Source: an optimization exercise on an open RTL-to-GDS flow (aim: small area and a short achievable clock period). Production flows keep margins and buffers that such runs may drop. RTL that was checked went through simulation tests only; none was proved equivalent to the original. The series may have gaps, and a smaller design here may also do less where the tests do not look. Function not checked in runs 1 to 6: the RTL went through the layout flow alone. Power is estimated from default activity; no workload was simulated.

Run 1, PDN straps and rails:
Pins as bars on the die edge.
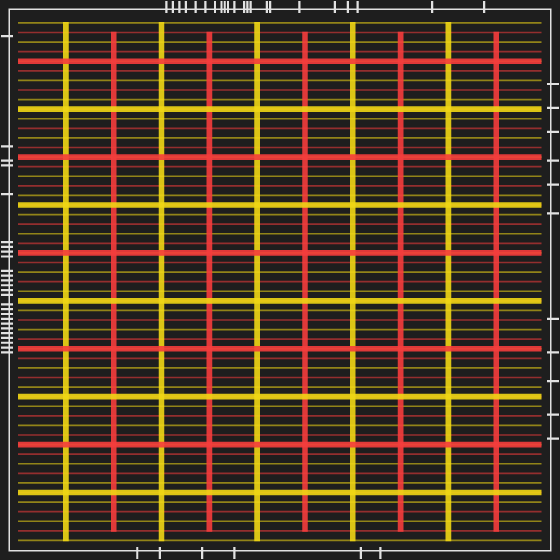
Run 1, placement by cell class:
Scale bar: 50 um.
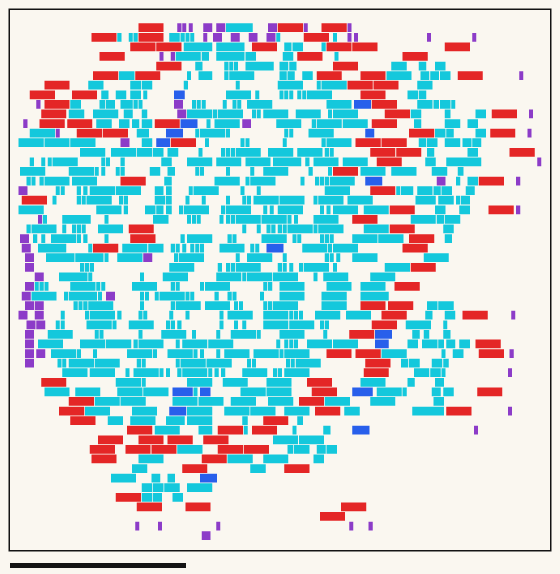
Run 1, clock wires, drivers and flops:
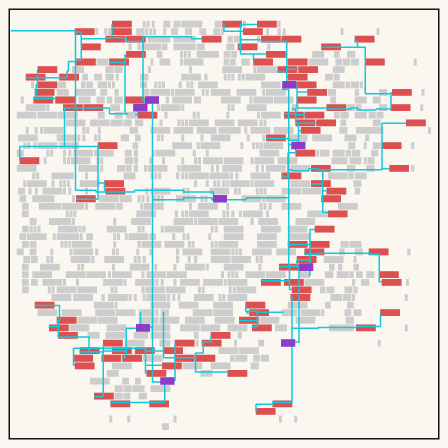
Run 1, routed metal, one colour a layer:
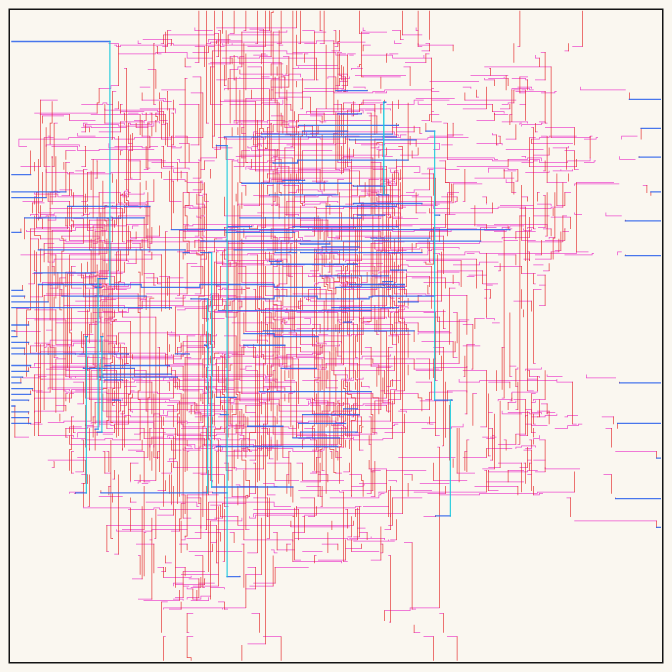
$ cat design/flow/config.mk
export PLATFORM = sky130hd
export DESIGN_NAME = mul16
export DESIGN_NICKNAME = mul16
export VERILOG_FILES = /design/flow/design.v
export SDC_FILE = /design/flow/constraint.sdc
export NUM_CORES = 4
export LEC_CHECK = 0
export CAP_MARGIN = 20
export CORE_MARGIN = 2
export CORE_UTILIZATION = 40
export CTS_BUF_LIST = sky130_fd_sc_hd__clkbuf_8
export CTS_CLUSTER_SIZE = 12
export SETUP_SLACK_MARGIN = 2.0
export SLEW_MARGIN = 20
export SYNTH_HIERARCHICAL = 1
export SYNTH_MINIMUM_KEEP_SIZE = 0
$ cat design/flow/constraint.sdc
create_clock -name core_clock -period 5.5 [get_ports {clk}]
set_input_delay 1.1000 -clock core_clock [delete_from_list [all_inputs] [get_ports {clk}]]
set_output_delay 1.1000 -clock core_clock [all_outputs]
set_load 0.01 [all_outputs]
$ cat design/flow/design.v
module mul8(
    input clk,
    input logic[7:0] a,
    input logic[7:0] b,
    output logic[15:0] r
);
    logic[15:0] r_temp;
    always @(*) begin
        r_temp = a*b;
    end
    always_ff  @(posedge clk) begin
        r <= r_temp;
    end
endmodule
module mul16(
    input clk,
    input logic[15:0] a,
    input logic[15:0] b,
    output logic[31:0] r
);
    wire pp0_0;
    wire pp0_1;
    wire pp0_2;
    wire pp0_3;
    wire pp0_4;
    wire pp0_5;
    wire pp0_6;
    wire pp0_7;
    wire pp0_8;
    wire pp0_9;
    wire pp0_10;
    wire pp0_11;
    wire pp0_12;
    wire pp0_13;
    wire pp0_14;
    wire pp0_15;
    wire pp1_0;
    wire pp1_1;
    wire pp1_2;
    wire pp1_3;
    wire pp1_4;
    wire pp1_5;
    wire pp1_6;
    wire pp1_7;
    wire pp1_8;
    wire pp1_9;
    wire pp1_10;
    wire pp1_11;
    wire pp1_12;
    wire pp1_13;
    wire pp1_14;
    wire pp1_15;
    wire pp2_0;
    wire pp2_1;
    wire pp2_2;
    wire pp2_3;
    wire pp2_4;
    wire pp2_5;
    wire pp2_6;
    wire pp2_7;
    wire pp2_8;
    wire pp2_9;
    wire pp2_10;
    wire pp2_11;
    wire pp2_12;
    wire pp2_13;
    wire pp2_14;
    wire pp2_15;
    wire pp3_0;
    wire pp3_1;
    wire pp3_2;
    wire pp3_3;
    wire pp3_4;
    wire pp3_5;
    wire pp3_6;
    wire pp3_7;
    wire pp3_8;
    wire pp3_9;
    wire pp3_10;
    wire pp3_11;
    wire pp3_12;
    wire pp3_13;
    wire pp3_14;
    wire pp3_15;
    wire pp4_0;
    wire pp4_1;
    wire pp4_2;
    wire pp4_3;
    wire pp4_4;
    wire pp4_5;
    wire pp4_6;
    wire pp4_7;
    wire pp4_8;
    wire pp4_9;
    wire pp4_10;
    wire pp4_11;
    wire pp4_12;
    wire pp4_13;
    wire pp4_14;
    wire pp4_15;
    wire pp5_0;
    wire pp5_1;
    wire pp5_2;
    wire pp5_3;
    wire pp5_4;
    wire pp5_5;
    wire pp5_6;
    wire pp5_7;
    wire pp5_8;
    wire pp5_9;
    wire pp5_10;
    wire pp5_11;
    wire pp5_12;
    wire pp5_13;
    wire pp5_14;
    wire pp5_15;
    wire pp6_0;
    wire pp6_1;
    wire pp6_2;
    wire pp6_3;
    wire pp6_4;
    wire pp6_5;
    wire pp6_6;
    wire pp6_7;
    wire pp6_8;
    wire pp6_9;
    wire pp6_10;
    wire pp6_11;
    wire pp6_12;
    wire pp6_13;
    wire pp6_14;
    wire pp6_15;
    wire pp7_0;
    wire pp7_1;
    wire pp7_2;
    wire pp7_3;
    wire pp7_4;
    wire pp7_5;
    wire pp7_6;
    wire pp7_7;
    wire pp7_8;
    wire pp7_9;
    wire pp7_10;
    wire pp7_11;
    wire pp7_12;
    wire pp7_13;
    wire pp7_14;
    wire pp7_15;
    wire pp8_0;
    wire pp8_1;
    wire pp8_2;
    wire pp8_3;
    wire pp8_4;
    wire pp8_5;
    wire pp8_6;
    wire pp8_7;
    wire pp8_8;
    wire pp8_9;
    wire pp8_10;
    wire pp8_11;
    wire pp8_12;
    wire pp8_13;
    wire pp8_14;
    wire pp8_15;
    wire pp9_0;
    wire pp9_1;
    wire pp9_2;
    wire pp9_3;
    wire pp9_4;
    wire pp9_5;
    wire pp9_6;
    wire pp9_7;
    wire pp9_8;
    wire pp9_9;
    wire pp9_10;
    wire pp9_11;
    wire pp9_12;
    wire pp9_13;
    wire pp9_14;
    wire pp9_15;
    wire pp10_0;
    wire pp10_1;
    wire pp10_2;
    wire pp10_3;
    wire pp10_4;
    wire pp10_5;
    wire pp10_6;
    wire pp10_7;
    wire pp10_8;
    wire pp10_9;
    wire pp10_10;
    wire pp10_11;
    wire pp10_12;
    wire pp10_13;
    wire pp10_14;
    wire pp10_15;
    wire pp11_0;
    wire pp11_1;
    wire pp11_2;
    wire pp11_3;
    wire pp11_4;
    wire pp11_5;
    wire pp11_6;
    wire pp11_7;
    wire pp11_8;
    wire pp11_9;
    wire pp11_10;
    wire pp11_11;
    wire pp11_12;
    wire pp11_13;
    wire pp11_14;
    wire pp11_15;
    wire pp12_0;
    wire pp12_1;
    wire pp12_2;
    wire pp12_3;
    wire pp12_4;
    wire pp12_5;
    wire pp12_6;
    wire pp12_7;
    wire pp12_8;
    wire pp12_9;
    wire pp12_10;
    wire pp12_11;
    wire pp12_12;
    wire pp12_13;
    wire pp12_14;
    wire pp12_15;
    wire pp13_0;
    wire pp13_1;
    wire pp13_2;
    wire pp13_3;
    wire pp13_4;
    wire pp13_5;
    wire pp13_6;
    wire pp13_7;
    wire pp13_8;
    wire pp13_9;
    wire pp13_10;
    wire pp13_11;
    wire pp13_12;
    wire pp13_13;
    wire pp13_14;
    wire pp13_15;
    wire pp14_0;
    wire pp14_1;
    wire pp14_2;
    wire pp14_3;
    wire pp14_4;
    wire pp14_5;
    wire pp14_6;
    wire pp14_7;
    wire pp14_8;
    wire pp14_9;
    wire pp14_10;
    wire pp14_11;
    wire pp14_12;
    wire pp14_13;
    wire pp14_14;
    wire pp14_15;
    wire pp15_0;
    wire pp15_1;
    wire pp15_2;
    wire pp15_3;
    wire pp15_4;
    wire pp15_5;
    wire pp15_6;
    wire pp15_7;
    wire pp15_8;
    wire pp15_9;
    wire pp15_10;
    wire pp15_11;
    wire pp15_12;
    wire pp15_13;
    wire pp15_14;
    wire pp15_15;
    wire s1, c2;
    wire s3, c4;
    wire s5, c6;
    wire s7, c8;
    wire s9, c10;
    wire s11, c12;
    wire s13, c14;
    wire s15, c16;
    wire s17, c18;
    wire s19, c20;
    wire s21, c22;
    wire s23, c24;
    wire s25, c26;
    wire s27, c28;
    wire s29, c30;
    wire s31, c32;
    wire s33, c34;
    wire s35, c36;
    wire s37, c38;
    wire s39, c40;
    wire s41, c42;
    wire s43, c44;
    wire s45, c46;
    wire s47, c48;
    wire s49, c50;
    wire s51, c52;
    wire s53, c54;
    wire s55, c56;
    wire s57, c58;
    wire s59, c60;
    wire s61, c62;
    wire s63, c64;
    wire s65, c66;
    wire s67, c68;
    wire s69, c70;
    wire s71, c72;
    wire s73, c74;
    wire s75, c76;
    wire s77, c78;
    wire s79, c80;
    wire s81, c82;
    wire s83, c84;
    wire s85, c86;
    wire s87, c88;
    wire s89, c90;
    wire s91, c92;
    wire s93, c94;
    wire s95, c96;
    wire s97, c98;
    wire s99, c100;
    wire s101, c102;
    wire s103, c104;
    wire s105, c106;
    wire s107, c108;
    wire s109, c110;
    wire s111, c112;
    wire s113, c114;
    wire s115, c116;
    wire s117, c118;
    wire s119, c120;
    wire s121, c122;
    wire s123, c124;
    wire s125, c126;
    wire s127, c128;
    wire s129, c130;
    wire s131, c132;
    wire s133, c134;
    wire s135, c136;
    wire s137, c138;
    wire s139, c140;
    wire s141, c142;
    wire s143, c144;
    wire s145, c146;
    wire s147, c148;
    wire s149, c150;
    wire s151, c152;
    wire s153, c154;
    wire s155, c156;
    wire s157, c158;
    wire s159, c160;
    wire s161, c162;
    wire s163, c164;
    wire s165, c166;
    wire s167, c168;
    wire s169, c170;
    wire s171, c172;
    wire s173, c174;
    wire s175, c176;
    wire s177, c178;
    wire s179, c180;
    wire s181, c182;
    wire s183, c184;
    wire s185, c186;
    wire s187, c188;
    wire s189, c190;
    wire s191, c192;
    wire s193, c194;
    wire s195, c196;
    wire s197, c198;
    wire s199, c200;
    wire s201, c202;
    wire s203, c204;
    wire s205, c206;
    wire s207, c208;
    wire s209, c210;
    wire s211, c212;
    wire s213, c214;
    wire s215, c216;
    wire s217, c218;
    wire s219, c220;
    wire s221, c222;
    wire s223, c224;
    wire s225, c226;
    wire s227, c228;
    wire s229, c230;
    wire s231, c232;
    wire s233, c234;
    wire s235, c236;
    wire s237, c238;
    wire s239, c240;
    wire s241, c242;
    wire s243, c244;
    wire s245, c246;
    wire s247, c248;
    wire s249, c250;
    wire s251, c252;
    wire s253, c254;
    wire s255, c256;
    wire s257, c258;
    wire s259, c260;
    wire s261, c262;
    wire s263, c264;
    wire s265, c266;
    wire s267, c268;
    wire s269, c270;
    wire s271, c272;
    wire s273, c274;
    wire s275, c276;
    wire s277, c278;
    wire s279, c280;
    wire s281, c282;
    wire s283, c284;
    wire s285, c286;
    wire s287, c288;
    wire s289, c290;
    wire s291, c292;
    wire s293, c294;
    wire s295, c296;
    wire s297, c298;
    wire s299, c300;
    wire s301, c302;
    wire s303, c304;
    wire s305, c306;
    wire s307, c308;
    wire s309, c310;
    wire s311, c312;
    wire s313, c314;
    wire s315, c316;
    wire s317, c318;
    wire s319, c320;
    wire s321, c322;
    wire s323, c324;
    wire s325, c326;
    wire s327, c328;
    wire s329, c330;
    wire s331, c332;
    wire s333, c334;
    wire s335, c336;
    wire s337, c338;
    wire s339, c340;
    wire s341, c342;
    wire s343, c344;
    wire s345, c346;
    wire s347, c348;
    wire s349, c350;
    wire s351, c352;
    wire s353, c354;
    wire s355, c356;
    wire s357, c358;
    wire s359, c360;
    wire s361, c362;
    wire s363, c364;
    wire s365, c366;
    wire s367, c368;
    wire s369, c370;
    wire s447, c448;
    wire s449, c450;
    wire s451, c452;
    wire s453, c454;
    wire s455, c456;
    wire s457, c458;
    wire s459, c460;
    wire s461, c462;
    wire s463, c464;
    wire s465, c466;
    wire s467, c468;
    wire s469, c470;
    wire s471, c472;
    wire s473, c474;
    wire s475, c476;
    wire s477, c478;
    wire s479, c480;
    wire s481, c482;
    wire s483, c484;
    wire s485, c486;
    wire s487, c488;
    wire s489, c490;
    wire s491, c492;
    wire s493, c494;
    wire s495, c496;
    wire s497, c498;
    wire s499, c500;
    wire s501, c502;
    wire s503, c504;
    wire s505, c506;
    logic [75:0] q;
    wire q371 = q[0];
    wire q372 = q[1];
    wire q373 = q[2];
    wire q374 = q[3];
    wire q375 = q[4];
    wire q376 = q[5];
    wire q377 = q[6];
    wire q378 = q[7];
    wire q379 = q[8];
    wire q380 = q[9];
    wire q381 = q[10];
    wire q382 = q[11];
    wire q383 = q[12];
    wire q384 = q[13];
    wire q385 = q[14];
    wire q386 = q[15];
    wire q387 = q[16];
    wire q388 = q[17];
    wire q389 = q[18];
    wire q390 = q[19];
    wire q391 = q[20];
    wire q392 = q[21];
    wire q393 = q[22];
    wire q394 = q[23];
    wire q395 = q[24];
    wire q396 = q[25];
    wire q397 = q[26];
    wire q398 = q[27];
    wire q399 = q[28];
    wire q400 = q[29];
    wire q401 = q[30];
    wire q402 = q[31];
    wire q403 = q[32];
    wire q404 = q[33];
    wire q405 = q[34];
    wire q406 = q[35];
    wire q407 = q[36];
    wire q408 = q[37];
    wire q409 = q[38];
    wire q410 = q[39];
    wire q411 = q[40];
    wire q412 = q[41];
    wire q413 = q[42];
    wire q414 = q[43];
    wire q415 = q[44];
    wire q416 = q[45];
    wire q417 = q[46];
    wire q418 = q[47];
    wire q419 = q[48];
    wire q420 = q[49];
    wire q421 = q[50];
    wire q422 = q[51];
    wire q423 = q[52];
    wire q424 = q[53];
    wire q425 = q[54];
    wire q426 = q[55];
    wire q427 = q[56];
    wire q428 = q[57];
    wire q429 = q[58];
    wire q430 = q[59];
    wire q431 = q[60];
    wire q432 = q[61];
    wire q433 = q[62];
    wire q434 = q[63];
    wire q435 = q[64];
    wire q436 = q[65];
    wire q437 = q[66];
    wire q438 = q[67];
    wire q439 = q[68];
    wire q440 = q[69];
    wire q441 = q[70];
    wire q442 = q[71];
    wire q443 = q[72];
    wire q444 = q[73];
    wire q445 = q[74];
    wire q446 = q[75];
    wire [31:0] xn = {1'b1, q445, q443, q441, q439, q437, q436, c504, c502, s501, s499, c494, c490, s489, c482, s479, s475, s471, s467, c460, s459, s455, s453, s451, s449, q380, q376, q375, q374, q373, q372, q371};
    wire [31:0] yn = {1'b1, q446, q444, q442, q440, q438, c506, s505, s503, c500, c498, s497, s493, c486, s485, s481, c472, c468, c464, s463, s457, c454, c452, c450, c448, s447, 1'b1, 1'b1, 1'b1, 1'b1, 1'b1, 1'b1};
    assign pp0_0 = ~(a[0] & b[0]);
    assign pp0_1 = ~(a[0] & b[1]);
    assign pp0_2 = ~(a[0] & b[2]);
    assign pp0_3 = ~(a[0] & b[3]);
    assign pp0_4 = ~(a[0] & b[4]);
    assign pp0_5 = ~(a[0] & b[5]);
    assign pp0_6 = ~(a[0] & b[6]);
    assign pp0_7 = ~(a[0] & b[7]);
    assign pp0_8 = ~(a[0] & b[8]);
    assign pp0_9 = ~(a[0] & b[9]);
    assign pp0_10 = ~(a[0] & b[10]);
    assign pp0_11 = ~(a[0] & b[11]);
    assign pp0_12 = ~(a[0] & b[12]);
    assign pp0_13 = ~(a[0] & b[13]);
    assign pp0_14 = ~(a[0] & b[14]);
    assign pp0_15 = ~(a[0] & b[15]);
    assign pp1_0 = ~(a[1] & b[0]);
    assign pp1_1 = ~(a[1] & b[1]);
    assign pp1_2 = ~(a[1] & b[2]);
    assign pp1_3 = ~(a[1] & b[3]);
    assign pp1_4 = ~(a[1] & b[4]);
    assign pp1_5 = ~(a[1] & b[5]);
    assign pp1_6 = ~(a[1] & b[6]);
    assign pp1_7 = ~(a[1] & b[7]);
    assign pp1_8 = ~(a[1] & b[8]);
    assign pp1_9 = ~(a[1] & b[9]);
    assign pp1_10 = ~(a[1] & b[10]);
    assign pp1_11 = ~(a[1] & b[11]);
    assign pp1_12 = ~(a[1] & b[12]);
    assign pp1_13 = ~(a[1] & b[13]);
    assign pp1_14 = ~(a[1] & b[14]);
    assign pp1_15 = ~(a[1] & b[15]);
    assign pp2_0 = ~(a[2] & b[0]);
    assign pp2_1 = ~(a[2] & b[1]);
    assign pp2_2 = ~(a[2] & b[2]);
    assign pp2_3 = ~(a[2] & b[3]);
    assign pp2_4 = ~(a[2] & b[4]);
    assign pp2_5 = ~(a[2] & b[5]);
    assign pp2_6 = ~(a[2] & b[6]);
    assign pp2_7 = ~(a[2] & b[7]);
    assign pp2_8 = ~(a[2] & b[8]);
    assign pp2_9 = ~(a[2] & b[9]);
    assign pp2_10 = ~(a[2] & b[10]);
    assign pp2_11 = ~(a[2] & b[11]);
    assign pp2_12 = ~(a[2] & b[12]);
    assign pp2_13 = ~(a[2] & b[13]);
    assign pp2_14 = ~(a[2] & b[14]);
    assign pp2_15 = ~(a[2] & b[15]);
    assign pp3_0 = ~(a[3] & b[0]);
    assign pp3_1 = ~(a[3] & b[1]);
    assign pp3_2 = ~(a[3] & b[2]);
    assign pp3_3 = ~(a[3] & b[3]);
    assign pp3_4 = ~(a[3] & b[4]);
    assign pp3_5 = ~(a[3] & b[5]);
    assign pp3_6 = ~(a[3] & b[6]);
    assign pp3_7 = ~(a[3] & b[7]);
    assign pp3_8 = ~(a[3] & b[8]);
    assign pp3_9 = ~(a[3] & b[9]);
    assign pp3_10 = ~(a[3] & b[10]);
    assign pp3_11 = ~(a[3] & b[11]);
    assign pp3_12 = ~(a[3] & b[12]);
    assign pp3_13 = ~(a[3] & b[13]);
    assign pp3_14 = ~(a[3] & b[14]);
    assign pp3_15 = ~(a[3] & b[15]);
    assign pp4_0 = ~(a[4] & b[0]);
    assign pp4_1 = ~(a[4] & b[1]);
    assign pp4_2 = ~(a[4] & b[2]);
    assign pp4_3 = ~(a[4] & b[3]);
    assign pp4_4 = ~(a[4] & b[4]);
    assign pp4_5 = ~(a[4] & b[5]);
    assign pp4_6 = ~(a[4] & b[6]);
    assign pp4_7 = ~(a[4] & b[7]);
    assign pp4_8 = ~(a[4] & b[8]);
    assign pp4_9 = ~(a[4] & b[9]);
    assign pp4_10 = ~(a[4] & b[10]);
    assign pp4_11 = ~(a[4] & b[11]);
    assign pp4_12 = ~(a[4] & b[12]);
    assign pp4_13 = ~(a[4] & b[13]);
    assign pp4_14 = ~(a[4] & b[14]);
    assign pp4_15 = ~(a[4] & b[15]);
    assign pp5_0 = ~(a[5] & b[0]);
    assign pp5_1 = ~(a[5] & b[1]);
    assign pp5_2 = ~(a[5] & b[2]);
    assign pp5_3 = ~(a[5] & b[3]);
    assign pp5_4 = ~(a[5] & b[4]);
    assign pp5_5 = ~(a[5] & b[5]);
    assign pp5_6 = ~(a[5] & b[6]);
    assign pp5_7 = ~(a[5] & b[7]);
    assign pp5_8 = ~(a[5] & b[8]);
    assign pp5_9 = ~(a[5] & b[9]);
    assign pp5_10 = ~(a[5] & b[10]);
    assign pp5_11 = ~(a[5] & b[11]);
    assign pp5_12 = ~(a[5] & b[12]);
    assign pp5_13 = ~(a[5] & b[13]);
    assign pp5_14 = ~(a[5] & b[14]);
    assign pp5_15 = ~(a[5] & b[15]);
    assign pp6_0 = ~(a[6] & b[0]);
    assign pp6_1 = ~(a[6] & b[1]);
    assign pp6_2 = ~(a[6] & b[2]);
    assign pp6_3 = ~(a[6] & b[3]);
    assign pp6_4 = ~(a[6] & b[4]);
    assign pp6_5 = ~(a[6] & b[5]);
    assign pp6_6 = ~(a[6] & b[6]);
    assign pp6_7 = ~(a[6] & b[7]);
    assign pp6_8 = ~(a[6] & b[8]);
    assign pp6_9 = ~(a[6] & b[9]);
    assign pp6_10 = ~(a[6] & b[10]);
    assign pp6_11 = ~(a[6] & b[11]);
    assign pp6_12 = ~(a[6] & b[12]);
    assign pp6_13 = ~(a[6] & b[13]);
    assign pp6_14 = ~(a[6] & b[14]);
    assign pp6_15 = ~(a[6] & b[15]);
    assign pp7_0 = ~(a[7] & b[0]);
    assign pp7_1 = ~(a[7] & b[1]);
    assign pp7_2 = ~(a[7] & b[2]);
    assign pp7_3 = ~(a[7] & b[3]);
    assign pp7_4 = ~(a[7] & b[4]);
    assign pp7_5 = ~(a[7] & b[5]);
    assign pp7_6 = ~(a[7] & b[6]);
    assign pp7_7 = ~(a[7] & b[7]);
    assign pp7_8 = ~(a[7] & b[8]);
    assign pp7_9 = ~(a[7] & b[9]);
    assign pp7_10 = ~(a[7] & b[10]);
    assign pp7_11 = ~(a[7] & b[11]);
    assign pp7_12 = ~(a[7] & b[12]);
    assign pp7_13 = ~(a[7] & b[13]);
    assign pp7_14 = ~(a[7] & b[14]);
    assign pp7_15 = ~(a[7] & b[15]);
    assign pp8_0 = ~(a[8] & b[0]);
    assign pp8_1 = ~(a[8] & b[1]);
    assign pp8_2 = ~(a[8] & b[2]);
    assign pp8_3 = ~(a[8] & b[3]);
    assign pp8_4 = ~(a[8] & b[4]);
    assign pp8_5 = ~(a[8] & b[5]);
    assign pp8_6 = ~(a[8] & b[6]);
    assign pp8_7 = ~(a[8] & b[7]);
    assign pp8_8 = ~(a[8] & b[8]);
    assign pp8_9 = ~(a[8] & b[9]);
    assign pp8_10 = ~(a[8] & b[10]);
    assign pp8_11 = ~(a[8] & b[11]);
    assign pp8_12 = ~(a[8] & b[12]);
    assign pp8_13 = ~(a[8] & b[13]);
    assign pp8_14 = ~(a[8] & b[14]);
    assign pp8_15 = ~(a[8] & b[15]);
    assign pp9_0 = ~(a[9] & b[0]);
    assign pp9_1 = ~(a[9] & b[1]);
    assign pp9_2 = ~(a[9] & b[2]);
    assign pp9_3 = ~(a[9] & b[3]);
    assign pp9_4 = ~(a[9] & b[4]);
    assign pp9_5 = ~(a[9] & b[5]);
    assign pp9_6 = ~(a[9] & b[6]);
    assign pp9_7 = ~(a[9] & b[7]);
    assign pp9_8 = ~(a[9] & b[8]);
    assign pp9_9 = ~(a[9] & b[9]);
    assign pp9_10 = ~(a[9] & b[10]);
    assign pp9_11 = ~(a[9] & b[11]);
    assign pp9_12 = ~(a[9] & b[12]);
    assign pp9_13 = ~(a[9] & b[13]);
    assign pp9_14 = ~(a[9] & b[14]);
    assign pp9_15 = ~(a[9] & b[15]);
    assign pp10_0 = ~(a[10] & b[0]);
    assign pp10_1 = ~(a[10] & b[1]);
    assign pp10_2 = ~(a[10] & b[2]);
    assign pp10_3 = ~(a[10] & b[3]);
    assign pp10_4 = ~(a[10] & b[4]);
    assign pp10_5 = ~(a[10] & b[5]);
    assign pp10_6 = ~(a[10] & b[6]);
    assign pp10_7 = ~(a[10] & b[7]);
    assign pp10_8 = ~(a[10] & b[8]);
    assign pp10_9 = ~(a[10] & b[9]);
    assign pp10_10 = ~(a[10] & b[10]);
    assign pp10_11 = ~(a[10] & b[11]);
    assign pp10_12 = ~(a[10] & b[12]);
    assign pp10_13 = ~(a[10] & b[13]);
    assign pp10_14 = ~(a[10] & b[14]);
    assign pp10_15 = ~(a[10] & b[15]);
    assign pp11_0 = ~(a[11] & b[0]);
    assign pp11_1 = ~(a[11] & b[1]);
    assign pp11_2 = ~(a[11] & b[2]);
    assign pp11_3 = ~(a[11] & b[3]);
    assign pp11_4 = ~(a[11] & b[4]);
    assign pp11_5 = ~(a[11] & b[5]);
    assign pp11_6 = ~(a[11] & b[6]);
    assign pp11_7 = ~(a[11] & b[7]);
    assign pp11_8 = ~(a[11] & b[8]);
    assign pp11_9 = ~(a[11] & b[9]);
    assign pp11_10 = ~(a[11] & b[10]);
    assign pp11_11 = ~(a[11] & b[11]);
    assign pp11_12 = ~(a[11] & b[12]);
    assign pp11_13 = ~(a[11] & b[13]);
    assign pp11_14 = ~(a[11] & b[14]);
    assign pp11_15 = ~(a[11] & b[15]);
    assign pp12_0 = ~(a[12] & b[0]);
    assign pp12_1 = ~(a[12] & b[1]);
    assign pp12_2 = ~(a[12] & b[2]);
    assign pp12_3 = ~(a[12] & b[3]);
    assign pp12_4 = ~(a[12] & b[4]);
    assign pp12_5 = ~(a[12] & b[5]);
    assign pp12_6 = ~(a[12] & b[6]);
    assign pp12_7 = ~(a[12] & b[7]);
    assign pp12_8 = ~(a[12] & b[8]);
    assign pp12_9 = ~(a[12] & b[9]);
    assign pp12_10 = ~(a[12] & b[10]);
    assign pp12_11 = ~(a[12] & b[11]);
    assign pp12_12 = ~(a[12] & b[12]);
    assign pp12_13 = ~(a[12] & b[13]);
    assign pp12_14 = ~(a[12] & b[14]);
    assign pp12_15 = ~(a[12] & b[15]);
    assign pp13_0 = ~(a[13] & b[0]);
    assign pp13_1 = ~(a[13] & b[1]);
    assign pp13_2 = ~(a[13] & b[2]);
    assign pp13_3 = ~(a[13] & b[3]);
    assign pp13_4 = ~(a[13] & b[4]);
    assign pp13_5 = ~(a[13] & b[5]);
    assign pp13_6 = ~(a[13] & b[6]);
    assign pp13_7 = ~(a[13] & b[7]);
    assign pp13_8 = ~(a[13] & b[8]);
    assign pp13_9 = ~(a[13] & b[9]);
    assign pp13_10 = ~(a[13] & b[10]);
    assign pp13_11 = ~(a[13] & b[11]);
    assign pp13_12 = ~(a[13] & b[12]);
    assign pp13_13 = ~(a[13] & b[13]);
    assign pp13_14 = ~(a[13] & b[14]);
    assign pp13_15 = ~(a[13] & b[15]);
    assign pp14_0 = ~(a[14] & b[0]);
    assign pp14_1 = ~(a[14] & b[1]);
    assign pp14_2 = ~(a[14] & b[2]);
    assign pp14_3 = ~(a[14] & b[3]);
    assign pp14_4 = ~(a[14] & b[4]);
    assign pp14_5 = ~(a[14] & b[5]);
    assign pp14_6 = ~(a[14] & b[6]);
    assign pp14_7 = ~(a[14] & b[7]);
    assign pp14_8 = ~(a[14] & b[8]);
    assign pp14_9 = ~(a[14] & b[9]);
    assign pp14_10 = ~(a[14] & b[10]);
    assign pp14_11 = ~(a[14] & b[11]);
    assign pp14_12 = ~(a[14] & b[12]);
    assign pp14_13 = ~(a[14] & b[13]);
    assign pp14_14 = ~(a[14] & b[14]);
    assign pp14_15 = ~(a[14] & b[15]);
    assign pp15_0 = ~(a[15] & b[0]);
    assign pp15_1 = ~(a[15] & b[1]);
    assign pp15_2 = ~(a[15] & b[2]);
    assign pp15_3 = ~(a[15] & b[3]);
    assign pp15_4 = ~(a[15] & b[4]);
    assign pp15_5 = ~(a[15] & b[5]);
    assign pp15_6 = ~(a[15] & b[6]);
    assign pp15_7 = ~(a[15] & b[7]);
    assign pp15_8 = ~(a[15] & b[8]);
    assign pp15_9 = ~(a[15] & b[9]);
    assign pp15_10 = ~(a[15] & b[10]);
    assign pp15_11 = ~(a[15] & b[11]);
    assign pp15_12 = ~(a[15] & b[12]);
    assign pp15_13 = ~(a[15] & b[13]);
    assign pp15_14 = ~(a[15] & b[14]);
    assign pp15_15 = ~(a[15] & b[15]);
    mul16_xnor us1 (.x(pp0_1), .y(pp1_0), .s(s1));
    assign c2 = pp0_1 | pp1_0;
    mul16_fa us3 (.x(pp0_2), .y(pp1_1), .z(pp2_0), .s(s3), .c(c4));
    mul16_xnor us5 (.x(c2), .y(s3), .s(s5));
    assign c6 = c2 | s3;
    mul16_fa us7 (.x(pp0_3), .y(pp1_2), .z(pp2_1), .s(s7), .c(c8));
    mul16_fa us9 (.x(pp3_0), .y(c4), .z(s7), .s(s9), .c(c10));
    mul16_xnor us11 (.x(c6), .y(s9), .s(s11));
    assign c12 = c6 | s9;
    mul16_fa us13 (.x(pp0_4), .y(pp1_3), .z(pp2_2), .s(s13), .c(c14));
    mul16_fa us15 (.x(pp3_1), .y(pp4_0), .z(c8), .s(s15), .c(c16));
    mul16_fa us17 (.x(s13), .y(s15), .z(c10), .s(s17), .c(c18));
    mul16_xnor us19 (.x(c12), .y(s17), .s(s19));
    assign c20 = c12 | s17;
    mul16_fa us21 (.x(pp0_5), .y(pp1_4), .z(pp2_3), .s(s21), .c(c22));
    mul16_fa us23 (.x(pp3_2), .y(pp4_1), .z(pp5_0), .s(s23), .c(c24));
    mul16_fa us25 (.x(c14), .y(s21), .z(s23), .s(s25), .c(c26));
    mul16_fa us27 (.x(c16), .y(s25), .z(c18), .s(s27), .c(c28));
    mul16_xnor us29 (.x(c20), .y(s27), .s(s29));
    assign c30 = c20 | s27;
    mul16_fa us31 (.x(pp0_6), .y(pp1_5), .z(pp2_4), .s(s31), .c(c32));
    mul16_fa us33 (.x(pp3_3), .y(pp4_2), .z(pp5_1), .s(s33), .c(c34));
    mul16_fa us35 (.x(pp6_0), .y(c22), .z(c24), .s(s35), .c(c36));
    mul16_fa us37 (.x(s31), .y(s33), .z(c26), .s(s37), .c(c38));
    mul16_fa us39 (.x(pp0_7), .y(pp1_6), .z(pp2_5), .s(s39), .c(c40));
    mul16_fa us41 (.x(pp3_4), .y(pp4_3), .z(pp5_2), .s(s41), .c(c42));
    mul16_fa us43 (.x(pp6_1), .y(pp7_0), .z(c32), .s(s43), .c(c44));
    mul16_fa us45 (.x(c34), .y(s39), .z(s41), .s(s45), .c(c46));
    mul16_fa us47 (.x(c36), .y(s43), .z(s45), .s(s47), .c(c48));
    mul16_fa us49 (.x(pp0_8), .y(pp1_7), .z(pp2_6), .s(s49), .c(c50));
    mul16_fa us51 (.x(pp3_5), .y(pp4_4), .z(pp5_3), .s(s51), .c(c52));
    mul16_fa us53 (.x(pp6_2), .y(pp7_1), .z(pp8_0), .s(s53), .c(c54));
    mul16_fa us55 (.x(c40), .y(c42), .z(s49), .s(s55), .c(c56));
    mul16_fa us57 (.x(s51), .y(s53), .z(c44), .s(s57), .c(c58));
    mul16_fa us59 (.x(c46), .y(s55), .z(s57), .s(s59), .c(c60));
    mul16_fa us61 (.x(pp0_9), .y(pp1_8), .z(pp2_7), .s(s61), .c(c62));
    mul16_fa us63 (.x(pp3_6), .y(pp4_5), .z(pp5_4), .s(s63), .c(c64));
    mul16_fa us65 (.x(pp6_3), .y(pp7_2), .z(pp8_1), .s(s65), .c(c66));
    mul16_fa us67 (.x(pp9_0), .y(c50), .z(c52), .s(s67), .c(c68));
    mul16_fa us69 (.x(c54), .y(s61), .z(s63), .s(s69), .c(c70));
    mul16_fa us71 (.x(s65), .y(c56), .z(s67), .s(s71), .c(c72));
    mul16_fa us73 (.x(s69), .y(c58), .z(s71), .s(s73), .c(c74));
    mul16_fa us75 (.x(pp0_10), .y(pp1_9), .z(pp2_8), .s(s75), .c(c76));
    mul16_fa us77 (.x(pp3_7), .y(pp4_6), .z(pp5_5), .s(s77), .c(c78));
    mul16_fa us79 (.x(pp6_4), .y(pp7_3), .z(pp8_2), .s(s79), .c(c80));
    mul16_fa us81 (.x(pp9_1), .y(pp10_0), .z(c62), .s(s81), .c(c82));
    mul16_fa us83 (.x(c64), .y(c66), .z(s75), .s(s83), .c(c84));
    mul16_fa us85 (.x(s77), .y(s79), .z(c68), .s(s85), .c(c86));
    mul16_fa us87 (.x(s81), .y(c70), .z(s83), .s(s87), .c(c88));
    mul16_fa us89 (.x(s85), .y(c72), .z(s87), .s(s89), .c(c90));
    mul16_fa us91 (.x(pp0_11), .y(pp1_10), .z(pp2_9), .s(s91), .c(c92));
    mul16_fa us93 (.x(pp3_8), .y(pp4_7), .z(pp5_6), .s(s93), .c(c94));
    mul16_fa us95 (.x(pp6_5), .y(pp7_4), .z(pp8_3), .s(s95), .c(c96));
    mul16_fa us97 (.x(pp9_2), .y(pp10_1), .z(pp11_0), .s(s97), .c(c98));
    mul16_fa us99 (.x(c76), .y(c78), .z(c80), .s(s99), .c(c100));
    mul16_fa us101 (.x(s91), .y(s93), .z(s95), .s(s101), .c(c102));
    mul16_fa us103 (.x(s97), .y(c82), .z(c84), .s(s103), .c(c104));
    mul16_fa us105 (.x(s99), .y(s101), .z(c86), .s(s105), .c(c106));
    mul16_fa us107 (.x(pp0_12), .y(pp1_11), .z(pp2_10), .s(s107), .c(c108));
    mul16_fa us109 (.x(pp3_9), .y(pp4_8), .z(pp5_7), .s(s109), .c(c110));
    mul16_fa us111 (.x(pp6_6), .y(pp7_5), .z(pp8_4), .s(s111), .c(c112));
    mul16_fa us113 (.x(pp9_3), .y(pp10_2), .z(pp11_1), .s(s113), .c(c114));
    mul16_fa us115 (.x(pp12_0), .y(c92), .z(c94), .s(s115), .c(c116));
    mul16_fa us117 (.x(c96), .y(c98), .z(s107), .s(s117), .c(c118));
    mul16_fa us119 (.x(s109), .y(s111), .z(s113), .s(s119), .c(c120));
    mul16_fa us121 (.x(c100), .y(s115), .z(c102), .s(s121), .c(c122));
    mul16_fa us123 (.x(s117), .y(s119), .z(c104), .s(s123), .c(c124));
    mul16_fa us125 (.x(pp0_13), .y(pp1_12), .z(pp2_11), .s(s125), .c(c126));
    mul16_fa us127 (.x(pp3_10), .y(pp4_9), .z(pp5_8), .s(s127), .c(c128));
    mul16_fa us129 (.x(pp6_7), .y(pp7_6), .z(pp8_5), .s(s129), .c(c130));
    mul16_fa us131 (.x(pp9_4), .y(pp10_3), .z(pp11_2), .s(s131), .c(c132));
    mul16_fa us133 (.x(pp12_1), .y(pp13_0), .z(c108), .s(s133), .c(c134));
    mul16_fa us135 (.x(c110), .y(c112), .z(c114), .s(s135), .c(c136));
    mul16_fa us137 (.x(s125), .y(s127), .z(s129), .s(s137), .c(c138));
    mul16_fa us139 (.x(s131), .y(c116), .z(s133), .s(s139), .c(c140));
    mul16_fa us141 (.x(c118), .y(c120), .z(s135), .s(s141), .c(c142));
    mul16_fa us143 (.x(s137), .y(c122), .z(s139), .s(s143), .c(c144));
    mul16_fa us145 (.x(pp0_14), .y(pp1_13), .z(pp2_12), .s(s145), .c(c146));
    mul16_fa us147 (.x(pp3_11), .y(pp4_10), .z(pp5_9), .s(s147), .c(c148));
    mul16_fa us149 (.x(pp6_8), .y(pp7_7), .z(pp8_6), .s(s149), .c(c150));
    mul16_fa us151 (.x(pp9_5), .y(pp10_4), .z(pp11_3), .s(s151), .c(c152));
    mul16_fa us153 (.x(pp12_2), .y(pp13_1), .z(pp14_0), .s(s153), .c(c154));
    mul16_fa us155 (.x(c126), .y(c128), .z(c130), .s(s155), .c(c156));
    mul16_fa us157 (.x(c132), .y(s145), .z(s147), .s(s157), .c(c158));
    mul16_fa us159 (.x(s149), .y(s151), .z(s153), .s(s159), .c(c160));
    mul16_fa us161 (.x(c134), .y(c136), .z(c138), .s(s161), .c(c162));
    mul16_fa us163 (.x(s155), .y(s157), .z(s159), .s(s163), .c(c164));
    mul16_fa us165 (.x(c140), .y(c142), .z(s161), .s(s165), .c(c166));
    mul16_fa us167 (.x(pp0_15), .y(pp1_14), .z(pp2_13), .s(s167), .c(c168));
    mul16_fa us169 (.x(pp3_12), .y(pp4_11), .z(pp5_10), .s(s169), .c(c170));
    mul16_fa us171 (.x(pp6_9), .y(pp7_8), .z(pp8_7), .s(s171), .c(c172));
    mul16_fa us173 (.x(pp9_6), .y(pp10_5), .z(pp11_4), .s(s173), .c(c174));
    mul16_fa us175 (.x(pp12_3), .y(pp13_2), .z(pp14_1), .s(s175), .c(c176));
    mul16_fa us177 (.x(pp15_0), .y(c146), .z(c148), .s(s177), .c(c178));
    mul16_fa us179 (.x(c150), .y(c152), .z(c154), .s(s179), .c(c180));
    mul16_fa us181 (.x(s167), .y(s169), .z(s171), .s(s181), .c(c182));
    mul16_fa us183 (.x(s173), .y(s175), .z(c156), .s(s183), .c(c184));
    mul16_fa us185 (.x(c158), .y(s177), .z(c160), .s(s185), .c(c186));
    mul16_fa us187 (.x(s179), .y(s181), .z(s183), .s(s187), .c(c188));
    mul16_fa us189 (.x(c162), .y(c164), .z(s185), .s(s189), .c(c190));
    mul16_fa us191 (.x(pp1_15), .y(pp2_14), .z(pp3_13), .s(s191), .c(c192));
    mul16_fa us193 (.x(pp4_12), .y(pp5_11), .z(pp6_10), .s(s193), .c(c194));
    mul16_fa us195 (.x(pp7_9), .y(pp8_8), .z(pp9_7), .s(s195), .c(c196));
    mul16_fa us197 (.x(pp10_6), .y(pp11_5), .z(pp12_4), .s(s197), .c(c198));
    mul16_fa us199 (.x(pp13_3), .y(pp14_2), .z(pp15_1), .s(s199), .c(c200));
    mul16_fa us201 (.x(c168), .y(c170), .z(c172), .s(s201), .c(c202));
    mul16_fa us203 (.x(c174), .y(c176), .z(s191), .s(s203), .c(c204));
    mul16_fa us205 (.x(s193), .y(s195), .z(s197), .s(s205), .c(c206));
    mul16_fa us207 (.x(s199), .y(c178), .z(c180), .s(s207), .c(c208));
    mul16_fa us209 (.x(c182), .y(s201), .z(s203), .s(s209), .c(c210));
    mul16_fa us211 (.x(s205), .y(c184), .z(s207), .s(s211), .c(c212));
    mul16_fa us213 (.x(pp2_15), .y(pp3_14), .z(pp4_13), .s(s213), .c(c214));
    mul16_fa us215 (.x(pp5_12), .y(pp6_11), .z(pp7_10), .s(s215), .c(c216));
    mul16_fa us217 (.x(pp8_9), .y(pp9_8), .z(pp10_7), .s(s217), .c(c218));
    mul16_fa us219 (.x(pp11_6), .y(pp12_5), .z(pp13_4), .s(s219), .c(c220));
    mul16_fa us221 (.x(pp14_3), .y(pp15_2), .z(c192), .s(s221), .c(c222));
    mul16_fa us223 (.x(c194), .y(c196), .z(c198), .s(s223), .c(c224));
    mul16_fa us225 (.x(c200), .y(s213), .z(s215), .s(s225), .c(c226));
    mul16_fa us227 (.x(s217), .y(s219), .z(c202), .s(s227), .c(c228));
    mul16_fa us229 (.x(s221), .y(c204), .z(c206), .s(s229), .c(c230));
    mul16_fa us231 (.x(s223), .y(s225), .z(c208), .s(s231), .c(c232));
    mul16_fa us233 (.x(s227), .y(c210), .z(s229), .s(s233), .c(c234));
    mul16_fa us235 (.x(pp3_15), .y(pp4_14), .z(pp5_13), .s(s235), .c(c236));
    mul16_fa us237 (.x(pp6_12), .y(pp7_11), .z(pp8_10), .s(s237), .c(c238));
    mul16_fa us239 (.x(pp9_9), .y(pp10_8), .z(pp11_7), .s(s239), .c(c240));
    mul16_fa us241 (.x(pp12_6), .y(pp13_5), .z(pp14_4), .s(s241), .c(c242));
    mul16_fa us243 (.x(pp15_3), .y(c214), .z(c216), .s(s243), .c(c244));
    mul16_fa us245 (.x(c218), .y(c220), .z(s235), .s(s245), .c(c246));
    mul16_fa us247 (.x(s237), .y(s239), .z(s241), .s(s247), .c(c248));
    mul16_fa us249 (.x(c222), .y(c224), .z(c226), .s(s249), .c(c250));
    mul16_fa us251 (.x(s243), .y(s245), .z(s247), .s(s251), .c(c252));
    mul16_fa us253 (.x(c228), .y(c230), .z(s249), .s(s253), .c(c254));
    mul16_fa us255 (.x(pp4_15), .y(pp5_14), .z(pp6_13), .s(s255), .c(c256));
    mul16_fa us257 (.x(pp7_12), .y(pp8_11), .z(pp9_10), .s(s257), .c(c258));
    mul16_fa us259 (.x(pp10_9), .y(pp11_8), .z(pp12_7), .s(s259), .c(c260));
    mul16_fa us261 (.x(pp13_6), .y(pp14_5), .z(pp15_4), .s(s261), .c(c262));
    mul16_fa us263 (.x(c236), .y(c238), .z(c240), .s(s263), .c(c264));
    mul16_fa us265 (.x(c242), .y(s255), .z(s257), .s(s265), .c(c266));
    mul16_fa us267 (.x(s259), .y(s261), .z(c244), .s(s267), .c(c268));
    mul16_fa us269 (.x(c246), .y(c248), .z(s263), .s(s269), .c(c270));
    mul16_fa us271 (.x(s265), .y(s267), .z(c250), .s(s271), .c(c272));
    mul16_fa us273 (.x(pp5_15), .y(pp6_14), .z(pp7_13), .s(s273), .c(c274));
    mul16_fa us275 (.x(pp8_12), .y(pp9_11), .z(pp10_10), .s(s275), .c(c276));
    mul16_fa us277 (.x(pp11_9), .y(pp12_8), .z(pp13_7), .s(s277), .c(c278));
    mul16_fa us279 (.x(pp14_6), .y(pp15_5), .z(c256), .s(s279), .c(c280));
    mul16_fa us281 (.x(c258), .y(c260), .z(c262), .s(s281), .c(c282));
    mul16_fa us283 (.x(s273), .y(s275), .z(s277), .s(s283), .c(c284));
    mul16_fa us285 (.x(c264), .y(s279), .z(c266), .s(s285), .c(c286));
    mul16_fa us287 (.x(s281), .y(s283), .z(c268), .s(s287), .c(c288));
    mul16_fa us289 (.x(pp6_15), .y(pp7_14), .z(pp8_13), .s(s289), .c(c290));
    mul16_fa us291 (.x(pp9_12), .y(pp10_11), .z(pp11_10), .s(s291), .c(c292));
    mul16_fa us293 (.x(pp12_9), .y(pp13_8), .z(pp14_7), .s(s293), .c(c294));
    mul16_fa us295 (.x(pp15_6), .y(c274), .z(c276), .s(s295), .c(c296));
    mul16_fa us297 (.x(c278), .y(s289), .z(s291), .s(s297), .c(c298));
    mul16_fa us299 (.x(s293), .y(c280), .z(c282), .s(s299), .c(c300));
    mul16_fa us301 (.x(s295), .y(c284), .z(s297), .s(s301), .c(c302));
    mul16_fa us303 (.x(c286), .y(s299), .z(s301), .s(s303), .c(c304));
    mul16_fa us305 (.x(pp7_15), .y(pp8_14), .z(pp9_13), .s(s305), .c(c306));
    mul16_fa us307 (.x(pp10_12), .y(pp11_11), .z(pp12_10), .s(s307), .c(c308));
    mul16_fa us309 (.x(pp13_9), .y(pp14_8), .z(pp15_7), .s(s309), .c(c310));
    mul16_fa us311 (.x(c290), .y(c292), .z(c294), .s(s311), .c(c312));
    mul16_fa us313 (.x(s305), .y(s307), .z(s309), .s(s313), .c(c314));
    mul16_fa us315 (.x(c296), .y(c298), .z(s311), .s(s315), .c(c316));
    mul16_fa us317 (.x(s313), .y(c300), .z(c302), .s(s317), .c(c318));
    mul16_fa us319 (.x(pp8_15), .y(pp9_14), .z(pp10_13), .s(s319), .c(c320));
    mul16_fa us321 (.x(pp11_12), .y(pp12_11), .z(pp13_10), .s(s321), .c(c322));
    mul16_fa us323 (.x(pp14_9), .y(pp15_8), .z(c306), .s(s323), .c(c324));
    mul16_fa us325 (.x(c308), .y(c310), .z(s319), .s(s325), .c(c326));
    mul16_fa us327 (.x(s321), .y(c312), .z(s323), .s(s327), .c(c328));
    mul16_fa us329 (.x(c314), .y(s325), .z(c316), .s(s329), .c(c330));
    mul16_fa us331 (.x(pp9_15), .y(pp10_14), .z(pp11_13), .s(s331), .c(c332));
    mul16_fa us333 (.x(pp12_12), .y(pp13_11), .z(pp14_10), .s(s333), .c(c334));
    mul16_fa us335 (.x(pp15_9), .y(c320), .z(c322), .s(s335), .c(c336));
    mul16_fa us337 (.x(s331), .y(s333), .z(c324), .s(s337), .c(c338));
    mul16_fa us339 (.x(c326), .y(s335), .z(c328), .s(s339), .c(c340));
    mul16_fa us341 (.x(pp10_15), .y(pp11_14), .z(pp12_13), .s(s341), .c(c342));
    mul16_fa us343 (.x(pp13_12), .y(pp14_11), .z(pp15_10), .s(s343), .c(c344));
    mul16_fa us345 (.x(c332), .y(c334), .z(s341), .s(s345), .c(c346));
    mul16_fa us347 (.x(s343), .y(c336), .z(s345), .s(s347), .c(c348));
    mul16_fa us349 (.x(c338), .y(s347), .z(c340), .s(s349), .c(c350));
    mul16_fa us351 (.x(pp11_15), .y(pp12_14), .z(pp13_13), .s(s351), .c(c352));
    mul16_fa us353 (.x(pp14_12), .y(pp15_11), .z(c342), .s(s353), .c(c354));
    mul16_fa us355 (.x(c344), .y(s351), .z(s353), .s(s355), .c(c356));
    mul16_fa us357 (.x(c346), .y(s355), .z(c348), .s(s357), .c(c358));
    mul16_fa us359 (.x(pp12_15), .y(pp13_14), .z(pp14_13), .s(s359), .c(c360));
    mul16_fa us361 (.x(pp15_12), .y(c352), .z(s359), .s(s361), .c(c362));
    mul16_fa us363 (.x(c354), .y(s361), .z(c356), .s(s363), .c(c364));
    mul16_fa us365 (.x(pp13_15), .y(pp14_14), .z(pp15_13), .s(s365), .c(c366));
    mul16_fa us367 (.x(c360), .y(s365), .z(c362), .s(s367), .c(c368));
    mul16_fa us369 (.x(pp14_15), .y(pp15_14), .z(c366), .s(s369), .c(c370));
    mul16_fa us447 (.x(q377), .y(q378), .z(q379), .s(s447), .c(c448));
    mul16_xnor us449 (.x(q381), .y(q382), .s(s449));
    assign c450 = q381 | q382;
    mul16_xnor us451 (.x(q383), .y(q384), .s(s451));
    assign c452 = q383 | q384;
    mul16_xnor us453 (.x(q385), .y(q386), .s(s453));
    assign c454 = q385 | q386;
    mul16_xnor us455 (.x(q387), .y(q388), .s(s455));
    assign c456 = q387 | q388;
    mul16_fa us457 (.x(q389), .y(q390), .z(q391), .s(s457), .c(c458));
    mul16_xnor us459 (.x(q392), .y(c456), .s(s459));
    assign c460 = q392 | c456;
    mul16_fa us461 (.x(q393), .y(q394), .z(q395), .s(s461), .c(c462));
    mul16_xnor us463 (.x(c458), .y(s461), .s(s463));
    assign c464 = c458 | s461;
    mul16_fa us465 (.x(q396), .y(q397), .z(q398), .s(s465), .c(c466));
    mul16_xnor us467 (.x(c462), .y(s465), .s(s467));
    assign c468 = c462 | s465;
    mul16_fa us469 (.x(q399), .y(q400), .z(q401), .s(s469), .c(c470));
    mul16_xnor us471 (.x(c466), .y(s469), .s(s471));
    assign c472 = c466 | s469;
    mul16_fa us473 (.x(q402), .y(q403), .z(q404), .s(s473), .c(c474));
    mul16_xnor us475 (.x(c470), .y(s473), .s(s475));
    assign c476 = c470 | s473;
    mul16_fa us477 (.x(q405), .y(q406), .z(q407), .s(s477), .c(c478));
    mul16_fa us479 (.x(q408), .y(q409), .z(c474), .s(s479), .c(c480));
    mul16_xnor us481 (.x(s477), .y(c476), .s(s481));
    assign c482 = s477 | c476;
    mul16_fa us483 (.x(q410), .y(q411), .z(q412), .s(s483), .c(c484));
    mul16_fa us485 (.x(c478), .y(s483), .z(c480), .s(s485), .c(c486));
    mul16_fa us487 (.x(q413), .y(q414), .z(q415), .s(s487), .c(c488));
    mul16_fa us489 (.x(q416), .y(c484), .z(s487), .s(s489), .c(c490));
    mul16_fa us491 (.x(q417), .y(q418), .z(q419), .s(s491), .c(c492));
    mul16_fa us493 (.x(q420), .y(c488), .z(s491), .s(s493), .c(c494));
    mul16_fa us495 (.x(q421), .y(q422), .z(q423), .s(s495), .c(c496));
    mul16_fa us497 (.x(q424), .y(c492), .z(s495), .s(s497), .c(c498));
    mul16_fa us499 (.x(q425), .y(q426), .z(c496), .s(s499), .c(c500));
    mul16_fa us501 (.x(q427), .y(q428), .z(q429), .s(s501), .c(c502));
    mul16_fa us503 (.x(q430), .y(q431), .z(q432), .s(s503), .c(c504));
    mul16_fa us505 (.x(q433), .y(q434), .z(q435), .s(s505), .c(c506));
    wire [25:0] cg, cp, cs;
    assign cg[0] = xn[6] & yn[6];
    assign cp[0] = xn[6] ^ yn[6];
    assign cg[1] = xn[7] & yn[7];
    assign cp[1] = xn[7] ^ yn[7];
    assign cg[2] = xn[8] & yn[8];
    assign cp[2] = xn[8] ^ yn[8];
    assign cg[3] = xn[9] & yn[9];
    assign cp[3] = xn[9] ^ yn[9];
    assign cg[4] = xn[10] & yn[10];
    assign cp[4] = xn[10] ^ yn[10];
    assign cg[5] = xn[11] & yn[11];
    assign cp[5] = xn[11] ^ yn[11];
    assign cg[6] = xn[12] & yn[12];
    assign cp[6] = xn[12] ^ yn[12];
    assign cg[7] = xn[13] & yn[13];
    assign cp[7] = xn[13] ^ yn[13];
    assign cg[8] = xn[14] & yn[14];
    assign cp[8] = xn[14] ^ yn[14];
    assign cg[9] = xn[15] & yn[15];
    assign cp[9] = xn[15] ^ yn[15];
    assign cg[10] = xn[16] & yn[16];
    assign cp[10] = xn[16] ^ yn[16];
    assign cg[11] = xn[17] & yn[17];
    assign cp[11] = xn[17] ^ yn[17];
    assign cg[12] = xn[18] & yn[18];
    assign cp[12] = xn[18] ^ yn[18];
    assign cg[13] = xn[19] & yn[19];
    assign cp[13] = xn[19] ^ yn[19];
    assign cg[14] = xn[20] & yn[20];
    assign cp[14] = xn[20] ^ yn[20];
    assign cg[15] = xn[21] & yn[21];
    assign cp[15] = xn[21] ^ yn[21];
    assign cg[16] = xn[22] & yn[22];
    assign cp[16] = xn[22] ^ yn[22];
    assign cg[17] = xn[23] & yn[23];
    assign cp[17] = xn[23] ^ yn[23];
    assign cg[18] = xn[24] & yn[24];
    assign cp[18] = xn[24] ^ yn[24];
    assign cg[19] = xn[25] & yn[25];
    assign cp[19] = xn[25] ^ yn[25];
    assign cg[20] = xn[26] & yn[26];
    assign cp[20] = xn[26] ^ yn[26];
    assign cg[21] = xn[27] & yn[27];
    assign cp[21] = xn[27] ^ yn[27];
    assign cg[22] = xn[28] & yn[28];
    assign cp[22] = xn[28] ^ yn[28];
    assign cg[23] = xn[29] & yn[29];
    assign cp[23] = xn[29] ^ yn[29];
    assign cg[24] = xn[30] & yn[30];
    assign cp[24] = xn[30] ^ yn[30];
    assign cg[25] = xn[31] & yn[31];
    assign cp[25] = xn[31] ^ yn[31];
    mul16_cpa ucpa (.gi(cg), .pi(cp), .co(cco));
    wire [24:0] cco;
    assign cs = {~(cp[25] ^ cco[24]), ~(cp[24] ^ cco[23]), ~(cp[23] ^ cco[22]), ~(cp[22] ^ cco[21]), ~(cp[21] ^ cco[20]), ~(cp[20] ^ cco[19]), ~(cp[19] ^ cco[18]), ~(cp[18] ^ cco[17]), ~(cp[17] ^ cco[16]), ~(cp[16] ^ cco[15]), ~(cp[15] ^ cco[14]), ~(cp[14] ^ cco[13]), ~(cp[13] ^ cco[12]), ~(cp[12] ^ cco[11]), ~(cp[11] ^ cco[10]), ~(cp[10] ^ cco[9]), ~(cp[9] ^ cco[8]), ~(cp[8] ^ cco[7]), ~(cp[7] ^ cco[6]), ~(cp[6] ^ cco[5]), ~(cp[5] ^ cco[4]), ~(cp[4] ^ cco[3]), ~(cp[3] ^ cco[2]), ~(cp[2] ^ cco[1]), ~(cp[1] ^ cco[0]), cp[0]};
    wire [31:0] sum = {cs, ~xn[5], ~xn[4], ~xn[3], ~xn[2], ~xn[1], ~xn[0]};
    always_ff @(posedge clk) begin
        q <= {c370, pp15_15, c368, s369, c364, s367, c358, s363, c350, s357, s349, s339, c330, s337, s329, c318, s327, s317, c304, s315, s303, c288, c272, s287, s285, c270, s271, c254, s269, c252, s253, c234, c232, s251, s233, s231, c212, c190, s211, c188, s209, c186, s189, c166, s187, s165, c144, s163, s143, c124, s141, s123, c106, s121, c90, s105, s103, c88, s89, c74, s73, c60, s59, c48, s47, c38, c30, c28, s37, s35, s29, s19, s11, s5, s1, pp0_0};
        r <= sum;
    end
endmodule
module mul16_fa(input x, input y, input z, output s, output c);
    assign s = x ^ y ^ z;
    assign c = (x & y) | (x & z) | (y & z);
endmodule
module mul16_cpa(input [25:0] gi, input [25:0] pi, output [24:0] co);
    wire g0 = gi[0] | pi[0];
    wire p0 = pi[0];
    wire g1 = gi[1];
    wire p1 = pi[1];
    wire g2 = gi[2];
    wire p2 = pi[2];
    wire g3 = gi[3];
    wire p3 = pi[3];
    wire g4 = gi[4];
    wire p4 = pi[4];
    wire g5 = gi[5];
    wire p5 = pi[5];
    wire g6 = gi[6];
    wire p6 = pi[6];
    wire g7 = gi[7];
    wire p7 = pi[7];
    wire g8 = gi[8];
    wire p8 = pi[8];
    wire g9 = gi[9];
    wire p9 = pi[9];
    wire g10 = gi[10];
    wire p10 = pi[10];
    wire g11 = gi[11];
    wire p11 = pi[11];
    wire g12 = gi[12];
    wire p12 = pi[12];
    wire g13 = gi[13];
    wire p13 = pi[13];
    wire g14 = gi[14];
    wire p14 = pi[14];
    wire g15 = gi[15];
    wire p15 = pi[15];
    wire g16 = gi[16];
    wire p16 = pi[16];
    wire g17 = gi[17];
    wire p17 = pi[17];
    wire g18 = gi[18];
    wire p18 = pi[18];
    wire g19 = gi[19];
    wire p19 = pi[19];
    wire g20 = gi[20];
    wire p20 = pi[20];
    wire g21 = gi[21];
    wire p21 = pi[21];
    wire g22 = gi[22];
    wire p22 = pi[22];
    wire g23 = gi[23];
    wire p23 = pi[23];
    wire g24 = gi[24];
    wire p24 = pi[24];
    wire g25 = gi[25];
    wire p25 = pi[25];
    wire G1 = g2 | (p2 & g1);
    wire P1 = p2 & p1;
    wire G2 = g4 | (p4 & g3);
    wire P2 = p4 & p3;
    wire G3 = g5 | (p5 & G2);
    wire P3 = p5 & P2;
    wire G4 = g3 | (p3 & G1);
    wire P4 = p3 & P1;
    wire G5 = G2 | (P2 & G1);
    wire P5 = P2 & P1;
    wire G6 = G3 | (P3 & G1);
    wire P6 = P3 & P1;
    wire G7 = g1 | (p1 & g0);
    wire P7 = p1 & p0;
    wire G8 = G1 | (P1 & g0);
    wire P8 = P1 & p0;
    wire G9 = G4 | (P4 & g0);
    wire P9 = P4 & p0;
    wire G10 = G5 | (P5 & g0);
    wire P10 = P5 & p0;
    wire G11 = G6 | (P6 & g0);
    wire P11 = P6 & p0;
    wire G12 = g7 | (p7 & g6);
    wire P12 = p7 & p6;
    wire G13 = g6 | (p6 & G11);
    wire P13 = p6 & P11;
    wire G14 = G12 | (P12 & G11);
    wire P14 = P12 & P11;
    wire G15 = g9 | (p9 & g8);
    wire P15 = p9 & p8;
    wire G16 = g10 | (p10 & G15);
    wire P16 = p10 & P15;
    wire G17 = g8 | (p8 & G14);
    wire P17 = p8 & P14;
    wire G18 = G15 | (P15 & G14);
    wire P18 = P15 & P14;
    wire G19 = G16 | (P16 & G14);
    wire P19 = P16 & P14;
    wire G20 = g11 | (p11 & G19);
    wire P20 = p11 & P19;
    wire G21 = g14 | (p14 & g13);
    wire P21 = p14 & p13;
    wire G22 = g16 | (p16 & g15);
    wire P22 = p16 & p15;
    wire G23 = g17 | (p17 & G22);
    wire P23 = p17 & P22;
    wire G24 = g15 | (p15 & G21);
    wire P24 = p15 & P21;
    wire G25 = G22 | (P22 & G21);
    wire P25 = P22 & P21;
    wire G26 = G23 | (P23 & G21);
    wire P26 = P23 & P21;
    wire G27 = g13 | (p13 & g12);
    wire P27 = p13 & p12;
    wire G28 = G21 | (P21 & g12);
    wire P28 = P21 & p12;
    wire G29 = G24 | (P24 & g12);
    wire P29 = P24 & p12;
    wire G30 = G25 | (P25 & g12);
    wire P30 = P25 & p12;
    wire G31 = G26 | (P26 & g12);
    wire P31 = P26 & p12;
    wire G32 = g19 | (p19 & g18);
    wire P32 = p19 & p18;
    wire G33 = g20 | (p20 & G32);
    wire P33 = p20 & P32;
    wire G34 = g21 | (p21 & G33);
    wire P34 = p21 & P33;
    wire G35 = g22 | (p22 & G34);
    wire P35 = p22 & P34;
    wire G36 = g23 | (p23 & G35);
    wire P36 = p23 & P35;
    wire G37 = g24 | (p24 & G36);
    wire P37 = p24 & P36;
    wire G38 = g25 | (p25 & G37);
    wire P38 = p25 & P37;
    wire G39 = g18 | (p18 & G31);
    wire P39 = p18 & P31;
    wire G40 = G32 | (P32 & G31);
    wire P40 = P32 & P31;
    wire G41 = G33 | (P33 & G31);
    wire P41 = P33 & P31;
    wire G42 = G34 | (P34 & G31);
    wire P42 = P34 & P31;
    wire G43 = G35 | (P35 & G31);
    wire P43 = P35 & P31;
    wire G44 = G36 | (P36 & G31);
    wire P44 = P36 & P31;
    wire G45 = G37 | (P37 & G31);
    wire P45 = P37 & P31;
    wire G46 = G38 | (P38 & G31);
    wire P46 = P38 & P31;
    wire G47 = g12 | (p12 & G20);
    wire P47 = p12 & P20;
    wire G48 = G27 | (P27 & G20);
    wire P48 = P27 & P20;
    wire G49 = G28 | (P28 & G20);
    wire P49 = P28 & P20;
    wire G50 = G29 | (P29 & G20);
    wire P50 = P29 & P20;
    wire G51 = G30 | (P30 & G20);
    wire P51 = P30 & P20;
    wire G52 = G31 | (P31 & G20);
    wire P52 = P31 & P20;
    wire G53 = G39 | (P39 & G20);
    wire P53 = P39 & P20;
    wire G54 = G40 | (P40 & G20);
    wire P54 = P40 & P20;
    wire G55 = G41 | (P41 & G20);
    wire P55 = P41 & P20;
    wire G56 = G42 | (P42 & G20);
    wire P56 = P42 & P20;
    wire G57 = G43 | (P43 & G20);
    wire P57 = P43 & P20;
    wire G58 = G44 | (P44 & G20);
    wire P58 = P44 & P20;
    wire G59 = G45 | (P45 & G20);
    wire P59 = P45 & P20;
    wire G60 = G46 | (P46 & G20);
    wire P60 = P46 & P20;
    assign co = {G59, G58, G57, G56, G55, G54, G53, G52, G51, G50, G49, G48, G47, G20, G19, G18, G17, G14, G13, G11, G10, G9, G8, G7, g0};
endmodule
module mul16_xnor(input x, input y, output s);
    assign s = ~(x ^ y);
endmodule
$ cat design/flow/flow/run.sh
#!/bin/bash
set -uo pipefail
here=$(pwd)
export BUFFER_PORTS_ARGS="-buffer_cell sky130_fd_sc_hd__buf_4"
export PRE_RESIZE_TCL="$here/flow/outbuf.tcl"
bash standard.sh > standard.log 2>&1
$ cat design/flow/flow/outbuf.tcl
# Sourced by ORFS's resize.tcl before repair_design: the buffer that buffer_ports put on
# each output port becomes a sky130_fd_sc_hd__buf_1.
set n 0
foreach port [get_ports -filter "direction==output"] {
  set net [get_nets [get_full_name $port]]
  foreach pin [get_pins -of_objects $net -filter "direction==output"] {
    set inst [get_cells -of_objects $pin]
    if {[get_property $inst ref_name] eq "sky130_fd_sc_hd__buf_4"} {
      replace_cell $inst sky130_fd_sc_hd__buf_1
      incr n
    }
  }
}
puts "outbuf.tcl: $n output buffers made buf_1"
$ cat design/flow/standard.sh
#!/bin/bash
# synth_recipe.tcl (not shown) runs the flow's synth.tcl, then flattens the netlist and writes it again
# the make line also repeats each setting of config.mk as NAME=value (left out here)
make -C /OpenROAD-flow-scripts/flow DESIGN_CONFIG=/design/flow/config.mk WORK_HOME=/design/flow/orfs CLKGATE_MAP_FILE= SYNTH_SCRIPT=/design/flow/synth_recipe.tcl "${@:-finish}"
==> summary.md, run 1 <==
| Metric | Value |
|---|---|
| Post-synth net total | 1072 |
| Required time of the critical path | 5.81 ns |
| Combined buffer and inverter count along the critical path | 0 |
| Global placer's final weighted congestion | 0.873 |
| Detail-routed net length per standard cell | 18.2 um |
| ANT nets after route | 0 |
| Endpoint of the worst-slack reg-to-reg timing path | r[29] |
| Critical R2R Launch | q[32] |
| Maximum single-stage delay on the critical path | 0.55 ns |
| Peak supply drop | 0.372 mV |
| Largest net degree at the start of global routing | 22 |
| Area of the mapped netlist | 8910 um2 |
| Drt total wl | 19.8 mm |
| Final critical delay including setup and external delays | 3.40 ns |
| Hold Buf Count CTS | 0 |
| Antenna diode count | 0 |
| Static leakage power | 3.41 nW |
| Hold Path Sink | r[2] |
| Top Family by Delay on Critical Path | adder cells |
| Fin nets | 1060 |
| Headroom to the max-slew limit | 0.645 |
| Global-route wire length before repair | 32.3 mm |
| Sequential cell area | 2160 um2 |
| Post-route clock period utilization | 0.617 |
| Layout cell share with drive strength beyond 1 | 0.119 |
| Power per unit of standard cell area | 664 nW/um2 |
| Hold path depth | 1 |
| Average size of a mapped cell | 10.9 um2 |
| H-tree depth reported by CTS | 3 |
| Clk_skew | 0.0158 ns |
| Clock latency at the later pin of the worst-skew pair | 0.41 ns |
| Number of slew-limit violations in the final report | 0 |
| Register-to-register setup slack | 2.10 ns |
| Starting Density | 0.408 |
| TritonCTS clock tree | done |
| Initial antenna violation count | 0 |
| CP cell instances | fa_1, fa_1, fa_1, ha_4, o21a_1, o31a_1, a22oi_2, nand3_2, a221o_1, xnor2_1 |
| Setup repair after global routing missed its margin | yes |
| Area of the core | 21800 um2 |
| Worst Hold Launch | q[2] |
| Clock share of power | 0.080 |
| Die ar. | 23500 um2 |
| TritonRoute pass-1 iters | 4 |
| Remaining routing DRC violations | 0 |
| Path category of the worst min-delay check | reg2reg |
| Actual slew at the worst max-slew pin | 0.526 ns |
| Outcome | finished clean |
| Cell depth of the worst flop-to-flop path | 10 |
| Area of the multi-input gates | 6320 um2 |
| Worst-path cell with the longest stage delay | fa_1 |
| All-layer global routing usage | 0.178 |
| DPL Wire Length | 15.1 mm |
| Clock Pin Slew Worst Setup and Hold Paths | 0.12 ns |
Notes on 'PDN straps and rails' above:
yellow -> VSS
red -> VDD
met5 straps = 10
signal pins = 65
met1 rails = 55

Notes on 'placement by cell class' above:
cyan -> all other logic  # cells 617
red -> flip-flops  # cells 108
purple -> other buffers and delay cells  # cells 66
blue -> clock drivers and dummy loads  # cells 16

Notes on 'clock wires, drivers and flops' above:
purple -> cells driving clock nets  # count 9
red -> flip-flops  # count 108
cyan -> clock wires  # length 1510 um
flops lie = widely spread
routed clock nets = 10

Notes on 'routed metal, one colour a layer' above:
blue -> met3  # wire length 1530 um
cyan -> met4  # wire length 466 um
red -> met2  # wire length 9340 um
magenta -> met1  # wire length 8490 um

run 1: stage by stage:
step                      area, um2  cells  hold slack [ns]  utilization  setup WS, ns
final                          9440   1087            0.367        0.432          2.10
after detailed placement       9180   1069            0.344        0.421          1.83
after global placement         9300   1069            0.339        0.426          1.87
after global routing           9440   1087            0.394        0.432          1.96
after floorplan                9180    814            0.338            -          1.97
after CTS                      9400   1085            0.363        0.431          2.01
run 1: final cells by class:
class,count,area share
Clock inverter,7,0.00849
Sequential cell,108,0.229
Inverter,7,0.00278
Clock buffer,9,0.0131
Tap cell,280,0.0371
Timing Repair Buffer,66,0.0398
Multi-Input combinational cell,610,0.670
run 1: power by group through the flow:
stage	Clock, mW	Sequential, mW	Combinational [mW]
6_report	0.500	1.35	4.41
5_1_grt	0.550	1.39	4.98
4_1_cts	0.527	1.35	4.32
3_5_place_dp	0	1.37	4.26
3_3_place_gp	0	1.37	4.33
2_1_floorplan	0	1.40	3.86
run 1: worst max path at each step:
stage	startpoint	to	cells after the start
final	q[32]	r[29]	10
after global routing	q[32]	r[29]	10
after CTS	q[32]	r[30]	11
after detailed placement	a[8]	q[65]	7
after global placement	a[8]	q[65]	7
after floorplan	a[14]	q[65]	8
run 1: timing repair:
| item | in CTS | in global routing |
|---|---|---|
| setup endpoints to repair | 1 | 5 |
| setup buffers | 0 | 2 |
| pin swaps | 0 | 3 |
| resized for setup | 1 | 4 |
| cloned | 0 | 0 |
run 1: state kept, by name, indices dropped and copies added, names as in the netlist:
| register | flops |
|---|---|
| q | 76 |
| r | 32 |
run 1: per-layer routing:
metal  track usage  wire length, um
met1         0.243             8490
met2         0.277             9340
met3        0.0391             1530
met4        0.0714              465
met5             0                0
Run 1, wires after detailed routing:
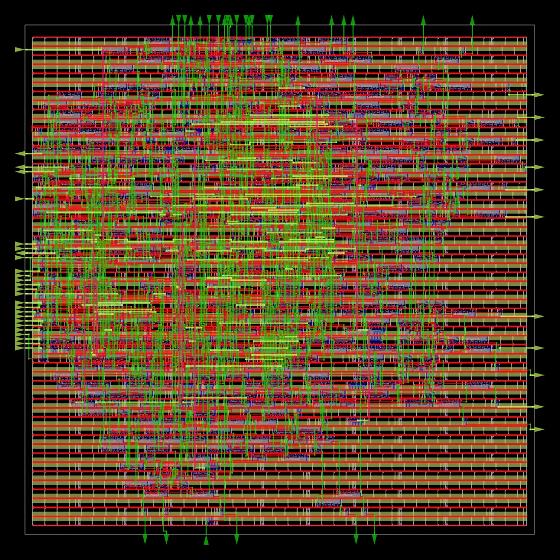

## Run 2: what changed since run 1
--- a/design/flow/design.v
+++ b/design/flow/design.v
@@ -458,116 +458,117 @@
     wire s363, c364;
     wire s365, c366;
     wire s367, c368;
-    wire s369, c370;
-    wire s447, c448;
-    wire s449, c450;
-    wire s451, c452;
-    wire s453, c454;
-    wire s455, c456;
-    wire s457, c458;
-    wire s459, c460;
-    wire s461, c462;
-    wire s463, c464;
-    wire s465, c466;
-    wire s467, c468;
-    wire s469, c470;
-    wire s471, c472;
-    wire s473, c474;
-    wire s475, c476;
-    wire s477, c478;
-    wire s479, c480;
-    wire s481, c482;
-    wire s483, c484;
-    wire s485, c486;
-    wire s487, c488;
-    wire s489, c490;
-    wire s491, c492;
-    wire s493, c494;
-    wire s495, c496;
-    wire s497, c498;
-    wire s499, c500;
-    wire s501, c502;
-    wire s503, c504;
-    wire s505, c506;
-    logic [75:0] q;
-    wire q371 = q[0];
-    wire q372 = q[1];
-    wire q373 = q[2];
-    wire q374 = q[3];
-    wire q375 = q[4];
-    wire q376 = q[5];
-    wire q377 = q[6];
-    wire q378 = q[7];
-    wire q379 = q[8];
-    wire q380 = q[9];
-    wire q381 = q[10];
-    wire q382 = q[11];
-    wire q383 = q[12];
-    wire q384 = q[13];
-    wire q385 = q[14];
-    wire q386 = q[15];
-    wire q387 = q[16];
-    wire q388 = q[17];
-    wire q389 = q[18];
-    wire q390 = q[19];
-    wire q391 = q[20];
-    wire q392 = q[21];
-    wire q393 = q[22];
-    wire q394 = q[23];
-    wire q395 = q[24];
-    wire q396 = q[25];
-    wire q397 = q[26];
-    wire q398 = q[27];
-    wire q399 = q[28];
-    wire q400 = q[29];
-    wire q401 = q[30];
-    wire q402 = q[31];
-    wire q403 = q[32];
-    wire q404 = q[33];
-    wire q405 = q[34];
-    wire q406 = q[35];
-    wire q407 = q[36];
-    wire q408 = q[37];
-    wire q409 = q[38];
-    wire q410 = q[39];
-    wire q411 = q[40];
-    wire q412 = q[41];
-    wire q413 = q[42];
-    wire q414 = q[43];
-    wire q415 = q[44];
-    wire q416 = q[45];
-    wire q417 = q[46];
-    wire q418 = q[47];
-    wire q419 = q[48];
-    wire q420 = q[49];
-    wire q421 = q[50];
-    wire q422 = q[51];
-    wire q423 = q[52];
-    wire q424 = q[53];
-    wire q425 = q[54];
-    wire q426 = q[55];
-    wire q427 = q[56];
-    wire q428 = q[57];
-    wire q429 = q[58];
-    wire q430 = q[59];
-    wire q431 = q[60];
-    wire q432 = q[61];
-    wire q433 = q[62];
-    wire q434 = q[63];
-    wire q435 = q[64];
-    wire q436 = q[65];
-    wire q437 = q[66];
-    wire q438 = q[67];
-    wire q439 = q[68];
-    wire q440 = q[69];
-    wire q441 = q[70];
-    wire q442 = q[71];
-    wire q443 = q[72];
-    wire q444 = q[73];
-    wire q445 = q[74];
-    wire q446 = q[75];
-    wire [31:0] xn = {1'b1, q445, q443, q441, q439, q437, q436, c504, c502, s501, s499, c494, c490, s489, c482, s479, s475, s471, s467, c460, s459, s455, s453, s451, s449, q380, q376, q375, q374, q373, q372, q371};
-    wire [31:0] yn = {1'b1, q446, q444, q442, q440, q438, c506, s505, s503, c500, c498, s497, s493, c486, s485, s481, c472, c468, c464, s463, s457, c454, c452, c450, c448, s447, 1'b1, 1'b1, 1'b1, 1'b1, 1'b1, 1'b1};
+    wire s446, c447;
+    wire s448, c449;
+    wire s450, c451;
+    wire s452, c453;
+    wire s454, c455;
+    wire s456, c457;
+    wire s458, c459;
+    wire s460, c461;
+    wire s462, c463;
+    wire s464, c465;
+    wire s466, c467;
+    wire s468, c469;
+    wire s470, c471;
+    wire s472, c473;
+    wire s474, c475;
+    wire s476, c477;
+    wire s478, c479;
+    wire s480, c481;
+    wire s482, c483;
+    wire s484, c485;
+    wire s486, c487;
+    wire s488, c489;
+    wire s490, c491;
+    wire s492, c493;
+    wire s494, c495;
+    wire s496, c497;
+    wire s498, c499;
+    wire s500, c501;
+    wire s502, c503;
+    wire s504, c505;
+    wire s506, c507;
+    logic [76:0] q;
+    wire q369 = q[0];
+    wire q370 = q[1];
+    wire q371 = q[2];
+    wire q372 = q[3];
+    wire q373 = q[4];
+    wire q374 = q[5];
+    wire q375 = q[6];
+    wire q376 = q[7];
+    wire q377 = q[8];
+    wire q378 = q[9];
+    wire q379 = q[10];
+    wire q380 = q[11];
+    wire q381 = q[12];
+    wire q382 = q[13];
+    wire q383 = q[14];
+    wire q384 = q[15];
+    wire q385 = q[16];
+    wire q386 = q[17];
+    wire q387 = q[18];
+    wire q388 = q[19];
+    wire q389 = q[20];
+    wire q390 = q[21];
+    wire q391 = q[22];
+    wire q392 = q[23];
+    wire q393 = q[24];
+    wire q394 = q[25];
+    wire q395 = q[26];
+    wire q396 = q[27];
+    wire q397 = q[28];
+    wire q398 = q[29];
+    wire q399 = q[30];
+    wire q400 = q[31];
+    wire q401 = q[32];
+    wire q402 = q[33];
+    wire q403 = q[34];
+    wire q404 = q[35];
+    wire q405 = q[36];
+    wire q406 = q[37];
+    wire q407 = q[38];
+    wire q408 = q[39];
+    wire q409 = q[40];
+    wire q410 = q[41];
+    wire q411 = q[42];
+    wire q412 = q[43];
+    wire q413 = q[44];
+    wire q414 = q[45];
+    wire q415 = q[46];
+    wire q416 = q[47];
+    wire q417 = q[48];
+    wire q418 = q[49];
+    wire q419 = q[50];
+    wire q420 = q[51];
+    wire q421 = q[52];
+    wire q422 = q[53];
+    wire q423 = q[54];
+    wire q424 = q[55];
+    wire q425 = q[56];
+    wire q426 = q[57];
+    wire q427 = q[58];
+    wire q428 = q[59];
+    wire q429 = q[60];
+    wire q430 = q[61];
+    wire q431 = q[62];
+    wire q432 = q[63];
+    wire q433 = q[64];
+    wire q434 = q[65];
+    wire q435 = q[66];
+    wire q436 = q[67];
+    wire q437 = q[68];
+    wire q438 = q[69];
+    wire q439 = q[70];
+    wire q440 = q[71];
+    wire q441 = q[72];
+    wire q442 = q[73];
+    wire q443 = q[74];
+    wire q444 = q[75];
+    wire q445 = q[76];
+    wire [31:0] xn = {1'b1, q444, q442, q440, q438, q437, c505, c503, c501, s500, s498, c493, c489, s488, c481, s478, s474, s470, s466, c459, s458, s454, s452, s450, s448, q378, q374, q373, q372, q371, q370, q369};
+    wire [31:0] yn = {1'b1, q445, q443, q441, q439, c507, s506, s504, s502, c499, c497, s496, s492, c485, s484, s480, c471, c467, c463, s462, s456, c453, c451, c449, c447, s446, 1'b1, 1'b1, 1'b1, 1'b1, 1'b1, 1'b1};
     assign pp0_0 = ~(a[0] & b[0]);
     assign pp0_1 = ~(a[0] & b[1]);
     assign pp0_2 = ~(a[0] & b[2]);
@@ -1003,57 +1004,57 @@
     mul16_fa us343 (.x(pp13_12), .y(pp14_11), .z(pp15_10), .s(s343), .c(c344));
     mul16_fa us345 (.x(c332), .y(c334), .z(s341), .s(s345), .c(c346));
     mul16_fa us347 (.x(s343), .y(c336), .z(s345), .s(s347), .c(c348));
-    mul16_fa us349 (.x(c338), .y(s347), .z(c340), .s(s349), .c(c350));
-    mul16_fa us351 (.x(pp11_15), .y(pp12_14), .z(pp13_13), .s(s351), .c(c352));
-    mul16_fa us353 (.x(pp14_12), .y(pp15_11), .z(c342), .s(s353), .c(c354));
-    mul16_fa us355 (.x(c344), .y(s351), .z(s353), .s(s355), .c(c356));
-    mul16_fa us357 (.x(c346), .y(s355), .z(c348), .s(s357), .c(c358));
-    mul16_fa us359 (.x(pp12_15), .y(pp13_14), .z(pp14_13), .s(s359), .c(c360));
-    mul16_fa us361 (.x(pp15_12), .y(c352), .z(s359), .s(s361), .c(c362));
-    mul16_fa us363 (.x(c354), .y(s361), .z(c356), .s(s363), .c(c364));
-    mul16_fa us365 (.x(pp13_15), .y(pp14_14), .z(pp15_13), .s(s365), .c(c366));
-    mul16_fa us367 (.x(c360), .y(s365), .z(c362), .s(s367), .c(c368));
-    mul16_fa us369 (.x(pp14_15), .y(pp15_14), .z(c366), .s(s369), .c(c370));
-    mul16_fa us447 (.x(q377), .y(q378), .z(q379), .s(s447), .c(c448));
-    mul16_xnor us449 (.x(q381), .y(q382), .s(s449));
-    assign c450 = q381 | q382;
-    mul16_xnor us451 (.x(q383), .y(q384), .s(s451));
-    assign c452 = q383 | q384;
-    mul16_xnor us453 (.x(q385), .y(q386), .s(s453));
-    assign c454 = q385 | q386;
-    mul16_xnor us455 (.x(q387), .y(q388), .s(s455));
-    assign c456 = q387 | q388;
-    mul16_fa us457 (.x(q389), .y(q390), .z(q391), .s(s457), .c(c458));
-    mul16_xnor us459 (.x(q392), .y(c456), .s(s459));
-    assign c460 = q392 | c456;
-    mul16_fa us461 (.x(q393), .y(q394), .z(q395), .s(s461), .c(c462));
-    mul16_xnor us463 (.x(c458), .y(s461), .s(s463));
-    assign c464 = c458 | s461;
-    mul16_fa us465 (.x(q396), .y(q397), .z(q398), .s(s465), .c(c466));
-    mul16_xnor us467 (.x(c462), .y(s465), .s(s467));
-    assign c468 = c462 | s465;
-    mul16_fa us469 (.x(q399), .y(q400), .z(q401), .s(s469), .c(c470));
-    mul16_xnor us471 (.x(c466), .y(s469), .s(s471));
-    assign c472 = c466 | s469;
-    mul16_fa us473 (.x(q402), .y(q403), .z(q404), .s(s473), .c(c474));
-    mul16_xnor us475 (.x(c470), .y(s473), .s(s475));
-    assign c476 = c470 | s473;
-    mul16_fa us477 (.x(q405), .y(q406), .z(q407), .s(s477), .c(c478));
-    mul16_fa us479 (.x(q408), .y(q409), .z(c474), .s(s479), .c(c480));
-    mul16_xnor us481 (.x(s477), .y(c476), .s(s481));
-    assign c482 = s477 | c476;
-    mul16_fa us483 (.x(q410), .y(q411), .z(q412), .s(s483), .c(c484));
-    mul16_fa us485 (.x(c478), .y(s483), .z(c480), .s(s485), .c(c486));
-    mul16_fa us487 (.x(q413), .y(q414), .z(q415), .s(s487), .c(c488));
-    mul16_fa us489 (.x(q416), .y(c484), .z(s487), .s(s489), .c(c490));
-    mul16_fa us491 (.x(q417), .y(q418), .z(q419), .s(s491), .c(c492));
-    mul16_fa us493 (.x(q420), .y(c488), .z(s491), .s(s493), .c(c494));
-    mul16_fa us495 (.x(q421), .y(q422), .z(q423), .s(s495), .c(c496));
-    mul16_fa us497 (.x(q424), .y(c492), .z(s495), .s(s497), .c(c498));
-    mul16_fa us499 (.x(q425), .y(q426), .z(c496), .s(s499), .c(c500));
-    mul16_fa us501 (.x(q427), .y(q428), .z(q429), .s(s501), .c(c502));
-    mul16_fa us503 (.x(q430), .y(q431), .z(q432), .s(s503), .c(c504));
-    mul16_fa us505 (.x(q433), .y(q434), .z(q435), .s(s505), .c(c506));
+    mul16_fa us349 (.x(pp11_15), .y(pp12_14), .z(pp13_13), .s(s349), .c(c350));
+    mul16_fa us351 (.x(pp14_12), .y(pp15_11), .z(c342), .s(s351), .c(c352));
+    mul16_fa us353 (.x(c344), .y(s349), .z(s351), .s(s353), .c(c354));
+    mul16_fa us355 (.x(c346), .y(s353), .z(c348), .s(s355), .c(c356));
+    mul16_fa us357 (.x(pp12_15), .y(pp13_14), .z(pp14_13), .s(s357), .c(c358));
+    mul16_fa us359 (.x(pp15_12), .y(c350), .z(s357), .s(s359), .c(c360));
+    mul16_fa us361 (.x(c352), .y(s359), .z(c354), .s(s361), .c(c362));
+    mul16_fa us363 (.x(pp13_15), .y(pp14_14), .z(pp15_13), .s(s363), .c(c364));
+    mul16_fa us365 (.x(c358), .y(s363), .z(c360), .s(s365), .c(c366));
+    mul16_fa us367 (.x(pp14_15), .y(pp15_14), .z(c364), .s(s367), .c(c368));
+    mul16_fa us446 (.x(q375), .y(q376), .z(q377), .s(s446), .c(c447));
+    mul16_xnor us448 (.x(q379), .y(q380), .s(s448));
+    assign c449 = q379 | q380;
+    mul16_xnor us450 (.x(q381), .y(q382), .s(s450));
+    assign c451 = q381 | q382;
+    mul16_xnor us452 (.x(q383), .y(q384), .s(s452));
+    assign c453 = q383 | q384;
+    mul16_xnor us454 (.x(q385), .y(q386), .s(s454));
+    assign c455 = q385 | q386;
+    mul16_fa us456 (.x(q387), .y(q388), .z(q389), .s(s456), .c(c457));
+    mul16_xnor us458 (.x(q390), .y(c455), .s(s458));
+    assign c459 = q390 | c455;
+    mul16_fa us460 (.x(q391), .y(q392), .z(q393), .s(s460), .c(c461));
+    mul16_xnor us462 (.x(c457), .y(s460), .s(s462));
+    assign c463 = c457 | s460;
+    mul16_fa us464 (.x(q394), .y(q395), .z(q396), .s(s464), .c(c465));
+    mul16_xnor us466 (.x(c461), .y(s464), .s(s466));
+    assign c467 = c461 | s464;
+    mul16_fa us468 (.x(q397), .y(q398), .z(q399), .s(s468), .c(c469));
+    mul16_xnor us470 (.x(c465), .y(s468), .s(s470));
+    assign c471 = c465 | s468;
+    mul16_fa us472 (.x(q400), .y(q401), .z(q402), .s(s472), .c(c473));
+    mul16_xnor us474 (.x(c469), .y(s472), .s(s474));
+    assign c475 = c469 | s472;
+    mul16_fa us476 (.x(q403), .y(q404), .z(q405), .s(s476), .c(c477));
+    mul16_fa us478 (.x(q406), .y(q407), .z(c473), .s(s478), .c(c479));
+    mul16_xnor us480 (.x(s476), .y(c475), .s(s480));
+    assign c481 = s476 | c475;
+    mul16_fa us482 (.x(q408), .y(q409), .z(q410), .s(s482), .c(c483));
+    mul16_fa us484 (.x(c477), .y(s482), .z(c479), .s(s484), .c(c485));
+    mul16_fa us486 (.x(q411), .y(q412), .z(q413), .s(s486), .c(c487));
+    mul16_fa us488 (.x(q414), .y(c483), .z(s486), .s(s488), .c(c489));
+    mul16_fa us490 (.x(q415), .y(q416), .z(q417), .s(s490), .c(c491));
+    mul16_fa us492 (.x(q418), .y(c487), .z(s490), .s(s492), .c(c493));
+    mul16_fa us494 (.x(q419), .y(q420), .z(q421), .s(s494), .c(c495));
+    mul16_fa us496 (.x(q422), .y(c491), .z(s494), .s(s496), .c(c497));
+    mul16_fa us498 (.x(q423), .y(q424), .z(c495), .s(s498), .c(c499));
+    mul16_fa us500 (.x(q425), .y(q426), .z(q427), .s(s500), .c(c501));
+    mul16_fa us502 (.x(q428), .y(q429), .z(q430), .s(s502), .c(c503));
+    mul16_fa us504 (.x(q431), .y(q432), .z(q433), .s(s504), .c(c505));
+    mul16_fa us506 (.x(q434), .y(q435), .z(q436), .s(s506), .c(c507));
     wire [25:0] cg, cp, cs;
     assign cg[0] = xn[6] & yn[6];
     assign cp[0] = xn[6] ^ yn[6];
@@ -1112,7 +1113,7 @@
     assign cs = {~(cp[25] ^ cco[24]), ~(cp[24] ^ cco[23]), ~(cp[23] ^ cco[22]), ~(cp[22] ^ cco[21]), ~(cp[21] ^ cco[20]), ~(cp[20] ^ cco[19]), ~(cp[19] ^ cco[18]), ~(cp[18] ^ cco[17]), ~(cp[17] ^ cco[16]), ~(cp[16] ^ cco[15]), ~(cp[15] ^ cco[14]), ~(cp[14] ^ cco[13]), ~(cp[13] ^ cco[12]), ~(cp[12] ^ cco[11]), ~(cp[11] ^ cco[10]), ~(cp[10] ^ cco[9]), ~(cp[9] ^ cco[8]), ~(cp[8] ^ cco[7]), ~(cp[7] ^ cco[6]), ~(cp[6] ^ cco[5]), ~(cp[5] ^ cco[4]), ~(cp[4] ^ cco[3]), ~(cp[3] ^ cco[2]), ~(cp[2] ^ cco[1]), ~(cp[1] ^ cco[0]), cp[0]};
     wire [31:0] sum = {cs, ~xn[5], ~xn[4], ~xn[3], ~xn[2], ~xn[1], ~xn[0]};
     always_ff @(posedge clk) begin
-        q <= {c370, pp15_15, c368, s369, c364, s367, c358, s363, c350, s357, s349, s339, c330, s337, s329, c318, s327, s317, c304, s315, s303, c288, c272, s287, s285, c270, s271, c254, s269, c252, s253, c234, c232, s251, s233, s231, c212, c190, s211, c188, s209, c186, s189, c166, s187, s165, c144, s163, s143, c124, s141, s123, c106, s121, c90, s105, s103, c88, s89, c74, s73, c60, s59, c48, s47, c38, c30, c28, s37, s35, s29, s19, s11, s5, s1, pp0_0};
+        q <= {c368, pp15_15, c366, s367, c362, s365, c356, s361, s355, c340, s347, c338, s339, c330, s337, s329, c318, s327, s317, c304, s315, s303, c288, c272, s287, s285, c270, s271, c254, s269, c252, s253, c234, c232, s251, s233, s231, c212, c190, s211, c188, s209, c186, s189, c166, s187, s165, c144, s163, s143, c124, s141, s123, c106, s121, c90, s105, s103, c88, s89, c74, s73, c60, s59, c48, s47, c38, c30, c28, s37, s35, s29, s19, s11, s5, s1, pp0_0};
         r <= sum;
     end
 endmodule
Run 2, wires after detailed routing:
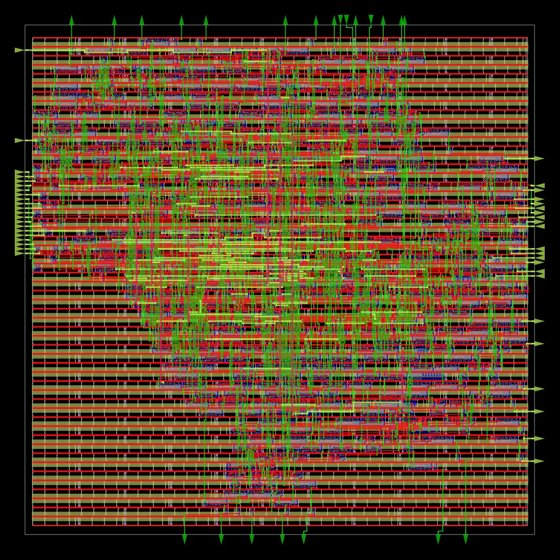
highest routed layer: met4
detail-routed net length per standard cell: 17.9 um
drt total wl: 19.4 mm
Met2 Wirelength: 9.22 mm

Run 2, routed metal, one colour a layer:
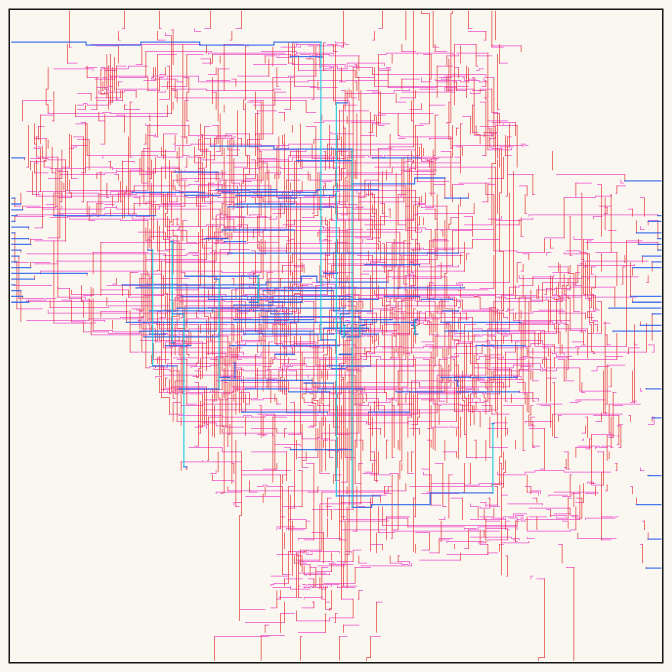
red -> met2  # wire length 9220 um
cyan -> met4  # wire length 396 um
blue -> met3  # wire length 1550 um
magenta -> met1  # wire length 8270 um

Run 2, clock wires, drivers and flops:
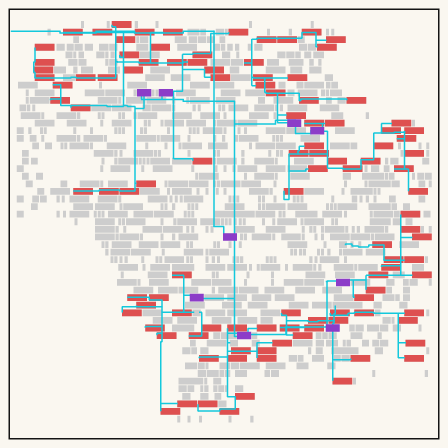
purple -> cells driving clock nets  # count 9
cyan -> clock wires  # length 1470 um
red -> flip-flops  # count 109
routed clock nets = 10

==> run 2 against run 1 <==
First-iteration DRC count is 16% lower. Via count is 1.9% higher. Design area is 0.13% lower. Sequential power hardly changed. Clock skew hardly changed. Clock power hardly changed. Routed wire length is 2.0% lower. Synthesized cell count is 0.12% higher. Non-clock buffer count is 1 lower. Global-route usage is 0.22 points lower. Sequential share of layout area is 0.24 points higher. Critical path type unchanged. Critical endpoint unchanged. Largest cell class unchanged. Highest routed layer unchanged.
==> summary.md, run 2 <==
| Metric | Value |
|---|---|
| Outcome | finished clean (unchanged) |
| Highest clock frequency the design can meet | 300 MHz (was 295 MHz) |
| Fin nets | 1060 (unchanged) |
| Sequential cell area | 2180 um2 (was 2160 um2) |
| TritonCTS clock tree | done (unchanged) |
| Maximum single-stage delay on the critical path | 0.56 ns (was 0.55 ns) |
| Clock Pin Slew Worst Setup and Hold Paths | 0.11 ns (was 0.12 ns) |
| Layout cell share with drive strength beyond 1 | 0.108 (was 0.119) |
| All-layer global routing usage | 0.176 (was 0.178) |
| Starting Density | 0.408 (about the same) |
| TritonRoute pass-1 iters | 6 (was 4) |
| Average size of a mapped cell | 11.0 um2 (was 10.9 um2) |
| CP cell instances | fa_1, fa_2, fa_1, ha_4, o21a_1, o31a_1, a22oi_2, nand3_2, a221o_1, xnor2_1 (was fa_1, fa_1, fa_1, ha_4, o21a_1, o31a_1, a22oi_2, nand3_2, a221o_1, xnor2_1) |
| Clk_skew | 0.0161 ns (was 0.0158 ns) |
| Register name with the most flops | q (unchanged) |
| Static leakage power | 3.40 nW (was 3.41 nW) |
| Register-to-register setup slack | 2.16 ns (was 2.10 ns) |
| Clock latency at the later pin of the worst-skew pair | 0.39 ns (was 0.41 ns) |
| DPL Wire Length | 14.9 mm (was 15.1 mm) |
| Worst Hold Launch | q[1] (was q[2]) |
| Largest net degree at the start of global routing | 19 (was 22) |
| Post-synth net total | 1073 (was 1072) |
| Initial antenna violation count | 0 (unchanged) |
| ANT nets after route | 0 (unchanged) |
| Final critical delay including setup and external delays | 3.34 ns (was 3.40 ns) |
| H-tree depth reported by CTS | 3 (unchanged) |
| Worst-path cell with the longest stage delay | fa_1 (unchanged) |
| Peak supply drop | 0.452 mV (was 0.372 mV) |
| Pre-CTS setup slack | 1.87 ns (was 1.83 ns) |
| Critical R2R Launch | q[32] (unchanged) |
| Post-route clock period utilization | 0.607 (was 0.617) |
| Registers with the highest flip-flop counts | q (77), r (32) (was q (76), r (32)) |
| Power per unit of standard cell area | 672 nW/um2 (was 664 nW/um2) |
| Die ar. | 23500 um2 (about the same) |
| Top Family by Delay on Critical Path | adder cells (unchanged) |
| Worst Setup EP | r[29] (unchanged) |
| Endpoint of the worst-slack reg-to-reg timing path | r[29] (unchanged) |
| Cell depth of the worst flop-to-flop path | 10 (unchanged) |
| Actual slew at the worst max-slew pin | 0.506 ns (was 0.526 ns) |
| Headroom to the max-slew limit | 0.659 (was 0.645) |
| Global-route wire length before repair | 31.9 mm (was 32.3 mm) |
| Global placer's final weighted congestion | 0.859 (was 0.873) |
| Summed negative setup slack over all endpoints | 0 ns (unchanged) |
| Cell count along the critical path | 10 (unchanged) |
| Area of the mapped netlist | 8930 um2 (was 8910 um2) |
| Area of the multi-input gates | 6300 um2 (was 6320 um2) |
| Path category of the worst min-delay check | reg2reg (unchanged) |
| Area of the core | 21900 um2 (was 21800 um2) |
| Max reg flops | 77 (was 76) |
[run 2: metrics by stage]
step	util	hold slack, ns	power (mW)	std cells	cell area, um2
global route	0.430	0.377	6.99	1086	9420
CTS	0.429	0.368	6.27	1085	9390
detailed placement	0.419	0.343	5.69	1070	9180
finish	0.430	0.366	6.34	1086	9420
global placement	0.425	0.339	5.76	1070	9300
floorplan	-	0.338	5.28	815	9130
[run 2: worst min path at each step]
stage | endpoint | slack [ns] | cells after the start
finish | r[1] | 0.37 | 1
global route | r[5] | 0.38 | 1
CTS | r[5] | 0.37 | 1
detailed placement | r[2] | 0.34 | 1
global placement | r[4] | 0.34 | 1
floorplan | r[0] | 0.34 | 1
[run 2: timing repair]
action	4_1_cts	5_1_grt
setup endpoints to repair	4	4
setup buffers	0	1
hold buffers	0	0
gates resized for setup	2	5
pin swaps	0	4
[run 2: per-layer routing]
| layer | global-route usage | vias up | wire length [um] |
|---|---|---|---|
| li1 | - | 2433 | - |
| met1 | 0.243 | 2899 | 8270 |
| met2 | 0.277 | 228 | 9220 |
| met3 | 0.0428 | 29 | 1550 |
| met4 | 0.0498 | 0 | 395 |
| met5 | 0 | - | 0 |
[run 2: area by class of cell]
cell class,count,area share
clock buffers,9,0.0131
clock inverters,6,0.00770
inverters,7,0.00279
multi-input cells,610,0.669
flip-flops and latches,109,0.232
well taps,280,0.0372
repair buffers,65,0.0390
[run 2: where the power goes]
| part | total (mW) | internal [mW] | switching (mW) |
|---|---|---|---|
| sequential | 1.35 | 1.21 | 0.138 |
| combinational | 4.48 | 2.12 | 2.36 |
| clock | 0.500 | 0.213 | 0.287 |
Run 2, PDN straps and rails:
Pins as bars on the die edge.
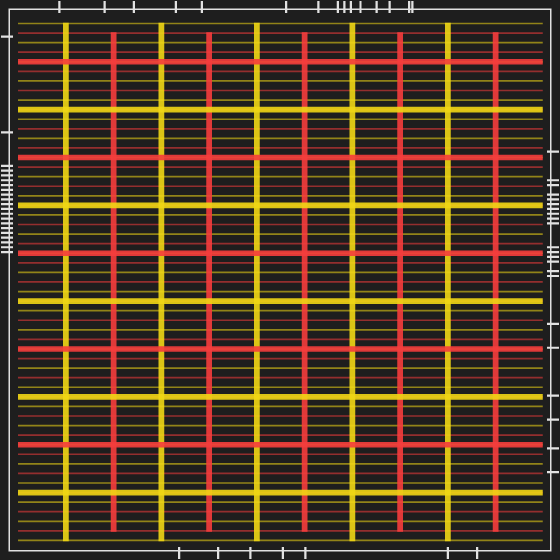

--- run 3 (changed files replaced; the others as in run 2) ---
removed: design/flow/flow/outbuf.tcl
==> design/flow/design.v <==
module mul8(
    input clk,
    input logic[7:0] a,
    input logic[7:0] b,
    output logic[15:0] r
);
    logic[15:0] r_temp;
    always @(*) begin
        r_temp = a*b;
    end
    always_ff  @(posedge clk) begin
        r <= r_temp;
    end
endmodule
module mul16(
    input clk,
    input logic[15:0] a,
    input logic[15:0] b,
    output logic[31:0] r
);
    wire pp0_0;
    wire pp0_1;
    wire pp0_2;
    wire pp0_3;
    wire pp0_4;
    wire pp0_5;
    wire pp0_6;
    wire pp0_7;
    wire pp0_8;
    wire pp0_9;
    wire pp0_10;
    wire pp0_11;
    wire pp0_12;
    wire pp0_13;
    wire pp0_14;
    wire pp0_15;
    wire pp1_0;
    wire pp1_1;
    wire pp1_2;
    wire pp1_3;
    wire pp1_4;
    wire pp1_5;
    wire pp1_6;
    wire pp1_7;
    wire pp1_8;
    wire pp1_9;
    wire pp1_10;
    wire pp1_11;
    wire pp1_12;
    wire pp1_13;
    wire pp1_14;
    wire pp1_15;
    wire pp2_0;
    wire pp2_1;
    wire pp2_2;
    wire pp2_3;
    wire pp2_4;
    wire pp2_5;
    wire pp2_6;
    wire pp2_7;
    wire pp2_8;
    wire pp2_9;
    wire pp2_10;
    wire pp2_11;
    wire pp2_12;
    wire pp2_13;
    wire pp2_14;
    wire pp2_15;
    wire pp3_0;
    wire pp3_1;
    wire pp3_2;
    wire pp3_3;
    wire pp3_4;
    wire pp3_5;
    wire pp3_6;
    wire pp3_7;
    wire pp3_8;
    wire pp3_9;
    wire pp3_10;
    wire pp3_11;
    wire pp3_12;
    wire pp3_13;
    wire pp3_14;
    wire pp3_15;
    wire pp4_0;
    wire pp4_1;
    wire pp4_2;
    wire pp4_3;
    wire pp4_4;
    wire pp4_5;
    wire pp4_6;
    wire pp4_7;
    wire pp4_8;
    wire pp4_9;
    wire pp4_10;
    wire pp4_11;
    wire pp4_12;
    wire pp4_13;
    wire pp4_14;
    wire pp4_15;
    wire pp5_0;
    wire pp5_1;
    wire pp5_2;
    wire pp5_3;
    wire pp5_4;
    wire pp5_5;
    wire pp5_6;
    wire pp5_7;
    wire pp5_8;
    wire pp5_9;
    wire pp5_10;
    wire pp5_11;
    wire pp5_12;
    wire pp5_13;
    wire pp5_14;
    wire pp5_15;
    wire pp6_0;
    wire pp6_1;
    wire pp6_2;
    wire pp6_3;
    wire pp6_4;
    wire pp6_5;
    wire pp6_6;
    wire pp6_7;
    wire pp6_8;
    wire pp6_9;
    wire pp6_10;
    wire pp6_11;
    wire pp6_12;
    wire pp6_13;
    wire pp6_14;
    wire pp6_15;
    wire pp7_0;
    wire pp7_1;
    wire pp7_2;
    wire pp7_3;
    wire pp7_4;
    wire pp7_5;
    wire pp7_6;
    wire pp7_7;
    wire pp7_8;
    wire pp7_9;
    wire pp7_10;
    wire pp7_11;
    wire pp7_12;
    wire pp7_13;
    wire pp7_14;
    wire pp7_15;
    wire pp8_0;
    wire pp8_1;
    wire pp8_2;
    wire pp8_3;
    wire pp8_4;
    wire pp8_5;
    wire pp8_6;
    wire pp8_7;
    wire pp8_8;
    wire pp8_9;
    wire pp8_10;
    wire pp8_11;
    wire pp8_12;
    wire pp8_13;
    wire pp8_14;
    wire pp8_15;
    wire pp9_0;
    wire pp9_1;
    wire pp9_2;
    wire pp9_3;
    wire pp9_4;
    wire pp9_5;
    wire pp9_6;
    wire pp9_7;
    wire pp9_8;
    wire pp9_9;
    wire pp9_10;
    wire pp9_11;
    wire pp9_12;
    wire pp9_13;
    wire pp9_14;
    wire pp9_15;
    wire pp10_0;
    wire pp10_1;
    wire pp10_2;
    wire pp10_3;
    wire pp10_4;
    wire pp10_5;
    wire pp10_6;
    wire pp10_7;
    wire pp10_8;
    wire pp10_9;
    wire pp10_10;
    wire pp10_11;
    wire pp10_12;
    wire pp10_13;
    wire pp10_14;
    wire pp10_15;
    wire pp11_0;
    wire pp11_1;
    wire pp11_2;
    wire pp11_3;
    wire pp11_4;
    wire pp11_5;
    wire pp11_6;
    wire pp11_7;
    wire pp11_8;
    wire pp11_9;
    wire pp11_10;
    wire pp11_11;
    wire pp11_12;
    wire pp11_13;
    wire pp11_14;
    wire pp11_15;
    wire pp12_0;
    wire pp12_1;
    wire pp12_2;
    wire pp12_3;
    wire pp12_4;
    wire pp12_5;
    wire pp12_6;
    wire pp12_7;
    wire pp12_8;
    wire pp12_9;
    wire pp12_10;
    wire pp12_11;
    wire pp12_12;
    wire pp12_13;
    wire pp12_14;
    wire pp12_15;
    wire pp13_0;
    wire pp13_1;
    wire pp13_2;
    wire pp13_3;
    wire pp13_4;
    wire pp13_5;
    wire pp13_6;
    wire pp13_7;
    wire pp13_8;
    wire pp13_9;
    wire pp13_10;
    wire pp13_11;
    wire pp13_12;
    wire pp13_13;
    wire pp13_14;
    wire pp13_15;
    wire pp14_0;
    wire pp14_1;
    wire pp14_2;
    wire pp14_3;
    wire pp14_4;
    wire pp14_5;
    wire pp14_6;
    wire pp14_7;
    wire pp14_8;
    wire pp14_9;
    wire pp14_10;
    wire pp14_11;
    wire pp14_12;
    wire pp14_13;
    wire pp14_14;
    wire pp14_15;
    wire pp15_0;
    wire pp15_1;
    wire pp15_2;
    wire pp15_3;
    wire pp15_4;
    wire pp15_5;
    wire pp15_6;
    wire pp15_7;
    wire pp15_8;
    wire pp15_9;
    wire pp15_10;
    wire pp15_11;
    wire pp15_12;
    wire pp15_13;
    wire pp15_14;
    wire pp15_15;
    wire s1, c2;
    wire s3, c4;
    wire s5, c6;
    wire s7, c8;
    wire s9, c10;
    wire s11, c12;
    wire s13, c14;
    wire s15, c16;
    wire s17, c18;
    wire s19, c20;
    wire s21, c22;
    wire s23, c24;
    wire s25, c26;
    wire s27, c28;
    wire s29, c30;
    wire s31, c32;
    wire s33, c34;
    wire s35, c36;
    wire s37, c38;
    wire s39, c40;
    wire s41, c42;
    wire s43, c44;
    wire s45, c46;
    wire s47, c48;
    wire s49, c50;
    wire s51, c52;
    wire s53, c54;
    wire s55, c56;
    wire s57, c58;
    wire s59, c60;
    wire s61, c62;
    wire s63, c64;
    wire s65, c66;
    wire s67, c68;
    wire s69, c70;
    wire s71, c72;
    wire s73, c74;
    wire s75, c76;
    wire s77, c78;
    wire s79, c80;
    wire s81, c82;
    wire s83, c84;
    wire s85, c86;
    wire s87, c88;
    wire s89, c90;
    wire s91, c92;
    wire s93, c94;
    wire s95, c96;
    wire s97, c98;
    wire s99, c100;
    wire s101, c102;
    wire s103, c104;
    wire s105, c106;
    wire s107, c108;
    wire s109, c110;
    wire s111, c112;
    wire s113, c114;
    wire s115, c116;
    wire s117, c118;
    wire s119, c120;
    wire s121, c122;
    wire s123, c124;
    wire s125, c126;
    wire s127, c128;
    wire s129, c130;
    wire s131, c132;
    wire s133, c134;
    wire s135, c136;
    wire s137, c138;
    wire s139, c140;
    wire s141, c142;
    wire s143, c144;
    wire s145, c146;
    wire s147, c148;
    wire s149, c150;
    wire s151, c152;
    wire s153, c154;
    wire s155, c156;
    wire s157, c158;
    wire s159, c160;
    wire s161, c162;
    wire s163, c164;
    wire s165, c166;
    wire s167, c168;
    wire s169, c170;
    wire s171, c172;
    wire s173, c174;
    wire s175, c176;
    wire s177, c178;
    wire s179, c180;
    wire s181, c182;
    wire s183, c184;
    wire s185, c186;
    wire s187, c188;
    wire s189, c190;
    wire s191, c192;
    wire s193, c194;
    wire s195, c196;
    wire s197, c198;
    wire s199, c200;
    wire s201, c202;
    wire s203, c204;
    wire s205, c206;
    wire s207, c208;
    wire s209, c210;
    wire s211, c212;
    wire s213, c214;
    wire s215, c216;
    wire s217, c218;
    wire s219, c220;
    wire s221, c222;
    wire s223, c224;
    wire s225, c226;
    wire s227, c228;
    wire s229, c230;
    wire s231, c232;
    wire s233, c234;
    wire s235, c236;
    wire s237, c238;
    wire s239, c240;
    wire s241, c242;
    wire s243, c244;
    wire s245, c246;
    wire s247, c248;
    wire s249, c250;
    wire s251, c252;
    wire s253, c254;
    wire s255, c256;
    wire s257, c258;
    wire s259, c260;
    wire s261, c262;
    wire s263, c264;
    wire s265, c266;
    wire s267, c268;
    wire s269, c270;
    wire s271, c272;
    wire s273, c274;
    wire s275, c276;
    wire s277, c278;
    wire s279, c280;
    wire s281, c282;
    wire s283, c284;
    wire s285, c286;
    wire s287, c288;
    wire s289, c290;
    wire s291, c292;
    wire s293, c294;
    wire s295, c296;
    wire s297, c298;
    wire s299, c300;
    wire s301, c302;
    wire s303, c304;
    wire s305, c306;
    wire s307, c308;
    wire s309, c310;
    wire s311, c312;
    wire s313, c314;
    wire s315, c316;
    wire s317, c318;
    wire s319, c320;
    wire s321, c322;
    wire s323, c324;
    wire s325, c326;
    wire s327, c328;
    wire s329, c330;
    wire s331, c332;
    wire s333, c334;
    wire s335, c336;
    wire s337, c338;
    wire s339, c340;
    wire s341, c342;
    wire s343, c344;
    wire s345, c346;
    wire s347, c348;
    wire s349, c350;
    wire s351, c352;
    wire s353, c354;
    wire s355, c356;
    wire s357, c358;
    wire s359, c360;
    wire s361, c362;
    wire s363, c364;
    wire s365, c366;
    wire s367, c368;
    wire s369, c370;
    wire s371, c372;
    wire s373, c374;
    wire s375, c376;
    wire s377, c378;
    wire s379, c380;
    wire s381, c382;
    wire s383, c384;
    wire s385, c386;
    wire s387, c388;
    wire s456, c457;
    wire s458, c459;
    wire s460, c461;
    wire s462, c463;
    wire s464, c465;
    wire s466, c467;
    wire s468, c469;
    wire s470, c471;
    wire s472, c473;
    wire s474, c475;
    wire s476, c477;
    wire s478, c479;
    wire s480, c481;
    wire s482, c483;
    wire s484, c485;
    wire s486, c487;
    wire s488, c489;
    wire s490, c491;
    wire s492, c493;
    wire s494, c495;
    wire s496, c497;
    logic [66:0] q;
    wire q389 = q[0];
    wire q390 = q[1];
    wire q391 = q[2];
    wire q392 = q[3];
    wire q393 = q[4];
    wire q394 = q[5];
    wire q395 = q[6];
    wire q396 = q[7];
    wire q397 = q[8];
    wire q398 = q[9];
    wire q399 = q[10];
    wire q400 = q[11];
    wire q401 = q[12];
    wire q402 = q[13];
    wire q403 = q[14];
    wire q404 = q[15];
    wire q405 = q[16];
    wire q406 = q[17];
    wire q407 = q[18];
    wire q408 = q[19];
    wire q409 = q[20];
    wire q410 = q[21];
    wire q411 = q[22];
    wire q412 = q[23];
    wire q413 = q[24];
    wire q414 = q[25];
    wire q415 = q[26];
    wire q416 = q[27];
    wire q417 = q[28];
    wire q418 = q[29];
    wire q419 = q[30];
    wire q420 = q[31];
    wire q421 = q[32];
    wire q422 = q[33];
    wire q423 = q[34];
    wire q424 = q[35];
    wire q425 = q[36];
    wire q426 = q[37];
    wire q427 = q[38];
    wire q428 = q[39];
    wire q429 = q[40];
    wire q430 = q[41];
    wire q431 = q[42];
    wire q432 = q[43];
    wire q433 = q[44];
    wire q434 = q[45];
    wire q435 = q[46];
    wire q436 = q[47];
    wire q437 = q[48];
    wire q438 = q[49];
    wire q439 = q[50];
    wire q440 = q[51];
    wire q441 = q[52];
    wire q442 = q[53];
    wire q443 = q[54];
    wire q444 = q[55];
    wire q445 = q[56];
    wire q446 = q[57];
    wire q447 = q[58];
    wire q448 = q[59];
    wire q449 = q[60];
    wire q450 = q[61];
    wire q451 = q[62];
    wire q452 = q[63];
    wire q453 = q[64];
    wire q454 = q[65];
    wire q455 = q[66];
    wire [31:0] xn = {1'b1, q454, q452, q450, q448, q446, q444, q442, q441, c495, c493, c491, s490, s488, c483, s482, s478, c471, s470, s466, s464, s462, s460, s458, q399, q395, q394, q393, q392, q391, q390, q389};
    wire [31:0] yn = {1'b1, q455, q453, q451, q449, q447, q445, q443, c497, s496, s494, s492, c489, c487, s486, c479, c475, s474, s468, c465, c463, c461, c459, c457, s456, q396, 1'b1, 1'b1, 1'b1, 1'b1, 1'b1, 1'b1};
    assign pp0_0 = ~(a[0] & b[0]);
    assign pp0_1 = ~(a[0] & b[1]);
    assign pp0_2 = ~(a[0] & b[2]);
    assign pp0_3 = ~(a[0] & b[3]);
    assign pp0_4 = ~(a[0] & b[4]);
    assign pp0_5 = ~(a[0] & b[5]);
    assign pp0_6 = ~(a[0] & b[6]);
    assign pp0_7 = ~(a[0] & b[7]);
    assign pp0_8 = ~(a[0] & b[8]);
    assign pp0_9 = ~(a[0] & b[9]);
    assign pp0_10 = ~(a[0] & b[10]);
    assign pp0_11 = ~(a[0] & b[11]);
    assign pp0_12 = ~(a[0] & b[12]);
    assign pp0_13 = ~(a[0] & b[13]);
    assign pp0_14 = ~(a[0] & b[14]);
    assign pp0_15 = ~(a[0] & b[15]);
    assign pp1_0 = ~(a[1] & b[0]);
    assign pp1_1 = ~(a[1] & b[1]);
    assign pp1_2 = ~(a[1] & b[2]);
    assign pp1_3 = ~(a[1] & b[3]);
    assign pp1_4 = ~(a[1] & b[4]);
    assign pp1_5 = ~(a[1] & b[5]);
    assign pp1_6 = ~(a[1] & b[6]);
    assign pp1_7 = ~(a[1] & b[7]);
    assign pp1_8 = ~(a[1] & b[8]);
    assign pp1_9 = ~(a[1] & b[9]);
    assign pp1_10 = ~(a[1] & b[10]);
    assign pp1_11 = ~(a[1] & b[11]);
    assign pp1_12 = ~(a[1] & b[12]);
    assign pp1_13 = ~(a[1] & b[13]);
    assign pp1_14 = ~(a[1] & b[14]);
    assign pp1_15 = ~(a[1] & b[15]);
    assign pp2_0 = ~(a[2] & b[0]);
    assign pp2_1 = ~(a[2] & b[1]);
    assign pp2_2 = ~(a[2] & b[2]);
    assign pp2_3 = ~(a[2] & b[3]);
    assign pp2_4 = ~(a[2] & b[4]);
    assign pp2_5 = ~(a[2] & b[5]);
    assign pp2_6 = ~(a[2] & b[6]);
    assign pp2_7 = ~(a[2] & b[7]);
    assign pp2_8 = ~(a[2] & b[8]);
    assign pp2_9 = ~(a[2] & b[9]);
    assign pp2_10 = ~(a[2] & b[10]);
    assign pp2_11 = ~(a[2] & b[11]);
    assign pp2_12 = ~(a[2] & b[12]);
    assign pp2_13 = ~(a[2] & b[13]);
    assign pp2_14 = ~(a[2] & b[14]);
    assign pp2_15 = ~(a[2] & b[15]);
    assign pp3_0 = ~(a[3] & b[0]);
    assign pp3_1 = ~(a[3] & b[1]);
    assign pp3_2 = ~(a[3] & b[2]);
    assign pp3_3 = ~(a[3] & b[3]);
    assign pp3_4 = ~(a[3] & b[4]);
    assign pp3_5 = ~(a[3] & b[5]);
    assign pp3_6 = ~(a[3] & b[6]);
    assign pp3_7 = ~(a[3] & b[7]);
    assign pp3_8 = ~(a[3] & b[8]);
    assign pp3_9 = ~(a[3] & b[9]);
    assign pp3_10 = ~(a[3] & b[10]);
    assign pp3_11 = ~(a[3] & b[11]);
    assign pp3_12 = ~(a[3] & b[12]);
    assign pp3_13 = ~(a[3] & b[13]);
    assign pp3_14 = ~(a[3] & b[14]);
    assign pp3_15 = ~(a[3] & b[15]);
    assign pp4_0 = ~(a[4] & b[0]);
    assign pp4_1 = ~(a[4] & b[1]);
    assign pp4_2 = ~(a[4] & b[2]);
    assign pp4_3 = ~(a[4] & b[3]);
    assign pp4_4 = ~(a[4] & b[4]);
    assign pp4_5 = ~(a[4] & b[5]);
    assign pp4_6 = ~(a[4] & b[6]);
    assign pp4_7 = ~(a[4] & b[7]);
    assign pp4_8 = ~(a[4] & b[8]);
    assign pp4_9 = ~(a[4] & b[9]);
    assign pp4_10 = ~(a[4] & b[10]);
    assign pp4_11 = ~(a[4] & b[11]);
    assign pp4_12 = ~(a[4] & b[12]);
    assign pp4_13 = ~(a[4] & b[13]);
    assign pp4_14 = ~(a[4] & b[14]);
    assign pp4_15 = ~(a[4] & b[15]);
    assign pp5_0 = ~(a[5] & b[0]);
    assign pp5_1 = ~(a[5] & b[1]);
    assign pp5_2 = ~(a[5] & b[2]);
    assign pp5_3 = ~(a[5] & b[3]);
    assign pp5_4 = ~(a[5] & b[4]);
    assign pp5_5 = ~(a[5] & b[5]);
    assign pp5_6 = ~(a[5] & b[6]);
    assign pp5_7 = ~(a[5] & b[7]);
    assign pp5_8 = ~(a[5] & b[8]);
    assign pp5_9 = ~(a[5] & b[9]);
    assign pp5_10 = ~(a[5] & b[10]);
    assign pp5_11 = ~(a[5] & b[11]);
    assign pp5_12 = ~(a[5] & b[12]);
    assign pp5_13 = ~(a[5] & b[13]);
    assign pp5_14 = ~(a[5] & b[14]);
    assign pp5_15 = ~(a[5] & b[15]);
    assign pp6_0 = ~(a[6] & b[0]);
    assign pp6_1 = ~(a[6] & b[1]);
    assign pp6_2 = ~(a[6] & b[2]);
    assign pp6_3 = ~(a[6] & b[3]);
    assign pp6_4 = ~(a[6] & b[4]);
    assign pp6_5 = ~(a[6] & b[5]);
    assign pp6_6 = ~(a[6] & b[6]);
    assign pp6_7 = ~(a[6] & b[7]);
    assign pp6_8 = ~(a[6] & b[8]);
    assign pp6_9 = ~(a[6] & b[9]);
    assign pp6_10 = ~(a[6] & b[10]);
    assign pp6_11 = ~(a[6] & b[11]);
    assign pp6_12 = ~(a[6] & b[12]);
    assign pp6_13 = ~(a[6] & b[13]);
    assign pp6_14 = ~(a[6] & b[14]);
    assign pp6_15 = ~(a[6] & b[15]);
    assign pp7_0 = ~(a[7] & b[0]);
    assign pp7_1 = ~(a[7] & b[1]);
    assign pp7_2 = ~(a[7] & b[2]);
    assign pp7_3 = ~(a[7] & b[3]);
    assign pp7_4 = ~(a[7] & b[4]);
    assign pp7_5 = ~(a[7] & b[5]);
    assign pp7_6 = ~(a[7] & b[6]);
    assign pp7_7 = ~(a[7] & b[7]);
    assign pp7_8 = ~(a[7] & b[8]);
    assign pp7_9 = ~(a[7] & b[9]);
    assign pp7_10 = ~(a[7] & b[10]);
    assign pp7_11 = ~(a[7] & b[11]);
    assign pp7_12 = ~(a[7] & b[12]);
    assign pp7_13 = ~(a[7] & b[13]);
    assign pp7_14 = ~(a[7] & b[14]);
    assign pp7_15 = ~(a[7] & b[15]);
    assign pp8_0 = ~(a[8] & b[0]);
    assign pp8_1 = ~(a[8] & b[1]);
    assign pp8_2 = ~(a[8] & b[2]);
    assign pp8_3 = ~(a[8] & b[3]);
    assign pp8_4 = ~(a[8] & b[4]);
    assign pp8_5 = ~(a[8] & b[5]);
    assign pp8_6 = ~(a[8] & b[6]);
    assign pp8_7 = ~(a[8] & b[7]);
    assign pp8_8 = ~(a[8] & b[8]);
    assign pp8_9 = ~(a[8] & b[9]);
    assign pp8_10 = ~(a[8] & b[10]);
    assign pp8_11 = ~(a[8] & b[11]);
    assign pp8_12 = ~(a[8] & b[12]);
    assign pp8_13 = ~(a[8] & b[13]);
    assign pp8_14 = ~(a[8] & b[14]);
    assign pp8_15 = ~(a[8] & b[15]);
    assign pp9_0 = ~(a[9] & b[0]);
    assign pp9_1 = ~(a[9] & b[1]);
    assign pp9_2 = ~(a[9] & b[2]);
    assign pp9_3 = ~(a[9] & b[3]);
    assign pp9_4 = ~(a[9] & b[4]);
    assign pp9_5 = ~(a[9] & b[5]);
    assign pp9_6 = ~(a[9] & b[6]);
    assign pp9_7 = ~(a[9] & b[7]);
    assign pp9_8 = ~(a[9] & b[8]);
    assign pp9_9 = ~(a[9] & b[9]);
    assign pp9_10 = ~(a[9] & b[10]);
    assign pp9_11 = ~(a[9] & b[11]);
    assign pp9_12 = ~(a[9] & b[12]);
    assign pp9_13 = ~(a[9] & b[13]);
    assign pp9_14 = ~(a[9] & b[14]);
    assign pp9_15 = ~(a[9] & b[15]);
    assign pp10_0 = ~(a[10] & b[0]);
    assign pp10_1 = ~(a[10] & b[1]);
    assign pp10_2 = ~(a[10] & b[2]);
    assign pp10_3 = ~(a[10] & b[3]);
    assign pp10_4 = ~(a[10] & b[4]);
    assign pp10_5 = ~(a[10] & b[5]);
    assign pp10_6 = ~(a[10] & b[6]);
    assign pp10_7 = ~(a[10] & b[7]);
    assign pp10_8 = ~(a[10] & b[8]);
    assign pp10_9 = ~(a[10] & b[9]);
    assign pp10_10 = ~(a[10] & b[10]);
    assign pp10_11 = ~(a[10] & b[11]);
    assign pp10_12 = ~(a[10] & b[12]);
    assign pp10_13 = ~(a[10] & b[13]);
    assign pp10_14 = ~(a[10] & b[14]);
    assign pp10_15 = ~(a[10] & b[15]);
    assign pp11_0 = ~(a[11] & b[0]);
    assign pp11_1 = ~(a[11] & b[1]);
    assign pp11_2 = ~(a[11] & b[2]);
    assign pp11_3 = ~(a[11] & b[3]);
    assign pp11_4 = ~(a[11] & b[4]);
    assign pp11_5 = ~(a[11] & b[5]);
    assign pp11_6 = ~(a[11] & b[6]);
    assign pp11_7 = ~(a[11] & b[7]);
    assign pp11_8 = ~(a[11] & b[8]);
    assign pp11_9 = ~(a[11] & b[9]);
    assign pp11_10 = ~(a[11] & b[10]);
    assign pp11_11 = ~(a[11] & b[11]);
    assign pp11_12 = ~(a[11] & b[12]);
    assign pp11_13 = ~(a[11] & b[13]);
    assign pp11_14 = ~(a[11] & b[14]);
    assign pp11_15 = ~(a[11] & b[15]);
    assign pp12_0 = ~(a[12] & b[0]);
    assign pp12_1 = ~(a[12] & b[1]);
    assign pp12_2 = ~(a[12] & b[2]);
    assign pp12_3 = ~(a[12] & b[3]);
    assign pp12_4 = ~(a[12] & b[4]);
    assign pp12_5 = ~(a[12] & b[5]);
    assign pp12_6 = ~(a[12] & b[6]);
    assign pp12_7 = ~(a[12] & b[7]);
    assign pp12_8 = ~(a[12] & b[8]);
    assign pp12_9 = ~(a[12] & b[9]);
    assign pp12_10 = ~(a[12] & b[10]);
    assign pp12_11 = ~(a[12] & b[11]);
    assign pp12_12 = ~(a[12] & b[12]);
    assign pp12_13 = ~(a[12] & b[13]);
    assign pp12_14 = ~(a[12] & b[14]);
    assign pp12_15 = ~(a[12] & b[15]);
    assign pp13_0 = ~(a[13] & b[0]);
    assign pp13_1 = ~(a[13] & b[1]);
    assign pp13_2 = ~(a[13] & b[2]);
    assign pp13_3 = ~(a[13] & b[3]);
    assign pp13_4 = ~(a[13] & b[4]);
    assign pp13_5 = ~(a[13] & b[5]);
    assign pp13_6 = ~(a[13] & b[6]);
    assign pp13_7 = ~(a[13] & b[7]);
    assign pp13_8 = ~(a[13] & b[8]);
    assign pp13_9 = ~(a[13] & b[9]);
    assign pp13_10 = ~(a[13] & b[10]);
    assign pp13_11 = ~(a[13] & b[11]);
    assign pp13_12 = ~(a[13] & b[12]);
    assign pp13_13 = ~(a[13] & b[13]);
    assign pp13_14 = ~(a[13] & b[14]);
    assign pp13_15 = ~(a[13] & b[15]);
    assign pp14_0 = ~(a[14] & b[0]);
    assign pp14_1 = ~(a[14] & b[1]);
    assign pp14_2 = ~(a[14] & b[2]);
    assign pp14_3 = ~(a[14] & b[3]);
    assign pp14_4 = ~(a[14] & b[4]);
    assign pp14_5 = ~(a[14] & b[5]);
    assign pp14_6 = ~(a[14] & b[6]);
    assign pp14_7 = ~(a[14] & b[7]);
    assign pp14_8 = ~(a[14] & b[8]);
    assign pp14_9 = ~(a[14] & b[9]);
    assign pp14_10 = ~(a[14] & b[10]);
    assign pp14_11 = ~(a[14] & b[11]);
    assign pp14_12 = ~(a[14] & b[12]);
    assign pp14_13 = ~(a[14] & b[13]);
    assign pp14_14 = ~(a[14] & b[14]);
    assign pp14_15 = ~(a[14] & b[15]);
    assign pp15_0 = ~(a[15] & b[0]);
    assign pp15_1 = ~(a[15] & b[1]);
    assign pp15_2 = ~(a[15] & b[2]);
    assign pp15_3 = ~(a[15] & b[3]);
    assign pp15_4 = ~(a[15] & b[4]);
    assign pp15_5 = ~(a[15] & b[5]);
    assign pp15_6 = ~(a[15] & b[6]);
    assign pp15_7 = ~(a[15] & b[7]);
    assign pp15_8 = ~(a[15] & b[8]);
    assign pp15_9 = ~(a[15] & b[9]);
    assign pp15_10 = ~(a[15] & b[10]);
    assign pp15_11 = ~(a[15] & b[11]);
    assign pp15_12 = ~(a[15] & b[12]);
    assign pp15_13 = ~(a[15] & b[13]);
    assign pp15_14 = ~(a[15] & b[14]);
    assign pp15_15 = ~(a[15] & b[15]);
    mul16_xnor us1 (.x(pp0_1), .y(pp1_0), .s(s1));
    assign c2 = pp0_1 | pp1_0;
    mul16_fa us3 (.x(pp0_2), .y(pp1_1), .z(pp2_0), .s(s3), .c(c4));
    mul16_xnor us5 (.x(c2), .y(s3), .s(s5));
    assign c6 = c2 | s3;
    mul16_fa us7 (.x(pp0_3), .y(pp1_2), .z(pp2_1), .s(s7), .c(c8));
    mul16_fa us9 (.x(pp3_0), .y(c4), .z(s7), .s(s9), .c(c10));
    mul16_xnor us11 (.x(c6), .y(s9), .s(s11));
    assign c12 = c6 | s9;
    mul16_fa us13 (.x(pp0_4), .y(pp1_3), .z(pp2_2), .s(s13), .c(c14));
    mul16_fa us15 (.x(pp3_1), .y(pp4_0), .z(c8), .s(s15), .c(c16));
    mul16_fa us17 (.x(s13), .y(s15), .z(c10), .s(s17), .c(c18));
    mul16_xnor us19 (.x(c12), .y(s17), .s(s19));
    assign c20 = c12 | s17;
    mul16_fa us21 (.x(pp0_5), .y(pp1_4), .z(pp2_3), .s(s21), .c(c22));
    mul16_fa us23 (.x(pp3_2), .y(pp4_1), .z(pp5_0), .s(s23), .c(c24));
    mul16_fa us25 (.x(c14), .y(s21), .z(s23), .s(s25), .c(c26));
    mul16_fa us27 (.x(c16), .y(s25), .z(c18), .s(s27), .c(c28));
    mul16_xnor us29 (.x(c20), .y(s27), .s(s29));
    assign c30 = c20 | s27;
    mul16_fa us31 (.x(pp0_6), .y(pp1_5), .z(pp2_4), .s(s31), .c(c32));
    mul16_fa us33 (.x(pp3_3), .y(pp4_2), .z(pp5_1), .s(s33), .c(c34));
    mul16_fa us35 (.x(pp6_0), .y(c22), .z(c24), .s(s35), .c(c36));
    mul16_fa us37 (.x(s31), .y(s33), .z(c26), .s(s37), .c(c38));
    mul16_fa us39 (.x(s35), .y(s37), .z(c28), .s(s39), .c(c40));
    mul16_fa us41 (.x(pp0_7), .y(pp1_6), .z(pp2_5), .s(s41), .c(c42));
    mul16_fa us43 (.x(pp3_4), .y(pp4_3), .z(pp5_2), .s(s43), .c(c44));
    mul16_fa us45 (.x(pp6_1), .y(pp7_0), .z(c32), .s(s45), .c(c46));
    mul16_fa us47 (.x(c34), .y(s41), .z(s43), .s(s47), .c(c48));
    mul16_fa us49 (.x(c36), .y(s45), .z(s47), .s(s49), .c(c50));
    mul16_fa us51 (.x(pp0_8), .y(pp1_7), .z(pp2_6), .s(s51), .c(c52));
    mul16_fa us53 (.x(pp3_5), .y(pp4_4), .z(pp5_3), .s(s53), .c(c54));
    mul16_fa us55 (.x(pp6_2), .y(pp7_1), .z(pp8_0), .s(s55), .c(c56));
    mul16_fa us57 (.x(c42), .y(c44), .z(s51), .s(s57), .c(c58));
    mul16_fa us59 (.x(s53), .y(s55), .z(c46), .s(s59), .c(c60));
    mul16_fa us61 (.x(c48), .y(s57), .z(s59), .s(s61), .c(c62));
    mul16_fa us63 (.x(pp0_9), .y(pp1_8), .z(pp2_7), .s(s63), .c(c64));
    mul16_fa us65 (.x(pp3_6), .y(pp4_5), .z(pp5_4), .s(s65), .c(c66));
    mul16_fa us67 (.x(pp6_3), .y(pp7_2), .z(pp8_1), .s(s67), .c(c68));
    mul16_fa us69 (.x(pp9_0), .y(c52), .z(c54), .s(s69), .c(c70));
    mul16_fa us71 (.x(c56), .y(s63), .z(s65), .s(s71), .c(c72));
    mul16_fa us73 (.x(s67), .y(c58), .z(s69), .s(s73), .c(c74));
    mul16_fa us75 (.x(s71), .y(c60), .z(s73), .s(s75), .c(c76));
    mul16_fa us77 (.x(pp0_10), .y(pp1_9), .z(pp2_8), .s(s77), .c(c78));
    mul16_fa us79 (.x(pp3_7), .y(pp4_6), .z(pp5_5), .s(s79), .c(c80));
    mul16_fa us81 (.x(pp6_4), .y(pp7_3), .z(pp8_2), .s(s81), .c(c82));
    mul16_fa us83 (.x(pp9_1), .y(pp10_0), .z(c64), .s(s83), .c(c84));
    mul16_fa us85 (.x(c66), .y(c68), .z(s77), .s(s85), .c(c86));
    mul16_fa us87 (.x(s79), .y(s81), .z(c70), .s(s87), .c(c88));
    mul16_fa us89 (.x(s83), .y(c72), .z(s85), .s(s89), .c(c90));
    mul16_fa us91 (.x(s87), .y(c74), .z(s89), .s(s91), .c(c92));
    mul16_fa us93 (.x(pp0_11), .y(pp1_10), .z(pp2_9), .s(s93), .c(c94));
    mul16_fa us95 (.x(pp3_8), .y(pp4_7), .z(pp5_6), .s(s95), .c(c96));
    mul16_fa us97 (.x(pp6_5), .y(pp7_4), .z(pp8_3), .s(s97), .c(c98));
    mul16_fa us99 (.x(pp9_2), .y(pp10_1), .z(pp11_0), .s(s99), .c(c100));
    mul16_fa us101 (.x(c78), .y(c80), .z(c82), .s(s101), .c(c102));
    mul16_fa us103 (.x(s93), .y(s95), .z(s97), .s(s103), .c(c104));
    mul16_fa us105 (.x(s99), .y(c84), .z(c86), .s(s105), .c(c106));
    mul16_fa us107 (.x(s101), .y(s103), .z(c88), .s(s107), .c(c108));
    mul16_fa us109 (.x(c90), .y(s105), .z(s107), .s(s109), .c(c110));
    mul16_fa us111 (.x(pp0_12), .y(pp1_11), .z(pp2_10), .s(s111), .c(c112));
    mul16_fa us113 (.x(pp3_9), .y(pp4_8), .z(pp5_7), .s(s113), .c(c114));
    mul16_fa us115 (.x(pp6_6), .y(pp7_5), .z(pp8_4), .s(s115), .c(c116));
    mul16_fa us117 (.x(pp9_3), .y(pp10_2), .z(pp11_1), .s(s117), .c(c118));
    mul16_fa us119 (.x(pp12_0), .y(c94), .z(c96), .s(s119), .c(c120));
    mul16_fa us121 (.x(c98), .y(c100), .z(s111), .s(s121), .c(c122));
    mul16_fa us123 (.x(s113), .y(s115), .z(s117), .s(s123), .c(c124));
    mul16_fa us125 (.x(c102), .y(s119), .z(c104), .s(s125), .c(c126));
    mul16_fa us127 (.x(s121), .y(s123), .z(c106), .s(s127), .c(c128));
    mul16_fa us129 (.x(s125), .y(c108), .z(s127), .s(s129), .c(c130));
    mul16_fa us131 (.x(pp0_13), .y(pp1_12), .z(pp2_11), .s(s131), .c(c132));
    mul16_fa us133 (.x(pp3_10), .y(pp4_9), .z(pp5_8), .s(s133), .c(c134));
    mul16_fa us135 (.x(pp6_7), .y(pp7_6), .z(pp8_5), .s(s135), .c(c136));
    mul16_fa us137 (.x(pp9_4), .y(pp10_3), .z(pp11_2), .s(s137), .c(c138));
    mul16_fa us139 (.x(pp12_1), .y(pp13_0), .z(c112), .s(s139), .c(c140));
    mul16_fa us141 (.x(c114), .y(c116), .z(c118), .s(s141), .c(c142));
    mul16_fa us143 (.x(s131), .y(s133), .z(s135), .s(s143), .c(c144));
    mul16_fa us145 (.x(s137), .y(c120), .z(s139), .s(s145), .c(c146));
    mul16_fa us147 (.x(c122), .y(c124), .z(s141), .s(s147), .c(c148));
    mul16_fa us149 (.x(s143), .y(c126), .z(s145), .s(s149), .c(c150));
    mul16_fa us151 (.x(pp0_14), .y(pp1_13), .z(pp2_12), .s(s151), .c(c152));
    mul16_fa us153 (.x(pp3_11), .y(pp4_10), .z(pp5_9), .s(s153), .c(c154));
    mul16_fa us155 (.x(pp6_8), .y(pp7_7), .z(pp8_6), .s(s155), .c(c156));
    mul16_fa us157 (.x(pp9_5), .y(pp10_4), .z(pp11_3), .s(s157), .c(c158));
    mul16_fa us159 (.x(pp12_2), .y(pp13_1), .z(pp14_0), .s(s159), .c(c160));
    mul16_fa us161 (.x(c132), .y(c134), .z(c136), .s(s161), .c(c162));
    mul16_fa us163 (.x(c138), .y(s151), .z(s153), .s(s163), .c(c164));
    mul16_fa us165 (.x(s155), .y(s157), .z(s159), .s(s165), .c(c166));
    mul16_fa us167 (.x(c140), .y(c142), .z(c144), .s(s167), .c(c168));
    mul16_fa us169 (.x(s161), .y(s163), .z(s165), .s(s169), .c(c170));
    mul16_fa us171 (.x(c146), .y(c148), .z(s167), .s(s171), .c(c172));
    mul16_fa us173 (.x(pp0_15), .y(pp1_14), .z(pp2_13), .s(s173), .c(c174));
    mul16_fa us175 (.x(pp3_12), .y(pp4_11), .z(pp5_10), .s(s175), .c(c176));
    mul16_fa us177 (.x(pp6_9), .y(pp7_8), .z(pp8_7), .s(s177), .c(c178));
    mul16_fa us179 (.x(pp9_6), .y(pp10_5), .z(pp11_4), .s(s179), .c(c180));
    mul16_fa us181 (.x(pp12_3), .y(pp13_2), .z(pp14_1), .s(s181), .c(c182));
    mul16_fa us183 (.x(pp15_0), .y(c152), .z(c154), .s(s183), .c(c184));
    mul16_fa us185 (.x(c156), .y(c158), .z(c160), .s(s185), .c(c186));
    mul16_fa us187 (.x(s173), .y(s175), .z(s177), .s(s187), .c(c188));
    mul16_fa us189 (.x(s179), .y(s181), .z(c162), .s(s189), .c(c190));
    mul16_fa us191 (.x(c164), .y(s183), .z(c166), .s(s191), .c(c192));
    mul16_fa us193 (.x(s185), .y(s187), .z(s189), .s(s193), .c(c194));
    mul16_fa us195 (.x(c168), .y(c170), .z(s191), .s(s195), .c(c196));
    mul16_fa us197 (.x(pp1_15), .y(pp2_14), .z(pp3_13), .s(s197), .c(c198));
    mul16_fa us199 (.x(pp4_12), .y(pp5_11), .z(pp6_10), .s(s199), .c(c200));
    mul16_fa us201 (.x(pp7_9), .y(pp8_8), .z(pp9_7), .s(s201), .c(c202));
    mul16_fa us203 (.x(pp10_6), .y(pp11_5), .z(pp12_4), .s(s203), .c(c204));
    mul16_fa us205 (.x(pp13_3), .y(pp14_2), .z(pp15_1), .s(s205), .c(c206));
    mul16_fa us207 (.x(c174), .y(c176), .z(c178), .s(s207), .c(c208));
    mul16_fa us209 (.x(c180), .y(c182), .z(s197), .s(s209), .c(c210));
    mul16_fa us211 (.x(s199), .y(s201), .z(s203), .s(s211), .c(c212));
    mul16_fa us213 (.x(s205), .y(c184), .z(c186), .s(s213), .c(c214));
    mul16_fa us215 (.x(c188), .y(s207), .z(s209), .s(s215), .c(c216));
    mul16_fa us217 (.x(s211), .y(c190), .z(s213), .s(s217), .c(c218));
    mul16_fa us219 (.x(c192), .y(s215), .z(c194), .s(s219), .c(c220));
    mul16_fa us221 (.x(pp2_15), .y(pp3_14), .z(pp4_13), .s(s221), .c(c222));
    mul16_fa us223 (.x(pp5_12), .y(pp6_11), .z(pp7_10), .s(s223), .c(c224));
    mul16_fa us225 (.x(pp8_9), .y(pp9_8), .z(pp10_7), .s(s225), .c(c226));
    mul16_fa us227 (.x(pp11_6), .y(pp12_5), .z(pp13_4), .s(s227), .c(c228));
    mul16_fa us229 (.x(pp14_3), .y(pp15_2), .z(c198), .s(s229), .c(c230));
    mul16_fa us231 (.x(c200), .y(c202), .z(c204), .s(s231), .c(c232));
    mul16_fa us233 (.x(c206), .y(s221), .z(s223), .s(s233), .c(c234));
    mul16_fa us235 (.x(s225), .y(s227), .z(c208), .s(s235), .c(c236));
    mul16_fa us237 (.x(s229), .y(c210), .z(c212), .s(s237), .c(c238));
    mul16_fa us239 (.x(s231), .y(s233), .z(c214), .s(s239), .c(c240));
    mul16_fa us241 (.x(s235), .y(c216), .z(s237), .s(s241), .c(c242));
    mul16_fa us243 (.x(pp3_15), .y(pp4_14), .z(pp5_13), .s(s243), .c(c244));
    mul16_fa us245 (.x(pp6_12), .y(pp7_11), .z(pp8_10), .s(s245), .c(c246));
    mul16_fa us247 (.x(pp9_9), .y(pp10_8), .z(pp11_7), .s(s247), .c(c248));
    mul16_fa us249 (.x(pp12_6), .y(pp13_5), .z(pp14_4), .s(s249), .c(c250));
    mul16_fa us251 (.x(pp15_3), .y(c222), .z(c224), .s(s251), .c(c252));
    mul16_fa us253 (.x(c226), .y(c228), .z(s243), .s(s253), .c(c254));
    mul16_fa us255 (.x(s245), .y(s247), .z(s249), .s(s255), .c(c256));
    mul16_fa us257 (.x(c230), .y(c232), .z(c234), .s(s257), .c(c258));
    mul16_fa us259 (.x(s251), .y(s253), .z(s255), .s(s259), .c(c260));
    mul16_fa us261 (.x(c236), .y(c238), .z(s257), .s(s261), .c(c262));
    mul16_fa us263 (.x(s259), .y(c240), .z(c242), .s(s263), .c(c264));
    mul16_fa us265 (.x(pp4_15), .y(pp5_14), .z(pp6_13), .s(s265), .c(c266));
    mul16_fa us267 (.x(pp7_12), .y(pp8_11), .z(pp9_10), .s(s267), .c(c268));
    mul16_fa us269 (.x(pp10_9), .y(pp11_8), .z(pp12_7), .s(s269), .c(c270));
    mul16_fa us271 (.x(pp13_6), .y(pp14_5), .z(pp15_4), .s(s271), .c(c272));
    mul16_fa us273 (.x(c244), .y(c246), .z(c248), .s(s273), .c(c274));
    mul16_fa us275 (.x(c250), .y(s265), .z(s267), .s(s275), .c(c276));
    mul16_fa us277 (.x(s269), .y(s271), .z(c252), .s(s277), .c(c278));
    mul16_fa us279 (.x(c254), .y(c256), .z(s273), .s(s279), .c(c280));
    mul16_fa us281 (.x(s275), .y(s277), .z(c258), .s(s281), .c(c282));
    mul16_fa us283 (.x(c260), .y(s279), .z(c262), .s(s283), .c(c284));
    mul16_fa us285 (.x(pp5_15), .y(pp6_14), .z(pp7_13), .s(s285), .c(c286));
    mul16_fa us287 (.x(pp8_12), .y(pp9_11), .z(pp10_10), .s(s287), .c(c288));
    mul16_fa us289 (.x(pp11_9), .y(pp12_8), .z(pp13_7), .s(s289), .c(c290));
    mul16_fa us291 (.x(pp14_6), .y(pp15_5), .z(c266), .s(s291), .c(c292));
    mul16_fa us293 (.x(c268), .y(c270), .z(c272), .s(s293), .c(c294));
    mul16_fa us295 (.x(s285), .y(s287), .z(s289), .s(s295), .c(c296));
    mul16_fa us297 (.x(c274), .y(s291), .z(c276), .s(s297), .c(c298));
    mul16_fa us299 (.x(s293), .y(s295), .z(c278), .s(s299), .c(c300));
    mul16_fa us301 (.x(c280), .y(s297), .z(s299), .s(s301), .c(c302));
    mul16_fa us303 (.x(pp6_15), .y(pp7_14), .z(pp8_13), .s(s303), .c(c304));
    mul16_fa us305 (.x(pp9_12), .y(pp10_11), .z(pp11_10), .s(s305), .c(c306));
    mul16_fa us307 (.x(pp12_9), .y(pp13_8), .z(pp14_7), .s(s307), .c(c308));
    mul16_fa us309 (.x(pp15_6), .y(c286), .z(c288), .s(s309), .c(c310));
    mul16_fa us311 (.x(c290), .y(s303), .z(s305), .s(s311), .c(c312));
    mul16_fa us313 (.x(s307), .y(c292), .z(c294), .s(s313), .c(c314));
    mul16_fa us315 (.x(s309), .y(c296), .z(s311), .s(s315), .c(c316));
    mul16_fa us317 (.x(c298), .y(s313), .z(s315), .s(s317), .c(c318));
    mul16_fa us319 (.x(pp7_15), .y(pp8_14), .z(pp9_13), .s(s319), .c(c320));
    mul16_fa us321 (.x(pp10_12), .y(pp11_11), .z(pp12_10), .s(s321), .c(c322));
    mul16_fa us323 (.x(pp13_9), .y(pp14_8), .z(pp15_7), .s(s323), .c(c324));
    mul16_fa us325 (.x(c304), .y(c306), .z(c308), .s(s325), .c(c326));
    mul16_fa us327 (.x(s319), .y(s321), .z(s323), .s(s327), .c(c328));
    mul16_fa us329 (.x(c310), .y(c312), .z(s325), .s(s329), .c(c330));
    mul16_fa us331 (.x(s327), .y(c314), .z(c316), .s(s331), .c(c332));
    mul16_fa us333 (.x(pp8_15), .y(pp9_14), .z(pp10_13), .s(s333), .c(c334));
    mul16_fa us335 (.x(pp11_12), .y(pp12_11), .z(pp13_10), .s(s335), .c(c336));
    mul16_fa us337 (.x(pp14_9), .y(pp15_8), .z(c320), .s(s337), .c(c338));
    mul16_fa us339 (.x(c322), .y(c324), .z(s333), .s(s339), .c(c340));
    mul16_fa us341 (.x(s335), .y(c326), .z(s337), .s(s341), .c(c342));
    mul16_fa us343 (.x(c328), .y(s339), .z(c330), .s(s343), .c(c344));
    mul16_fa us345 (.x(s341), .y(c332), .z(s343), .s(s345), .c(c346));
    mul16_fa us347 (.x(pp9_15), .y(pp10_14), .z(pp11_13), .s(s347), .c(c348));
    mul16_fa us349 (.x(pp12_12), .y(pp13_11), .z(pp14_10), .s(s349), .c(c350));
    mul16_fa us351 (.x(pp15_9), .y(c334), .z(c336), .s(s351), .c(c352));
    mul16_fa us353 (.x(s347), .y(s349), .z(c338), .s(s353), .c(c354));
    mul16_fa us355 (.x(c340), .y(s351), .z(c342), .s(s355), .c(c356));
    mul16_fa us357 (.x(s353), .y(c344), .z(s355), .s(s357), .c(c358));
    mul16_fa us359 (.x(pp10_15), .y(pp11_14), .z(pp12_13), .s(s359), .c(c360));
    mul16_fa us361 (.x(pp13_12), .y(pp14_11), .z(pp15_10), .s(s361), .c(c362));
    mul16_fa us363 (.x(c348), .y(c350), .z(s359), .s(s363), .c(c364));
    mul16_fa us365 (.x(s361), .y(c352), .z(s363), .s(s365), .c(c366));
    mul16_fa us367 (.x(c354), .y(s365), .z(c356), .s(s367), .c(c368));
    mul16_fa us369 (.x(pp11_15), .y(pp12_14), .z(pp13_13), .s(s369), .c(c370));
    mul16_fa us371 (.x(pp14_12), .y(pp15_11), .z(c360), .s(s371), .c(c372));
    mul16_fa us373 (.x(c362), .y(s369), .z(s371), .s(s373), .c(c374));
    mul16_fa us375 (.x(c364), .y(s373), .z(c366), .s(s375), .c(c376));
    mul16_fa us377 (.x(pp12_15), .y(pp13_14), .z(pp14_13), .s(s377), .c(c378));
    mul16_fa us379 (.x(pp15_12), .y(c370), .z(s377), .s(s379), .c(c380));
    mul16_fa us381 (.x(c372), .y(s379), .z(c374), .s(s381), .c(c382));
    mul16_fa us383 (.x(pp13_15), .y(pp14_14), .z(pp15_13), .s(s383), .c(c384));
    mul16_fa us385 (.x(c378), .y(s383), .z(c380), .s(s385), .c(c386));
    mul16_fa us387 (.x(pp14_15), .y(pp15_14), .z(c384), .s(s387), .c(c388));
    mul16_xnor us456 (.x(q397), .y(q398), .s(s456));
    assign c457 = q397 | q398;
    mul16_xnor us458 (.x(q400), .y(q401), .s(s458));
    assign c459 = q400 | q401;
    mul16_xnor us460 (.x(q402), .y(q403), .s(s460));
    assign c461 = q402 | q403;
    mul16_xnor us462 (.x(q404), .y(q405), .s(s462));
    assign c463 = q404 | q405;
    mul16_xnor us464 (.x(q406), .y(q407), .s(s464));
    assign c465 = q406 | q407;
    mul16_xnor us466 (.x(q408), .y(q409), .s(s466));
    assign c467 = q408 | q409;
    mul16_fa us468 (.x(q410), .y(q411), .z(q412), .s(s468), .c(c469));
    mul16_xnor us470 (.x(q413), .y(c467), .s(s470));
    assign c471 = q413 | c467;
    mul16_fa us472 (.x(q414), .y(q415), .z(q416), .s(s472), .c(c473));
    mul16_xnor us474 (.x(c469), .y(s472), .s(s474));
    assign c475 = c469 | s472;
    mul16_fa us476 (.x(q417), .y(q418), .z(q419), .s(s476), .c(c477));
    mul16_xnor us478 (.x(c473), .y(s476), .s(s478));
    assign c479 = c473 | s476;
    mul16_fa us480 (.x(q420), .y(q421), .z(q422), .s(s480), .c(c481));
    mul16_xnor us482 (.x(c477), .y(s480), .s(s482));
    assign c483 = c477 | s480;
    mul16_fa us484 (.x(q423), .y(q424), .z(q425), .s(s484), .c(c485));
    mul16_fa us486 (.x(q426), .y(c481), .z(s484), .s(s486), .c(c487));
    mul16_fa us488 (.x(q427), .y(q428), .z(c485), .s(s488), .c(c489));
    mul16_fa us490 (.x(q429), .y(q430), .z(q431), .s(s490), .c(c491));
    mul16_fa us492 (.x(q432), .y(q433), .z(q434), .s(s492), .c(c493));
    mul16_fa us494 (.x(q435), .y(q436), .z(q437), .s(s494), .c(c495));
    mul16_fa us496 (.x(q438), .y(q439), .z(q440), .s(s496), .c(c497));
    wire [25:0] cg, cp, cs;
    assign cg[0] = xn[6] & yn[6];
    assign cp[0] = xn[6] ^ yn[6];
    assign cg[1] = xn[7] & yn[7];
    assign cp[1] = xn[7] ^ yn[7];
    assign cg[2] = xn[8] & yn[8];
    assign cp[2] = xn[8] ^ yn[8];
    assign cg[3] = xn[9] & yn[9];
    assign cp[3] = xn[9] ^ yn[9];
    assign cg[4] = xn[10] & yn[10];
    assign cp[4] = xn[10] ^ yn[10];
    assign cg[5] = xn[11] & yn[11];
    assign cp[5] = xn[11] ^ yn[11];
    assign cg[6] = xn[12] & yn[12];
    assign cp[6] = xn[12] ^ yn[12];
    assign cg[7] = xn[13] & yn[13];
    assign cp[7] = xn[13] ^ yn[13];
    assign cg[8] = xn[14] & yn[14];
    assign cp[8] = xn[14] ^ yn[14];
    assign cg[9] = xn[15] & yn[15];
    assign cp[9] = xn[15] ^ yn[15];
    assign cg[10] = xn[16] & yn[16];
    assign cp[10] = xn[16] ^ yn[16];
    assign cg[11] = xn[17] & yn[17];
    assign cp[11] = xn[17] ^ yn[17];
    assign cg[12] = xn[18] & yn[18];
    assign cp[12] = xn[18] ^ yn[18];
    assign cg[13] = xn[19] & yn[19];
    assign cp[13] = xn[19] ^ yn[19];
    assign cg[14] = xn[20] & yn[20];
    assign cp[14] = xn[20] ^ yn[20];
    assign cg[15] = xn[21] & yn[21];
    assign cp[15] = xn[21] ^ yn[21];
    assign cg[16] = xn[22] & yn[22];
    assign cp[16] = xn[22] ^ yn[22];
    assign cg[17] = xn[23] & yn[23];
    assign cp[17] = xn[23] ^ yn[23];
    assign cg[18] = xn[24] & yn[24];
    assign cp[18] = xn[24] ^ yn[24];
    assign cg[19] = xn[25] & yn[25];
    assign cp[19] = xn[25] ^ yn[25];
    assign cg[20] = xn[26] & yn[26];
    assign cp[20] = xn[26] ^ yn[26];
    assign cg[21] = xn[27] & yn[27];
    assign cp[21] = xn[27] ^ yn[27];
    assign cg[22] = xn[28] & yn[28];
    assign cp[22] = xn[28] ^ yn[28];
    assign cg[23] = xn[29] & yn[29];
    assign cp[23] = xn[29] ^ yn[29];
    assign cg[24] = xn[30] & yn[30];
    assign cp[24] = xn[30] ^ yn[30];
    assign cg[25] = xn[31] & yn[31];
    assign cp[25] = xn[31] ^ yn[31];
    mul16_cpa ucpa (.gi(cg), .pi(cp), .s(cs));
    wire [31:0] sum = {cs, ~xn[5], ~xn[4], ~xn[3], ~xn[2], ~xn[1], ~xn[0]};
    always_ff @(posedge clk) begin
        q <= {c388, pp15_15, c386, s387, c382, s385, c376, s381, c368, s375, s367, c358, s357, c346, s345, s331, c318, s329, c302, s317, c300, c284, s301, c282, s283, c264, s281, s263, s261, c220, s241, s239, c218, s219, c196, s217, s195, c172, s193, s171, c150, s169, c130, s149, c128, s147, s129, c110, s109, c92, s91, c76, s75, c62, s61, c50, c40, s49, c38, s39, c30, s29, s19, s11, s5, s1, pp0_0};
        r <= sum;
    end
endmodule
module mul16_fa(input x, input y, input z, output s, output c);
    assign s = x ^ y ^ z;
    assign c = (x & y) | (x & z) | (y & z);
endmodule
module mul16_cpa(input [25:0] gi, input [25:0] pi, output [25:0] s);
    wire g0 = gi[0] | pi[0];
    wire p0 = pi[0];
    wire g1 = gi[1];
    wire p1 = pi[1];
    wire g2 = gi[2];
    wire p2 = pi[2];
    wire g3 = gi[3];
    wire p3 = pi[3];
    wire g4 = gi[4];
    wire p4 = pi[4];
    wire g5 = gi[5];
    wire p5 = pi[5];
    wire g6 = gi[6];
    wire p6 = pi[6];
    wire g7 = gi[7];
    wire p7 = pi[7];
    wire g8 = gi[8];
    wire p8 = pi[8];
    wire g9 = gi[9];
    wire p9 = pi[9];
    wire g10 = gi[10];
    wire p10 = pi[10];
    wire g11 = gi[11];
    wire p11 = pi[11];
    wire g12 = gi[12];
    wire p12 = pi[12];
    wire g13 = gi[13];
    wire p13 = pi[13];
    wire g14 = gi[14];
    wire p14 = pi[14];
    wire g15 = gi[15];
    wire p15 = pi[15];
    wire g16 = gi[16];
    wire p16 = pi[16];
    wire g17 = gi[17];
    wire p17 = pi[17];
    wire g18 = gi[18];
    wire p18 = pi[18];
    wire g19 = gi[19];
    wire p19 = pi[19];
    wire g20 = gi[20];
    wire p20 = pi[20];
    wire g21 = gi[21];
    wire p21 = pi[21];
    wire g22 = gi[22];
    wire p22 = pi[22];
    wire g23 = gi[23];
    wire p23 = pi[23];
    wire g24 = gi[24];
    wire p24 = pi[24];
    wire g25 = gi[25];
    wire p25 = pi[25];
    wire G1 = g1 | (p1 & g0);
    wire P1 = p1 & p0;
    wire G2 = g3 | (p3 & g2);
    wire P2 = p3 & p2;
    wire G3 = g5 | (p5 & g4);
    wire P3 = p5 & p4;
    wire G4 = g7 | (p7 & g6);
    wire P4 = p7 & p6;
    wire G5 = g9 | (p9 & g8);
    wire P5 = p9 & p8;
    wire G6 = g11 | (p11 & g10);
    wire P6 = p11 & p10;
    wire G7 = g13 | (p13 & g12);
    wire P7 = p13 & p12;
    wire G8 = g15 | (p15 & g14);
    wire P8 = p15 & p14;
    wire G9 = g17 | (p17 & g16);
    wire P9 = p17 & p16;
    wire G10 = g19 | (p19 & g18);
    wire P10 = p19 & p18;
    wire G11 = g21 | (p21 & g20);
    wire P11 = p21 & p20;
    wire G12 = g23 | (p23 & g22);
    wire P12 = p23 & p22;
    wire G13 = g25 | (p25 & g24);
    wire P13 = p25 & p24;
    wire G14 = G2 | (P2 & G1);
    wire P14 = P2 & P1;
    wire G15 = G4 | (P4 & G3);
    wire P15 = P4 & P3;
    wire G16 = G6 | (P6 & G5);
    wire P16 = P6 & P5;
    wire G17 = G8 | (P8 & G7);
    wire P17 = P8 & P7;
    wire G18 = G10 | (P10 & G9);
    wire P18 = P10 & P9;
    wire G19 = G12 | (P12 & G11);
    wire P19 = P12 & P11;
    wire G20 = G15 | (P15 & G14);
    wire P20 = P15 & P14;
    wire G21 = G17 | (P17 & G16);
    wire P21 = P17 & P16;
    wire G22 = G19 | (P19 & G18);
    wire P22 = P19 & P18;
    wire G23 = G21 | (P21 & G20);
    wire P23 = P21 & P20;
    wire G24 = G22 | (P22 & G23);
    wire P24 = P22 & P23;
    wire G25 = G16 | (P16 & G20);
    wire P25 = P16 & P20;
    wire G26 = G18 | (P18 & G23);
    wire P26 = P18 & P23;
    wire G27 = G3 | (P3 & G14);
    wire P27 = P3 & P14;
    wire G28 = G5 | (P5 & G20);
    wire P28 = P5 & P20;
    wire G29 = G7 | (P7 & G25);
    wire P29 = P7 & P25;
    wire G30 = G9 | (P9 & G23);
    wire P30 = P9 & P23;
    wire G31 = G11 | (P11 & G26);
    wire P31 = P11 & P26;
    wire G32 = G13 | (P13 & G24);
    wire P32 = P13 & P24;
    wire G33 = g2 | (p2 & G1);
    wire P33 = p2 & P1;
    wire G34 = g4 | (p4 & G14);
    wire P34 = p4 & P14;
    wire G35 = g6 | (p6 & G27);
    wire P35 = p6 & P27;
    wire G36 = g8 | (p8 & G20);
    wire P36 = p8 & P20;
    wire G37 = g10 | (p10 & G28);
    wire P37 = p10 & P28;
    wire G38 = g12 | (p12 & G25);
    wire P38 = p12 & P25;
    wire G39 = g14 | (p14 & G29);
    wire P39 = p14 & P29;
    wire G40 = g16 | (p16 & G23);
    wire P40 = p16 & P23;
    wire G41 = g18 | (p18 & G30);
    wire P41 = p18 & P30;
    wire G42 = g20 | (p20 & G26);
    wire P42 = p20 & P26;
    wire G43 = g22 | (p22 & G31);
    wire P43 = p22 & P31;
    wire G44 = g24 | (p24 & G24);
    wire P44 = p24 & P24;
    assign s = {~(p25 ^ G44), ~(p24 ^ G24), ~(p23 ^ G43), ~(p22 ^ G31), ~(p21 ^ G42), ~(p20 ^ G26), ~(p19 ^ G41), ~(p18 ^ G30), ~(p17 ^ G40), ~(p16 ^ G23), ~(p15 ^ G39), ~(p14 ^ G29), ~(p13 ^ G38), ~(p12 ^ G25), ~(p11 ^ G37), ~(p10 ^ G28), ~(p9 ^ G36), ~(p8 ^ G20), ~(p7 ^ G35), ~(p6 ^ G27), ~(p5 ^ G34), ~(p4 ^ G14), ~(p3 ^ G33), ~(p2 ^ G1), ~(p1 ^ g0), p0};
endmodule
module mul16_xnor(input x, input y, output s);
    assign s = ~(x ^ y);
endmodule
==> design/flow/flow/run.sh <==
#!/bin/bash
# The standard layout (standard.sh, standard synthesis unchanged), except that
# the port buffers are sky130_fd_sc_hd__buf_2 cells instead of the resizer's default pick
# (a clkdlybuf4s50_1 delay cell). Every input and output port still gets its buffer.
set -uo pipefail
export BUFFER_PORTS_ARGS="-buffer_cell sky130_fd_sc_hd__buf_2"
bash standard.sh > standard.log 2>&1
==> design/flow/config.mk <==
export PLATFORM = sky130hd
export DESIGN_NAME = mul16
export DESIGN_NICKNAME = mul16
export VERILOG_FILES = /design/flow/design.v
export SDC_FILE = /design/flow/constraint.sdc
export NUM_CORES = 4
export LEC_CHECK = 0
export CAP_MARGIN = 20
export CORE_MARGIN = 2
export CORE_UTILIZATION = 40
export SETUP_SLACK_MARGIN = 1.8
export SLEW_MARGIN = 20
export SYNTH_HIERARCHICAL = 1
export SYNTH_MINIMUM_KEEP_SIZE = 0
Run 3, PDN straps and rails:
Pins as bars on the die edge.
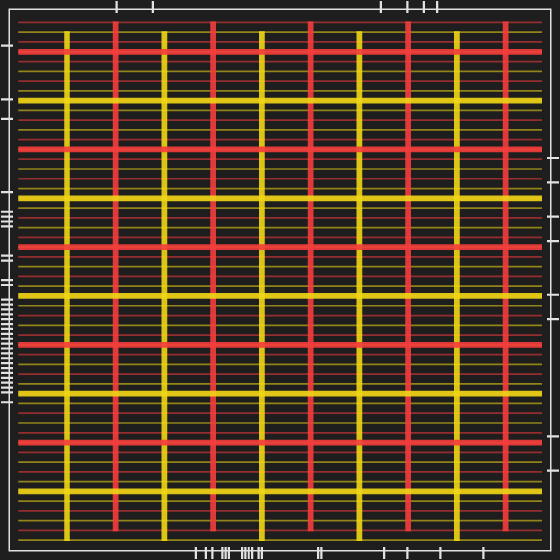
yellow -> VSS
red -> VDD
met4 straps = 10
met5 straps = 10
met1 rails = 54
rows = 53

Run 3, clock wires, drivers and flops:
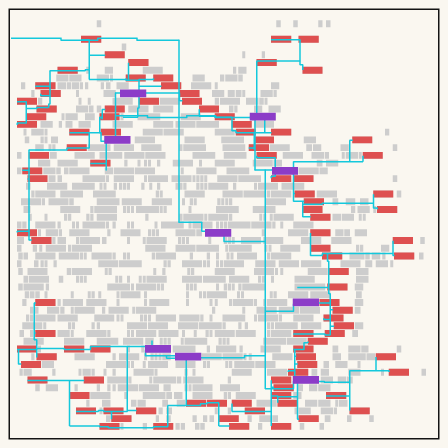
red -> flip-flops  # count 99
cyan -> clock wires  # length 1410 um
purple -> cells driving clock nets  # count 9
routed clock nets = 10

Run 3, placement by cell class:
Scale bar: 50 um.
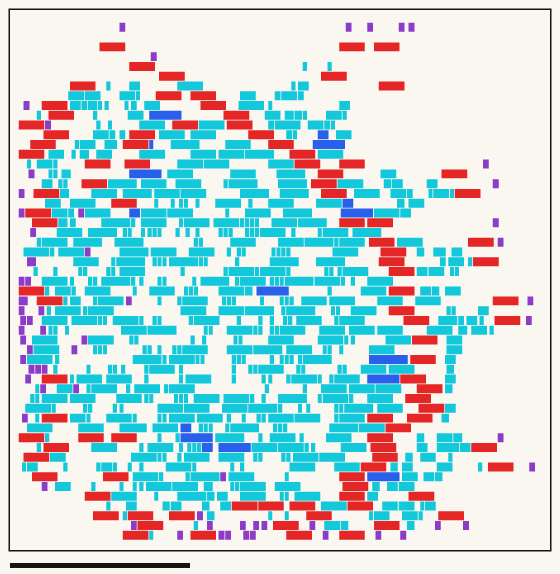
cyan -> all other logic  # cells 626
purple -> other buffers and delay cells  # cells 64
red -> flip-flops  # cells 99
blue -> clock drivers and dummy loads  # cells 16

==> run 3 against run 2 <==
Still clean on timing, DRC and antenna. Flip-flop and latch count fell by 10. Utilization rose by 1.4 points. Synthesized cell count fell by 3.1%. Via count fell by 1.6%. Count of clock-buffer cells in the layout rose by 1. Clock power rose by about 30%. Sequential power fell by 8%. Die area fell by 4.0%. Power fell by 16%. Synthesized area fell by 4.1%. Highest routed layer unchanged.
==> summary.md, run 3 <==
| Metric | Value |
|---|---|
| Global placer's final weighted congestion | 0.919 (was 0.859) |
| Layout cell share with drive strength beyond 1 | 0.181 (was 0.108) |
| Largest net degree at the start of global routing | 18 (was 19) |
| Clk_skew | 0.00659 ns (was 0.0161 ns) |
| Number of slew-limit violations in the final report | 0 (unchanged) |
| Registers with the highest flip-flop counts | q (67), r (32) (was q (77), r (32)) |
| Actual slew at the worst max-slew pin | 0.499 ns (was 0.506 ns) |
| Static leakage power | 3.55 nW (was 3.40 nW) |
| Die ar. | 22600 um2 (was 23500 um2) |
| Sequential cell area | 1980 um2 (was 2180 um2) |
| Drt total wl | 20.0 mm (was 19.4 mm) |
| Starting Density | 0.408 (about the same) |
| Peak supply drop | 0.319 mV (was 0.452 mV) |
| GRT busiest layer | met2 (unchanged) |
| Power per unit of standard cell area | 571 nW/um2 (was 672 nW/um2) |
| Combined buffer and inverter count along the critical path | 1 (was 0) |
| TritonRoute pass-1 iters | 5 (was 6) |
| Highest clock frequency the design can meet | 277 MHz (was 300 MHz) |
| Post-route clock period utilization | 0.657 (was 0.607) |
| Remaining routing DRC violations | 0 (unchanged) |
| Summed negative setup slack over all endpoints | 0 ns (unchanged) |
| Outcome | finished clean (unchanged) |
| Setup repair after global routing missed its margin | no (unchanged) |
| Area of the core | 21000 um2 (was 21900 um2) |
| Global-route wire length before repair | 33.3 mm (was 31.9 mm) |
| Post-synth net total | 1061 (was 1073) |
| Path category of the worst min-delay check | reg2reg (unchanged) |
| Final critical delay including setup and external delays | 3.61 ns (was 3.34 ns) |
| Global routing met1 resource utilization | 0.264 (was 0.243) |
| Clock Pin Slew Worst Setup and Hold Paths | 0.07 ns (was 0.11 ns) |
| Clock latency at the later pin of the worst-skew pair | 0.36 ns (was 0.39 ns) |
| Antenna diode count | 0 (unchanged) |
| Met3 routing resource usage after global routing | 0.0436 (was 0.0428) |
| Headroom to the max-slew limit | 0.665 (was 0.659) |
| DPL Wire Length | 14.9 mm (about the same) |
| ANT nets after route | 0 (unchanged) |
| Register-to-register setup slack | 2.10 ns (was 2.16 ns) |
| Fin nets | 1071 (was 1060) |
| Top Family by Delay on Critical Path | adder cells (unchanged) |
| All-layer global routing usage | 0.196 (was 0.176) |
| Detail-routed net length per standard cell | 18.5 um (was 17.9 um) |
| Area of the multi-input gates | 6290 um2 (was 6300 um2) |
| CP cell instances | buf_2, nand2_1, fa_2, fa_1, fa_2, fa_2, fa_1 (was fa_1, fa_2, fa_1, ha_4, o21a_1, o31a_1, a22oi_2, nand3_2, a221o_1, xnor2_1) |
| Area after DPL | 9030 um2 (was 9180 um2) |
## run 3: cell count changes in the layout (fill, tap and decap cells not counted), sizes merged, moves of 4 or more
cell | previous run | this run
nand3 | 7 | 1
dfxtp | 109 | 99
xnor2 | 39 | 15
xor2 | 0 | 12
inv | 9 | 26
a21oi | 7 | 11
ha | 25 | 38
nor2 | 4 | 16
a21o | 14 | 5
## run 3: power by group
| part | switching, mW | internal [mW] | total, mW |
|---|---|---|---|
| clock | 0.291 | 0.358 | 0.649 |
| sequential | 0.122 | 1.12 | 1.24 |
| combinational | 1.94 | 1.50 | 3.44 |
## run 3: repair_timing
item / in CTS / in global routing
hold buffers: 0 / 0
gates resized for setup: 0 / 2
endpoints found under the setup margin: 0 / 2
buffers inserted: 0 / 0
## run 3: cell type report
class,instances,share of cell area
Multi-Input combinational cell,601,0.674
Sequential cell,99,0.212
Tap cell,275,0.0368
Timing Repair Buffer,64,0.0348
Clock buffer,10,0.0245
Inverter,25,0.0100
Clock inverter,6,0.00791
## run 3: through the flow
| stage | cells | power (mW) | hold slack, ns | worst slack, ns | utilization |
|---|---|---|---|---|---|
| floorplan | 790 | 3.87 | 0.338 | 1.77 | - |
| global route | 1080 | 6.00 | 0.364 | 1.81 | 0.444 |
| global placement | 1064 | 4.73 | 0.342 | 1.54 | 0.430 |
| finish | 1080 | 5.33 | 0.361 | 1.89 | 0.444 |
| CTS | 1080 | 5.46 | 0.360 | 1.90 | 0.444 |
| detailed placement | 1064 | 4.77 | 0.345 | 1.51 | 0.430 |
## run 3: path summary, 6_finish.rpt
kind / startpoint / end / depth (start not counted)
hold / removal: q[5] / r[5] / 1
hold reg to reg: q[5] / r[5] / 1
setup / recovery: a[1] / q[39] / 7
setup reg to reg: q[35] / r[31] / 12
## run 3: per-layer routing
metal	vias up	routed length, um
li1	2400	-
met1	2842	8420
met2	223	9590
met3	32	1470
met4	0	504
met5	-	0
Run 3, routed metal, one colour a layer:
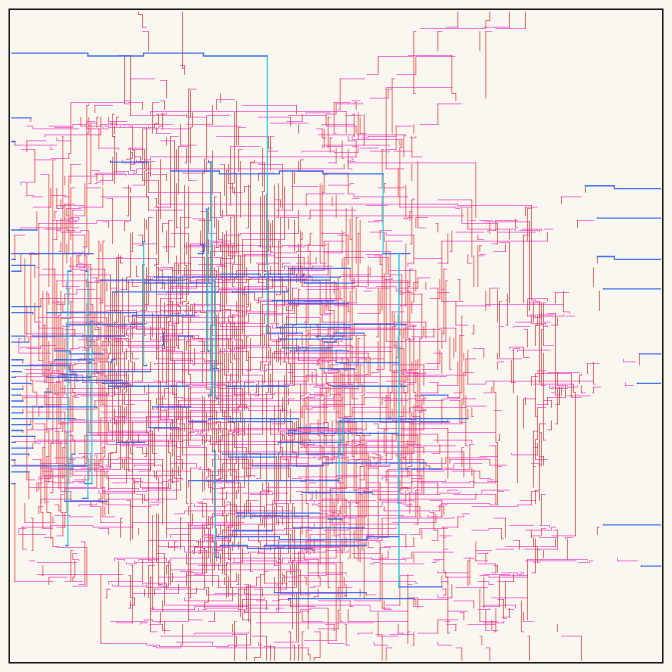

## Run 4: what changed since run 3
--- a/design/flow/design.v
+++ b/design/flow/design.v
@@ -1098,7 +1098,9 @@
     assign cp[24] = xn[30] ^ yn[30];
     assign cg[25] = xn[31] & yn[31];
     assign cp[25] = xn[31] ^ yn[31];
-    mul16_cpa ucpa (.gi(cg), .pi(cp), .s(cs));
+    mul16_cpa ucpa (.gi(cg), .pi(cp), .co(cco));
+    wire [24:0] cco;
+    assign cs = {~(cp[25] ^ cco[24]), ~(cp[24] ^ cco[23]), ~(cp[23] ^ cco[22]), ~(cp[22] ^ cco[21]), ~(cp[21] ^ cco[20]), ~(cp[20] ^ cco[19]), ~(cp[19] ^ cco[18]), ~(cp[18] ^ cco[17]), ~(cp[17] ^ cco[16]), ~(cp[16] ^ cco[15]), ~(cp[15] ^ cco[14]), ~(cp[14] ^ cco[13]), ~(cp[13] ^ cco[12]), ~(cp[12] ^ cco[11]), ~(cp[11] ^ cco[10]), ~(cp[10] ^ cco[9]), ~(cp[9] ^ cco[8]), ~(cp[8] ^ cco[7]), ~(cp[7] ^ cco[6]), ~(cp[6] ^ cco[5]), ~(cp[5] ^ cco[4]), ~(cp[4] ^ cco[3]), ~(cp[3] ^ cco[2]), ~(cp[2] ^ cco[1]), ~(cp[1] ^ cco[0]), cp[0]};
     wire [31:0] sum = {cs, ~xn[5], ~xn[4], ~xn[3], ~xn[2], ~xn[1], ~xn[0]};
     always_ff @(posedge clk) begin
         q <= {c388, pp15_15, c386, s387, c382, s385, c376, s381, c368, s375, s367, c358, s357, c346, s345, s331, c318, s329, c302, s317, c300, c284, s301, c282, s283, c264, s281, s263, s261, c220, s241, s239, c218, s219, c196, s217, s195, c172, s193, s171, c150, s169, c130, s149, c128, s147, s129, c110, s109, c92, s91, c76, s75, c62, s61, c50, c40, s49, c38, s39, c30, s29, s19, s11, s5, s1, pp0_0};
@@ -1109,7 +1111,7 @@
     assign s = x ^ y ^ z;
     assign c = (x & y) | (x & z) | (y & z);
 endmodule
-module mul16_cpa(input [25:0] gi, input [25:0] pi, output [25:0] s);
+module mul16_cpa(input [25:0] gi, input [25:0] pi, output [24:0] co);
     wire g0 = gi[0] | pi[0];
     wire p0 = pi[0];
     wire g1 = gi[1];
@@ -1250,7 +1252,7 @@
     wire P43 = p22 & P31;
     wire G44 = g24 | (p24 & G24);
     wire P44 = p24 & P24;
-    assign s = {~(p25 ^ G44), ~(p24 ^ G24), ~(p23 ^ G43), ~(p22 ^ G31), ~(p21 ^ G42), ~(p20 ^ G26), ~(p19 ^ G41), ~(p18 ^ G30), ~(p17 ^ G40), ~(p16 ^ G23), ~(p15 ^ G39), ~(p14 ^ G29), ~(p13 ^ G38), ~(p12 ^ G25), ~(p11 ^ G37), ~(p10 ^ G28), ~(p9 ^ G36), ~(p8 ^ G20), ~(p7 ^ G35), ~(p6 ^ G27), ~(p5 ^ G34), ~(p4 ^ G14), ~(p3 ^ G33), ~(p2 ^ G1), ~(p1 ^ g0), p0};
+    assign co = {G44, G24, G43, G31, G42, G26, G41, G30, G40, G23, G39, G29, G38, G25, G37, G28, G36, G20, G35, G27, G34, G14, G33, G1, g0};
 endmodule
 module mul16_xnor(input x, input y, output s);
     assign s = ~(x ^ y);
==> design/flow/flow/run.sh (replaced) <==
#!/bin/bash
set -uo pipefail
here=$(pwd)
export BUFFER_PORTS_ARGS="-buffer_cell sky130_fd_sc_hd__buf_4"
export PRE_RESIZE_TCL="$here/flow/outbuf.tcl"
bash standard.sh > standard.log 2>&1
==> design/flow/flow/outbuf.tcl (new file) <==
# Sourced by ORFS's resize.tcl before repair_design: the buffer that buffer_ports put on
# each output port becomes a sky130_fd_sc_hd__buf_1.
set n 0
foreach port [get_ports -filter "direction==output"] {
  set net [get_nets [get_full_name $port]]
  foreach pin [get_pins -of_objects $net -filter "direction==output"] {
    set inst [get_cells -of_objects $pin]
    if {[get_property $inst ref_name] eq "sky130_fd_sc_hd__buf_4"} {
      replace_cell $inst sky130_fd_sc_hd__buf_1
      incr n
    }
  }
}
puts "outbuf.tcl: $n output buffers made buf_1"
--- a/design/flow/config.mk
+++ b/design/flow/config.mk
@@ -8,7 +8,9 @@
 export CAP_MARGIN = 20
 export CORE_MARGIN = 2
 export CORE_UTILIZATION = 40
-export SETUP_SLACK_MARGIN = 1.8
+export CTS_BUF_LIST = sky130_fd_sc_hd__clkbuf_8
+export CTS_CLUSTER_SIZE = 12
+export SETUP_SLACK_MARGIN = 2.0
 export SLEW_MARGIN = 20
 export SYNTH_HIERARCHICAL = 1
 export SYNTH_MINIMUM_KEEP_SIZE = 0
Run 4, routed metal, one colour a layer:
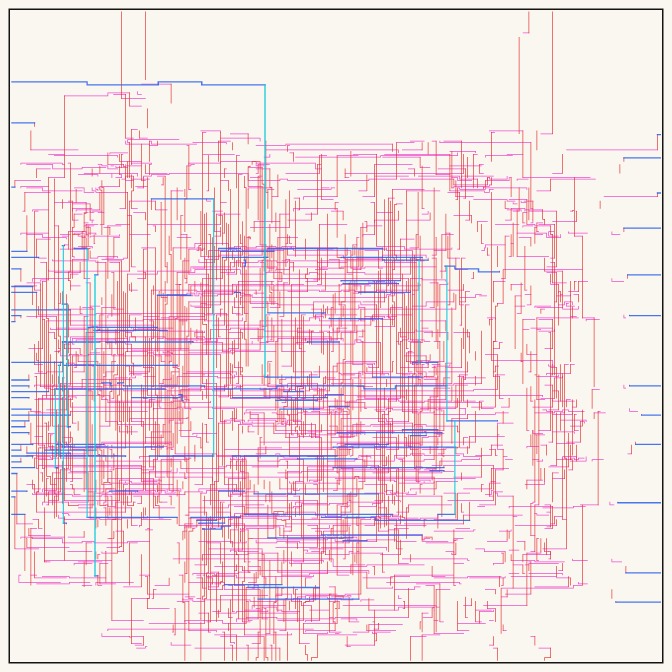
magenta -> met1  # wire length 8450 um
blue -> met3  # wire length 1280 um
red -> met2  # wire length 9430 um
cyan -> met4  # wire length 475 um

Run 4, wires after detailed routing:
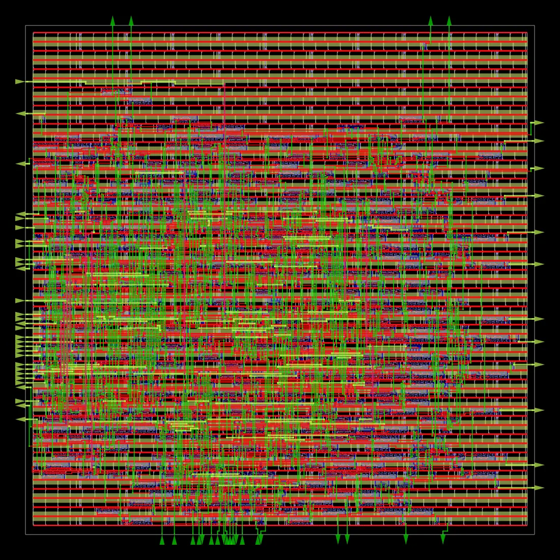
Met2 Wirelength: 9.43 mm
all-layer global routing usage: 0.187

Run 4, PDN straps and rails:
Pins as bars on the die edge.
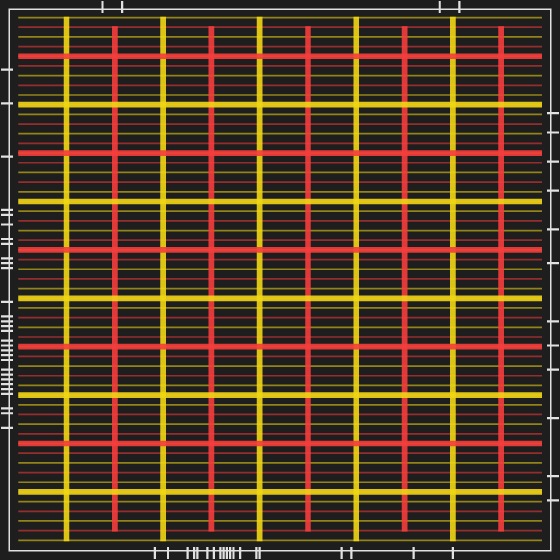
yellow -> VSS
red -> VDD
met5 straps = 10
rows = 54
met1 rails = 55
met4 straps = 10

==> run 4 against run 3 <==
Critical path depth is the same. Design area increased by 0.42%. Fmax is 7.1% higher. Flip-flop and latch count stayed put. Hold slack about the same. Die area grew 1.8%. First-iteration DRC count shrank 2.6%. Clock skew rose by 0.0097 ns.
==> summary.md, run 4 <==
| Metric | Value |
|---|---|
| Post-synth net total | 1063 (was 1061) |
| Outcome | finished clean (unchanged) |
| Net Sw Frac | 0.435 (was 0.442) |
| Maximum single-stage delay on the critical path | 0.50 ns (was 0.53 ns) |
| Initial antenna violation count | 0 (unchanged) |
| Summed negative setup slack over all endpoints | 0 ns (unchanged) |
| DPL Wire Length | 15.0 mm (was 14.9 mm) |
| CP cell instances | buf_4, nand2_1, fa_2, fa_1, fa_1, fa_2, fa_1 (was buf_2, nand2_1, fa_2, fa_1, fa_2, fa_2, fa_1) |
| H-tree depth reported by CTS | 3 (unchanged) |
| ANT nets after route | 0 (unchanged) |
| Peak supply drop | 0.348 mV (was 0.319 mV) |
| Actual slew at the worst max-slew pin | 0.435 ns (was 0.499 ns) |
| Max reg flops | 67 (unchanged) |
| Detail-routed net length per standard cell | 18.2 um (was 18.5 um) |
| Total of warnings raised by yosys | 7 (unchanged) |
| Drt total wl | 19.6 mm (was 20.0 mm) |
| Number of non-filler instances in the completed layout | 1077 (was 1080) |
| Global placer's final weighted congestion | 0.859 (was 0.919) |
| TritonCTS clock tree | done (unchanged) |
| Total power | 5.42 mW (was 5.33 mW) |
| Die ar. | 23000 um2 (was 22600 um2) |
| Remaining routing DRC violations | 0 (unchanged) |
| Power per unit of standard cell area | 578 nW/um2 (was 571 nW/um2) |
| Fin nets | 1050 (was 1071) |
| Clock share of power | 0.081 (was 0.122) |
| Minimum hold slack | 0.362 ns (was 0.361 ns) |
| Largest net degree at the start of global routing | 18 (unchanged) |
| Average size of a mapped cell | 10.8 um2 (about the same) |
| Area of the mapped netlist | 8730 um2 (was 8570 um2) |
| Internal Pwr Total | 3.06 mW (was 2.98 mW) |
| Post-route clock period utilization | 0.614 (was 0.657) |
| Antenna diode count | 0 (unchanged) |
| Clock Pin Slew Worst Setup and Hold Paths | 0.09 ns (was 0.07 ns) |
| Switching pwr | 2.36 mW (was 2.35 mW) |
| Relative contribution of sequential cells to total power | 0.230 (was 0.233) |
| Number of slew-limit violations in the final report | 0 (unchanged) |
| Static leakage power | 3.33 nW (was 3.55 nW) |
| Starting Density | 0.404 (was 0.408) |
| Top Family by Delay on Critical Path | adder cells (unchanged) |
| Relative contribution of combinational cells to total power | 0.689 (was 0.646) |
| Clock latency at the later pin of the worst-skew pair | 0.39 ns (was 0.36 ns) |
| Worst-path cell with the longest stage delay | fa_1 (unchanged) |
| Number of vias after detailed routing | 5434 (was 5497) |
| TritonRoute pass-1 iters | 5 (unchanged) |
| Via-per-instance ratio | 5.05 (was 5.09) |
| Required time of the critical path | 5.77 ns (was 5.73 ns) |
| Area of the core | 21600 um2 (was 21000 um2) |
| Instance count after placement with tap cells included | 1060 (was 1064) |
| Layout cell share with drive strength beyond 1 | 0.191 (was 0.181) |
| Global-route wire length before repair | 32.1 mm (was 33.3 mm) |
| Headroom to the max-slew limit | 0.710 (was 0.665) |
| Setup repair after global routing missed its margin | no (unchanged) |
| Registers with the highest flip-flop counts | q (67), r (32) (unchanged) |
| End-of-flow core utilization | 0.434 (was 0.444) |
| Register name with the most flops | q (unchanged) |
| Path category of the worst min-delay check | reg2reg (unchanged) |
| Combined buffer and inverter count along the critical path | 1 (unchanged) |
| Final critical delay including setup and external delays | 3.38 ns (was 3.61 ns) |
| Highest clock frequency the design can meet | 296 MHz (was 277 MHz) |
| Clk_skew | 0.0163 ns (was 0.00659 ns) |
-- run 4: routing by layer --
| metal | track usage | wire length [um] | up-vias |
|---|---|---|---|
| li1 | - | - | 2404 |
| met1 | 0.252 | 8450 | 2807 |
| met2 | 0.307 | 9430 | 199 |
| met3 | 0.0347 | 1280 | 24 |
| met4 | 0.0634 | 474 | 0 |
| met5 | 0 | 0 | - |
-- run 4: what timing repair did --
action                                  4_1_cts  5_1_grt
setup buffers                                 0        1
endpoints found under the setup margin        1        1
gates resized for setup                       1        2
hold buffers                                  0        0
pin swaps                                     0        1
-- run 4: final timing paths --
| check | start | to | slack, ns | depth (start not counted) |
|---|---|---|---|---|
| max | a[1] | q[39] | 2.12 | 7 |
| min | q[5] | r[5] | 0.36 | 1 |
| max reg2reg | q[35] | r[30] | 2.24 | 10 |
| min reg2reg | q[5] | r[5] | 0.36 | 1 |
-- run 4: cell type report --
type / instances / area (um2) / share of cell area
clock buffer: 10 / 138 / 0.0147
clock inverter: 6 / 41.3 / 0.00440
inverter: 12 / 45.0 / 0.00480
multi-input combinational: 605 / 6450 / 0.688
sequential: 99 / 1980 / 0.211
tap: 280 / 350 / 0.0374
timing repair buffer: 65 / 368 / 0.0392
-- run 4: per-stage QoR --
step	cell area, um2	setup WS, ns
4_1_cts	9360	2.12
3_3_place_gp	9290	1.74
6_report	9380	2.12
5_1_grt	9380	2.06
3_5_place_dp	9170	1.70
2_1_floorplan	9420	1.83
-- run 4: worst reg2reg max path, cell delays in order (launching register included) --
cell and delay (ns):
dfxtp_1 0.32, fa_1 0.44, fa_1 0.48, ha_1 0.38
nand4_1 0.21, nor4_2 0.34, a32oi_2 0.18, a21o_2 0.30
o21ai_2 0.26, a21o_1 0.17, xnor2_1 0.12
-- run 4: power groups by stage --
stage	registers [mW]	clock network (mW)	logic [mW]
after floorplan	1.30	0	3.40
after global placement	1.27	0	3.77
after detailed placement	1.27	0	3.73
after CTS	1.25	0.463	3.76
after global routing	1.28	0.487	4.29
final	1.25	0.441	3.73
Run 4, placement by cell class:
Scale bar: 50 um.
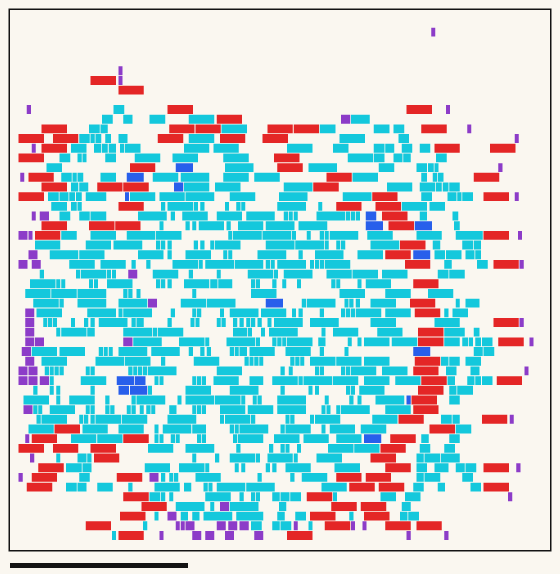

## Run 5: what changed since run 4
--- a/design/flow/design.v
+++ b/design/flow/design.v
@@ -1166,93 +1166,135 @@
     wire p25 = pi[25];
     wire G1 = g1 | (p1 & g0);
     wire P1 = p1 & p0;
-    wire G2 = g3 | (p3 & g2);
-    wire P2 = p3 & p2;
-    wire G3 = g5 | (p5 & g4);
-    wire P3 = p5 & p4;
-    wire G4 = g7 | (p7 & g6);
-    wire P4 = p7 & p6;
-    wire G5 = g9 | (p9 & g8);
-    wire P5 = p9 & p8;
-    wire G6 = g11 | (p11 & g10);
-    wire P6 = p11 & p10;
-    wire G7 = g13 | (p13 & g12);
-    wire P7 = p13 & p12;
-    wire G8 = g15 | (p15 & g14);
-    wire P8 = p15 & p14;
-    wire G9 = g17 | (p17 & g16);
-    wire P9 = p17 & p16;
-    wire G10 = g19 | (p19 & g18);
-    wire P10 = p19 & p18;
-    wire G11 = g21 | (p21 & g20);
-    wire P11 = p21 & p20;
-    wire G12 = g23 | (p23 & g22);
-    wire P12 = p23 & p22;
-    wire G13 = g25 | (p25 & g24);
-    wire P13 = p25 & p24;
-    wire G14 = G2 | (P2 & G1);
-    wire P14 = P2 & P1;
-    wire G15 = G4 | (P4 & G3);
-    wire P15 = P4 & P3;
-    wire G16 = G6 | (P6 & G5);
-    wire P16 = P6 & P5;
-    wire G17 = G8 | (P8 & G7);
-    wire P17 = P8 & P7;
-    wire G18 = G10 | (P10 & G9);
-    wire P18 = P10 & P9;
-    wire G19 = G12 | (P12 & G11);
-    wire P19 = P12 & P11;
-    wire G20 = G15 | (P15 & G14);
-    wire P20 = P15 & P14;
-    wire G21 = G17 | (P17 & G16);
-    wire P21 = P17 & P16;
-    wire G22 = G19 | (P19 & G18);
-    wire P22 = P19 & P18;
-    wire G23 = G21 | (P21 & G20);
-    wire P23 = P21 & P20;
-    wire G24 = G22 | (P22 & G23);
-    wire P24 = P22 & P23;
-    wire G25 = G16 | (P16 & G20);
-    wire P25 = P16 & P20;
-    wire G26 = G18 | (P18 & G23);
-    wire P26 = P18 & P23;
-    wire G27 = G3 | (P3 & G14);
-    wire P27 = P3 & P14;
-    wire G28 = G5 | (P5 & G20);
-    wire P28 = P5 & P20;
-    wire G29 = G7 | (P7 & G25);
-    wire P29 = P7 & P25;
-    wire G30 = G9 | (P9 & G23);
-    wire P30 = P9 & P23;
-    wire G31 = G11 | (P11 & G26);
-    wire P31 = P11 & P26;
-    wire G32 = G13 | (P13 & G24);
-    wire P32 = P13 & P24;
-    wire G33 = g2 | (p2 & G1);
-    wire P33 = p2 & P1;
-    wire G34 = g4 | (p4 & G14);
-    wire P34 = p4 & P14;
-    wire G35 = g6 | (p6 & G27);
-    wire P35 = p6 & P27;
-    wire G36 = g8 | (p8 & G20);
-    wire P36 = p8 & P20;
-    wire G37 = g10 | (p10 & G28);
-    wire P37 = p10 & P28;
-    wire G38 = g12 | (p12 & G25);
-    wire P38 = p12 & P25;
-    wire G39 = g14 | (p14 & G29);
-    wire P39 = p14 & P29;
-    wire G40 = g16 | (p16 & G23);
-    wire P40 = p16 & P23;
-    wire G41 = g18 | (p18 & G30);
-    wire P41 = p18 & P30;
-    wire G42 = g20 | (p20 & G26);
-    wire P42 = p20 & P26;
-    wire G43 = g22 | (p22 & G31);
-    wire P43 = p22 & P31;
-    wire G44 = g24 | (p24 & G24);
-    wire P44 = p24 & P24;
-    assign co = {G44, G24, G43, G31, G42, G26, G41, G30, G40, G23, G39, G29, G38, G25, G37, G28, G36, G20, G35, G27, G34, G14, G33, G1, g0};
+    wire G2 = g2 | (p2 & G1);
+    wire P2 = p2 & P1;
+    wire G3 = g3 | (p3 & G2);
+    wire P3 = p3 & P2;
+    wire G4 = g4 | (p4 & G3);
+    wire P4 = p4 & P3;
+    wire G5 = g6 | (p6 & g5);
+    wire P5 = p6 & p5;
+    wire G6 = g7 | (p7 & G5);
+    wire P6 = p7 & P5;
+    wire G7 = g5 | (p5 & G4);
+    wire P7 = p5 & P4;
+    wire G8 = G5 | (P5 & G4);
+    wire P8 = P5 & P4;
+    wire G9 = G6 | (P6 & G4);
+    wire P9 = P6 & P4;
+    wire G10 = g9 | (p9 & g8);
+    wire P10 = p9 & p8;
+    wire G11 = g10 | (p10 & G10);
+    wire P11 = p10 & P10;
+    wire G12 = g8 | (p8 & G9);
+    wire P12 = p8 & P9;
+    wire G13 = G10 | (P10 & G9);
+    wire P13 = P10 & P9;
+    wire G14 = G11 | (P11 & G9);
+    wire P14 = P11 & P9;
+    wire G15 = g12 | (p12 & g11);
+    wire P15 = p12 & p11;
+    wire G16 = g15 | (p15 & g14);
+    wire P16 = p15 & p14;
+    wire G17 = g16 | (p16 & G16);
+    wire P17 = p16 & P16;
+    wire G18 = g17 | (p17 & G17);
+    wire P18 = p17 & P17;
+    wire G19 = g14 | (p14 & g13);
+    wire P19 = p14 & p13;
+    wire G20 = G16 | (P16 & g13);
+    wire P20 = P16 & p13;
+    wire G21 = G17 | (P17 & g13);
+    wire P21 = P17 & p13;
+    wire G22 = G18 | (P18 & g13);
+    wire P22 = P18 & p13;
+    wire G23 = g19 | (p19 & g18);
+    wire P23 = p19 & p18;
+    wire G24 = g20 | (p20 & G23);
+    wire P24 = p20 & P23;
+    wire G25 = g21 | (p21 & G24);
+    wire P25 = p21 & P24;
+    wire G26 = g22 | (p22 & G25);
+    wire P26 = p22 & P25;
+    wire G27 = g23 | (p23 & G26);
+    wire P27 = p23 & P26;
+    wire G28 = g24 | (p24 & G27);
+    wire P28 = p24 & P27;
+    wire G29 = g25 | (p25 & G28);
+    wire P29 = p25 & P28;
+    wire G30 = g18 | (p18 & G22);
+    wire P30 = p18 & P22;
+    wire G31 = G23 | (P23 & G22);
+    wire P31 = P23 & P22;
+    wire G32 = G24 | (P24 & G22);
+    wire P32 = P24 & P22;
+    wire G33 = G25 | (P25 & G22);
+    wire P33 = P25 & P22;
+    wire G34 = G26 | (P26 & G22);
+    wire P34 = P26 & P22;
+    wire G35 = G27 | (P27 & G22);
+    wire P35 = P27 & P22;
+    wire G36 = G28 | (P28 & G22);
+    wire P36 = P28 & P22;
+    wire G37 = G29 | (P29 & G22);
+    wire P37 = P29 & P22;
+    wire G38 = g13 | (p13 & G15);
+    wire P38 = p13 & P15;
+    wire G39 = G19 | (P19 & G15);
+    wire P39 = P19 & P15;
+    wire G40 = G20 | (P20 & G15);
+    wire P40 = P20 & P15;
+    wire G41 = G21 | (P21 & G15);
+    wire P41 = P21 & P15;
+    wire G42 = G22 | (P22 & G15);
+    wire P42 = P22 & P15;
+    wire G43 = G30 | (P30 & G15);
+    wire P43 = P30 & P15;
+    wire G44 = G31 | (P31 & G15);
+    wire P44 = P31 & P15;
+    wire G45 = G32 | (P32 & G15);
+    wire P45 = P32 & P15;
+    wire G46 = G33 | (P33 & G15);
+    wire P46 = P33 & P15;
+    wire G47 = G34 | (P34 & G15);
+    wire P47 = P34 & P15;
+    wire G48 = G35 | (P35 & G15);
+    wire P48 = P35 & P15;
+    wire G49 = G36 | (P36 & G15);
+    wire P49 = P36 & P15;
+    wire G50 = G37 | (P37 & G15);
+    wire P50 = P37 & P15;
+    wire G51 = g11 | (p11 & G14);
+    wire P51 = p11 & P14;
+    wire G52 = G15 | (P15 & G14);
+    wire P52 = P15 & P14;
+    wire G53 = G38 | (P38 & G14);
+    wire P53 = P38 & P14;
+    wire G54 = G39 | (P39 & G14);
+    wire P54 = P39 & P14;
+    wire G55 = G40 | (P40 & G14);
+    wire P55 = P40 & P14;
+    wire G56 = G41 | (P41 & G14);
+    wire P56 = P41 & P14;
+    wire G57 = G42 | (P42 & G14);
+    wire P57 = P42 & P14;
+    wire G58 = G43 | (P43 & G14);
+    wire P58 = P43 & P14;
+    wire G59 = G44 | (P44 & G14);
+    wire P59 = P44 & P14;
+    wire G60 = G45 | (P45 & G14);
+    wire P60 = P45 & P14;
+    wire G61 = G46 | (P46 & G14);
+    wire P61 = P46 & P14;
+    wire G62 = G47 | (P47 & G14);
+    wire P62 = P47 & P14;
+    wire G63 = G48 | (P48 & G14);
+    wire P63 = P48 & P14;
+    wire G64 = G49 | (P49 & G14);
+    wire P64 = P49 & P14;
+    wire G65 = G50 | (P50 & G14);
+    wire P65 = P50 & P14;
+    assign co = {G64, G63, G62, G61, G60, G59, G58, G57, G56, G55, G54, G53, G52, G51, G14, G13, G12, G9, G8, G7, G4, G3, G2, G1, g0};
 endmodule
 module mul16_xnor(input x, input y, output s);
     assign s = ~(x ^ y);
Run 5, placement by cell class:
Scale bar: 50 um.
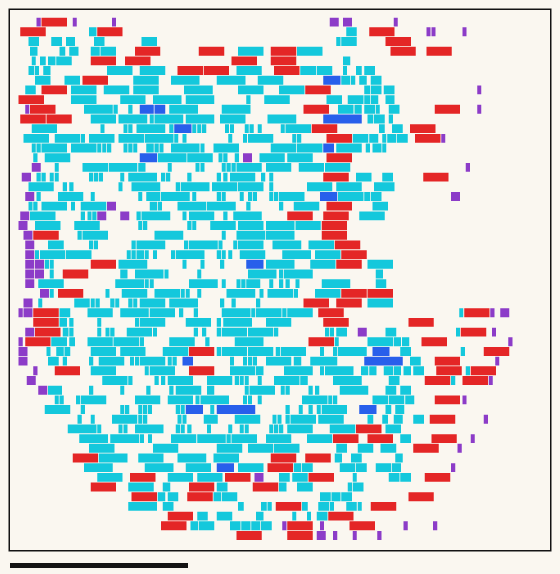
purple -> other buffers and delay cells  # cells 64
blue -> clock drivers and dummy loads  # cells 16
red -> flip-flops  # cells 99
cyan -> all other logic  # cells 621

Run 5, wires after detailed routing:
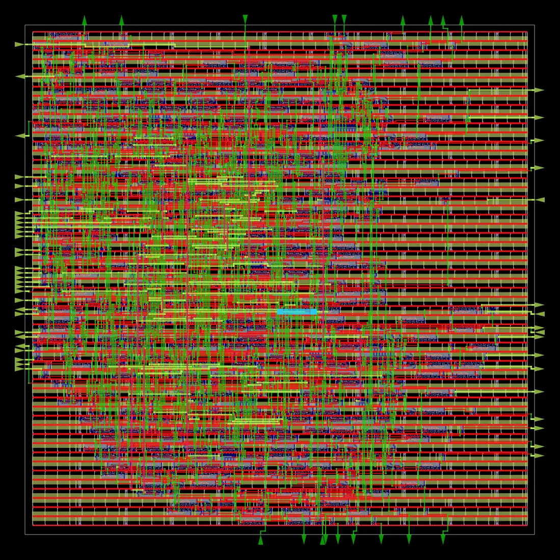
Detail Route met3 WL: 1.53 mm
number of vias after detailed routing: 5470
highest routed layer: met5
detail-routed net length per standard cell: 18.4 um

==> run 5 against run 4 <==
Sequential share of layout area decreased by 0.081 points. Largest cell class unchanged. Synthesized area fell by 0.10%. Register-to-register slack got worse by 0.04 ns. Fmax is essentially flat. Synthesized cell count increased by 0.50%. Worst setup slack worse by 0.0025 ns. First-iteration DRC count up 2.7%. Power rose by 3.0%. Clock skew up 0.0043 ns. Count of clock-buffer cells in the layout down 1. Die area about the same.
==> summary.md, run 5 <==
| Metric | Value |
|---|---|
| Path category of the worst min-delay check | reg2reg (unchanged) |
| Post_cts resized | 0 (was 1) |
| Top Family by Delay on Critical Path | adder cells (unchanged) |
| Largest net degree at the start of global routing | 19 (was 18) |
| CP cell instances | buf_4, nand2_1, fa_2, fa_1, fa_1, fa_2, fa_1 (unchanged) |
| Clock Pin Slew Worst Setup and Hold Paths | 0.11 ns (was 0.09 ns) |
| Drt total wl | 19.9 mm (was 19.6 mm) |
| Total of warnings raised by yosys | 7 (unchanged) |
| Layout cell share with drive strength beyond 1 | 0.188 (was 0.191) |
| Post-CTS setup buffer count | 0 (unchanged) |
| Max reg flops | 67 (unchanged) |
| Summed negative setup slack over all endpoints | 0 ns (unchanged) |
| Total power | 5.59 mW (was 5.42 mW) |
| Post-route clock period utilization | 0.614 (about the same) |
| Static leakage power | 3.36 nW (was 3.33 nW) |
| Antenna diode count | 0 (unchanged) |
| Required time of the critical path | 5.78 ns (was 5.77 ns) |
| Fin nets | 1053 (was 1050) |
| Hold Buf Count CTS | 0 (unchanged) |
| Area of the core | 21600 um2 (unchanged) |
| TritonRoute pass-1 iters | 4 (was 5) |
| Most frequent standard cell in the layout excluding fill and tap cells | nand2_1 (unchanged) |
| Power per unit of standard cell area | 594 nW/um2 (was 578 nW/um2) |
| Peak supply drop | 0.323 mV (was 0.348 mV) |
| Area of the mapped netlist | 8720 um2 (was 8730 um2) |
| Global placer's final weighted congestion | 0.852 (was 0.859) |
| All-layer global routing usage | 0.189 (was 0.187) |
| Outcome | finished clean (unchanged) |
| Worst setup path category | in2reg (unchanged) |
| Clock latency at the later pin of the worst-skew pair | 0.41 ns (was 0.39 ns) |
| Combined buffer and inverter count along the critical path | 1 (unchanged) |
| Setup repair after global routing missed its margin | no (unchanged) |
| Final critical delay including setup and external delays | 3.38 ns (about the same) |
| Via-per-instance ratio | 5.06 (was 5.05) |
| Cell count after synthesis | 809 (was 805) |
| Registers with the highest flip-flop counts | q (67), r (32) (unchanged) |
| Register-to-register setup slack | 2.20 ns (was 2.24 ns) |
| Headroom to the max-slew limit | 0.743 (was 0.710) |
| Highest clock frequency the design can meet | 296 MHz (about the same) |
| Area added between synthesis and finish | 7.95% (was 7.43%) |
| Die ar. | 23000 um2 (about the same) |
| H-tree depth reported by CTS | 3 (unchanged) |
| Starting Density | 0.403 (was 0.404) |
| Number of port buffers | 64 (unchanged) |
| Global-route wire length before repair | 32.3 mm (was 32.1 mm) |
| DPL Wire Length | 14.8 mm (was 15.0 mm) |
| Average size of a mapped cell | 10.8 um2 (about the same) |
| Actual slew at the worst max-slew pin | 0.383 ns (was 0.435 ns) |
| Clk_skew | 0.0206 ns (was 0.0163 ns) |
| Number of slew-limit violations in the final report | 0 (unchanged) |
| Post-synth net total | 1067 (was 1063) |
| Worst-path cell with the longest stage delay | fa_1 (unchanged) |
| Remaining routing DRC violations | 0 (unchanged) |
| TritonCTS clock tree | done (unchanged) |
| ANT nets after route | 0 (unchanged) |
| Maximum single-stage delay on the critical path | 0.50 ns (about the same) |
| Critical Path Most Common Cell | fa_1 (unchanged) |
| Number of DRC markers after the initial detailed-route iteration | 304 (was 296) |
| Initial antenna violation count | 1 (was 0) |
| Register name with the most flops | q (unchanged) |
Run 5, clock wires, drivers and flops:
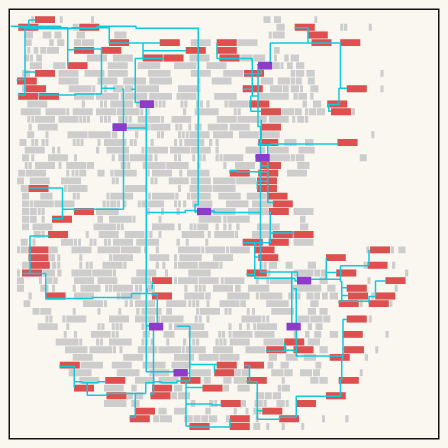
purple -> cells driving clock nets  # count 9
cyan -> clock wires  # length 1550 um
red -> flip-flops  # count 99
routed clock nets = 10

run 5: metal layers:
metal / GRT usage / part of all wire / vias to the layer above
met5: 0 / 0.00050 / -
met4: 0.0704 / 0.022 / 2
met3: 0.0440 / 0.077 / 31
met2: 0.296 / 0.45 / 213
met1: 0.259 / 0.45 / 2821
li1: - / - / 2403
run 5: layout make-up:
class | count | area (um2)
tap | 280 | 350
timing repair buffer | 64 | 360
clock inverter | 7 | 128
inverter | 10 | 37.5
multi-input combinational | 611 | 6430
fill | 2057 | 12200
sequential | 99 | 1980
clock buffer | 9 | 124
run 5: path summary, 6_finish.rpt:
kind | from | end | cells past startpoint
setup / recovery | a[1] | q[39] | 7
hold / removal | q[4] | r[4] | 1
setup reg to reg | q[22] | r[30] | 11
hold reg to reg | q[4] | r[4] | 1
run 5: worst register-to-register path, stage by stage (launching register included):
cell	delay, ns
dfxtp_1	0.37
fa_1	0.51
or2_2	0.31
ha_1	0.33
a21o_1	0.19
a21oi_1	0.13
o21ai_1	0.15
o21ai_1	0.37
o22ai_2	0.20
a31oi_2	0.34
a21oi_1	0.15
xnor2_1	0.14
run 5: power breakdown:
part / total (mW) / internal [mW] / switching (mW) / leakage, nW
sequential: 1.25 / 1.12 / 0.130 / 0.833
clock: 0.609 / 0.310 / 0.298 / 0.127
combinational: 3.73 / 1.74 / 1.99 / 2.40
run 5: through the flow:
stage	setup WS [ns]	utilization	instance area, um2	cells	hold slack, ns
3_5_place_dp	1.70	0.424	9160	1064	0.342
6_report	2.12	0.435	9410	1080	0.366
2_1_floorplan	1.83	-	9410	809	0.338
5_1_grt	2.05	0.435	9410	1080	0.380
3_3_place_gp	1.74	0.429	9280	1064	0.343
4_1_cts	2.12	0.435	9410	1080	0.368
Run 5, routed metal, one colour a layer:
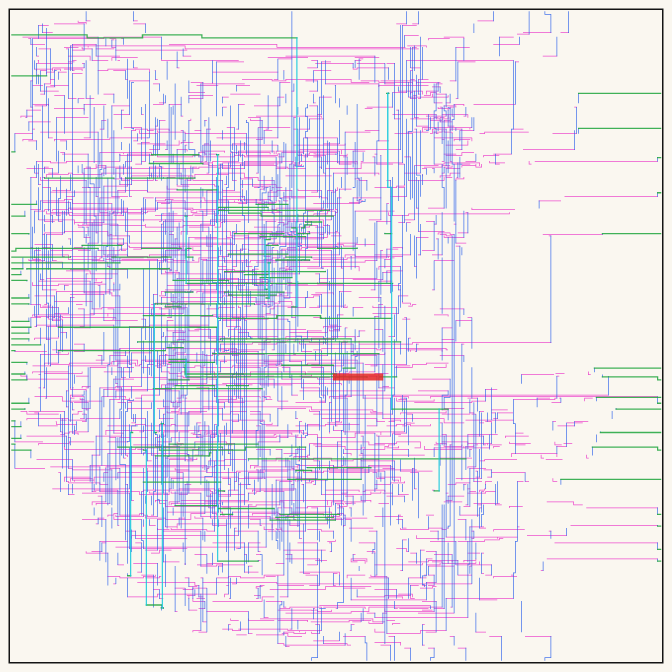

--- run 6: outline of the changes from run 5 ---
design/flow/design.v: 1301 -> 1261 lines; modules unchanged: 3
  mul16: edited, 1095 -> 1091 lines
  mul16_cpa: edited, 185 -> 149 lines
==> module mul16_cpa as of run 6 <==
module mul16_cpa(input [25:0] gi, input [25:0] pi, output [24:0] co);
    wire g0 = gi[0] | pi[0];
    wire p0 = pi[0];
    wire g1 = gi[1];
    wire p1 = pi[1];
    wire g2 = gi[2];
    wire p2 = pi[2];
    wire g3 = gi[3];
    wire p3 = pi[3];
    wire g4 = gi[4];
    wire p4 = pi[4];
    wire g5 = gi[5];
    wire p5 = pi[5];
    wire g6 = gi[6];
    wire p6 = pi[6];
    wire g7 = gi[7];
    wire p7 = pi[7];
    wire g8 = gi[8];
    wire p8 = pi[8];
    wire g9 = gi[9];
    wire p9 = pi[9];
    wire g10 = gi[10];
    wire p10 = pi[10];
    wire g11 = gi[11];
    wire p11 = pi[11];
    wire g12 = gi[12];
    wire p12 = pi[12];
    wire g13 = gi[13];
    wire p13 = pi[13];
    wire g14 = gi[14];
    wire p14 = pi[14];
    wire g15 = gi[15];
    wire p15 = pi[15];
    wire g16 = gi[16];
    wire p16 = pi[16];
    wire g17 = gi[17];
    wire p17 = pi[17];
    wire g18 = gi[18];
    wire p18 = pi[18];
    wire g19 = gi[19];
    wire p19 = pi[19];
    wire g20 = gi[20];
    wire p20 = pi[20];
    wire g21 = gi[21];
    wire p21 = pi[21];
    wire g22 = gi[22];
    wire p22 = pi[22];
    wire g23 = gi[23];
    wire p23 = pi[23];
    wire g24 = gi[24];
    wire p24 = pi[24];
    wire g25 = gi[25];
    wire p25 = pi[25];
    wire G1 = g1 | (p1 & g0);
    wire P1 = p1 & p0;
    wire G2 = g2 | (p2 & G1);
    wire P2 = p2 & P1;
    wire G3 = g3 | (p3 & G2);
    wire P3 = p3 & P2;
    wire G4 = g5 | (p5 & g4);
    wire P4 = p5 & p4;
    wire G5 = g4 | (p4 & G3);
    wire P5 = p4 & P3;
    wire G6 = G4 | (P4 & G3);
    wire P6 = P4 & P3;
    wire G7 = g7 | (p7 & g6);
    wire P7 = p7 & p6;
    wire G8 = g8 | (p8 & G7);
    wire P8 = p8 & P7;
    wire G9 = g9 | (p9 & G8);
    wire P9 = p9 & P8;
    wire G10 = g10 | (p10 & G9);
    wire P10 = p10 & P9;
    wire G11 = g6 | (p6 & G6);
    wire P11 = p6 & P6;
    wire G12 = G7 | (P7 & G6);
    wire P12 = P7 & P6;
    wire G13 = G8 | (P8 & G6);
    wire P13 = P8 & P6;
    wire G14 = G9 | (P9 & G6);
    wire P14 = P9 & P6;
    wire G15 = G10 | (P10 & G6);
    wire P15 = P10 & P6;
    wire G16 = g12 | (p12 & g11);
    wire P16 = p12 & p11;
    wire G17 = g14 | (p14 & g13);
    wire P17 = p14 & p13;
    wire G18 = g15 | (p15 & G17);
    wire P18 = p15 & P17;
    wire G19 = g13 | (p13 & G16);
    wire P19 = p13 & P16;
    wire G20 = G17 | (P17 & G16);
    wire P20 = P17 & P16;
    wire G21 = G18 | (P18 & G16);
    wire P21 = P18 & P16;
    wire G22 = g11 | (p11 & G15);
    wire P22 = p11 & P15;
    wire G23 = G16 | (P16 & G15);
    wire P23 = P16 & P15;
    wire G24 = G19 | (P19 & G15);
    wire P24 = P19 & P15;
    wire G25 = G20 | (P20 & G15);
    wire P25 = P20 & P15;
    wire G26 = G21 | (P21 & G15);
    wire P26 = P21 & P15;
    wire G27 = g17 | (p17 & g16);
    wire P27 = p17 & p16;
    wire G28 = g18 | (p18 & G27);
    wire P28 = p18 & P27;
    wire G29 = g19 | (p19 & G28);
    wire P29 = p19 & P28;
    wire G30 = g20 | (p20 & G29);
    wire P30 = p20 & P29;
    wire G31 = g21 | (p21 & G30);
    wire P31 = p21 & P30;
    wire G32 = g23 | (p23 & g22);
    wire P32 = p23 & p22;
    wire G33 = g22 | (p22 & G31);
    wire P33 = p22 & P31;
    wire G34 = G32 | (P32 & G31);
    wire P34 = P32 & P31;
    wire G35 = g25 | (p25 & g24);
    wire P35 = p25 & p24;
    wire G36 = g24 | (p24 & G34);
    wire P36 = p24 & P34;
    wire G37 = G35 | (P35 & G34);
    wire P37 = P35 & P34;
    wire G38 = g16 | (p16 & G26);
    wire P38 = p16 & P26;
    wire G39 = G27 | (P27 & G26);
    wire P39 = P27 & P26;
    wire G40 = G28 | (P28 & G26);
    wire P40 = P28 & P26;
    wire G41 = G29 | (P29 & G26);
    wire P41 = P29 & P26;
    wire G42 = G30 | (P30 & G26);
    wire P42 = P30 & P26;
    wire G43 = G31 | (P31 & G26);
    wire P43 = P31 & P26;
    wire G44 = G33 | (P33 & G26);
    wire P44 = P33 & P26;
    wire G45 = G34 | (P34 & G26);
    wire P45 = P34 & P26;
    wire G46 = G36 | (P36 & G26);
    wire P46 = P36 & P26;
    wire G47 = G37 | (P37 & G26);
    wire P47 = P37 & P26;
    assign co = {G46, G45, G44, G43, G42, G41, G40, G39, G38, G26, G25, G24, G23, G22, G15, G14, G13, G12, G11, G6, G5, G3, G2, G1, g0};
endmodule
Run 6, routed metal, one colour a layer:
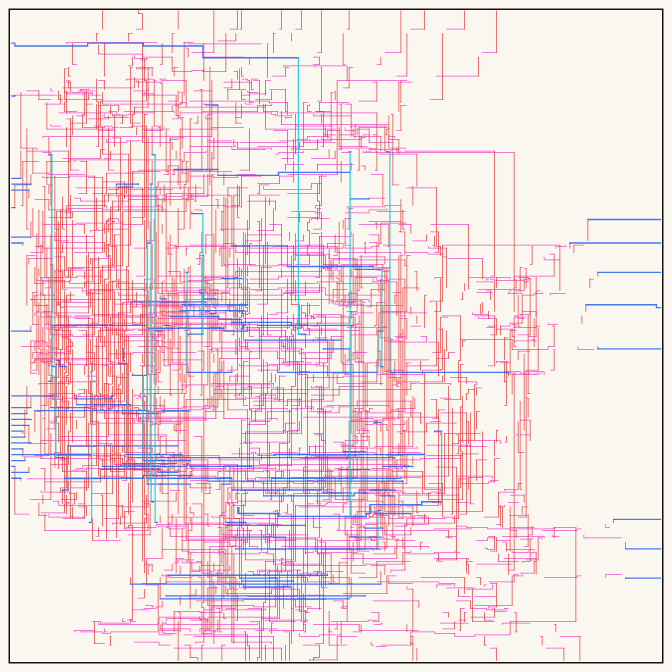
cyan -> met4  # wire length 686 um
magenta -> met1  # wire length 7920 um
red -> met2  # wire length 9250 um
blue -> met3  # wire length 1510 um

Run 6, placement by cell class:
Scale bar: 50 um.
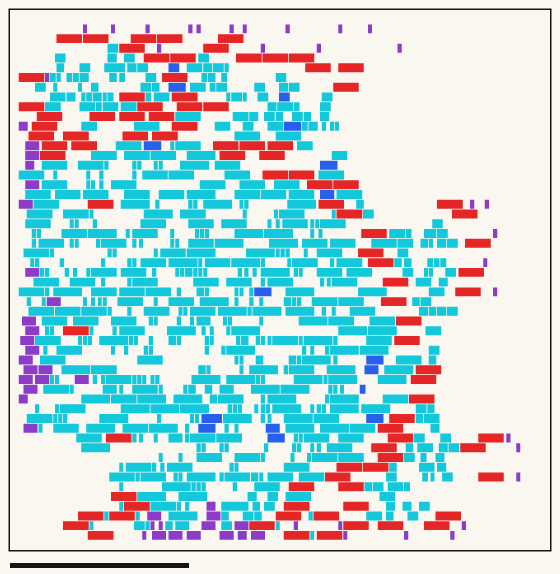
purple -> other buffers and delay cells  # cells 64
blue -> clock drivers and dummy loads  # cells 16
cyan -> all other logic  # cells 618
red -> flip-flops  # cells 95

==> run 6 against run 5 <==
Fmax fell by 2.0%. Sequential share of layout area fell by 0.78 points. Synthesized area fell by 1.2%. Power fell by 13%.
==> summary.md, run 6 <==
| Metric | Value |
|---|---|
| Clk_skew | 0.0212 ns (was 0.0206 ns) |
| Post_cts resized | 1 (was 0) |
| Critical Path Most Common Cell | fa_2 (was fa_1) |
| Worst-path cell with the longest stage delay | fa_1 (unchanged) |
| End-of-flow core utilization | 0.445 (was 0.435) |
| Outcome | finished clean (unchanged) |
| Pre-CTS setup slack | 1.57 ns (was 1.70 ns) |
| Max reg flops | 63 (was 67) |
| Number of inserted filler cells in the final layout | 2002 (was 2057) |
| Maximum single-stage delay on the critical path | 0.56 ns (was 0.50 ns) |
| Largest net degree at the start of global routing | 20 (was 19) |
| Highest clock frequency the design can meet | 290 MHz (was 296 MHz) |
| CP cell instances | buf_4, nand2_1, fa_1, fa_2, fa_2, fa_1, fa_2 (was buf_4, nand2_1, fa_2, fa_1, fa_1, fa_2, fa_1) |
| Actual slew at the worst max-slew pin | 0.494 ns (was 0.383 ns) |
| Post-synth net total | 1060 (was 1067) |
| Setup repair after global routing missed its margin | yes (was no) |
| Most frequent standard cell in the layout excluding fill and tap cells | nand2_1 (unchanged) |
| Detail-routed net length per standard cell | 18.1 um (was 18.4 um) |
| Total of warnings raised by yosys | 7 (unchanged) |
| Fin nets | 1046 (was 1053) |
| TritonRoute pass-1 iters | 4 (unchanged) |
| Area of the mapped netlist | 8620 um2 (was 8720 um2) |
| Top Family by Delay on Critical Path | adder cells (unchanged) |
| Layout cell share with drive strength beyond 1 | 0.194 (was 0.188) |
| Headroom to the max-slew limit | 0.669 (was 0.743) |
| Global-route wire length before repair | 31.7 mm (was 32.3 mm) |
| Via-per-instance ratio | 5.09 (was 5.06) |
| Register name with the most flops | q (unchanged) |
| Area of the multi-input gates | 6440 um2 (was 6430 um2) |
| Die ar. | 22700 um2 (was 23000 um2) |
| Number of vias after detailed routing | 5438 (was 5470) |
| Number of slew-limit violations in the final report | 0 (unchanged) |
| Sequential cell area | 1900 um2 (was 1980 um2) |
| Summed negative setup slack over all endpoints | 0 ns (unchanged) |
| Minimum setup slack in the final design | 2.05 ns (was 2.12 ns) |
| Initial antenna violation count | 0 (was 1) |
| ANT nets after route | 0 (unchanged) |
| Clock Pin Slew Worst Setup and Hold Paths | 0.11 ns (about the same) |
| H-tree depth reported by CTS | 3 (unchanged) |
| Final critical delay including setup and external delays | 3.45 ns (was 3.38 ns) |
| Post-route clock period utilization | 0.627 (was 0.614) |
Run 6, PDN straps and rails:
Pins as bars on the die edge.
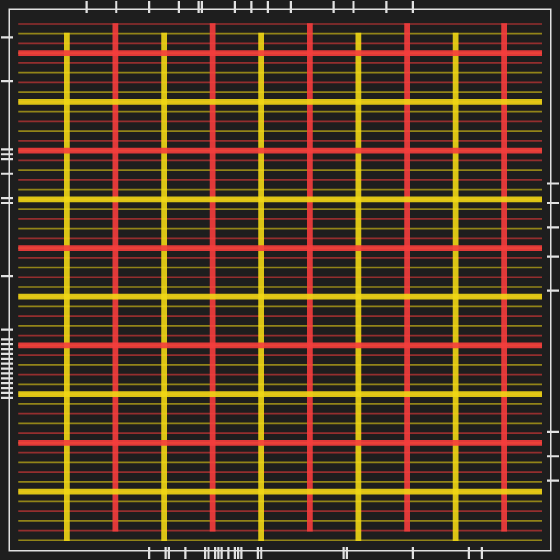
red -> VDD
yellow -> VSS
rows = 53
signal pins = 65
met4 straps = 10
met1 rails = 54

[run 6: final timing paths]
path	start	endpoint	slack [ns]	cells after the start
worst min-delay path	q[4]	r[4]	0.35	1
worst max-delay path	b[7]	q[24]	2.05	7
worst max register to register	q[30]	r[27]	2.33	10
worst min register to register	q[4]	r[4]	0.35	1
[run 6: where the power goes]
part	leakage (nW)	total, mW	switching (mW)	internal, mW
Clock	0.102	0.472	0.293	0.179
Sequential	0.799	1.19	0.124	1.07
Combinational	2.46	3.18	1.64	1.54
[run 6: final cells by class]
cell class	count	share of cell area
clock inverter	7	0.00774
timing repair buffer	64	0.0492
multi-input combinational	609	0.687
clock buffer	9	0.0132
tap	275	0.0367
inverter	9	0.00360
sequential	95	0.203
[run 6: layer usage]
metal	GRT usage	wire [um]
met1	0.239	7920
met2	0.303	9250
met4	0.0771	686
met3	0.0461	1510
met5	0	0
[run 6: through the flow]
stage               instance area, um2  hold slack (ns)  instances
floorplan                         9340            0.338        802
global placement                  9200            0.339       1052
detailed placement                9080            0.341       1052
CTS                               9280            0.353       1068
global route                      9380            0.355       1068
finish                            9380            0.351       1068
Run 6, wires after detailed routing:
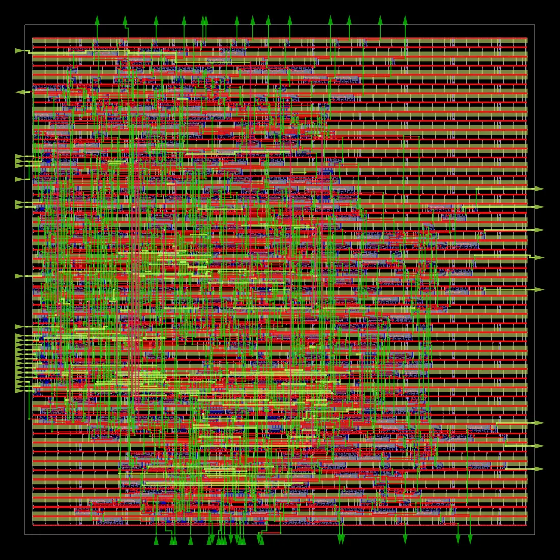

## Run 7: large edit since run 6, in outline
design/flow/design.v: 1261 -> 1286 lines; modules unchanged: 3
  mul16: edited, 1091 -> 1100 lines
  mul16_cpa: edited, 149 -> 165 lines
==> module mul16_cpa as of run 7 <==
module mul16_cpa(input [25:0] gi, input [25:0] pi, output [24:0] co);
    wire g0 = gi[0] | pi[0];
    wire p0 = pi[0];
    wire g1 = gi[1];
    wire p1 = pi[1];
    wire g2 = gi[2];
    wire p2 = pi[2];
    wire g3 = gi[3];
    wire p3 = pi[3];
    wire g4 = gi[4];
    wire p4 = pi[4];
    wire g5 = gi[5];
    wire p5 = pi[5];
    wire g6 = gi[6];
    wire p6 = pi[6];
    wire g7 = gi[7];
    wire p7 = pi[7];
    wire g8 = gi[8];
    wire p8 = pi[8];
    wire g9 = gi[9];
    wire p9 = pi[9];
    wire g10 = gi[10];
    wire p10 = pi[10];
    wire g11 = gi[11];
    wire p11 = pi[11];
    wire g12 = gi[12];
    wire p12 = pi[12];
    wire g13 = gi[13];
    wire p13 = pi[13];
    wire g14 = gi[14];
    wire p14 = pi[14];
    wire g15 = gi[15];
    wire p15 = pi[15];
    wire g16 = gi[16];
    wire p16 = pi[16];
    wire g17 = gi[17];
    wire p17 = pi[17];
    wire g18 = gi[18];
    wire p18 = pi[18];
    wire g19 = gi[19];
    wire p19 = pi[19];
    wire g20 = gi[20];
    wire p20 = pi[20];
    wire g21 = gi[21];
    wire p21 = pi[21];
    wire g22 = gi[22];
    wire p22 = pi[22];
    wire g23 = gi[23];
    wire p23 = pi[23];
    wire g24 = gi[24];
    wire p24 = pi[24];
    wire g25 = gi[25];
    wire p25 = pi[25];
    wire G1 = g1 | (p1 & g0);
    wire P1 = p1 & p0;
    wire G2 = g2 | (p2 & G1);
    wire P2 = p2 & P1;
    wire G3 = g3 | (p3 & G2);
    wire P3 = p3 & P2;
    wire G4 = g5 | (p5 & g4);
    wire P4 = p5 & p4;
    wire G5 = g6 | (p6 & G4);
    wire P5 = p6 & P4;
    wire G6 = g4 | (p4 & G3);
    wire P6 = p4 & P3;
    wire G7 = G4 | (P4 & G3);
    wire P7 = P4 & P3;
    wire G8 = G5 | (P5 & G3);
    wire P8 = P5 & P3;
    wire G9 = g8 | (p8 & g7);
    wire P9 = p8 & p7;
    wire G10 = g7 | (p7 & G8);
    wire P10 = p7 & P8;
    wire G11 = G9 | (P9 & G8);
    wire P11 = P9 & P8;
    wire G12 = g10 | (p10 & g9);
    wire P12 = p10 & p9;
    wire G13 = g11 | (p11 & G12);
    wire P13 = p11 & P12;
    wire G14 = g9 | (p9 & G11);
    wire P14 = p9 & P11;
    wire G15 = G12 | (P12 & G11);
    wire P15 = P12 & P11;
    wire G16 = G13 | (P13 & G11);
    wire P16 = P13 & P11;
    wire G17 = g13 | (p13 & g12);
    wire P17 = p13 & p12;
    wire G18 = g15 | (p15 & g14);
    wire P18 = p15 & p14;
    wire G19 = g16 | (p16 & G18);
    wire P19 = p16 & P18;
    wire G20 = g14 | (p14 & G17);
    wire P20 = p14 & P17;
    wire G21 = G18 | (P18 & G17);
    wire P21 = P18 & P17;
    wire G22 = G19 | (P19 & G17);
    wire P22 = P19 & P17;
    wire G23 = g18 | (p18 & g17);
    wire P23 = p18 & p17;
    wire G24 = g19 | (p19 & G23);
    wire P24 = p19 & P23;
    wire G25 = g20 | (p20 & G24);
    wire P25 = p20 & P24;
    wire G26 = g21 | (p21 & G25);
    wire P26 = p21 & P25;
    wire G27 = g23 | (p23 & g22);
    wire P27 = p23 & p22;
    wire G28 = g22 | (p22 & G26);
    wire P28 = p22 & P26;
    wire G29 = G27 | (P27 & G26);
    wire P29 = P27 & P26;
    wire G30 = g25 | (p25 & g24);
    wire P30 = p25 & p24;
    wire G31 = g24 | (p24 & G29);
    wire P31 = p24 & P29;
    wire G32 = G30 | (P30 & G29);
    wire P32 = P30 & P29;
    wire G33 = g17 | (p17 & G22);
    wire P33 = p17 & P22;
    wire G34 = G23 | (P23 & G22);
    wire P34 = P23 & P22;
    wire G35 = G24 | (P24 & G22);
    wire P35 = P24 & P22;
    wire G36 = G25 | (P25 & G22);
    wire P36 = P25 & P22;
    wire G37 = G26 | (P26 & G22);
    wire P37 = P26 & P22;
    wire G38 = G28 | (P28 & G22);
    wire P38 = P28 & P22;
    wire G39 = G29 | (P29 & G22);
    wire P39 = P29 & P22;
    wire G40 = G31 | (P31 & G22);
    wire P40 = P31 & P22;
    wire G41 = G32 | (P32 & G22);
    wire P41 = P32 & P22;
    wire G42 = g12 | (p12 & G16);
    wire P42 = p12 & P16;
    wire G43 = G17 | (P17 & G16);
    wire P43 = P17 & P16;
    wire G44 = G20 | (P20 & G16);
    wire P44 = P20 & P16;
    wire G45 = G21 | (P21 & G16);
    wire P45 = P21 & P16;
    wire G46 = G22 | (P22 & G16);
    wire P46 = P22 & P16;
    wire G47 = G33 | (P33 & G16);
    wire P47 = P33 & P16;
    wire G48 = G34 | (P34 & G16);
    wire P48 = P34 & P16;
    wire G49 = G35 | (P35 & G16);
    wire P49 = P35 & P16;
    wire G50 = G36 | (P36 & G16);
    wire P50 = P36 & P16;
    wire G51 = G37 | (P37 & G16);
    wire P51 = P37 & P16;
    wire G52 = G38 | (P38 & G16);
    wire P52 = P38 & P16;
    wire G53 = G39 | (P39 & G16);
    wire P53 = P39 & P16;
    wire G54 = G40 | (P40 & G16);
    wire P54 = P40 & P16;
    wire G55 = G41 | (P41 & G16);
    wire P55 = P41 & P16;
    assign co = {G54, G53, G52, G51, G50, G49, G48, G47, G46, G45, G44, G43, G42, G16, G15, G14, G11, G10, G8, G7, G6, G3, G2, G1, g0};
endmodule
--- a/design/flow/config.mk
+++ b/design/flow/config.mk
@@ -11,5 +11,5 @@
 export CTS_BUF_LIST = sky130_fd_sc_hd__clkbuf_8
 export CTS_CLUSTER_SIZE = 12
-export SETUP_SLACK_MARGIN = 2.0
+export SETUP_SLACK_MARGIN = 2.25
 export SLEW_MARGIN = 20
 export SYNTH_HIERARCHICAL = 1
Run 7, wires after detailed routing:
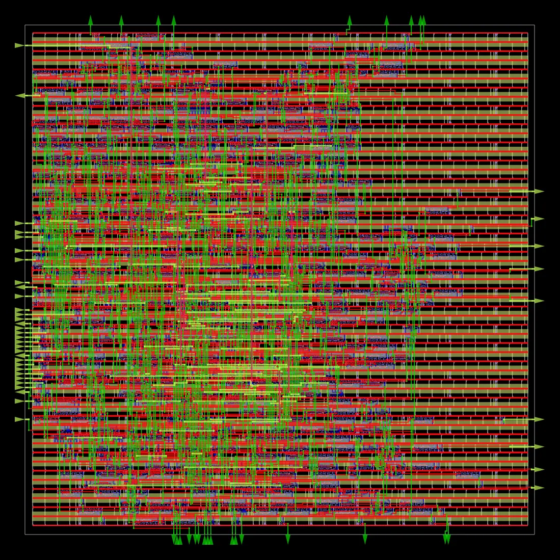
Met2 Wirelength: 9.36 mm
detailed-routing wirelength on met1: 8.83 mm
highest routed layer: met4
number of vias after detailed routing: 5448

Run 7, PDN straps and rails:
Pins as bars on the die edge.
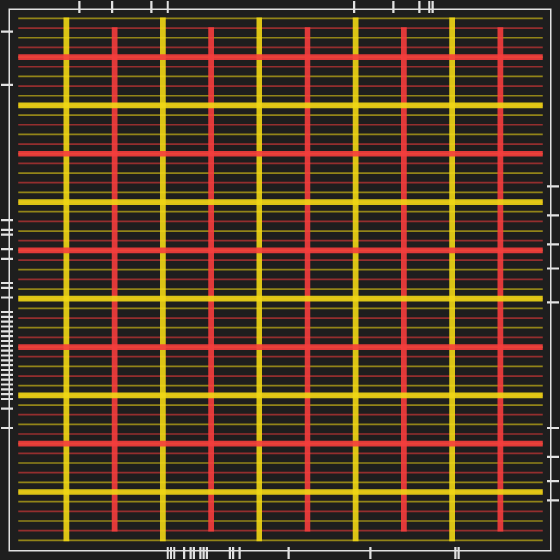
yellow -> VSS
red -> VDD
signal pins = 65
met5 straps = 10
rows = 54
met4 straps = 10
met1 rails = 55

Run 7, routed metal, one colour a layer:
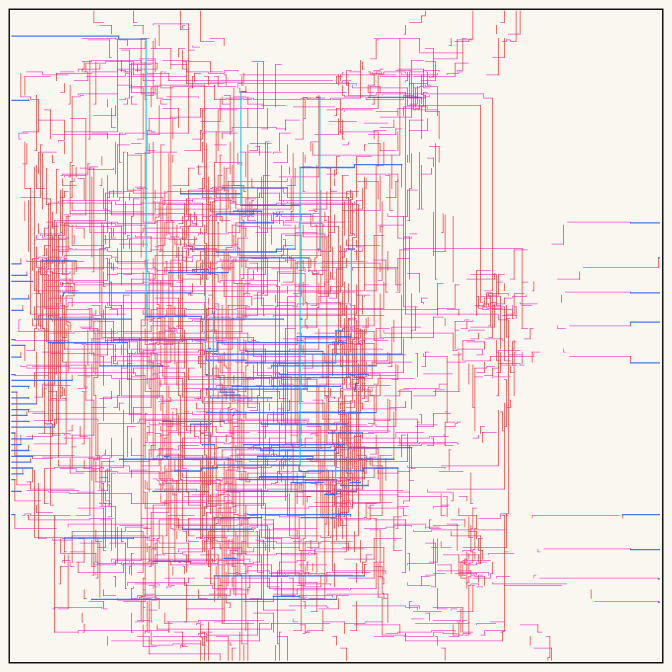
red -> met2  # wire length 9360 um
blue -> met3  # wire length 1380 um
cyan -> met4  # wire length 323 um
magenta -> met1  # wire length 8830 um

==> run 7 against run 6 <==
Combinational power grew 25%. Hold slack better by 0.014 ns. First-iteration DRC count up 13%. Synthesized area up 1.6%. Global-route usage shrank 0.25 points. Count of clock-buffer cells in the layout unchanged. Fmax up 7.7%. Register-to-register slack hardly changed. Via count is 0.18% higher. Largest power group unchanged. Highest routed layer unchanged.
==> summary.md, run 7 <==
| Metric | Value |
|---|---|
| Outcome | finished clean (unchanged) |
| Fin nets | 1050 (was 1046) |
| Clock latency at the later pin of the worst-skew pair | 0.40 ns (about the same) |
| TritonCTS clock tree | done (unchanged) |
| Path category of the worst min-delay check | reg2reg (unchanged) |
| Layout cell share with drive strength beyond 1 | 0.212 (was 0.194) |
| Pre-CTS setup slack | 1.88 ns (was 1.57 ns) |
| Actual slew at the worst max-slew pin | 0.623 ns (was 0.494 ns) |
| Global placer's final weighted congestion | 0.836 (was 0.830) |
| Final design instance area without fill | 9530 um2 (was 9380 um2) |
| Antenna diode count | 0 (unchanged) |
| Drt total wl | 19.9 mm (was 19.4 mm) |
| Area added between synthesis and finish | 8.77% (was 8.86%) |
| Area after DPL | 9250 um2 (was 9080 um2) |
| H-tree depth reported by CTS | 3 (unchanged) |
| Register-to-register setup slack | 2.33 ns (about the same) |
| Headroom to the max-slew limit | 0.583 (was 0.669) |
| Clock Pin Slew Worst Setup and Hold Paths | 0.11 ns (about the same) |
| Hold Buf Count CTS | 0 (unchanged) |
| Detail-routed net length per standard cell | 18.5 um (was 18.1 um) |
| Cell count after synthesis | 805 (was 802) |
| Minimum hold slack | 0.366 ns (was 0.351 ns) |
| Via-per-instance ratio | 5.06 (was 5.09) |
| Start point of the critical path | a[2] (was b[7]) |
| Max reg flops | 72 (was 63) |
| Number of port buffers | 64 (unchanged) |
| Clk_skew | 0.0165 ns (was 0.0212 ns) |
| Post-synth net total | 1063 (was 1060) |
| Required time of the critical path | 5.78 ns (was 5.77 ns) |
| Highest clock frequency the design can meet | 312 MHz (was 290 MHz) |
| Hold path depth | 1 (unchanged) |
==> run 7: final timing paths <==
kind	to
hold / removal	r[5]
hold reg to reg	r[5]
setup / recovery	q[48]
setup reg to reg	r[30]
==> run 7: routing by layer <==
metal  up-vias  track usage  routed length (um)
met2       190        0.291                9360
met1      2831        0.252                8830
met4         0       0.0534                 323
met5         -            0                   0
li1       2401            -                   -
met3        26       0.0471                1380
==> run 7: final cells by class <==
type                            count  area (um2)
Clock buffer                        9         124
Clock inverter                      7        83.8
Fill cell                        2034       12200
Inverter                           10        37.5
Multi-Input combinational cell    602        6460
Sequential cell                   104        2080
Tap cell                          280         350
Timing Repair Buffer               65         390
==> run 7: timing repair <==
action	in CTS	in global routing
setup endpoints to repair	1	5
pin swaps	2	9
setup buffers	0	1
hold endpoints to repair	0	0
resized for setup	3	9
gates cloned	0	0
==> run 7: through the flow <==
| stage | util | std cells |
|---|---|---|
| after global routing | 0.439 | 1077 |
| after floorplan | - | 805 |
| after global placement | 0.432 | 1060 |
| after detailed placement | 0.427 | 1060 |
| after CTS | 0.437 | 1076 |
| final | 0.439 | 1077 |
==> run 7: report_power, final <==
group / internal [mW] / leakage (nW) / total (mW) / switching, mW
sequential: 1.17 / 0.875 / 1.31 / 0.135
clock: 0.220 / 0.103 / 0.519 / 0.299
combinational: 1.92 / 2.42 / 3.96 / 2.04
==> run 7: worst max-delay path: stages <==
cell and delay (ns):
buf_4 0.23, nand2_1 0.12, fa_2 0.41, fa_2 0.37
fa_2 0.35, fa_1 0.50, fa_1 0.40
Run 7, clock wires, drivers and flops:
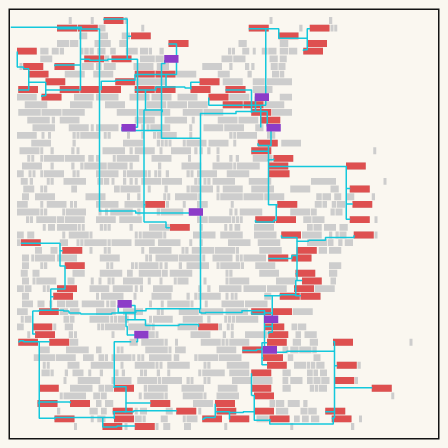

## Run 8: what changed since run 7
--- a/design/flow/config.mk
+++ b/design/flow/config.mk
@@ -10,7 +10,7 @@
 export CORE_UTILIZATION = 40
 export CTS_BUF_LIST = sky130_fd_sc_hd__clkbuf_8
 export CTS_CLUSTER_SIZE = 12
-export SETUP_SLACK_MARGIN = 2.25
+export SETUP_SLACK_MARGIN = 2.5
 export SLEW_MARGIN = 20
 export SYNTH_HIERARCHICAL = 1
 export SYNTH_MINIMUM_KEEP_SIZE = 0
Run 8, clock wires, drivers and flops:
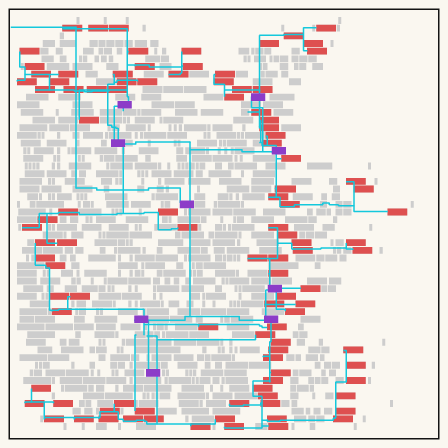
cyan -> clock wires  # length 1450 um
purple -> cells driving clock nets  # count 9
red -> flip-flops  # count 104
flops lie = widely spread

Run 8, PDN straps and rails:
Pins as bars on the die edge.
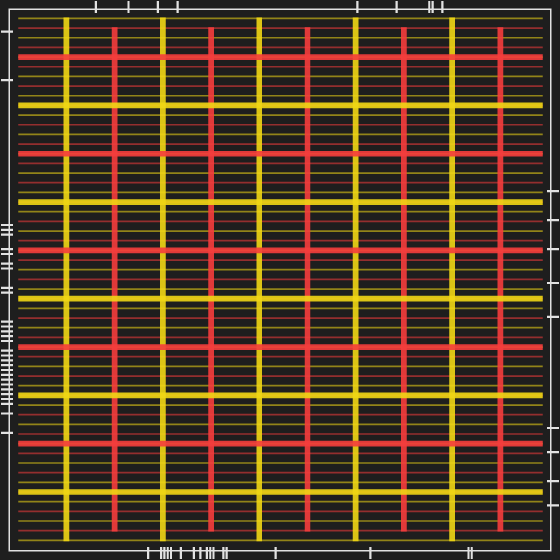
yellow -> VSS
red -> VDD
met4 straps = 10
met5 straps = 10
met1 rails = 55
signal pins = 65
rows = 54

Run 8, wires after detailed routing:
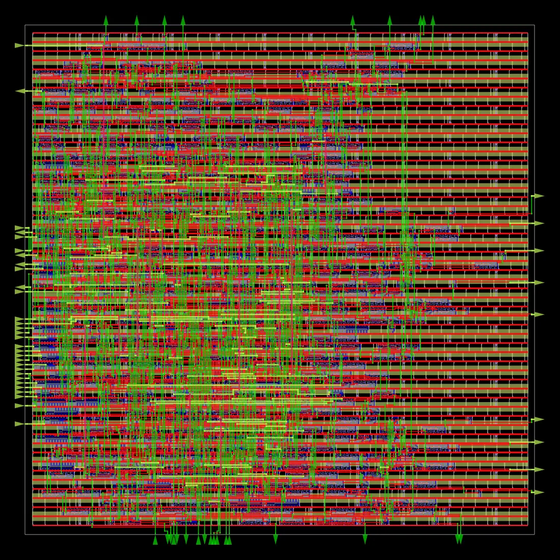
detailed-routing wirelength on met1: 9.04 mm
drt total wl: 21.4 mm
detail-routed net length per standard cell: 19.1 um

==> run 8 against run 7 <==
Still clean on timing, DRC and antenna. Critical path depth rose by 3. Hold slack improved by 0.0024 ns. Sequential share of layout area fell by 2.4 points. Clock power rose by 1%. Die area did not move. Combinational power rose by 6.3%. Design area rose by 12%. Critical path type is now reg2reg.
==> summary.md, run 8 <==
| Metric | Value |
|---|---|
| Clk_skew | 0.0209 ns (was 0.0165 ns) |
| Post-synth net total | 1063 (unchanged) |
| Layout cell share with drive strength beyond 1 | 0.327 (was 0.212) |
| Antenna diode count | 0 (unchanged) |
| Relative contribution of combinational cells to total power | 0.696 (was 0.685) |
| DPL Wire Length | 14.7 mm (about the same) |
| Headroom to the max-slew limit | 0.706 (was 0.583) |
| Combined buffer and inverter count along the critical path | 0 (was 1) |
| Worst-path cell with the longest stage delay | fa_1 (unchanged) |
| Max reg flops | 72 (unchanged) |
| Registers with the highest flip-flop counts | q (72), r (32) (unchanged) |
| Actual slew at the worst max-slew pin | 0.439 ns (was 0.623 ns) |
| Path category of the worst min-delay check | reg2reg (unchanged) |
| Outcome | finished clean (unchanged) |
| Maximum single-stage delay on the critical path | 0.57 ns (was 0.50 ns) |
| Fin nets | 1095 (was 1050) |
| Highest clock frequency the design can meet | 317 MHz (was 312 MHz) |
| CP cell instances | fa_1, fa_1, ha_4, a21oi_2, o211ai_1, a22oi_2, o21ai_1, a31o_2, a221o_1, xnor2_2 (was buf_4, nand2_1, fa_2, fa_2, fa_2, fa_1, fa_1) |
| Post-route clock period utilization | 0.574 (was 0.582) |
| Summed negative setup slack over all endpoints | 0 ns (unchanged) |
| Final critical delay including setup and external delays | 3.16 ns (was 3.20 ns) |
| Cell count after synthesis | 805 (unchanged) |
| TritonCTS clock tree | done (unchanged) |
| Relative contribution of sequential cells to total power | 0.217 (was 0.226) |
| Minimum hold slack | 0.368 ns (was 0.366 ns) |
| Peak supply drop | 0.364 mV (was 0.352 mV) |
| Area of the mapped netlist | 8760 um2 (unchanged) |
| Global-route wire length before repair | 32.7 mm (was 32.8 mm) |
| Register name with the most flops | q (unchanged) |
| Area after DPL | 9370 um2 (was 9250 um2) |
| Number of slew-limit violations in the final report | 0 (unchanged) |
run 8: final timing paths:
path	start	endpoint	slack, ns	cells after the start
min	q[4]	r[4]	0.37	1
max	q[36]	r[30]	2.34	10
max reg2reg	q[36]	r[30]	2.34	10
min reg2reg	q[4]	r[4]	0.37	1
run 8: worst register-to-register path: stages (launching register included):
cell	delay [ns]
dfxtp_2	0.33
fa_1	0.49
fa_1	0.57
ha_4	0.23
a21oi_2	0.13
o211ai_1	0.20
a22oi_2	0.23
o21ai_1	0.10
a31o_2	0.28
a221o_1	0.35
xnor2_2	0.16
run 8: through the flow:
| step | setup WS [ns] | util | std cells |
|---|---|---|---|
| 2_1_floorplan | 2.01 | - | 805 |
| 3_3_place_gp | 1.84 | 0.437 | 1060 |
| 3_5_place_dp | 1.80 | 0.432 | 1060 |
| 4_1_cts | 2.37 | 0.462 | 1081 |
| 5_1_grt | 2.19 | 0.493 | 1122 |
| 6_report | 2.34 | 0.493 | 1122 |
run 8: repair_timing:
item / 4_1_cts / 5_1_grt
endpoints found under the setup margin: 33 / 27
pin swaps: 10 / 36
gates cloned: 0 / 2
setup buffers: 5 / 39
gates resized for setup: 95 / 57
run 8: power groups by stage:
stage / clock (mW) / sequential [mW] / combinational [mW]
2_1_floorplan: 0 / 1.36 / 3.60
3_3_place_gp: 0 / 1.33 / 3.92
3_5_place_dp: 0 / 1.33 / 3.88
4_1_cts: 0.541 / 1.32 / 4.07
5_1_grt: 0.575 / 1.35 / 4.78
6_report: 0.525 / 1.31 / 4.21
run 8: routing by layer:
metal,routed length [um],vias to the layer above,global-route usage
met2,10500,221,0.297
met3,1510,29,0.0408
met1,9040,2999,0.248
met4,381,0,0.0512
met5,0,-,0
li1,-,2501,-
run 8: cell type report:
cell class / count / area (um2) / area share
clock buffer: 10 / 138 / 0.0129
clock inverter: 6 / 75.1 / 0.00702
inverter: 10 / 37.5 / 0.00351
multi-input combinational: 602 / 6680 / 0.625
sequential: 104 / 2080 / 0.195
tap: 280 / 350 / 0.0328
timing repair buffer: 110 / 1320 / 0.124
Run 8, placement by cell class:
Scale bar: 50 um.
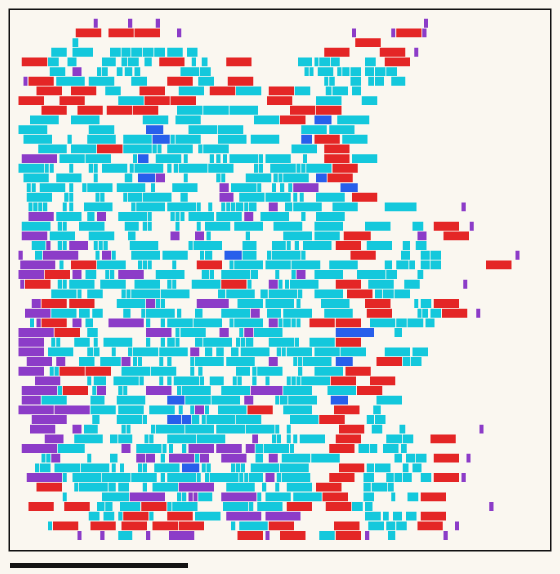

## Run 9: what changed since run 8
--- a/design/flow/config.mk
+++ b/design/flow/config.mk
@@ -7,10 +7,10 @@
 export LEC_CHECK = 0
 export CAP_MARGIN = 20
 export CORE_MARGIN = 2
-export CORE_UTILIZATION = 40
+export CORE_UTILIZATION = 45
 export CTS_BUF_LIST = sky130_fd_sc_hd__clkbuf_8
 export CTS_CLUSTER_SIZE = 12
-export SETUP_SLACK_MARGIN = 2.5
+export SETUP_SLACK_MARGIN = 2.0
 export SLEW_MARGIN = 20
 export SYNTH_HIERARCHICAL = 1
 export SYNTH_MINIMUM_KEEP_SIZE = 0
Run 9, placement by cell class:
Scale bar: 50 um.
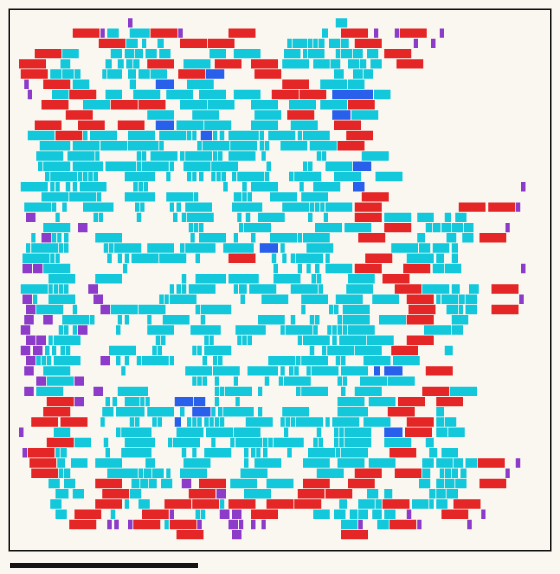
cyan -> all other logic  # cells 612
blue -> clock drivers and dummy loads  # cells 16
red -> flip-flops  # cells 104
purple -> other buffers and delay cells  # cells 64

Run 9, PDN straps and rails:
Pins as bars on the die edge.
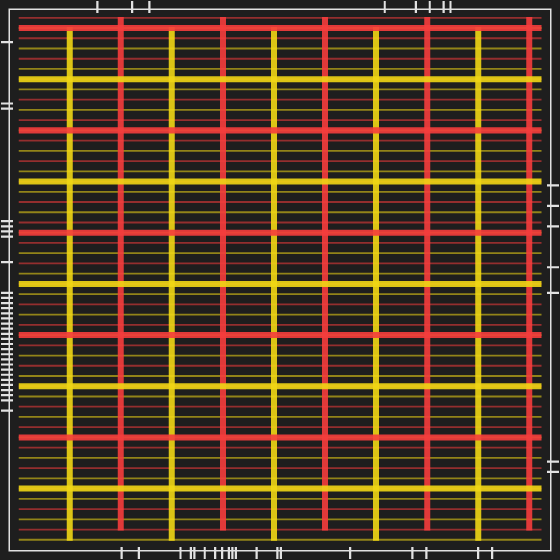
red -> VDD
yellow -> VSS
signal pins = 65
met1 rails = 52
met4 straps = 10

Run 9, clock wires, drivers and flops:
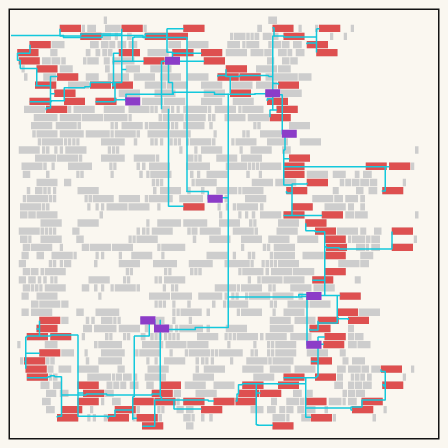
red -> flip-flops  # count 104
cyan -> clock wires  # length 1360 um
purple -> cells driving clock nets  # count 9
routed clock nets = 10
flops lie = widely spread

==> run 9 against run 8 <==
Power decreased by 7.6%. Largest power group unchanged. Hold slack got worse by 0.0028 ns. Clock power shrank 5.5%. Cell count is 5.4% lower. Fmax down 3.6%. Global-route usage grew 2.8 points.
==> summary.md, run 9 <==
| Metric | Value |
|---|---|
| CP cell instances | buf_4, nand2_1, fa_2, fa_2, fa_2, fa_1, fa_1 (was fa_1, fa_1, ha_4, a21oi_2, o211ai_1, a22oi_2, o21ai_1, a31o_2, a221o_1, xnor2_2) |
| Post-route clock period utilization | 0.595 (was 0.574) |
| Detail-routed net length per standard cell | 18.6 um (was 19.1 um) |
| Hold path depth | 1 (unchanged) |
| Register-to-register setup slack | 2.24 ns (was 2.34 ns) |
| Die ar. | 20600 um2 (was 23100 um2) |
| Layout cell share with drive strength beyond 1 | 0.123 (was 0.327) |
| Top Family by Delay on Critical Path | adder cells (unchanged) |
| Post-synth net total | 1063 (unchanged) |
| Global placer's final weighted congestion | 0.865 (was 0.829) |
| Number of port buffers | 64 (unchanged) |
| Clock latency at the later pin of the worst-skew pair | 0.38 ns (was 0.40 ns) |
| Required time of the critical path | 5.76 ns (was 5.79 ns) |
| Initial antenna violation count | 0 (unchanged) |
| Path category of the worst min-delay check | reg2reg (unchanged) |
| Clk_skew | 0.0114 ns (was 0.0209 ns) |
| Via-per-instance ratio | 5.16 (was 5.12) |
| TritonCTS clock tree | done (unchanged) |
| Fin nets | 1049 (was 1095) |
| Summed negative setup slack over all endpoints | 0 ns (unchanged) |
| Area of the core | 19300 um2 (was 21700 um2) |
| Global-route wire length before repair | 32.6 mm (was 32.7 mm) |
| Total power | 5.58 mW (was 6.04 mW) |
| Critical R2R Launch | q[36] (unchanged) |
| Most frequent standard cell in the layout excluding fill and tap cells | nand2_1 (unchanged) |
| Max reg flops | 72 (unchanged) |
| Area of the mapped netlist | 8760 um2 (unchanged) |
| Number of vias after detailed routing | 5473 (was 5750) |
| Number of slew-limit violations in the final report | 0 (unchanged) |
| Worst Hold Launch | q[2] (was q[4]) |
| Area after DPL | 9040 um2 (was 9370 um2) |
| Maximum single-stage delay on the critical path | 0.51 ns (was 0.57 ns) |
| Average size of a mapped cell | 10.9 um2 (unchanged) |
| H-tree depth reported by CTS | 3 (unchanged) |
| Clock Pin Slew Worst Setup and Hold Paths | 0.10 ns (was 0.12 ns) |
| Drt total wl | 19.7 mm (was 21.4 mm) |
| Registers with the highest flip-flop counts | q (72), r (32) (unchanged) |
| Minimum setup slack in the final design | 2.23 ns (was 2.34 ns) |
| Worst-path cell with the longest stage delay | fa_1 (unchanged) |
| Final critical delay including setup and external delays | 3.27 ns (was 3.16 ns) |
| Hold Buf Count CTS | 0 (unchanged) |
| Outcome | finished clean (unchanged) |
| Highest clock frequency the design can meet | 305 MHz (was 317 MHz) |
| DPL Wire Length | 15.0 mm (was 14.7 mm) |
| Actual slew at the worst max-slew pin | 0.635 ns (was 0.439 ns) |
| Combined buffer and inverter count along the critical path | 1 (was 0) |
| Hold Path Sink | r[2] (was r[4]) |
==> run 9: changes by cell type in the layout (fill, tap and decap cells not counted), moves of 3 or more <==
cell and delta:
nand2_2 -27, xnor2_2 -3, buf_16 -16, fa_1 +78, nand2_4 -13, buf_12 -19
xnor2_1 +3, buf_8 -3, nand2_1 +40, buf_4 -4, fa_2 -78
==> run 9: metrics by stage <==
step / hold WS (ns) / std cells
2_1_floorplan: 0.338 / 805
3_3_place_gp: 0.342 / 1045
3_5_place_dp: 0.342 / 1045
4_1_cts: 0.367 / 1061
5_1_grt: 0.380 / 1061
6_report: 0.365 / 1061
==> run 9: worst max-delay path by stage <==
stage	slack, ns	cells after the start	startpoint	end
3_5_place_dp	1.84	7	b[5]	q[18]
6_report	2.23	7	a[3]	q[18]
5_1_grt	2.05	10	q[36]	r[30]
4_1_cts	2.12	10	q[36]	r[30]
2_1_floorplan	1.96	8	a[3]	q[18]
3_3_place_gp	1.86	7	b[7]	q[18]
==> run 9: report_power, final <==
group / switching (mW) / total, mW / internal (mW)
clock: 0.271 / 0.496 / 0.225
sequential: 0.130 / 1.30 / 1.17
combinational: 1.99 / 3.79 / 1.80
total: 2.39 / 5.58 / 3.19
==> run 9: final cells by class <==
type                    instances  area, um2
fillers                      1807      10000
inverters                      10       37.5
repair buffers                 64        360
clock inverters                 6       66.3
clock buffers                  10        138
multi-input cells             602       6240
flip-flops and latches        104       2080
well taps                     265        332
==> run 9: metal layers <==
layer,share of wire,global-route usage,vias to the layer above
li1,-,-,2400
met1,0.43,0.292,2843
met2,0.47,0.332,209
met3,0.076,0.0536,21
met4,0.018,0.0599,0
met5,0,0,-
==> run 9: repair_timing <==
item / CTS / global route
endpoints found under the hold margin: 0 / 0
setup buffers: 0 / 0
endpoints found under the setup margin: 0 / 1
resized for setup: 0 / 1
Run 9, routed metal, one colour a layer:
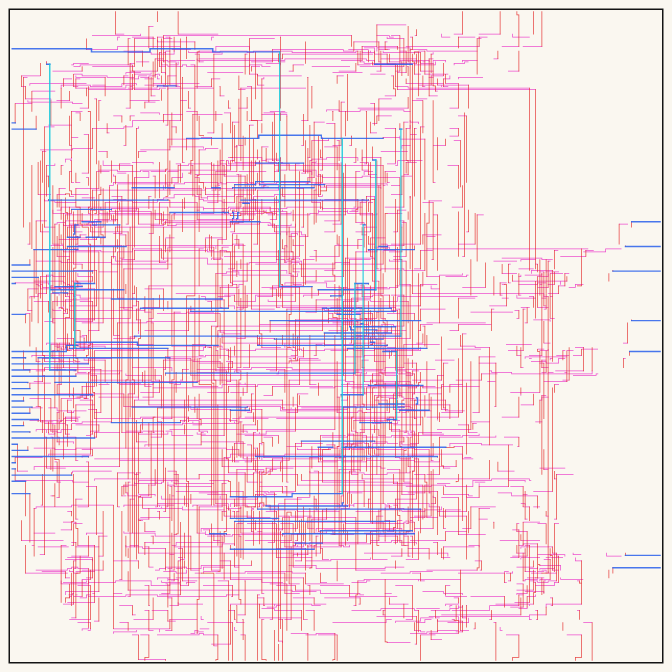

## Run 10: what changed since run 9
--- a/design/flow/config.mk
+++ b/design/flow/config.mk
@@ -7,7 +7,7 @@
 export LEC_CHECK = 0
 export CAP_MARGIN = 20
 export CORE_MARGIN = 2
-export CORE_UTILIZATION = 45
+export CORE_UTILIZATION = 35
 export CTS_BUF_LIST = sky130_fd_sc_hd__clkbuf_8
 export CTS_CLUSTER_SIZE = 12
 export SETUP_SLACK_MARGIN = 2.0
Run 10, routed metal, one colour a layer:
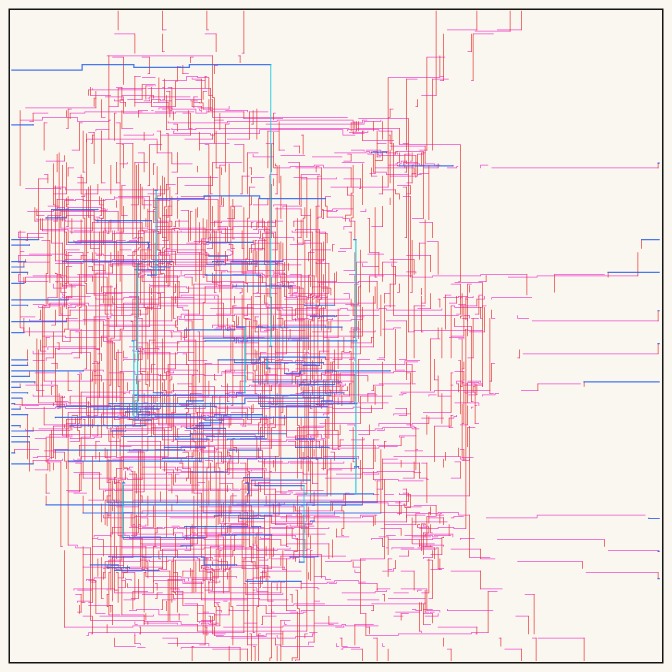
red -> met2  # wire length 9210 um
magenta -> met1  # wire length 8760 um
cyan -> met4  # wire length 264 um
blue -> met3  # wire length 1730 um

Run 10, wires after detailed routing:
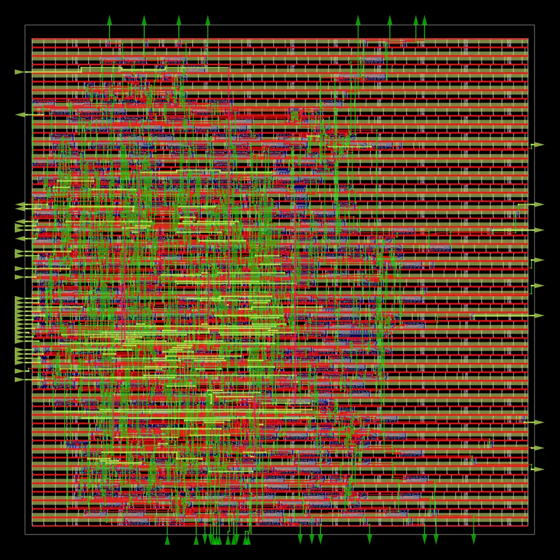
Detail Route met3 WL: 1.73 mm
detailed-routing wirelength on met1: 8.76 mm

Run 10, PDN straps and rails:
Pins as bars on the die edge.
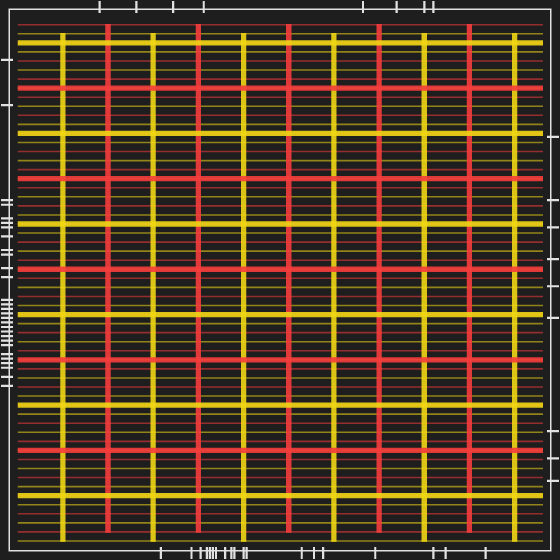
yellow -> VSS
red -> VDD
rows = 57
signal pins = 65
met4 straps = 11

==> run 10 against run 9 <==
Synthesized area did not move. Combinational power barely moved. Clock skew rose by 0.0052 ns. Design area grew 0.91%. First-iteration DRC count up 17%. Count of clock-buffer cells in the layout did not move. Cell count rose by 5.6%.
==> summary.md, run 10 <==
| Metric | Value |
|---|---|
| Required time of the critical path | 5.77 ns (was 5.76 ns) |
| Via-per-instance ratio | 4.87 (was 5.16) |
| H-tree depth reported by CTS | 3 (unchanged) |
| DPL Wire Length | 15.0 mm (about the same) |
| Total of warnings raised by yosys | 7 (unchanged) |
| TritonRoute pass-1 iters | 5 (unchanged) |
| Actual slew at the worst max-slew pin | 0.569 ns (was 0.635 ns) |
| Highest clock frequency the design can meet | 307 MHz (was 305 MHz) |
| Headroom to the max-slew limit | 0.619 (was 0.575) |
| Global-route wire length before repair | 32.8 mm (was 32.6 mm) |
| Hold path depth | 1 (unchanged) |
| Hold Buf Count CTS | 0 (unchanged) |
| Final design instance area without fill | 9340 um2 (was 9250 um2) |
| Post-synth net total | 1063 (unchanged) |
| Outcome | finished clean (unchanged) |
| Number of DRC markers after the initial detailed-route iteration | 380 (was 326) |
| Most frequent standard cell in the layout excluding fill and tap cells | nand2_1 (unchanged) |
| Global placer's final weighted congestion | 0.831 (was 0.865) |
| Summed negative setup slack over all endpoints | 0 ns (unchanged) |
| Clock latency at the later pin of the worst-skew pair | 0.39 ns (was 0.38 ns) |
| End-of-flow core utilization | 0.382 (was 0.480) |
| Combined buffer and inverter count along the critical path | 1 (unchanged) |
| Minimum setup slack in the final design | 2.24 ns (was 2.23 ns) |
| Clk_skew | 0.0166 ns (was 0.0114 ns) |
| Remaining routing DRC violations | 0 (unchanged) |
| Endpoint of the worst-slack reg-to-reg timing path | r[30] (unchanged) |
| Cell depth of the worst flop-to-flop path | 10 (unchanged) |
| Critical Path Most Common Cell | fa_2 (unchanged) |
| All-layer global routing usage | 0.164 (was 0.211) |
| Cell count after synthesis | 805 (unchanged) |
| Worst-path cell with the longest stage delay | fa_1 (unchanged) |
-- run 10: cell types whose count changed in the layout (fill, tap and decap cells not counted) --
cell	delta
clkinv_2	-2
clkinvlp_4	+2
inv_6	-2
inv_8	+2
-- run 10: how the worst max path moves through the flow --
stage | to | slack, ns | cells after the start
finish | q[48] | 2.24 | 7
global route | r[30] | 2.08 | 10
CTS | r[30] | 2.15 | 10
detailed placement | q[34] | 1.81 | 7
global placement | q[48] | 1.87 | 7
floorplan | q[18] | 1.96 | 8
-- run 10: layout make-up --
cell class | instances | area (um2)
clock inverters | 6 | 76.3
flip-flops and latches | 104 | 2080
inverters | 10 | 37.5
clock buffers | 10 | 138
repair buffers | 64 | 360
fillers | 2408 | 15100
multi-input cells | 602 | 6240
well taps | 324 | 405
-- run 10: what timing repair did --
| item | 4_1_cts | 5_1_grt |
|---|---|---|
| gates resized for setup | 0 | 1 |
| buffers inserted | 0 | 0 |
| setup endpoints to repair | 0 | 1 |
-- run 10: metal layers --
layer	vias to the layer above	global-route usage	routed length [um]
met1	2801	0.230	8760
met5	-	0	0
li1	2398	-	-
met3	22	0.0380	1730
met2	228	0.258	9210
met4	0	0.0451	264
-- run 10: power breakdown --
group / switching (mW) / internal (mW) / leakage (nW) / total, mW
clock: 0.286 / 0.230 / 0.103 / 0.516
combinational: 1.97 / 1.79 / 2.38 / 3.76
sequential: 0.147 / 1.17 / 0.875 / 1.32
total: 2.41 / 3.19 / 3.36 / 5.59
Run 10, placement by cell class:
Scale bar: 50 um.
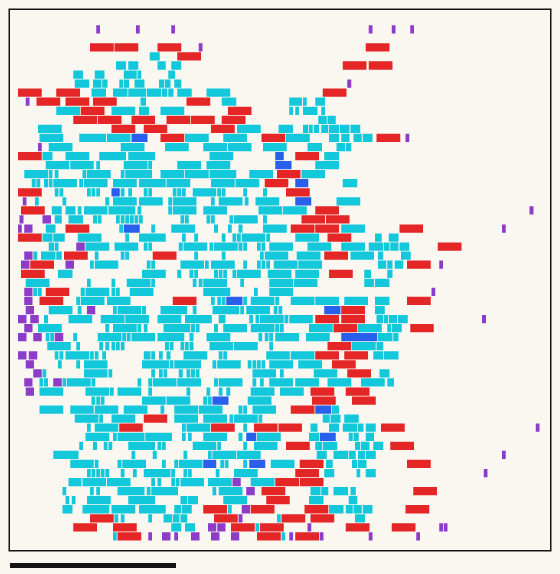

## Run 11: what changed since run 10
--- a/design/flow/config.mk
+++ b/design/flow/config.mk
@@ -7,7 +7,7 @@
 export LEC_CHECK = 0
 export CAP_MARGIN = 20
 export CORE_MARGIN = 2
-export CORE_UTILIZATION = 35
+export CORE_UTILIZATION = 40
 export CTS_BUF_LIST = sky130_fd_sc_hd__clkbuf_8
 export CTS_CLUSTER_SIZE = 12
 export SETUP_SLACK_MARGIN = 2.0
Run 11, placement by cell class:
Scale bar: 50 um.
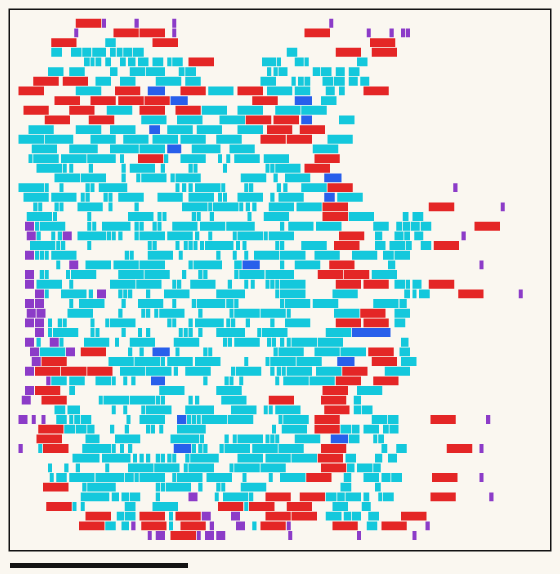
cyan -> all other logic  # cells 612
blue -> clock drivers and dummy loads  # cells 16
red -> flip-flops  # cells 104
purple -> other buffers and delay cells  # cells 64

Run 11, clock wires, drivers and flops:
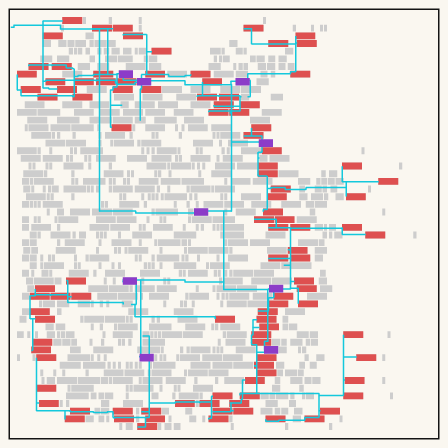
cyan -> clock wires  # length 1370 um
purple -> cells driving clock nets  # count 9
red -> flip-flops  # count 104
flops lie = widely spread
routed clock nets = 10

Run 11, wires after detailed routing:
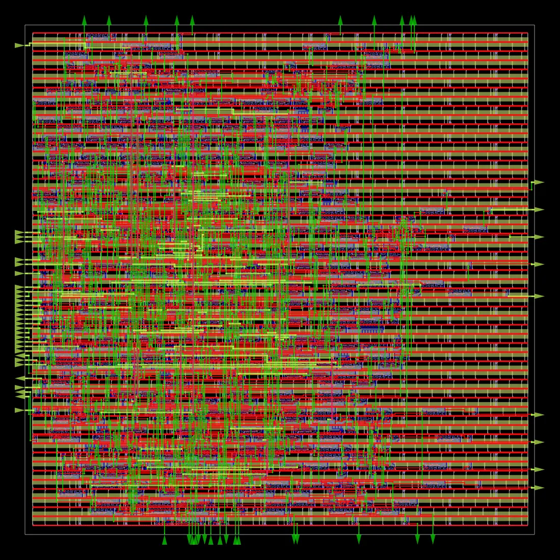
detail-routed net length per standard cell: 17.8 um
all-layer global routing usage: 0.174
Detail Route met3 WL: 1.36 mm
number of vias after detailed routing: 5382
Met2 Wirelength: 8.74 mm

==> run 11 against run 10 <==
Via count down 1.2%. Flip-flop and latch count unchanged. Critical path depth is 3 higher. Sequential power hardly changed. Sequential share of layout area is 0.15 points higher. Worst setup slack got worse by 0.044 ns. Synthesized area stayed put. Design area shrank 0.68%. Critical path type is now reg2reg.
==> summary.md, run 11 <==
| Metric | Value |
|---|---|
| Outcome | finished clean (unchanged) |
| Setup repair after global routing missed its margin | no (unchanged) |
| Maximum single-stage delay on the critical path | 0.56 ns (was 0.51 ns) |
| Number of inserted filler cells in the final layout | 2069 (was 2408) |
| Register-to-register setup slack | 2.20 ns (was 2.29 ns) |
| Via-per-instance ratio | 5.00 (was 4.87) |
| Post_cts resized | 0 (unchanged) |
| Fin nets | 1049 (unchanged) |
| Global-route wire length before repair | 31.4 mm (was 32.8 mm) |
| Hold path depth | 1 (unchanged) |
| Global placer's final weighted congestion | 0.810 (was 0.831) |
| Number of DRC markers after the initial detailed-route iteration | 304 (was 380) |
| Area of the mapped netlist | 8760 um2 (unchanged) |
| Initial antenna violation count | 0 (unchanged) |
| Starting Density | 0.404 (was 0.358) |
| Post-synth net total | 1063 (unchanged) |
| Clk_skew | 0.0114 ns (was 0.0166 ns) |
| Hold Buf Count CTS | 0 (unchanged) |
| Average size of a mapped cell | 10.9 um2 (unchanged) |
| Headroom to the max-slew limit | 0.617 (was 0.619) |
| Register name with the most flops | q (unchanged) |
| Required time of the critical path | 5.79 ns (was 5.77 ns) |
| Largest net degree at the start of global routing | 20 (was 19) |
| Static leakage power | 3.36 nW (about the same) |
| Die ar. | 23100 um2 (was 26300 um2) |
| Path category of the worst min-delay check | reg2reg (unchanged) |
| Start point of the critical path | q[36] (was a[2]) |
| Layout cell share with drive strength beyond 1 | 0.122 (was 0.123) |
| Sequential cell area | 2080 um2 (unchanged) |
| Area of the core | 21700 um2 (was 24500 um2) |
| Drt total wl | 19.1 mm (was 20.0 mm) |
| TritonRoute pass-1 iters | 5 (unchanged) |
| ANT nets after route | 0 (unchanged) |
| Worst Setup EP | r[30] (was q[48]) |
| Post-CTS setup buffer count | 0 (unchanged) |
| Most frequent standard cell in the layout excluding fill and tap cells | nand2_1 (unchanged) |
| TritonCTS clock tree | done (unchanged) |
| DPL Wire Length | 14.3 mm (was 15.0 mm) |
| Number of port buffers | 64 (unchanged) |
| Worst-path cell with the longest stage delay | fa_1 (unchanged) |
-- run 11: layer usage --
metal / share of wire / track usage
met3: 0.071 / 0.0428
met2: 0.46 / 0.274
met1: 0.45 / 0.237
met5: 0 / 0
met4: 0.023 / 0.0610
-- run 11: where the power goes --
group	leakage [nW]	internal, mW	switching [mW]
Clock	0.104	0.221	0.292
Sequential	0.875	1.17	0.130
Combinational	2.38	1.78	1.95
-- run 11: through the flow --
stage	instance area, um2	utilization	setup slack [ns]	hold WS, ns	instances
floorplan	9260	-	1.96	0.338	805
global placement	9180	0.423	1.84	0.340	1060
detailed placement	9060	0.418	1.82	0.341	1060
CTS	9270	0.428	2.17	0.367	1076
global route	9270	0.428	2.01	0.380	1076
finish	9270	0.428	2.20	0.366	1076
-- run 11: layout make-up --
class | instances | share of cell area
multi-input cells | 602 | 0.672
clock inverters | 7 | 0.00931
flip-flops and latches | 104 | 0.225
repair buffers | 64 | 0.0389
clock buffers | 9 | 0.0134
well taps | 280 | 0.0378
inverters | 10 | 0.00405
-- run 11: worst min path at each step --
stage / from / endpoint / slack, ns
final: q[5] / r[5] / 0.37
after global routing: q[3] / r[3] / 0.38
after global placement: q[2] / r[2] / 0.34
after floorplan: q[0] / r[0] / 0.34
after CTS: q[5] / r[5] / 0.37
after detailed placement: q[5] / r[5] / 0.34
-- run 11: critical path: cells and delay by family (launching register included) --
kind            cells  cell delay [ns]
xor+xnor            1             0.13
flops               1             0.33
compound gates      6             1.41
fa+ha+maj           3             1.34
Run 11, routed metal, one colour a layer:
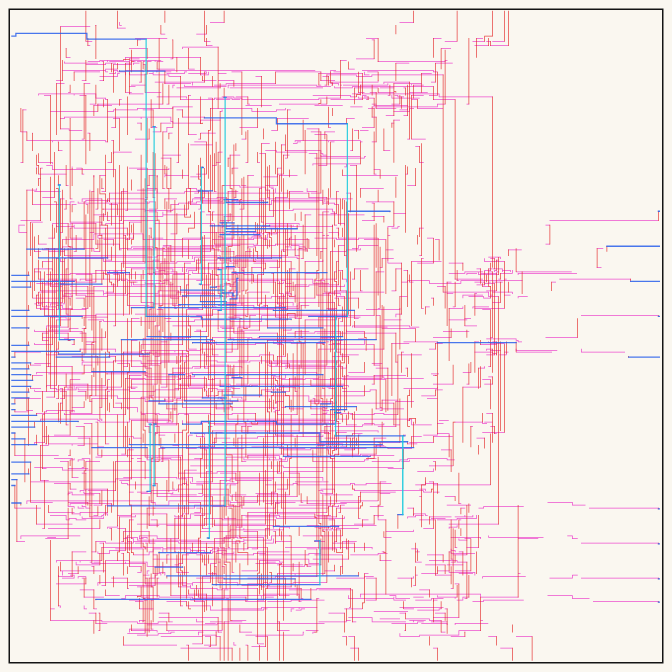

## Run 12: what changed since run 11
--- a/design/flow/config.mk
+++ b/design/flow/config.mk
@@ -7,9 +7,9 @@
 export LEC_CHECK = 0
 export CAP_MARGIN = 20
 export CORE_MARGIN = 2
-export CORE_UTILIZATION = 40
-export CTS_BUF_LIST = sky130_fd_sc_hd__clkbuf_8
-export CTS_CLUSTER_SIZE = 12
+export CORE_UTILIZATION = 35
+export CTS_BUF_LIST = sky130_fd_sc_hd__clkbuf_16
+export CTS_CLUSTER_SIZE = 30
 export SETUP_SLACK_MARGIN = 2.0
 export SLEW_MARGIN = 20
 export SYNTH_HIERARCHICAL = 1
Run 12, routed metal, one colour a layer:
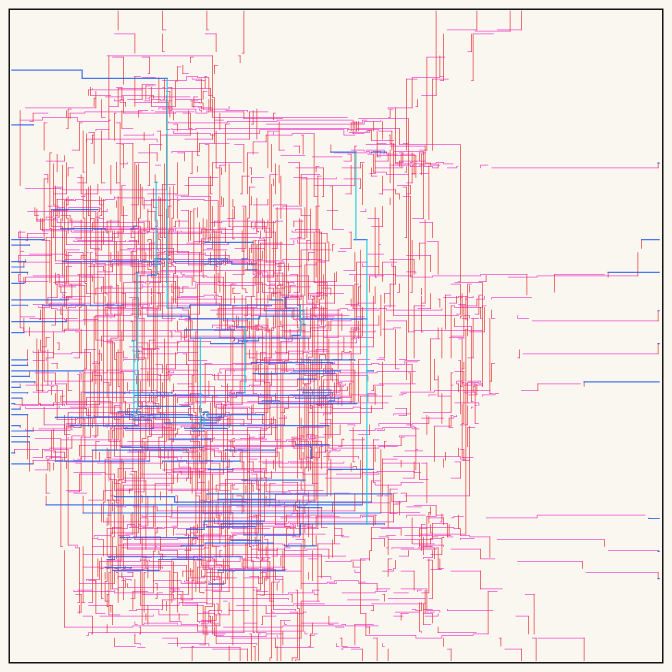
cyan -> met4  # wire length 281 um
red -> met2  # wire length 9290 um
magenta -> met1  # wire length 8810 um
blue -> met3  # wire length 1560 um

Run 12, placement by cell class:
Scale bar: 50 um.
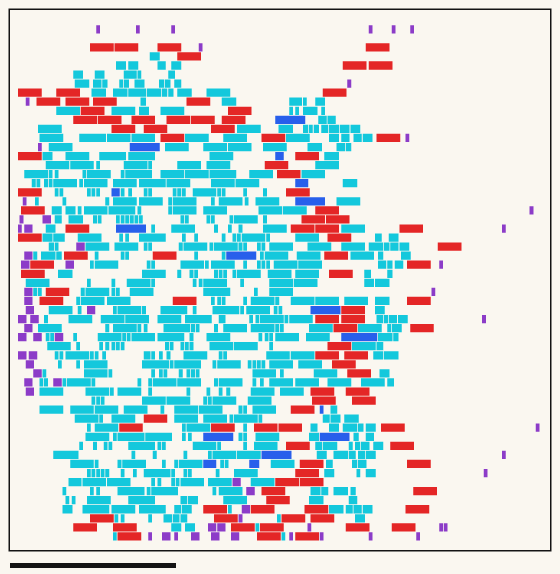
blue -> clock drivers and dummy loads  # cells 16
purple -> other buffers and delay cells  # cells 64
red -> flip-flops  # cells 104
cyan -> all other logic  # cells 612

==> run 12 against run 11 <==
Clock power is 29% higher. Register-to-register slack better by 0.10 ns. Fmax is 0.19% higher. Cell count is 4.1% higher.
==> summary.md, run 12 <==
| Metric | Value |
|---|---|
| Outcome | finished clean (unchanged) |
| Endpoint of the worst-slack reg-to-reg timing path | r[30] (unchanged) |
| Static leakage power | 3.40 nW (was 3.36 nW) |
| Die ar. | 26300 um2 (was 23100 um2) |
| Maximum single-stage delay on the critical path | 0.51 ns (was 0.56 ns) |
| Average size of a mapped cell | 10.9 um2 (unchanged) |
| Remaining routing DRC violations | 0 (unchanged) |
| Number of slew-limit violations in the final report | 0 (unchanged) |
| Total of warnings raised by yosys | 7 (unchanged) |
| Drt total wl | 19.9 mm (was 19.1 mm) |
| Power per unit of standard cell area | 608 nW/um2 (was 598 nW/um2) |
| Via-per-instance ratio | 4.88 (was 5.00) |
| Number of port buffers | 64 (unchanged) |
| Clock latency at the later pin of the worst-skew pair | 0.36 ns (was 0.39 ns) |
| Number of DRC markers after the initial detailed-route iteration | 334 (was 304) |
| Max reg flops | 72 (unchanged) |
| Number of vias after detailed routing | 5468 (was 5382) |
| Final critical delay including setup and external delays | 3.30 ns (about the same) |
| Largest net degree at the start of global routing | 19 (was 20) |
| Hold path depth | 1 (unchanged) |
| Antenna diode count | 0 (unchanged) |
| Worst-path cell with the longest stage delay | fa_1 (unchanged) |
| Fin nets | 1049 (unchanged) |
| Summed negative setup slack over all endpoints | 0 ns (unchanged) |
| Area of the mapped netlist | 8760 um2 (unchanged) |
| Area of the core | 24500 um2 (was 21700 um2) |
| DPL Wire Length | 15.0 mm (was 14.3 mm) |
| All-layer global routing usage | 0.164 (was 0.174) |
| Layout cell share with drive strength beyond 1 | 0.122 (unchanged) |
| Post-CTS setup buffer count | 0 (unchanged) |
| Setup repair after global routing missed its margin | no (unchanged) |
| CP cell instances | buf_4, nand2_1, fa_2, fa_2, fa_2, fa_1, fa_1 (was fa_1, fa_1, ha_1, a21oi_1, o211ai_1, a22oi_1, o21ai_1, a31o_2, a221o_1, xnor2_1) |
| Clk_skew | 0.0101 ns (was 0.0114 ns) |
| Post-synth net total | 1063 (unchanged) |
| Minimum hold slack | 0.354 ns (was 0.366 ns) |
Run 12, clock wires, drivers and flops:
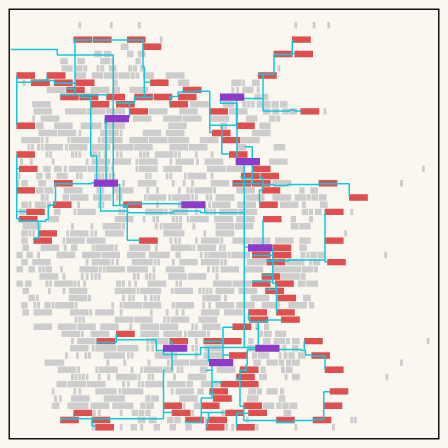
red -> flip-flops  # count 104
purple -> cells driving clock nets  # count 9
cyan -> clock wires  # length 1390 um
routed clock nets = 10

run 12: area by class of cell:
type / instances / area (um2)
inverters: 10 / 37.5
clock inverters: 7 / 80.1
multi-input cells: 602 / 6240
well taps: 324 / 405
fillers: 2405 / 15000
flip-flops and latches: 104 / 2080
repair buffers: 64 / 360
clock buffers: 9 / 225
run 12: metrics by stage:
step / power (mW) / std cells / setup slack (ns) / utilization / cell area [um2]
after floorplan: 4.86 / 805 / 1.96 / - / 9260
after global placement: 5.19 / 1104 / 1.87 / 0.378 / 9240
after detailed placement: 5.16 / 1104 / 1.81 / 0.373 / 9120
after CTS: 5.85 / 1120 / 2.15 / 0.385 / 9420
after global routing: 6.41 / 1120 / 2.09 / 0.385 / 9430
final: 5.74 / 1120 / 2.20 / 0.385 / 9430
run 12: where the power goes:
part           total (mW)  internal [mW]  switching [mW]
logic                3.76           1.79            1.97
registers            1.32           1.17           0.146
clock network       0.661          0.359           0.302
run 12: worst max-delay path by stage:
stage                     endpoint  slack [ns]  cells past startpoint
after detailed placement     q[34]        1.81                      7
after global routing         r[30]        2.09                     10
after floorplan              q[18]        1.96                      8
after global placement       q[48]        1.87                      7
final                        q[48]        2.20                      7
after CTS                    r[30]        2.15                     10
run 12: critical path, delay by kind of cell:
family | cells | cell delay [ns]
fa+ha+maj | 5 | 2.07
simple gates | 1 | 0.12
buf+inv | 1 | 0.22
run 12: per-layer routing:
metal / track usage / up-vias / share of wire
met2: 0.257 / 228 / 0.47
met1: 0.231 / 2813 / 0.44
met5: 0 / - / 0
met3: 0.0368 / 27 / 0.078
met4: 0.0459 / 0 / 0.014
li1: - / 2400 / -

==> screenshots <==
Wires after detailed routing.
shot_01.png
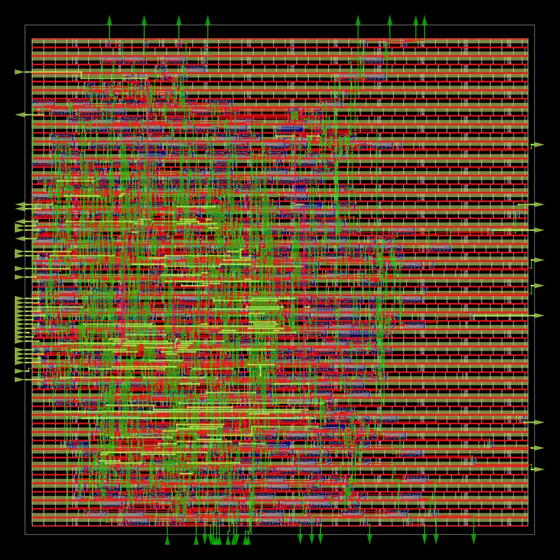
shot_02.png
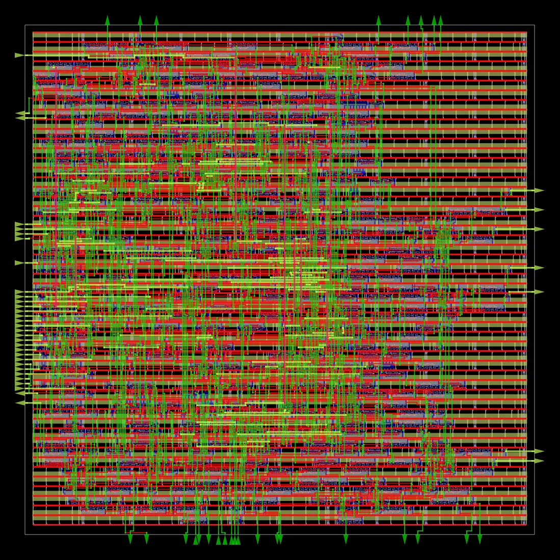
- shot_01.png = run 12
- shot_02.png = run 9


==> screenshots <==
Clock wires, drivers and flops.
image #1
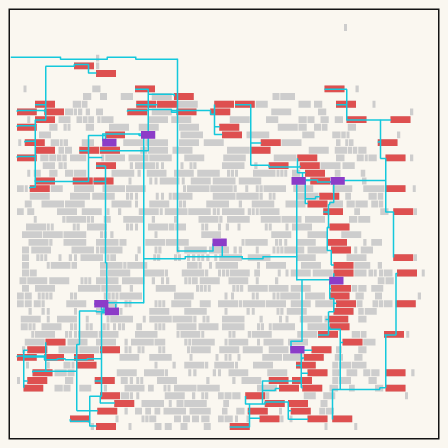
image #2
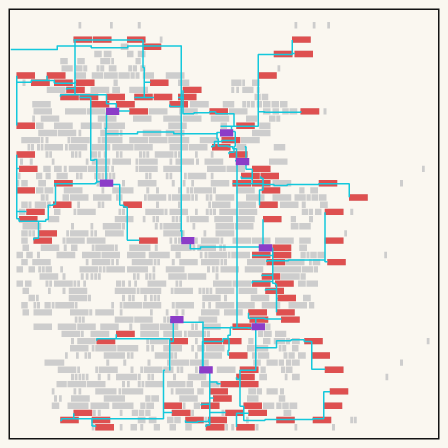
image #3
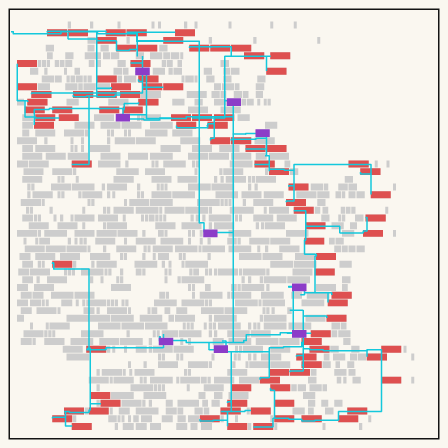
For run 10, see image #2.
For run 6, see image #3.
For run 4, see image #1.

Key to image #1:
cyan -> clock wires  # length 1400 um
red -> flip-flops  # count 99
purple -> cells driving clock nets  # count 9
routed clock nets = 10

## port drivers added, routing unchanged
Ports are ideal in the flow. The routed layouts listed here were re-timed in OpenROAD.
Step 1: set_driving_cell puts a clkbuf_16 on clk and a buf_2 on each other input, an assumption about the parent block.
Step 2 also shifts input and output timing later by t, the mid clock arrival at the registers, as if the neighbouring blocks saw the same clock.
a / b / c = ideal / step 1 / step 2; a / b = the first two.
run | t, ns | setup slack, ns | hold WS [ns] | cell pins on the clock port's net
run 1 | 0.443 | 2.105 / 2.105 / 1.847 | 0.367 / 0.367 / 0.367 | 1
run 2 | 0.427 | 2.161 / 2.161 / 1.866 | 0.366 / 0.366 / 0.366 | 1
run 3 | 0.399 | 1.885 / 1.897 / 1.498 | 0.361 / 0.361 / 0.361 | 1
run 4 | 0.424 | 2.124 / 2.133 / 1.709 | 0.362 / 0.362 / 0.362 | 1
run 5 | 0.440 | 2.122 / 2.138 / 1.698 | 0.366 / 0.366 / 0.366 | 1
run 6 | 0.427 | 2.053 / 2.065 / 1.637 | 0.351 / 0.351 / 0.351 | 1
run 7 | 0.429 | 2.298 / 2.300 / 1.871 | 0.366 / 0.366 / 0.366 | 1
run 8 | 0.427 | 2.344 / 2.256 / 1.829 | 0.368 / 0.368 / 0.368 | 1
run 9 | 0.415 | 2.226 / 2.229 / 1.814 | 0.365 / 0.365 / 0.365 | 1
run 10 | 0.426 | 2.242 / 2.252 / 1.826 | 0.354 / 0.354 / 0.354 | 1
run 11 | 0.429 | 2.198 / 2.198 / 1.821 | 0.366 / 0.366 / 0.366 | 1
run 12 | 0.397 | 2.204 / 2.224 / 1.827 | 0.354 / 0.354 / 0.354 | 1
After both steps every run listed still meets setup and hold. For run 8, which loses most, drivers alone change the setup slack by -0.088 ns; drivers and shift together by -0.515 ns.
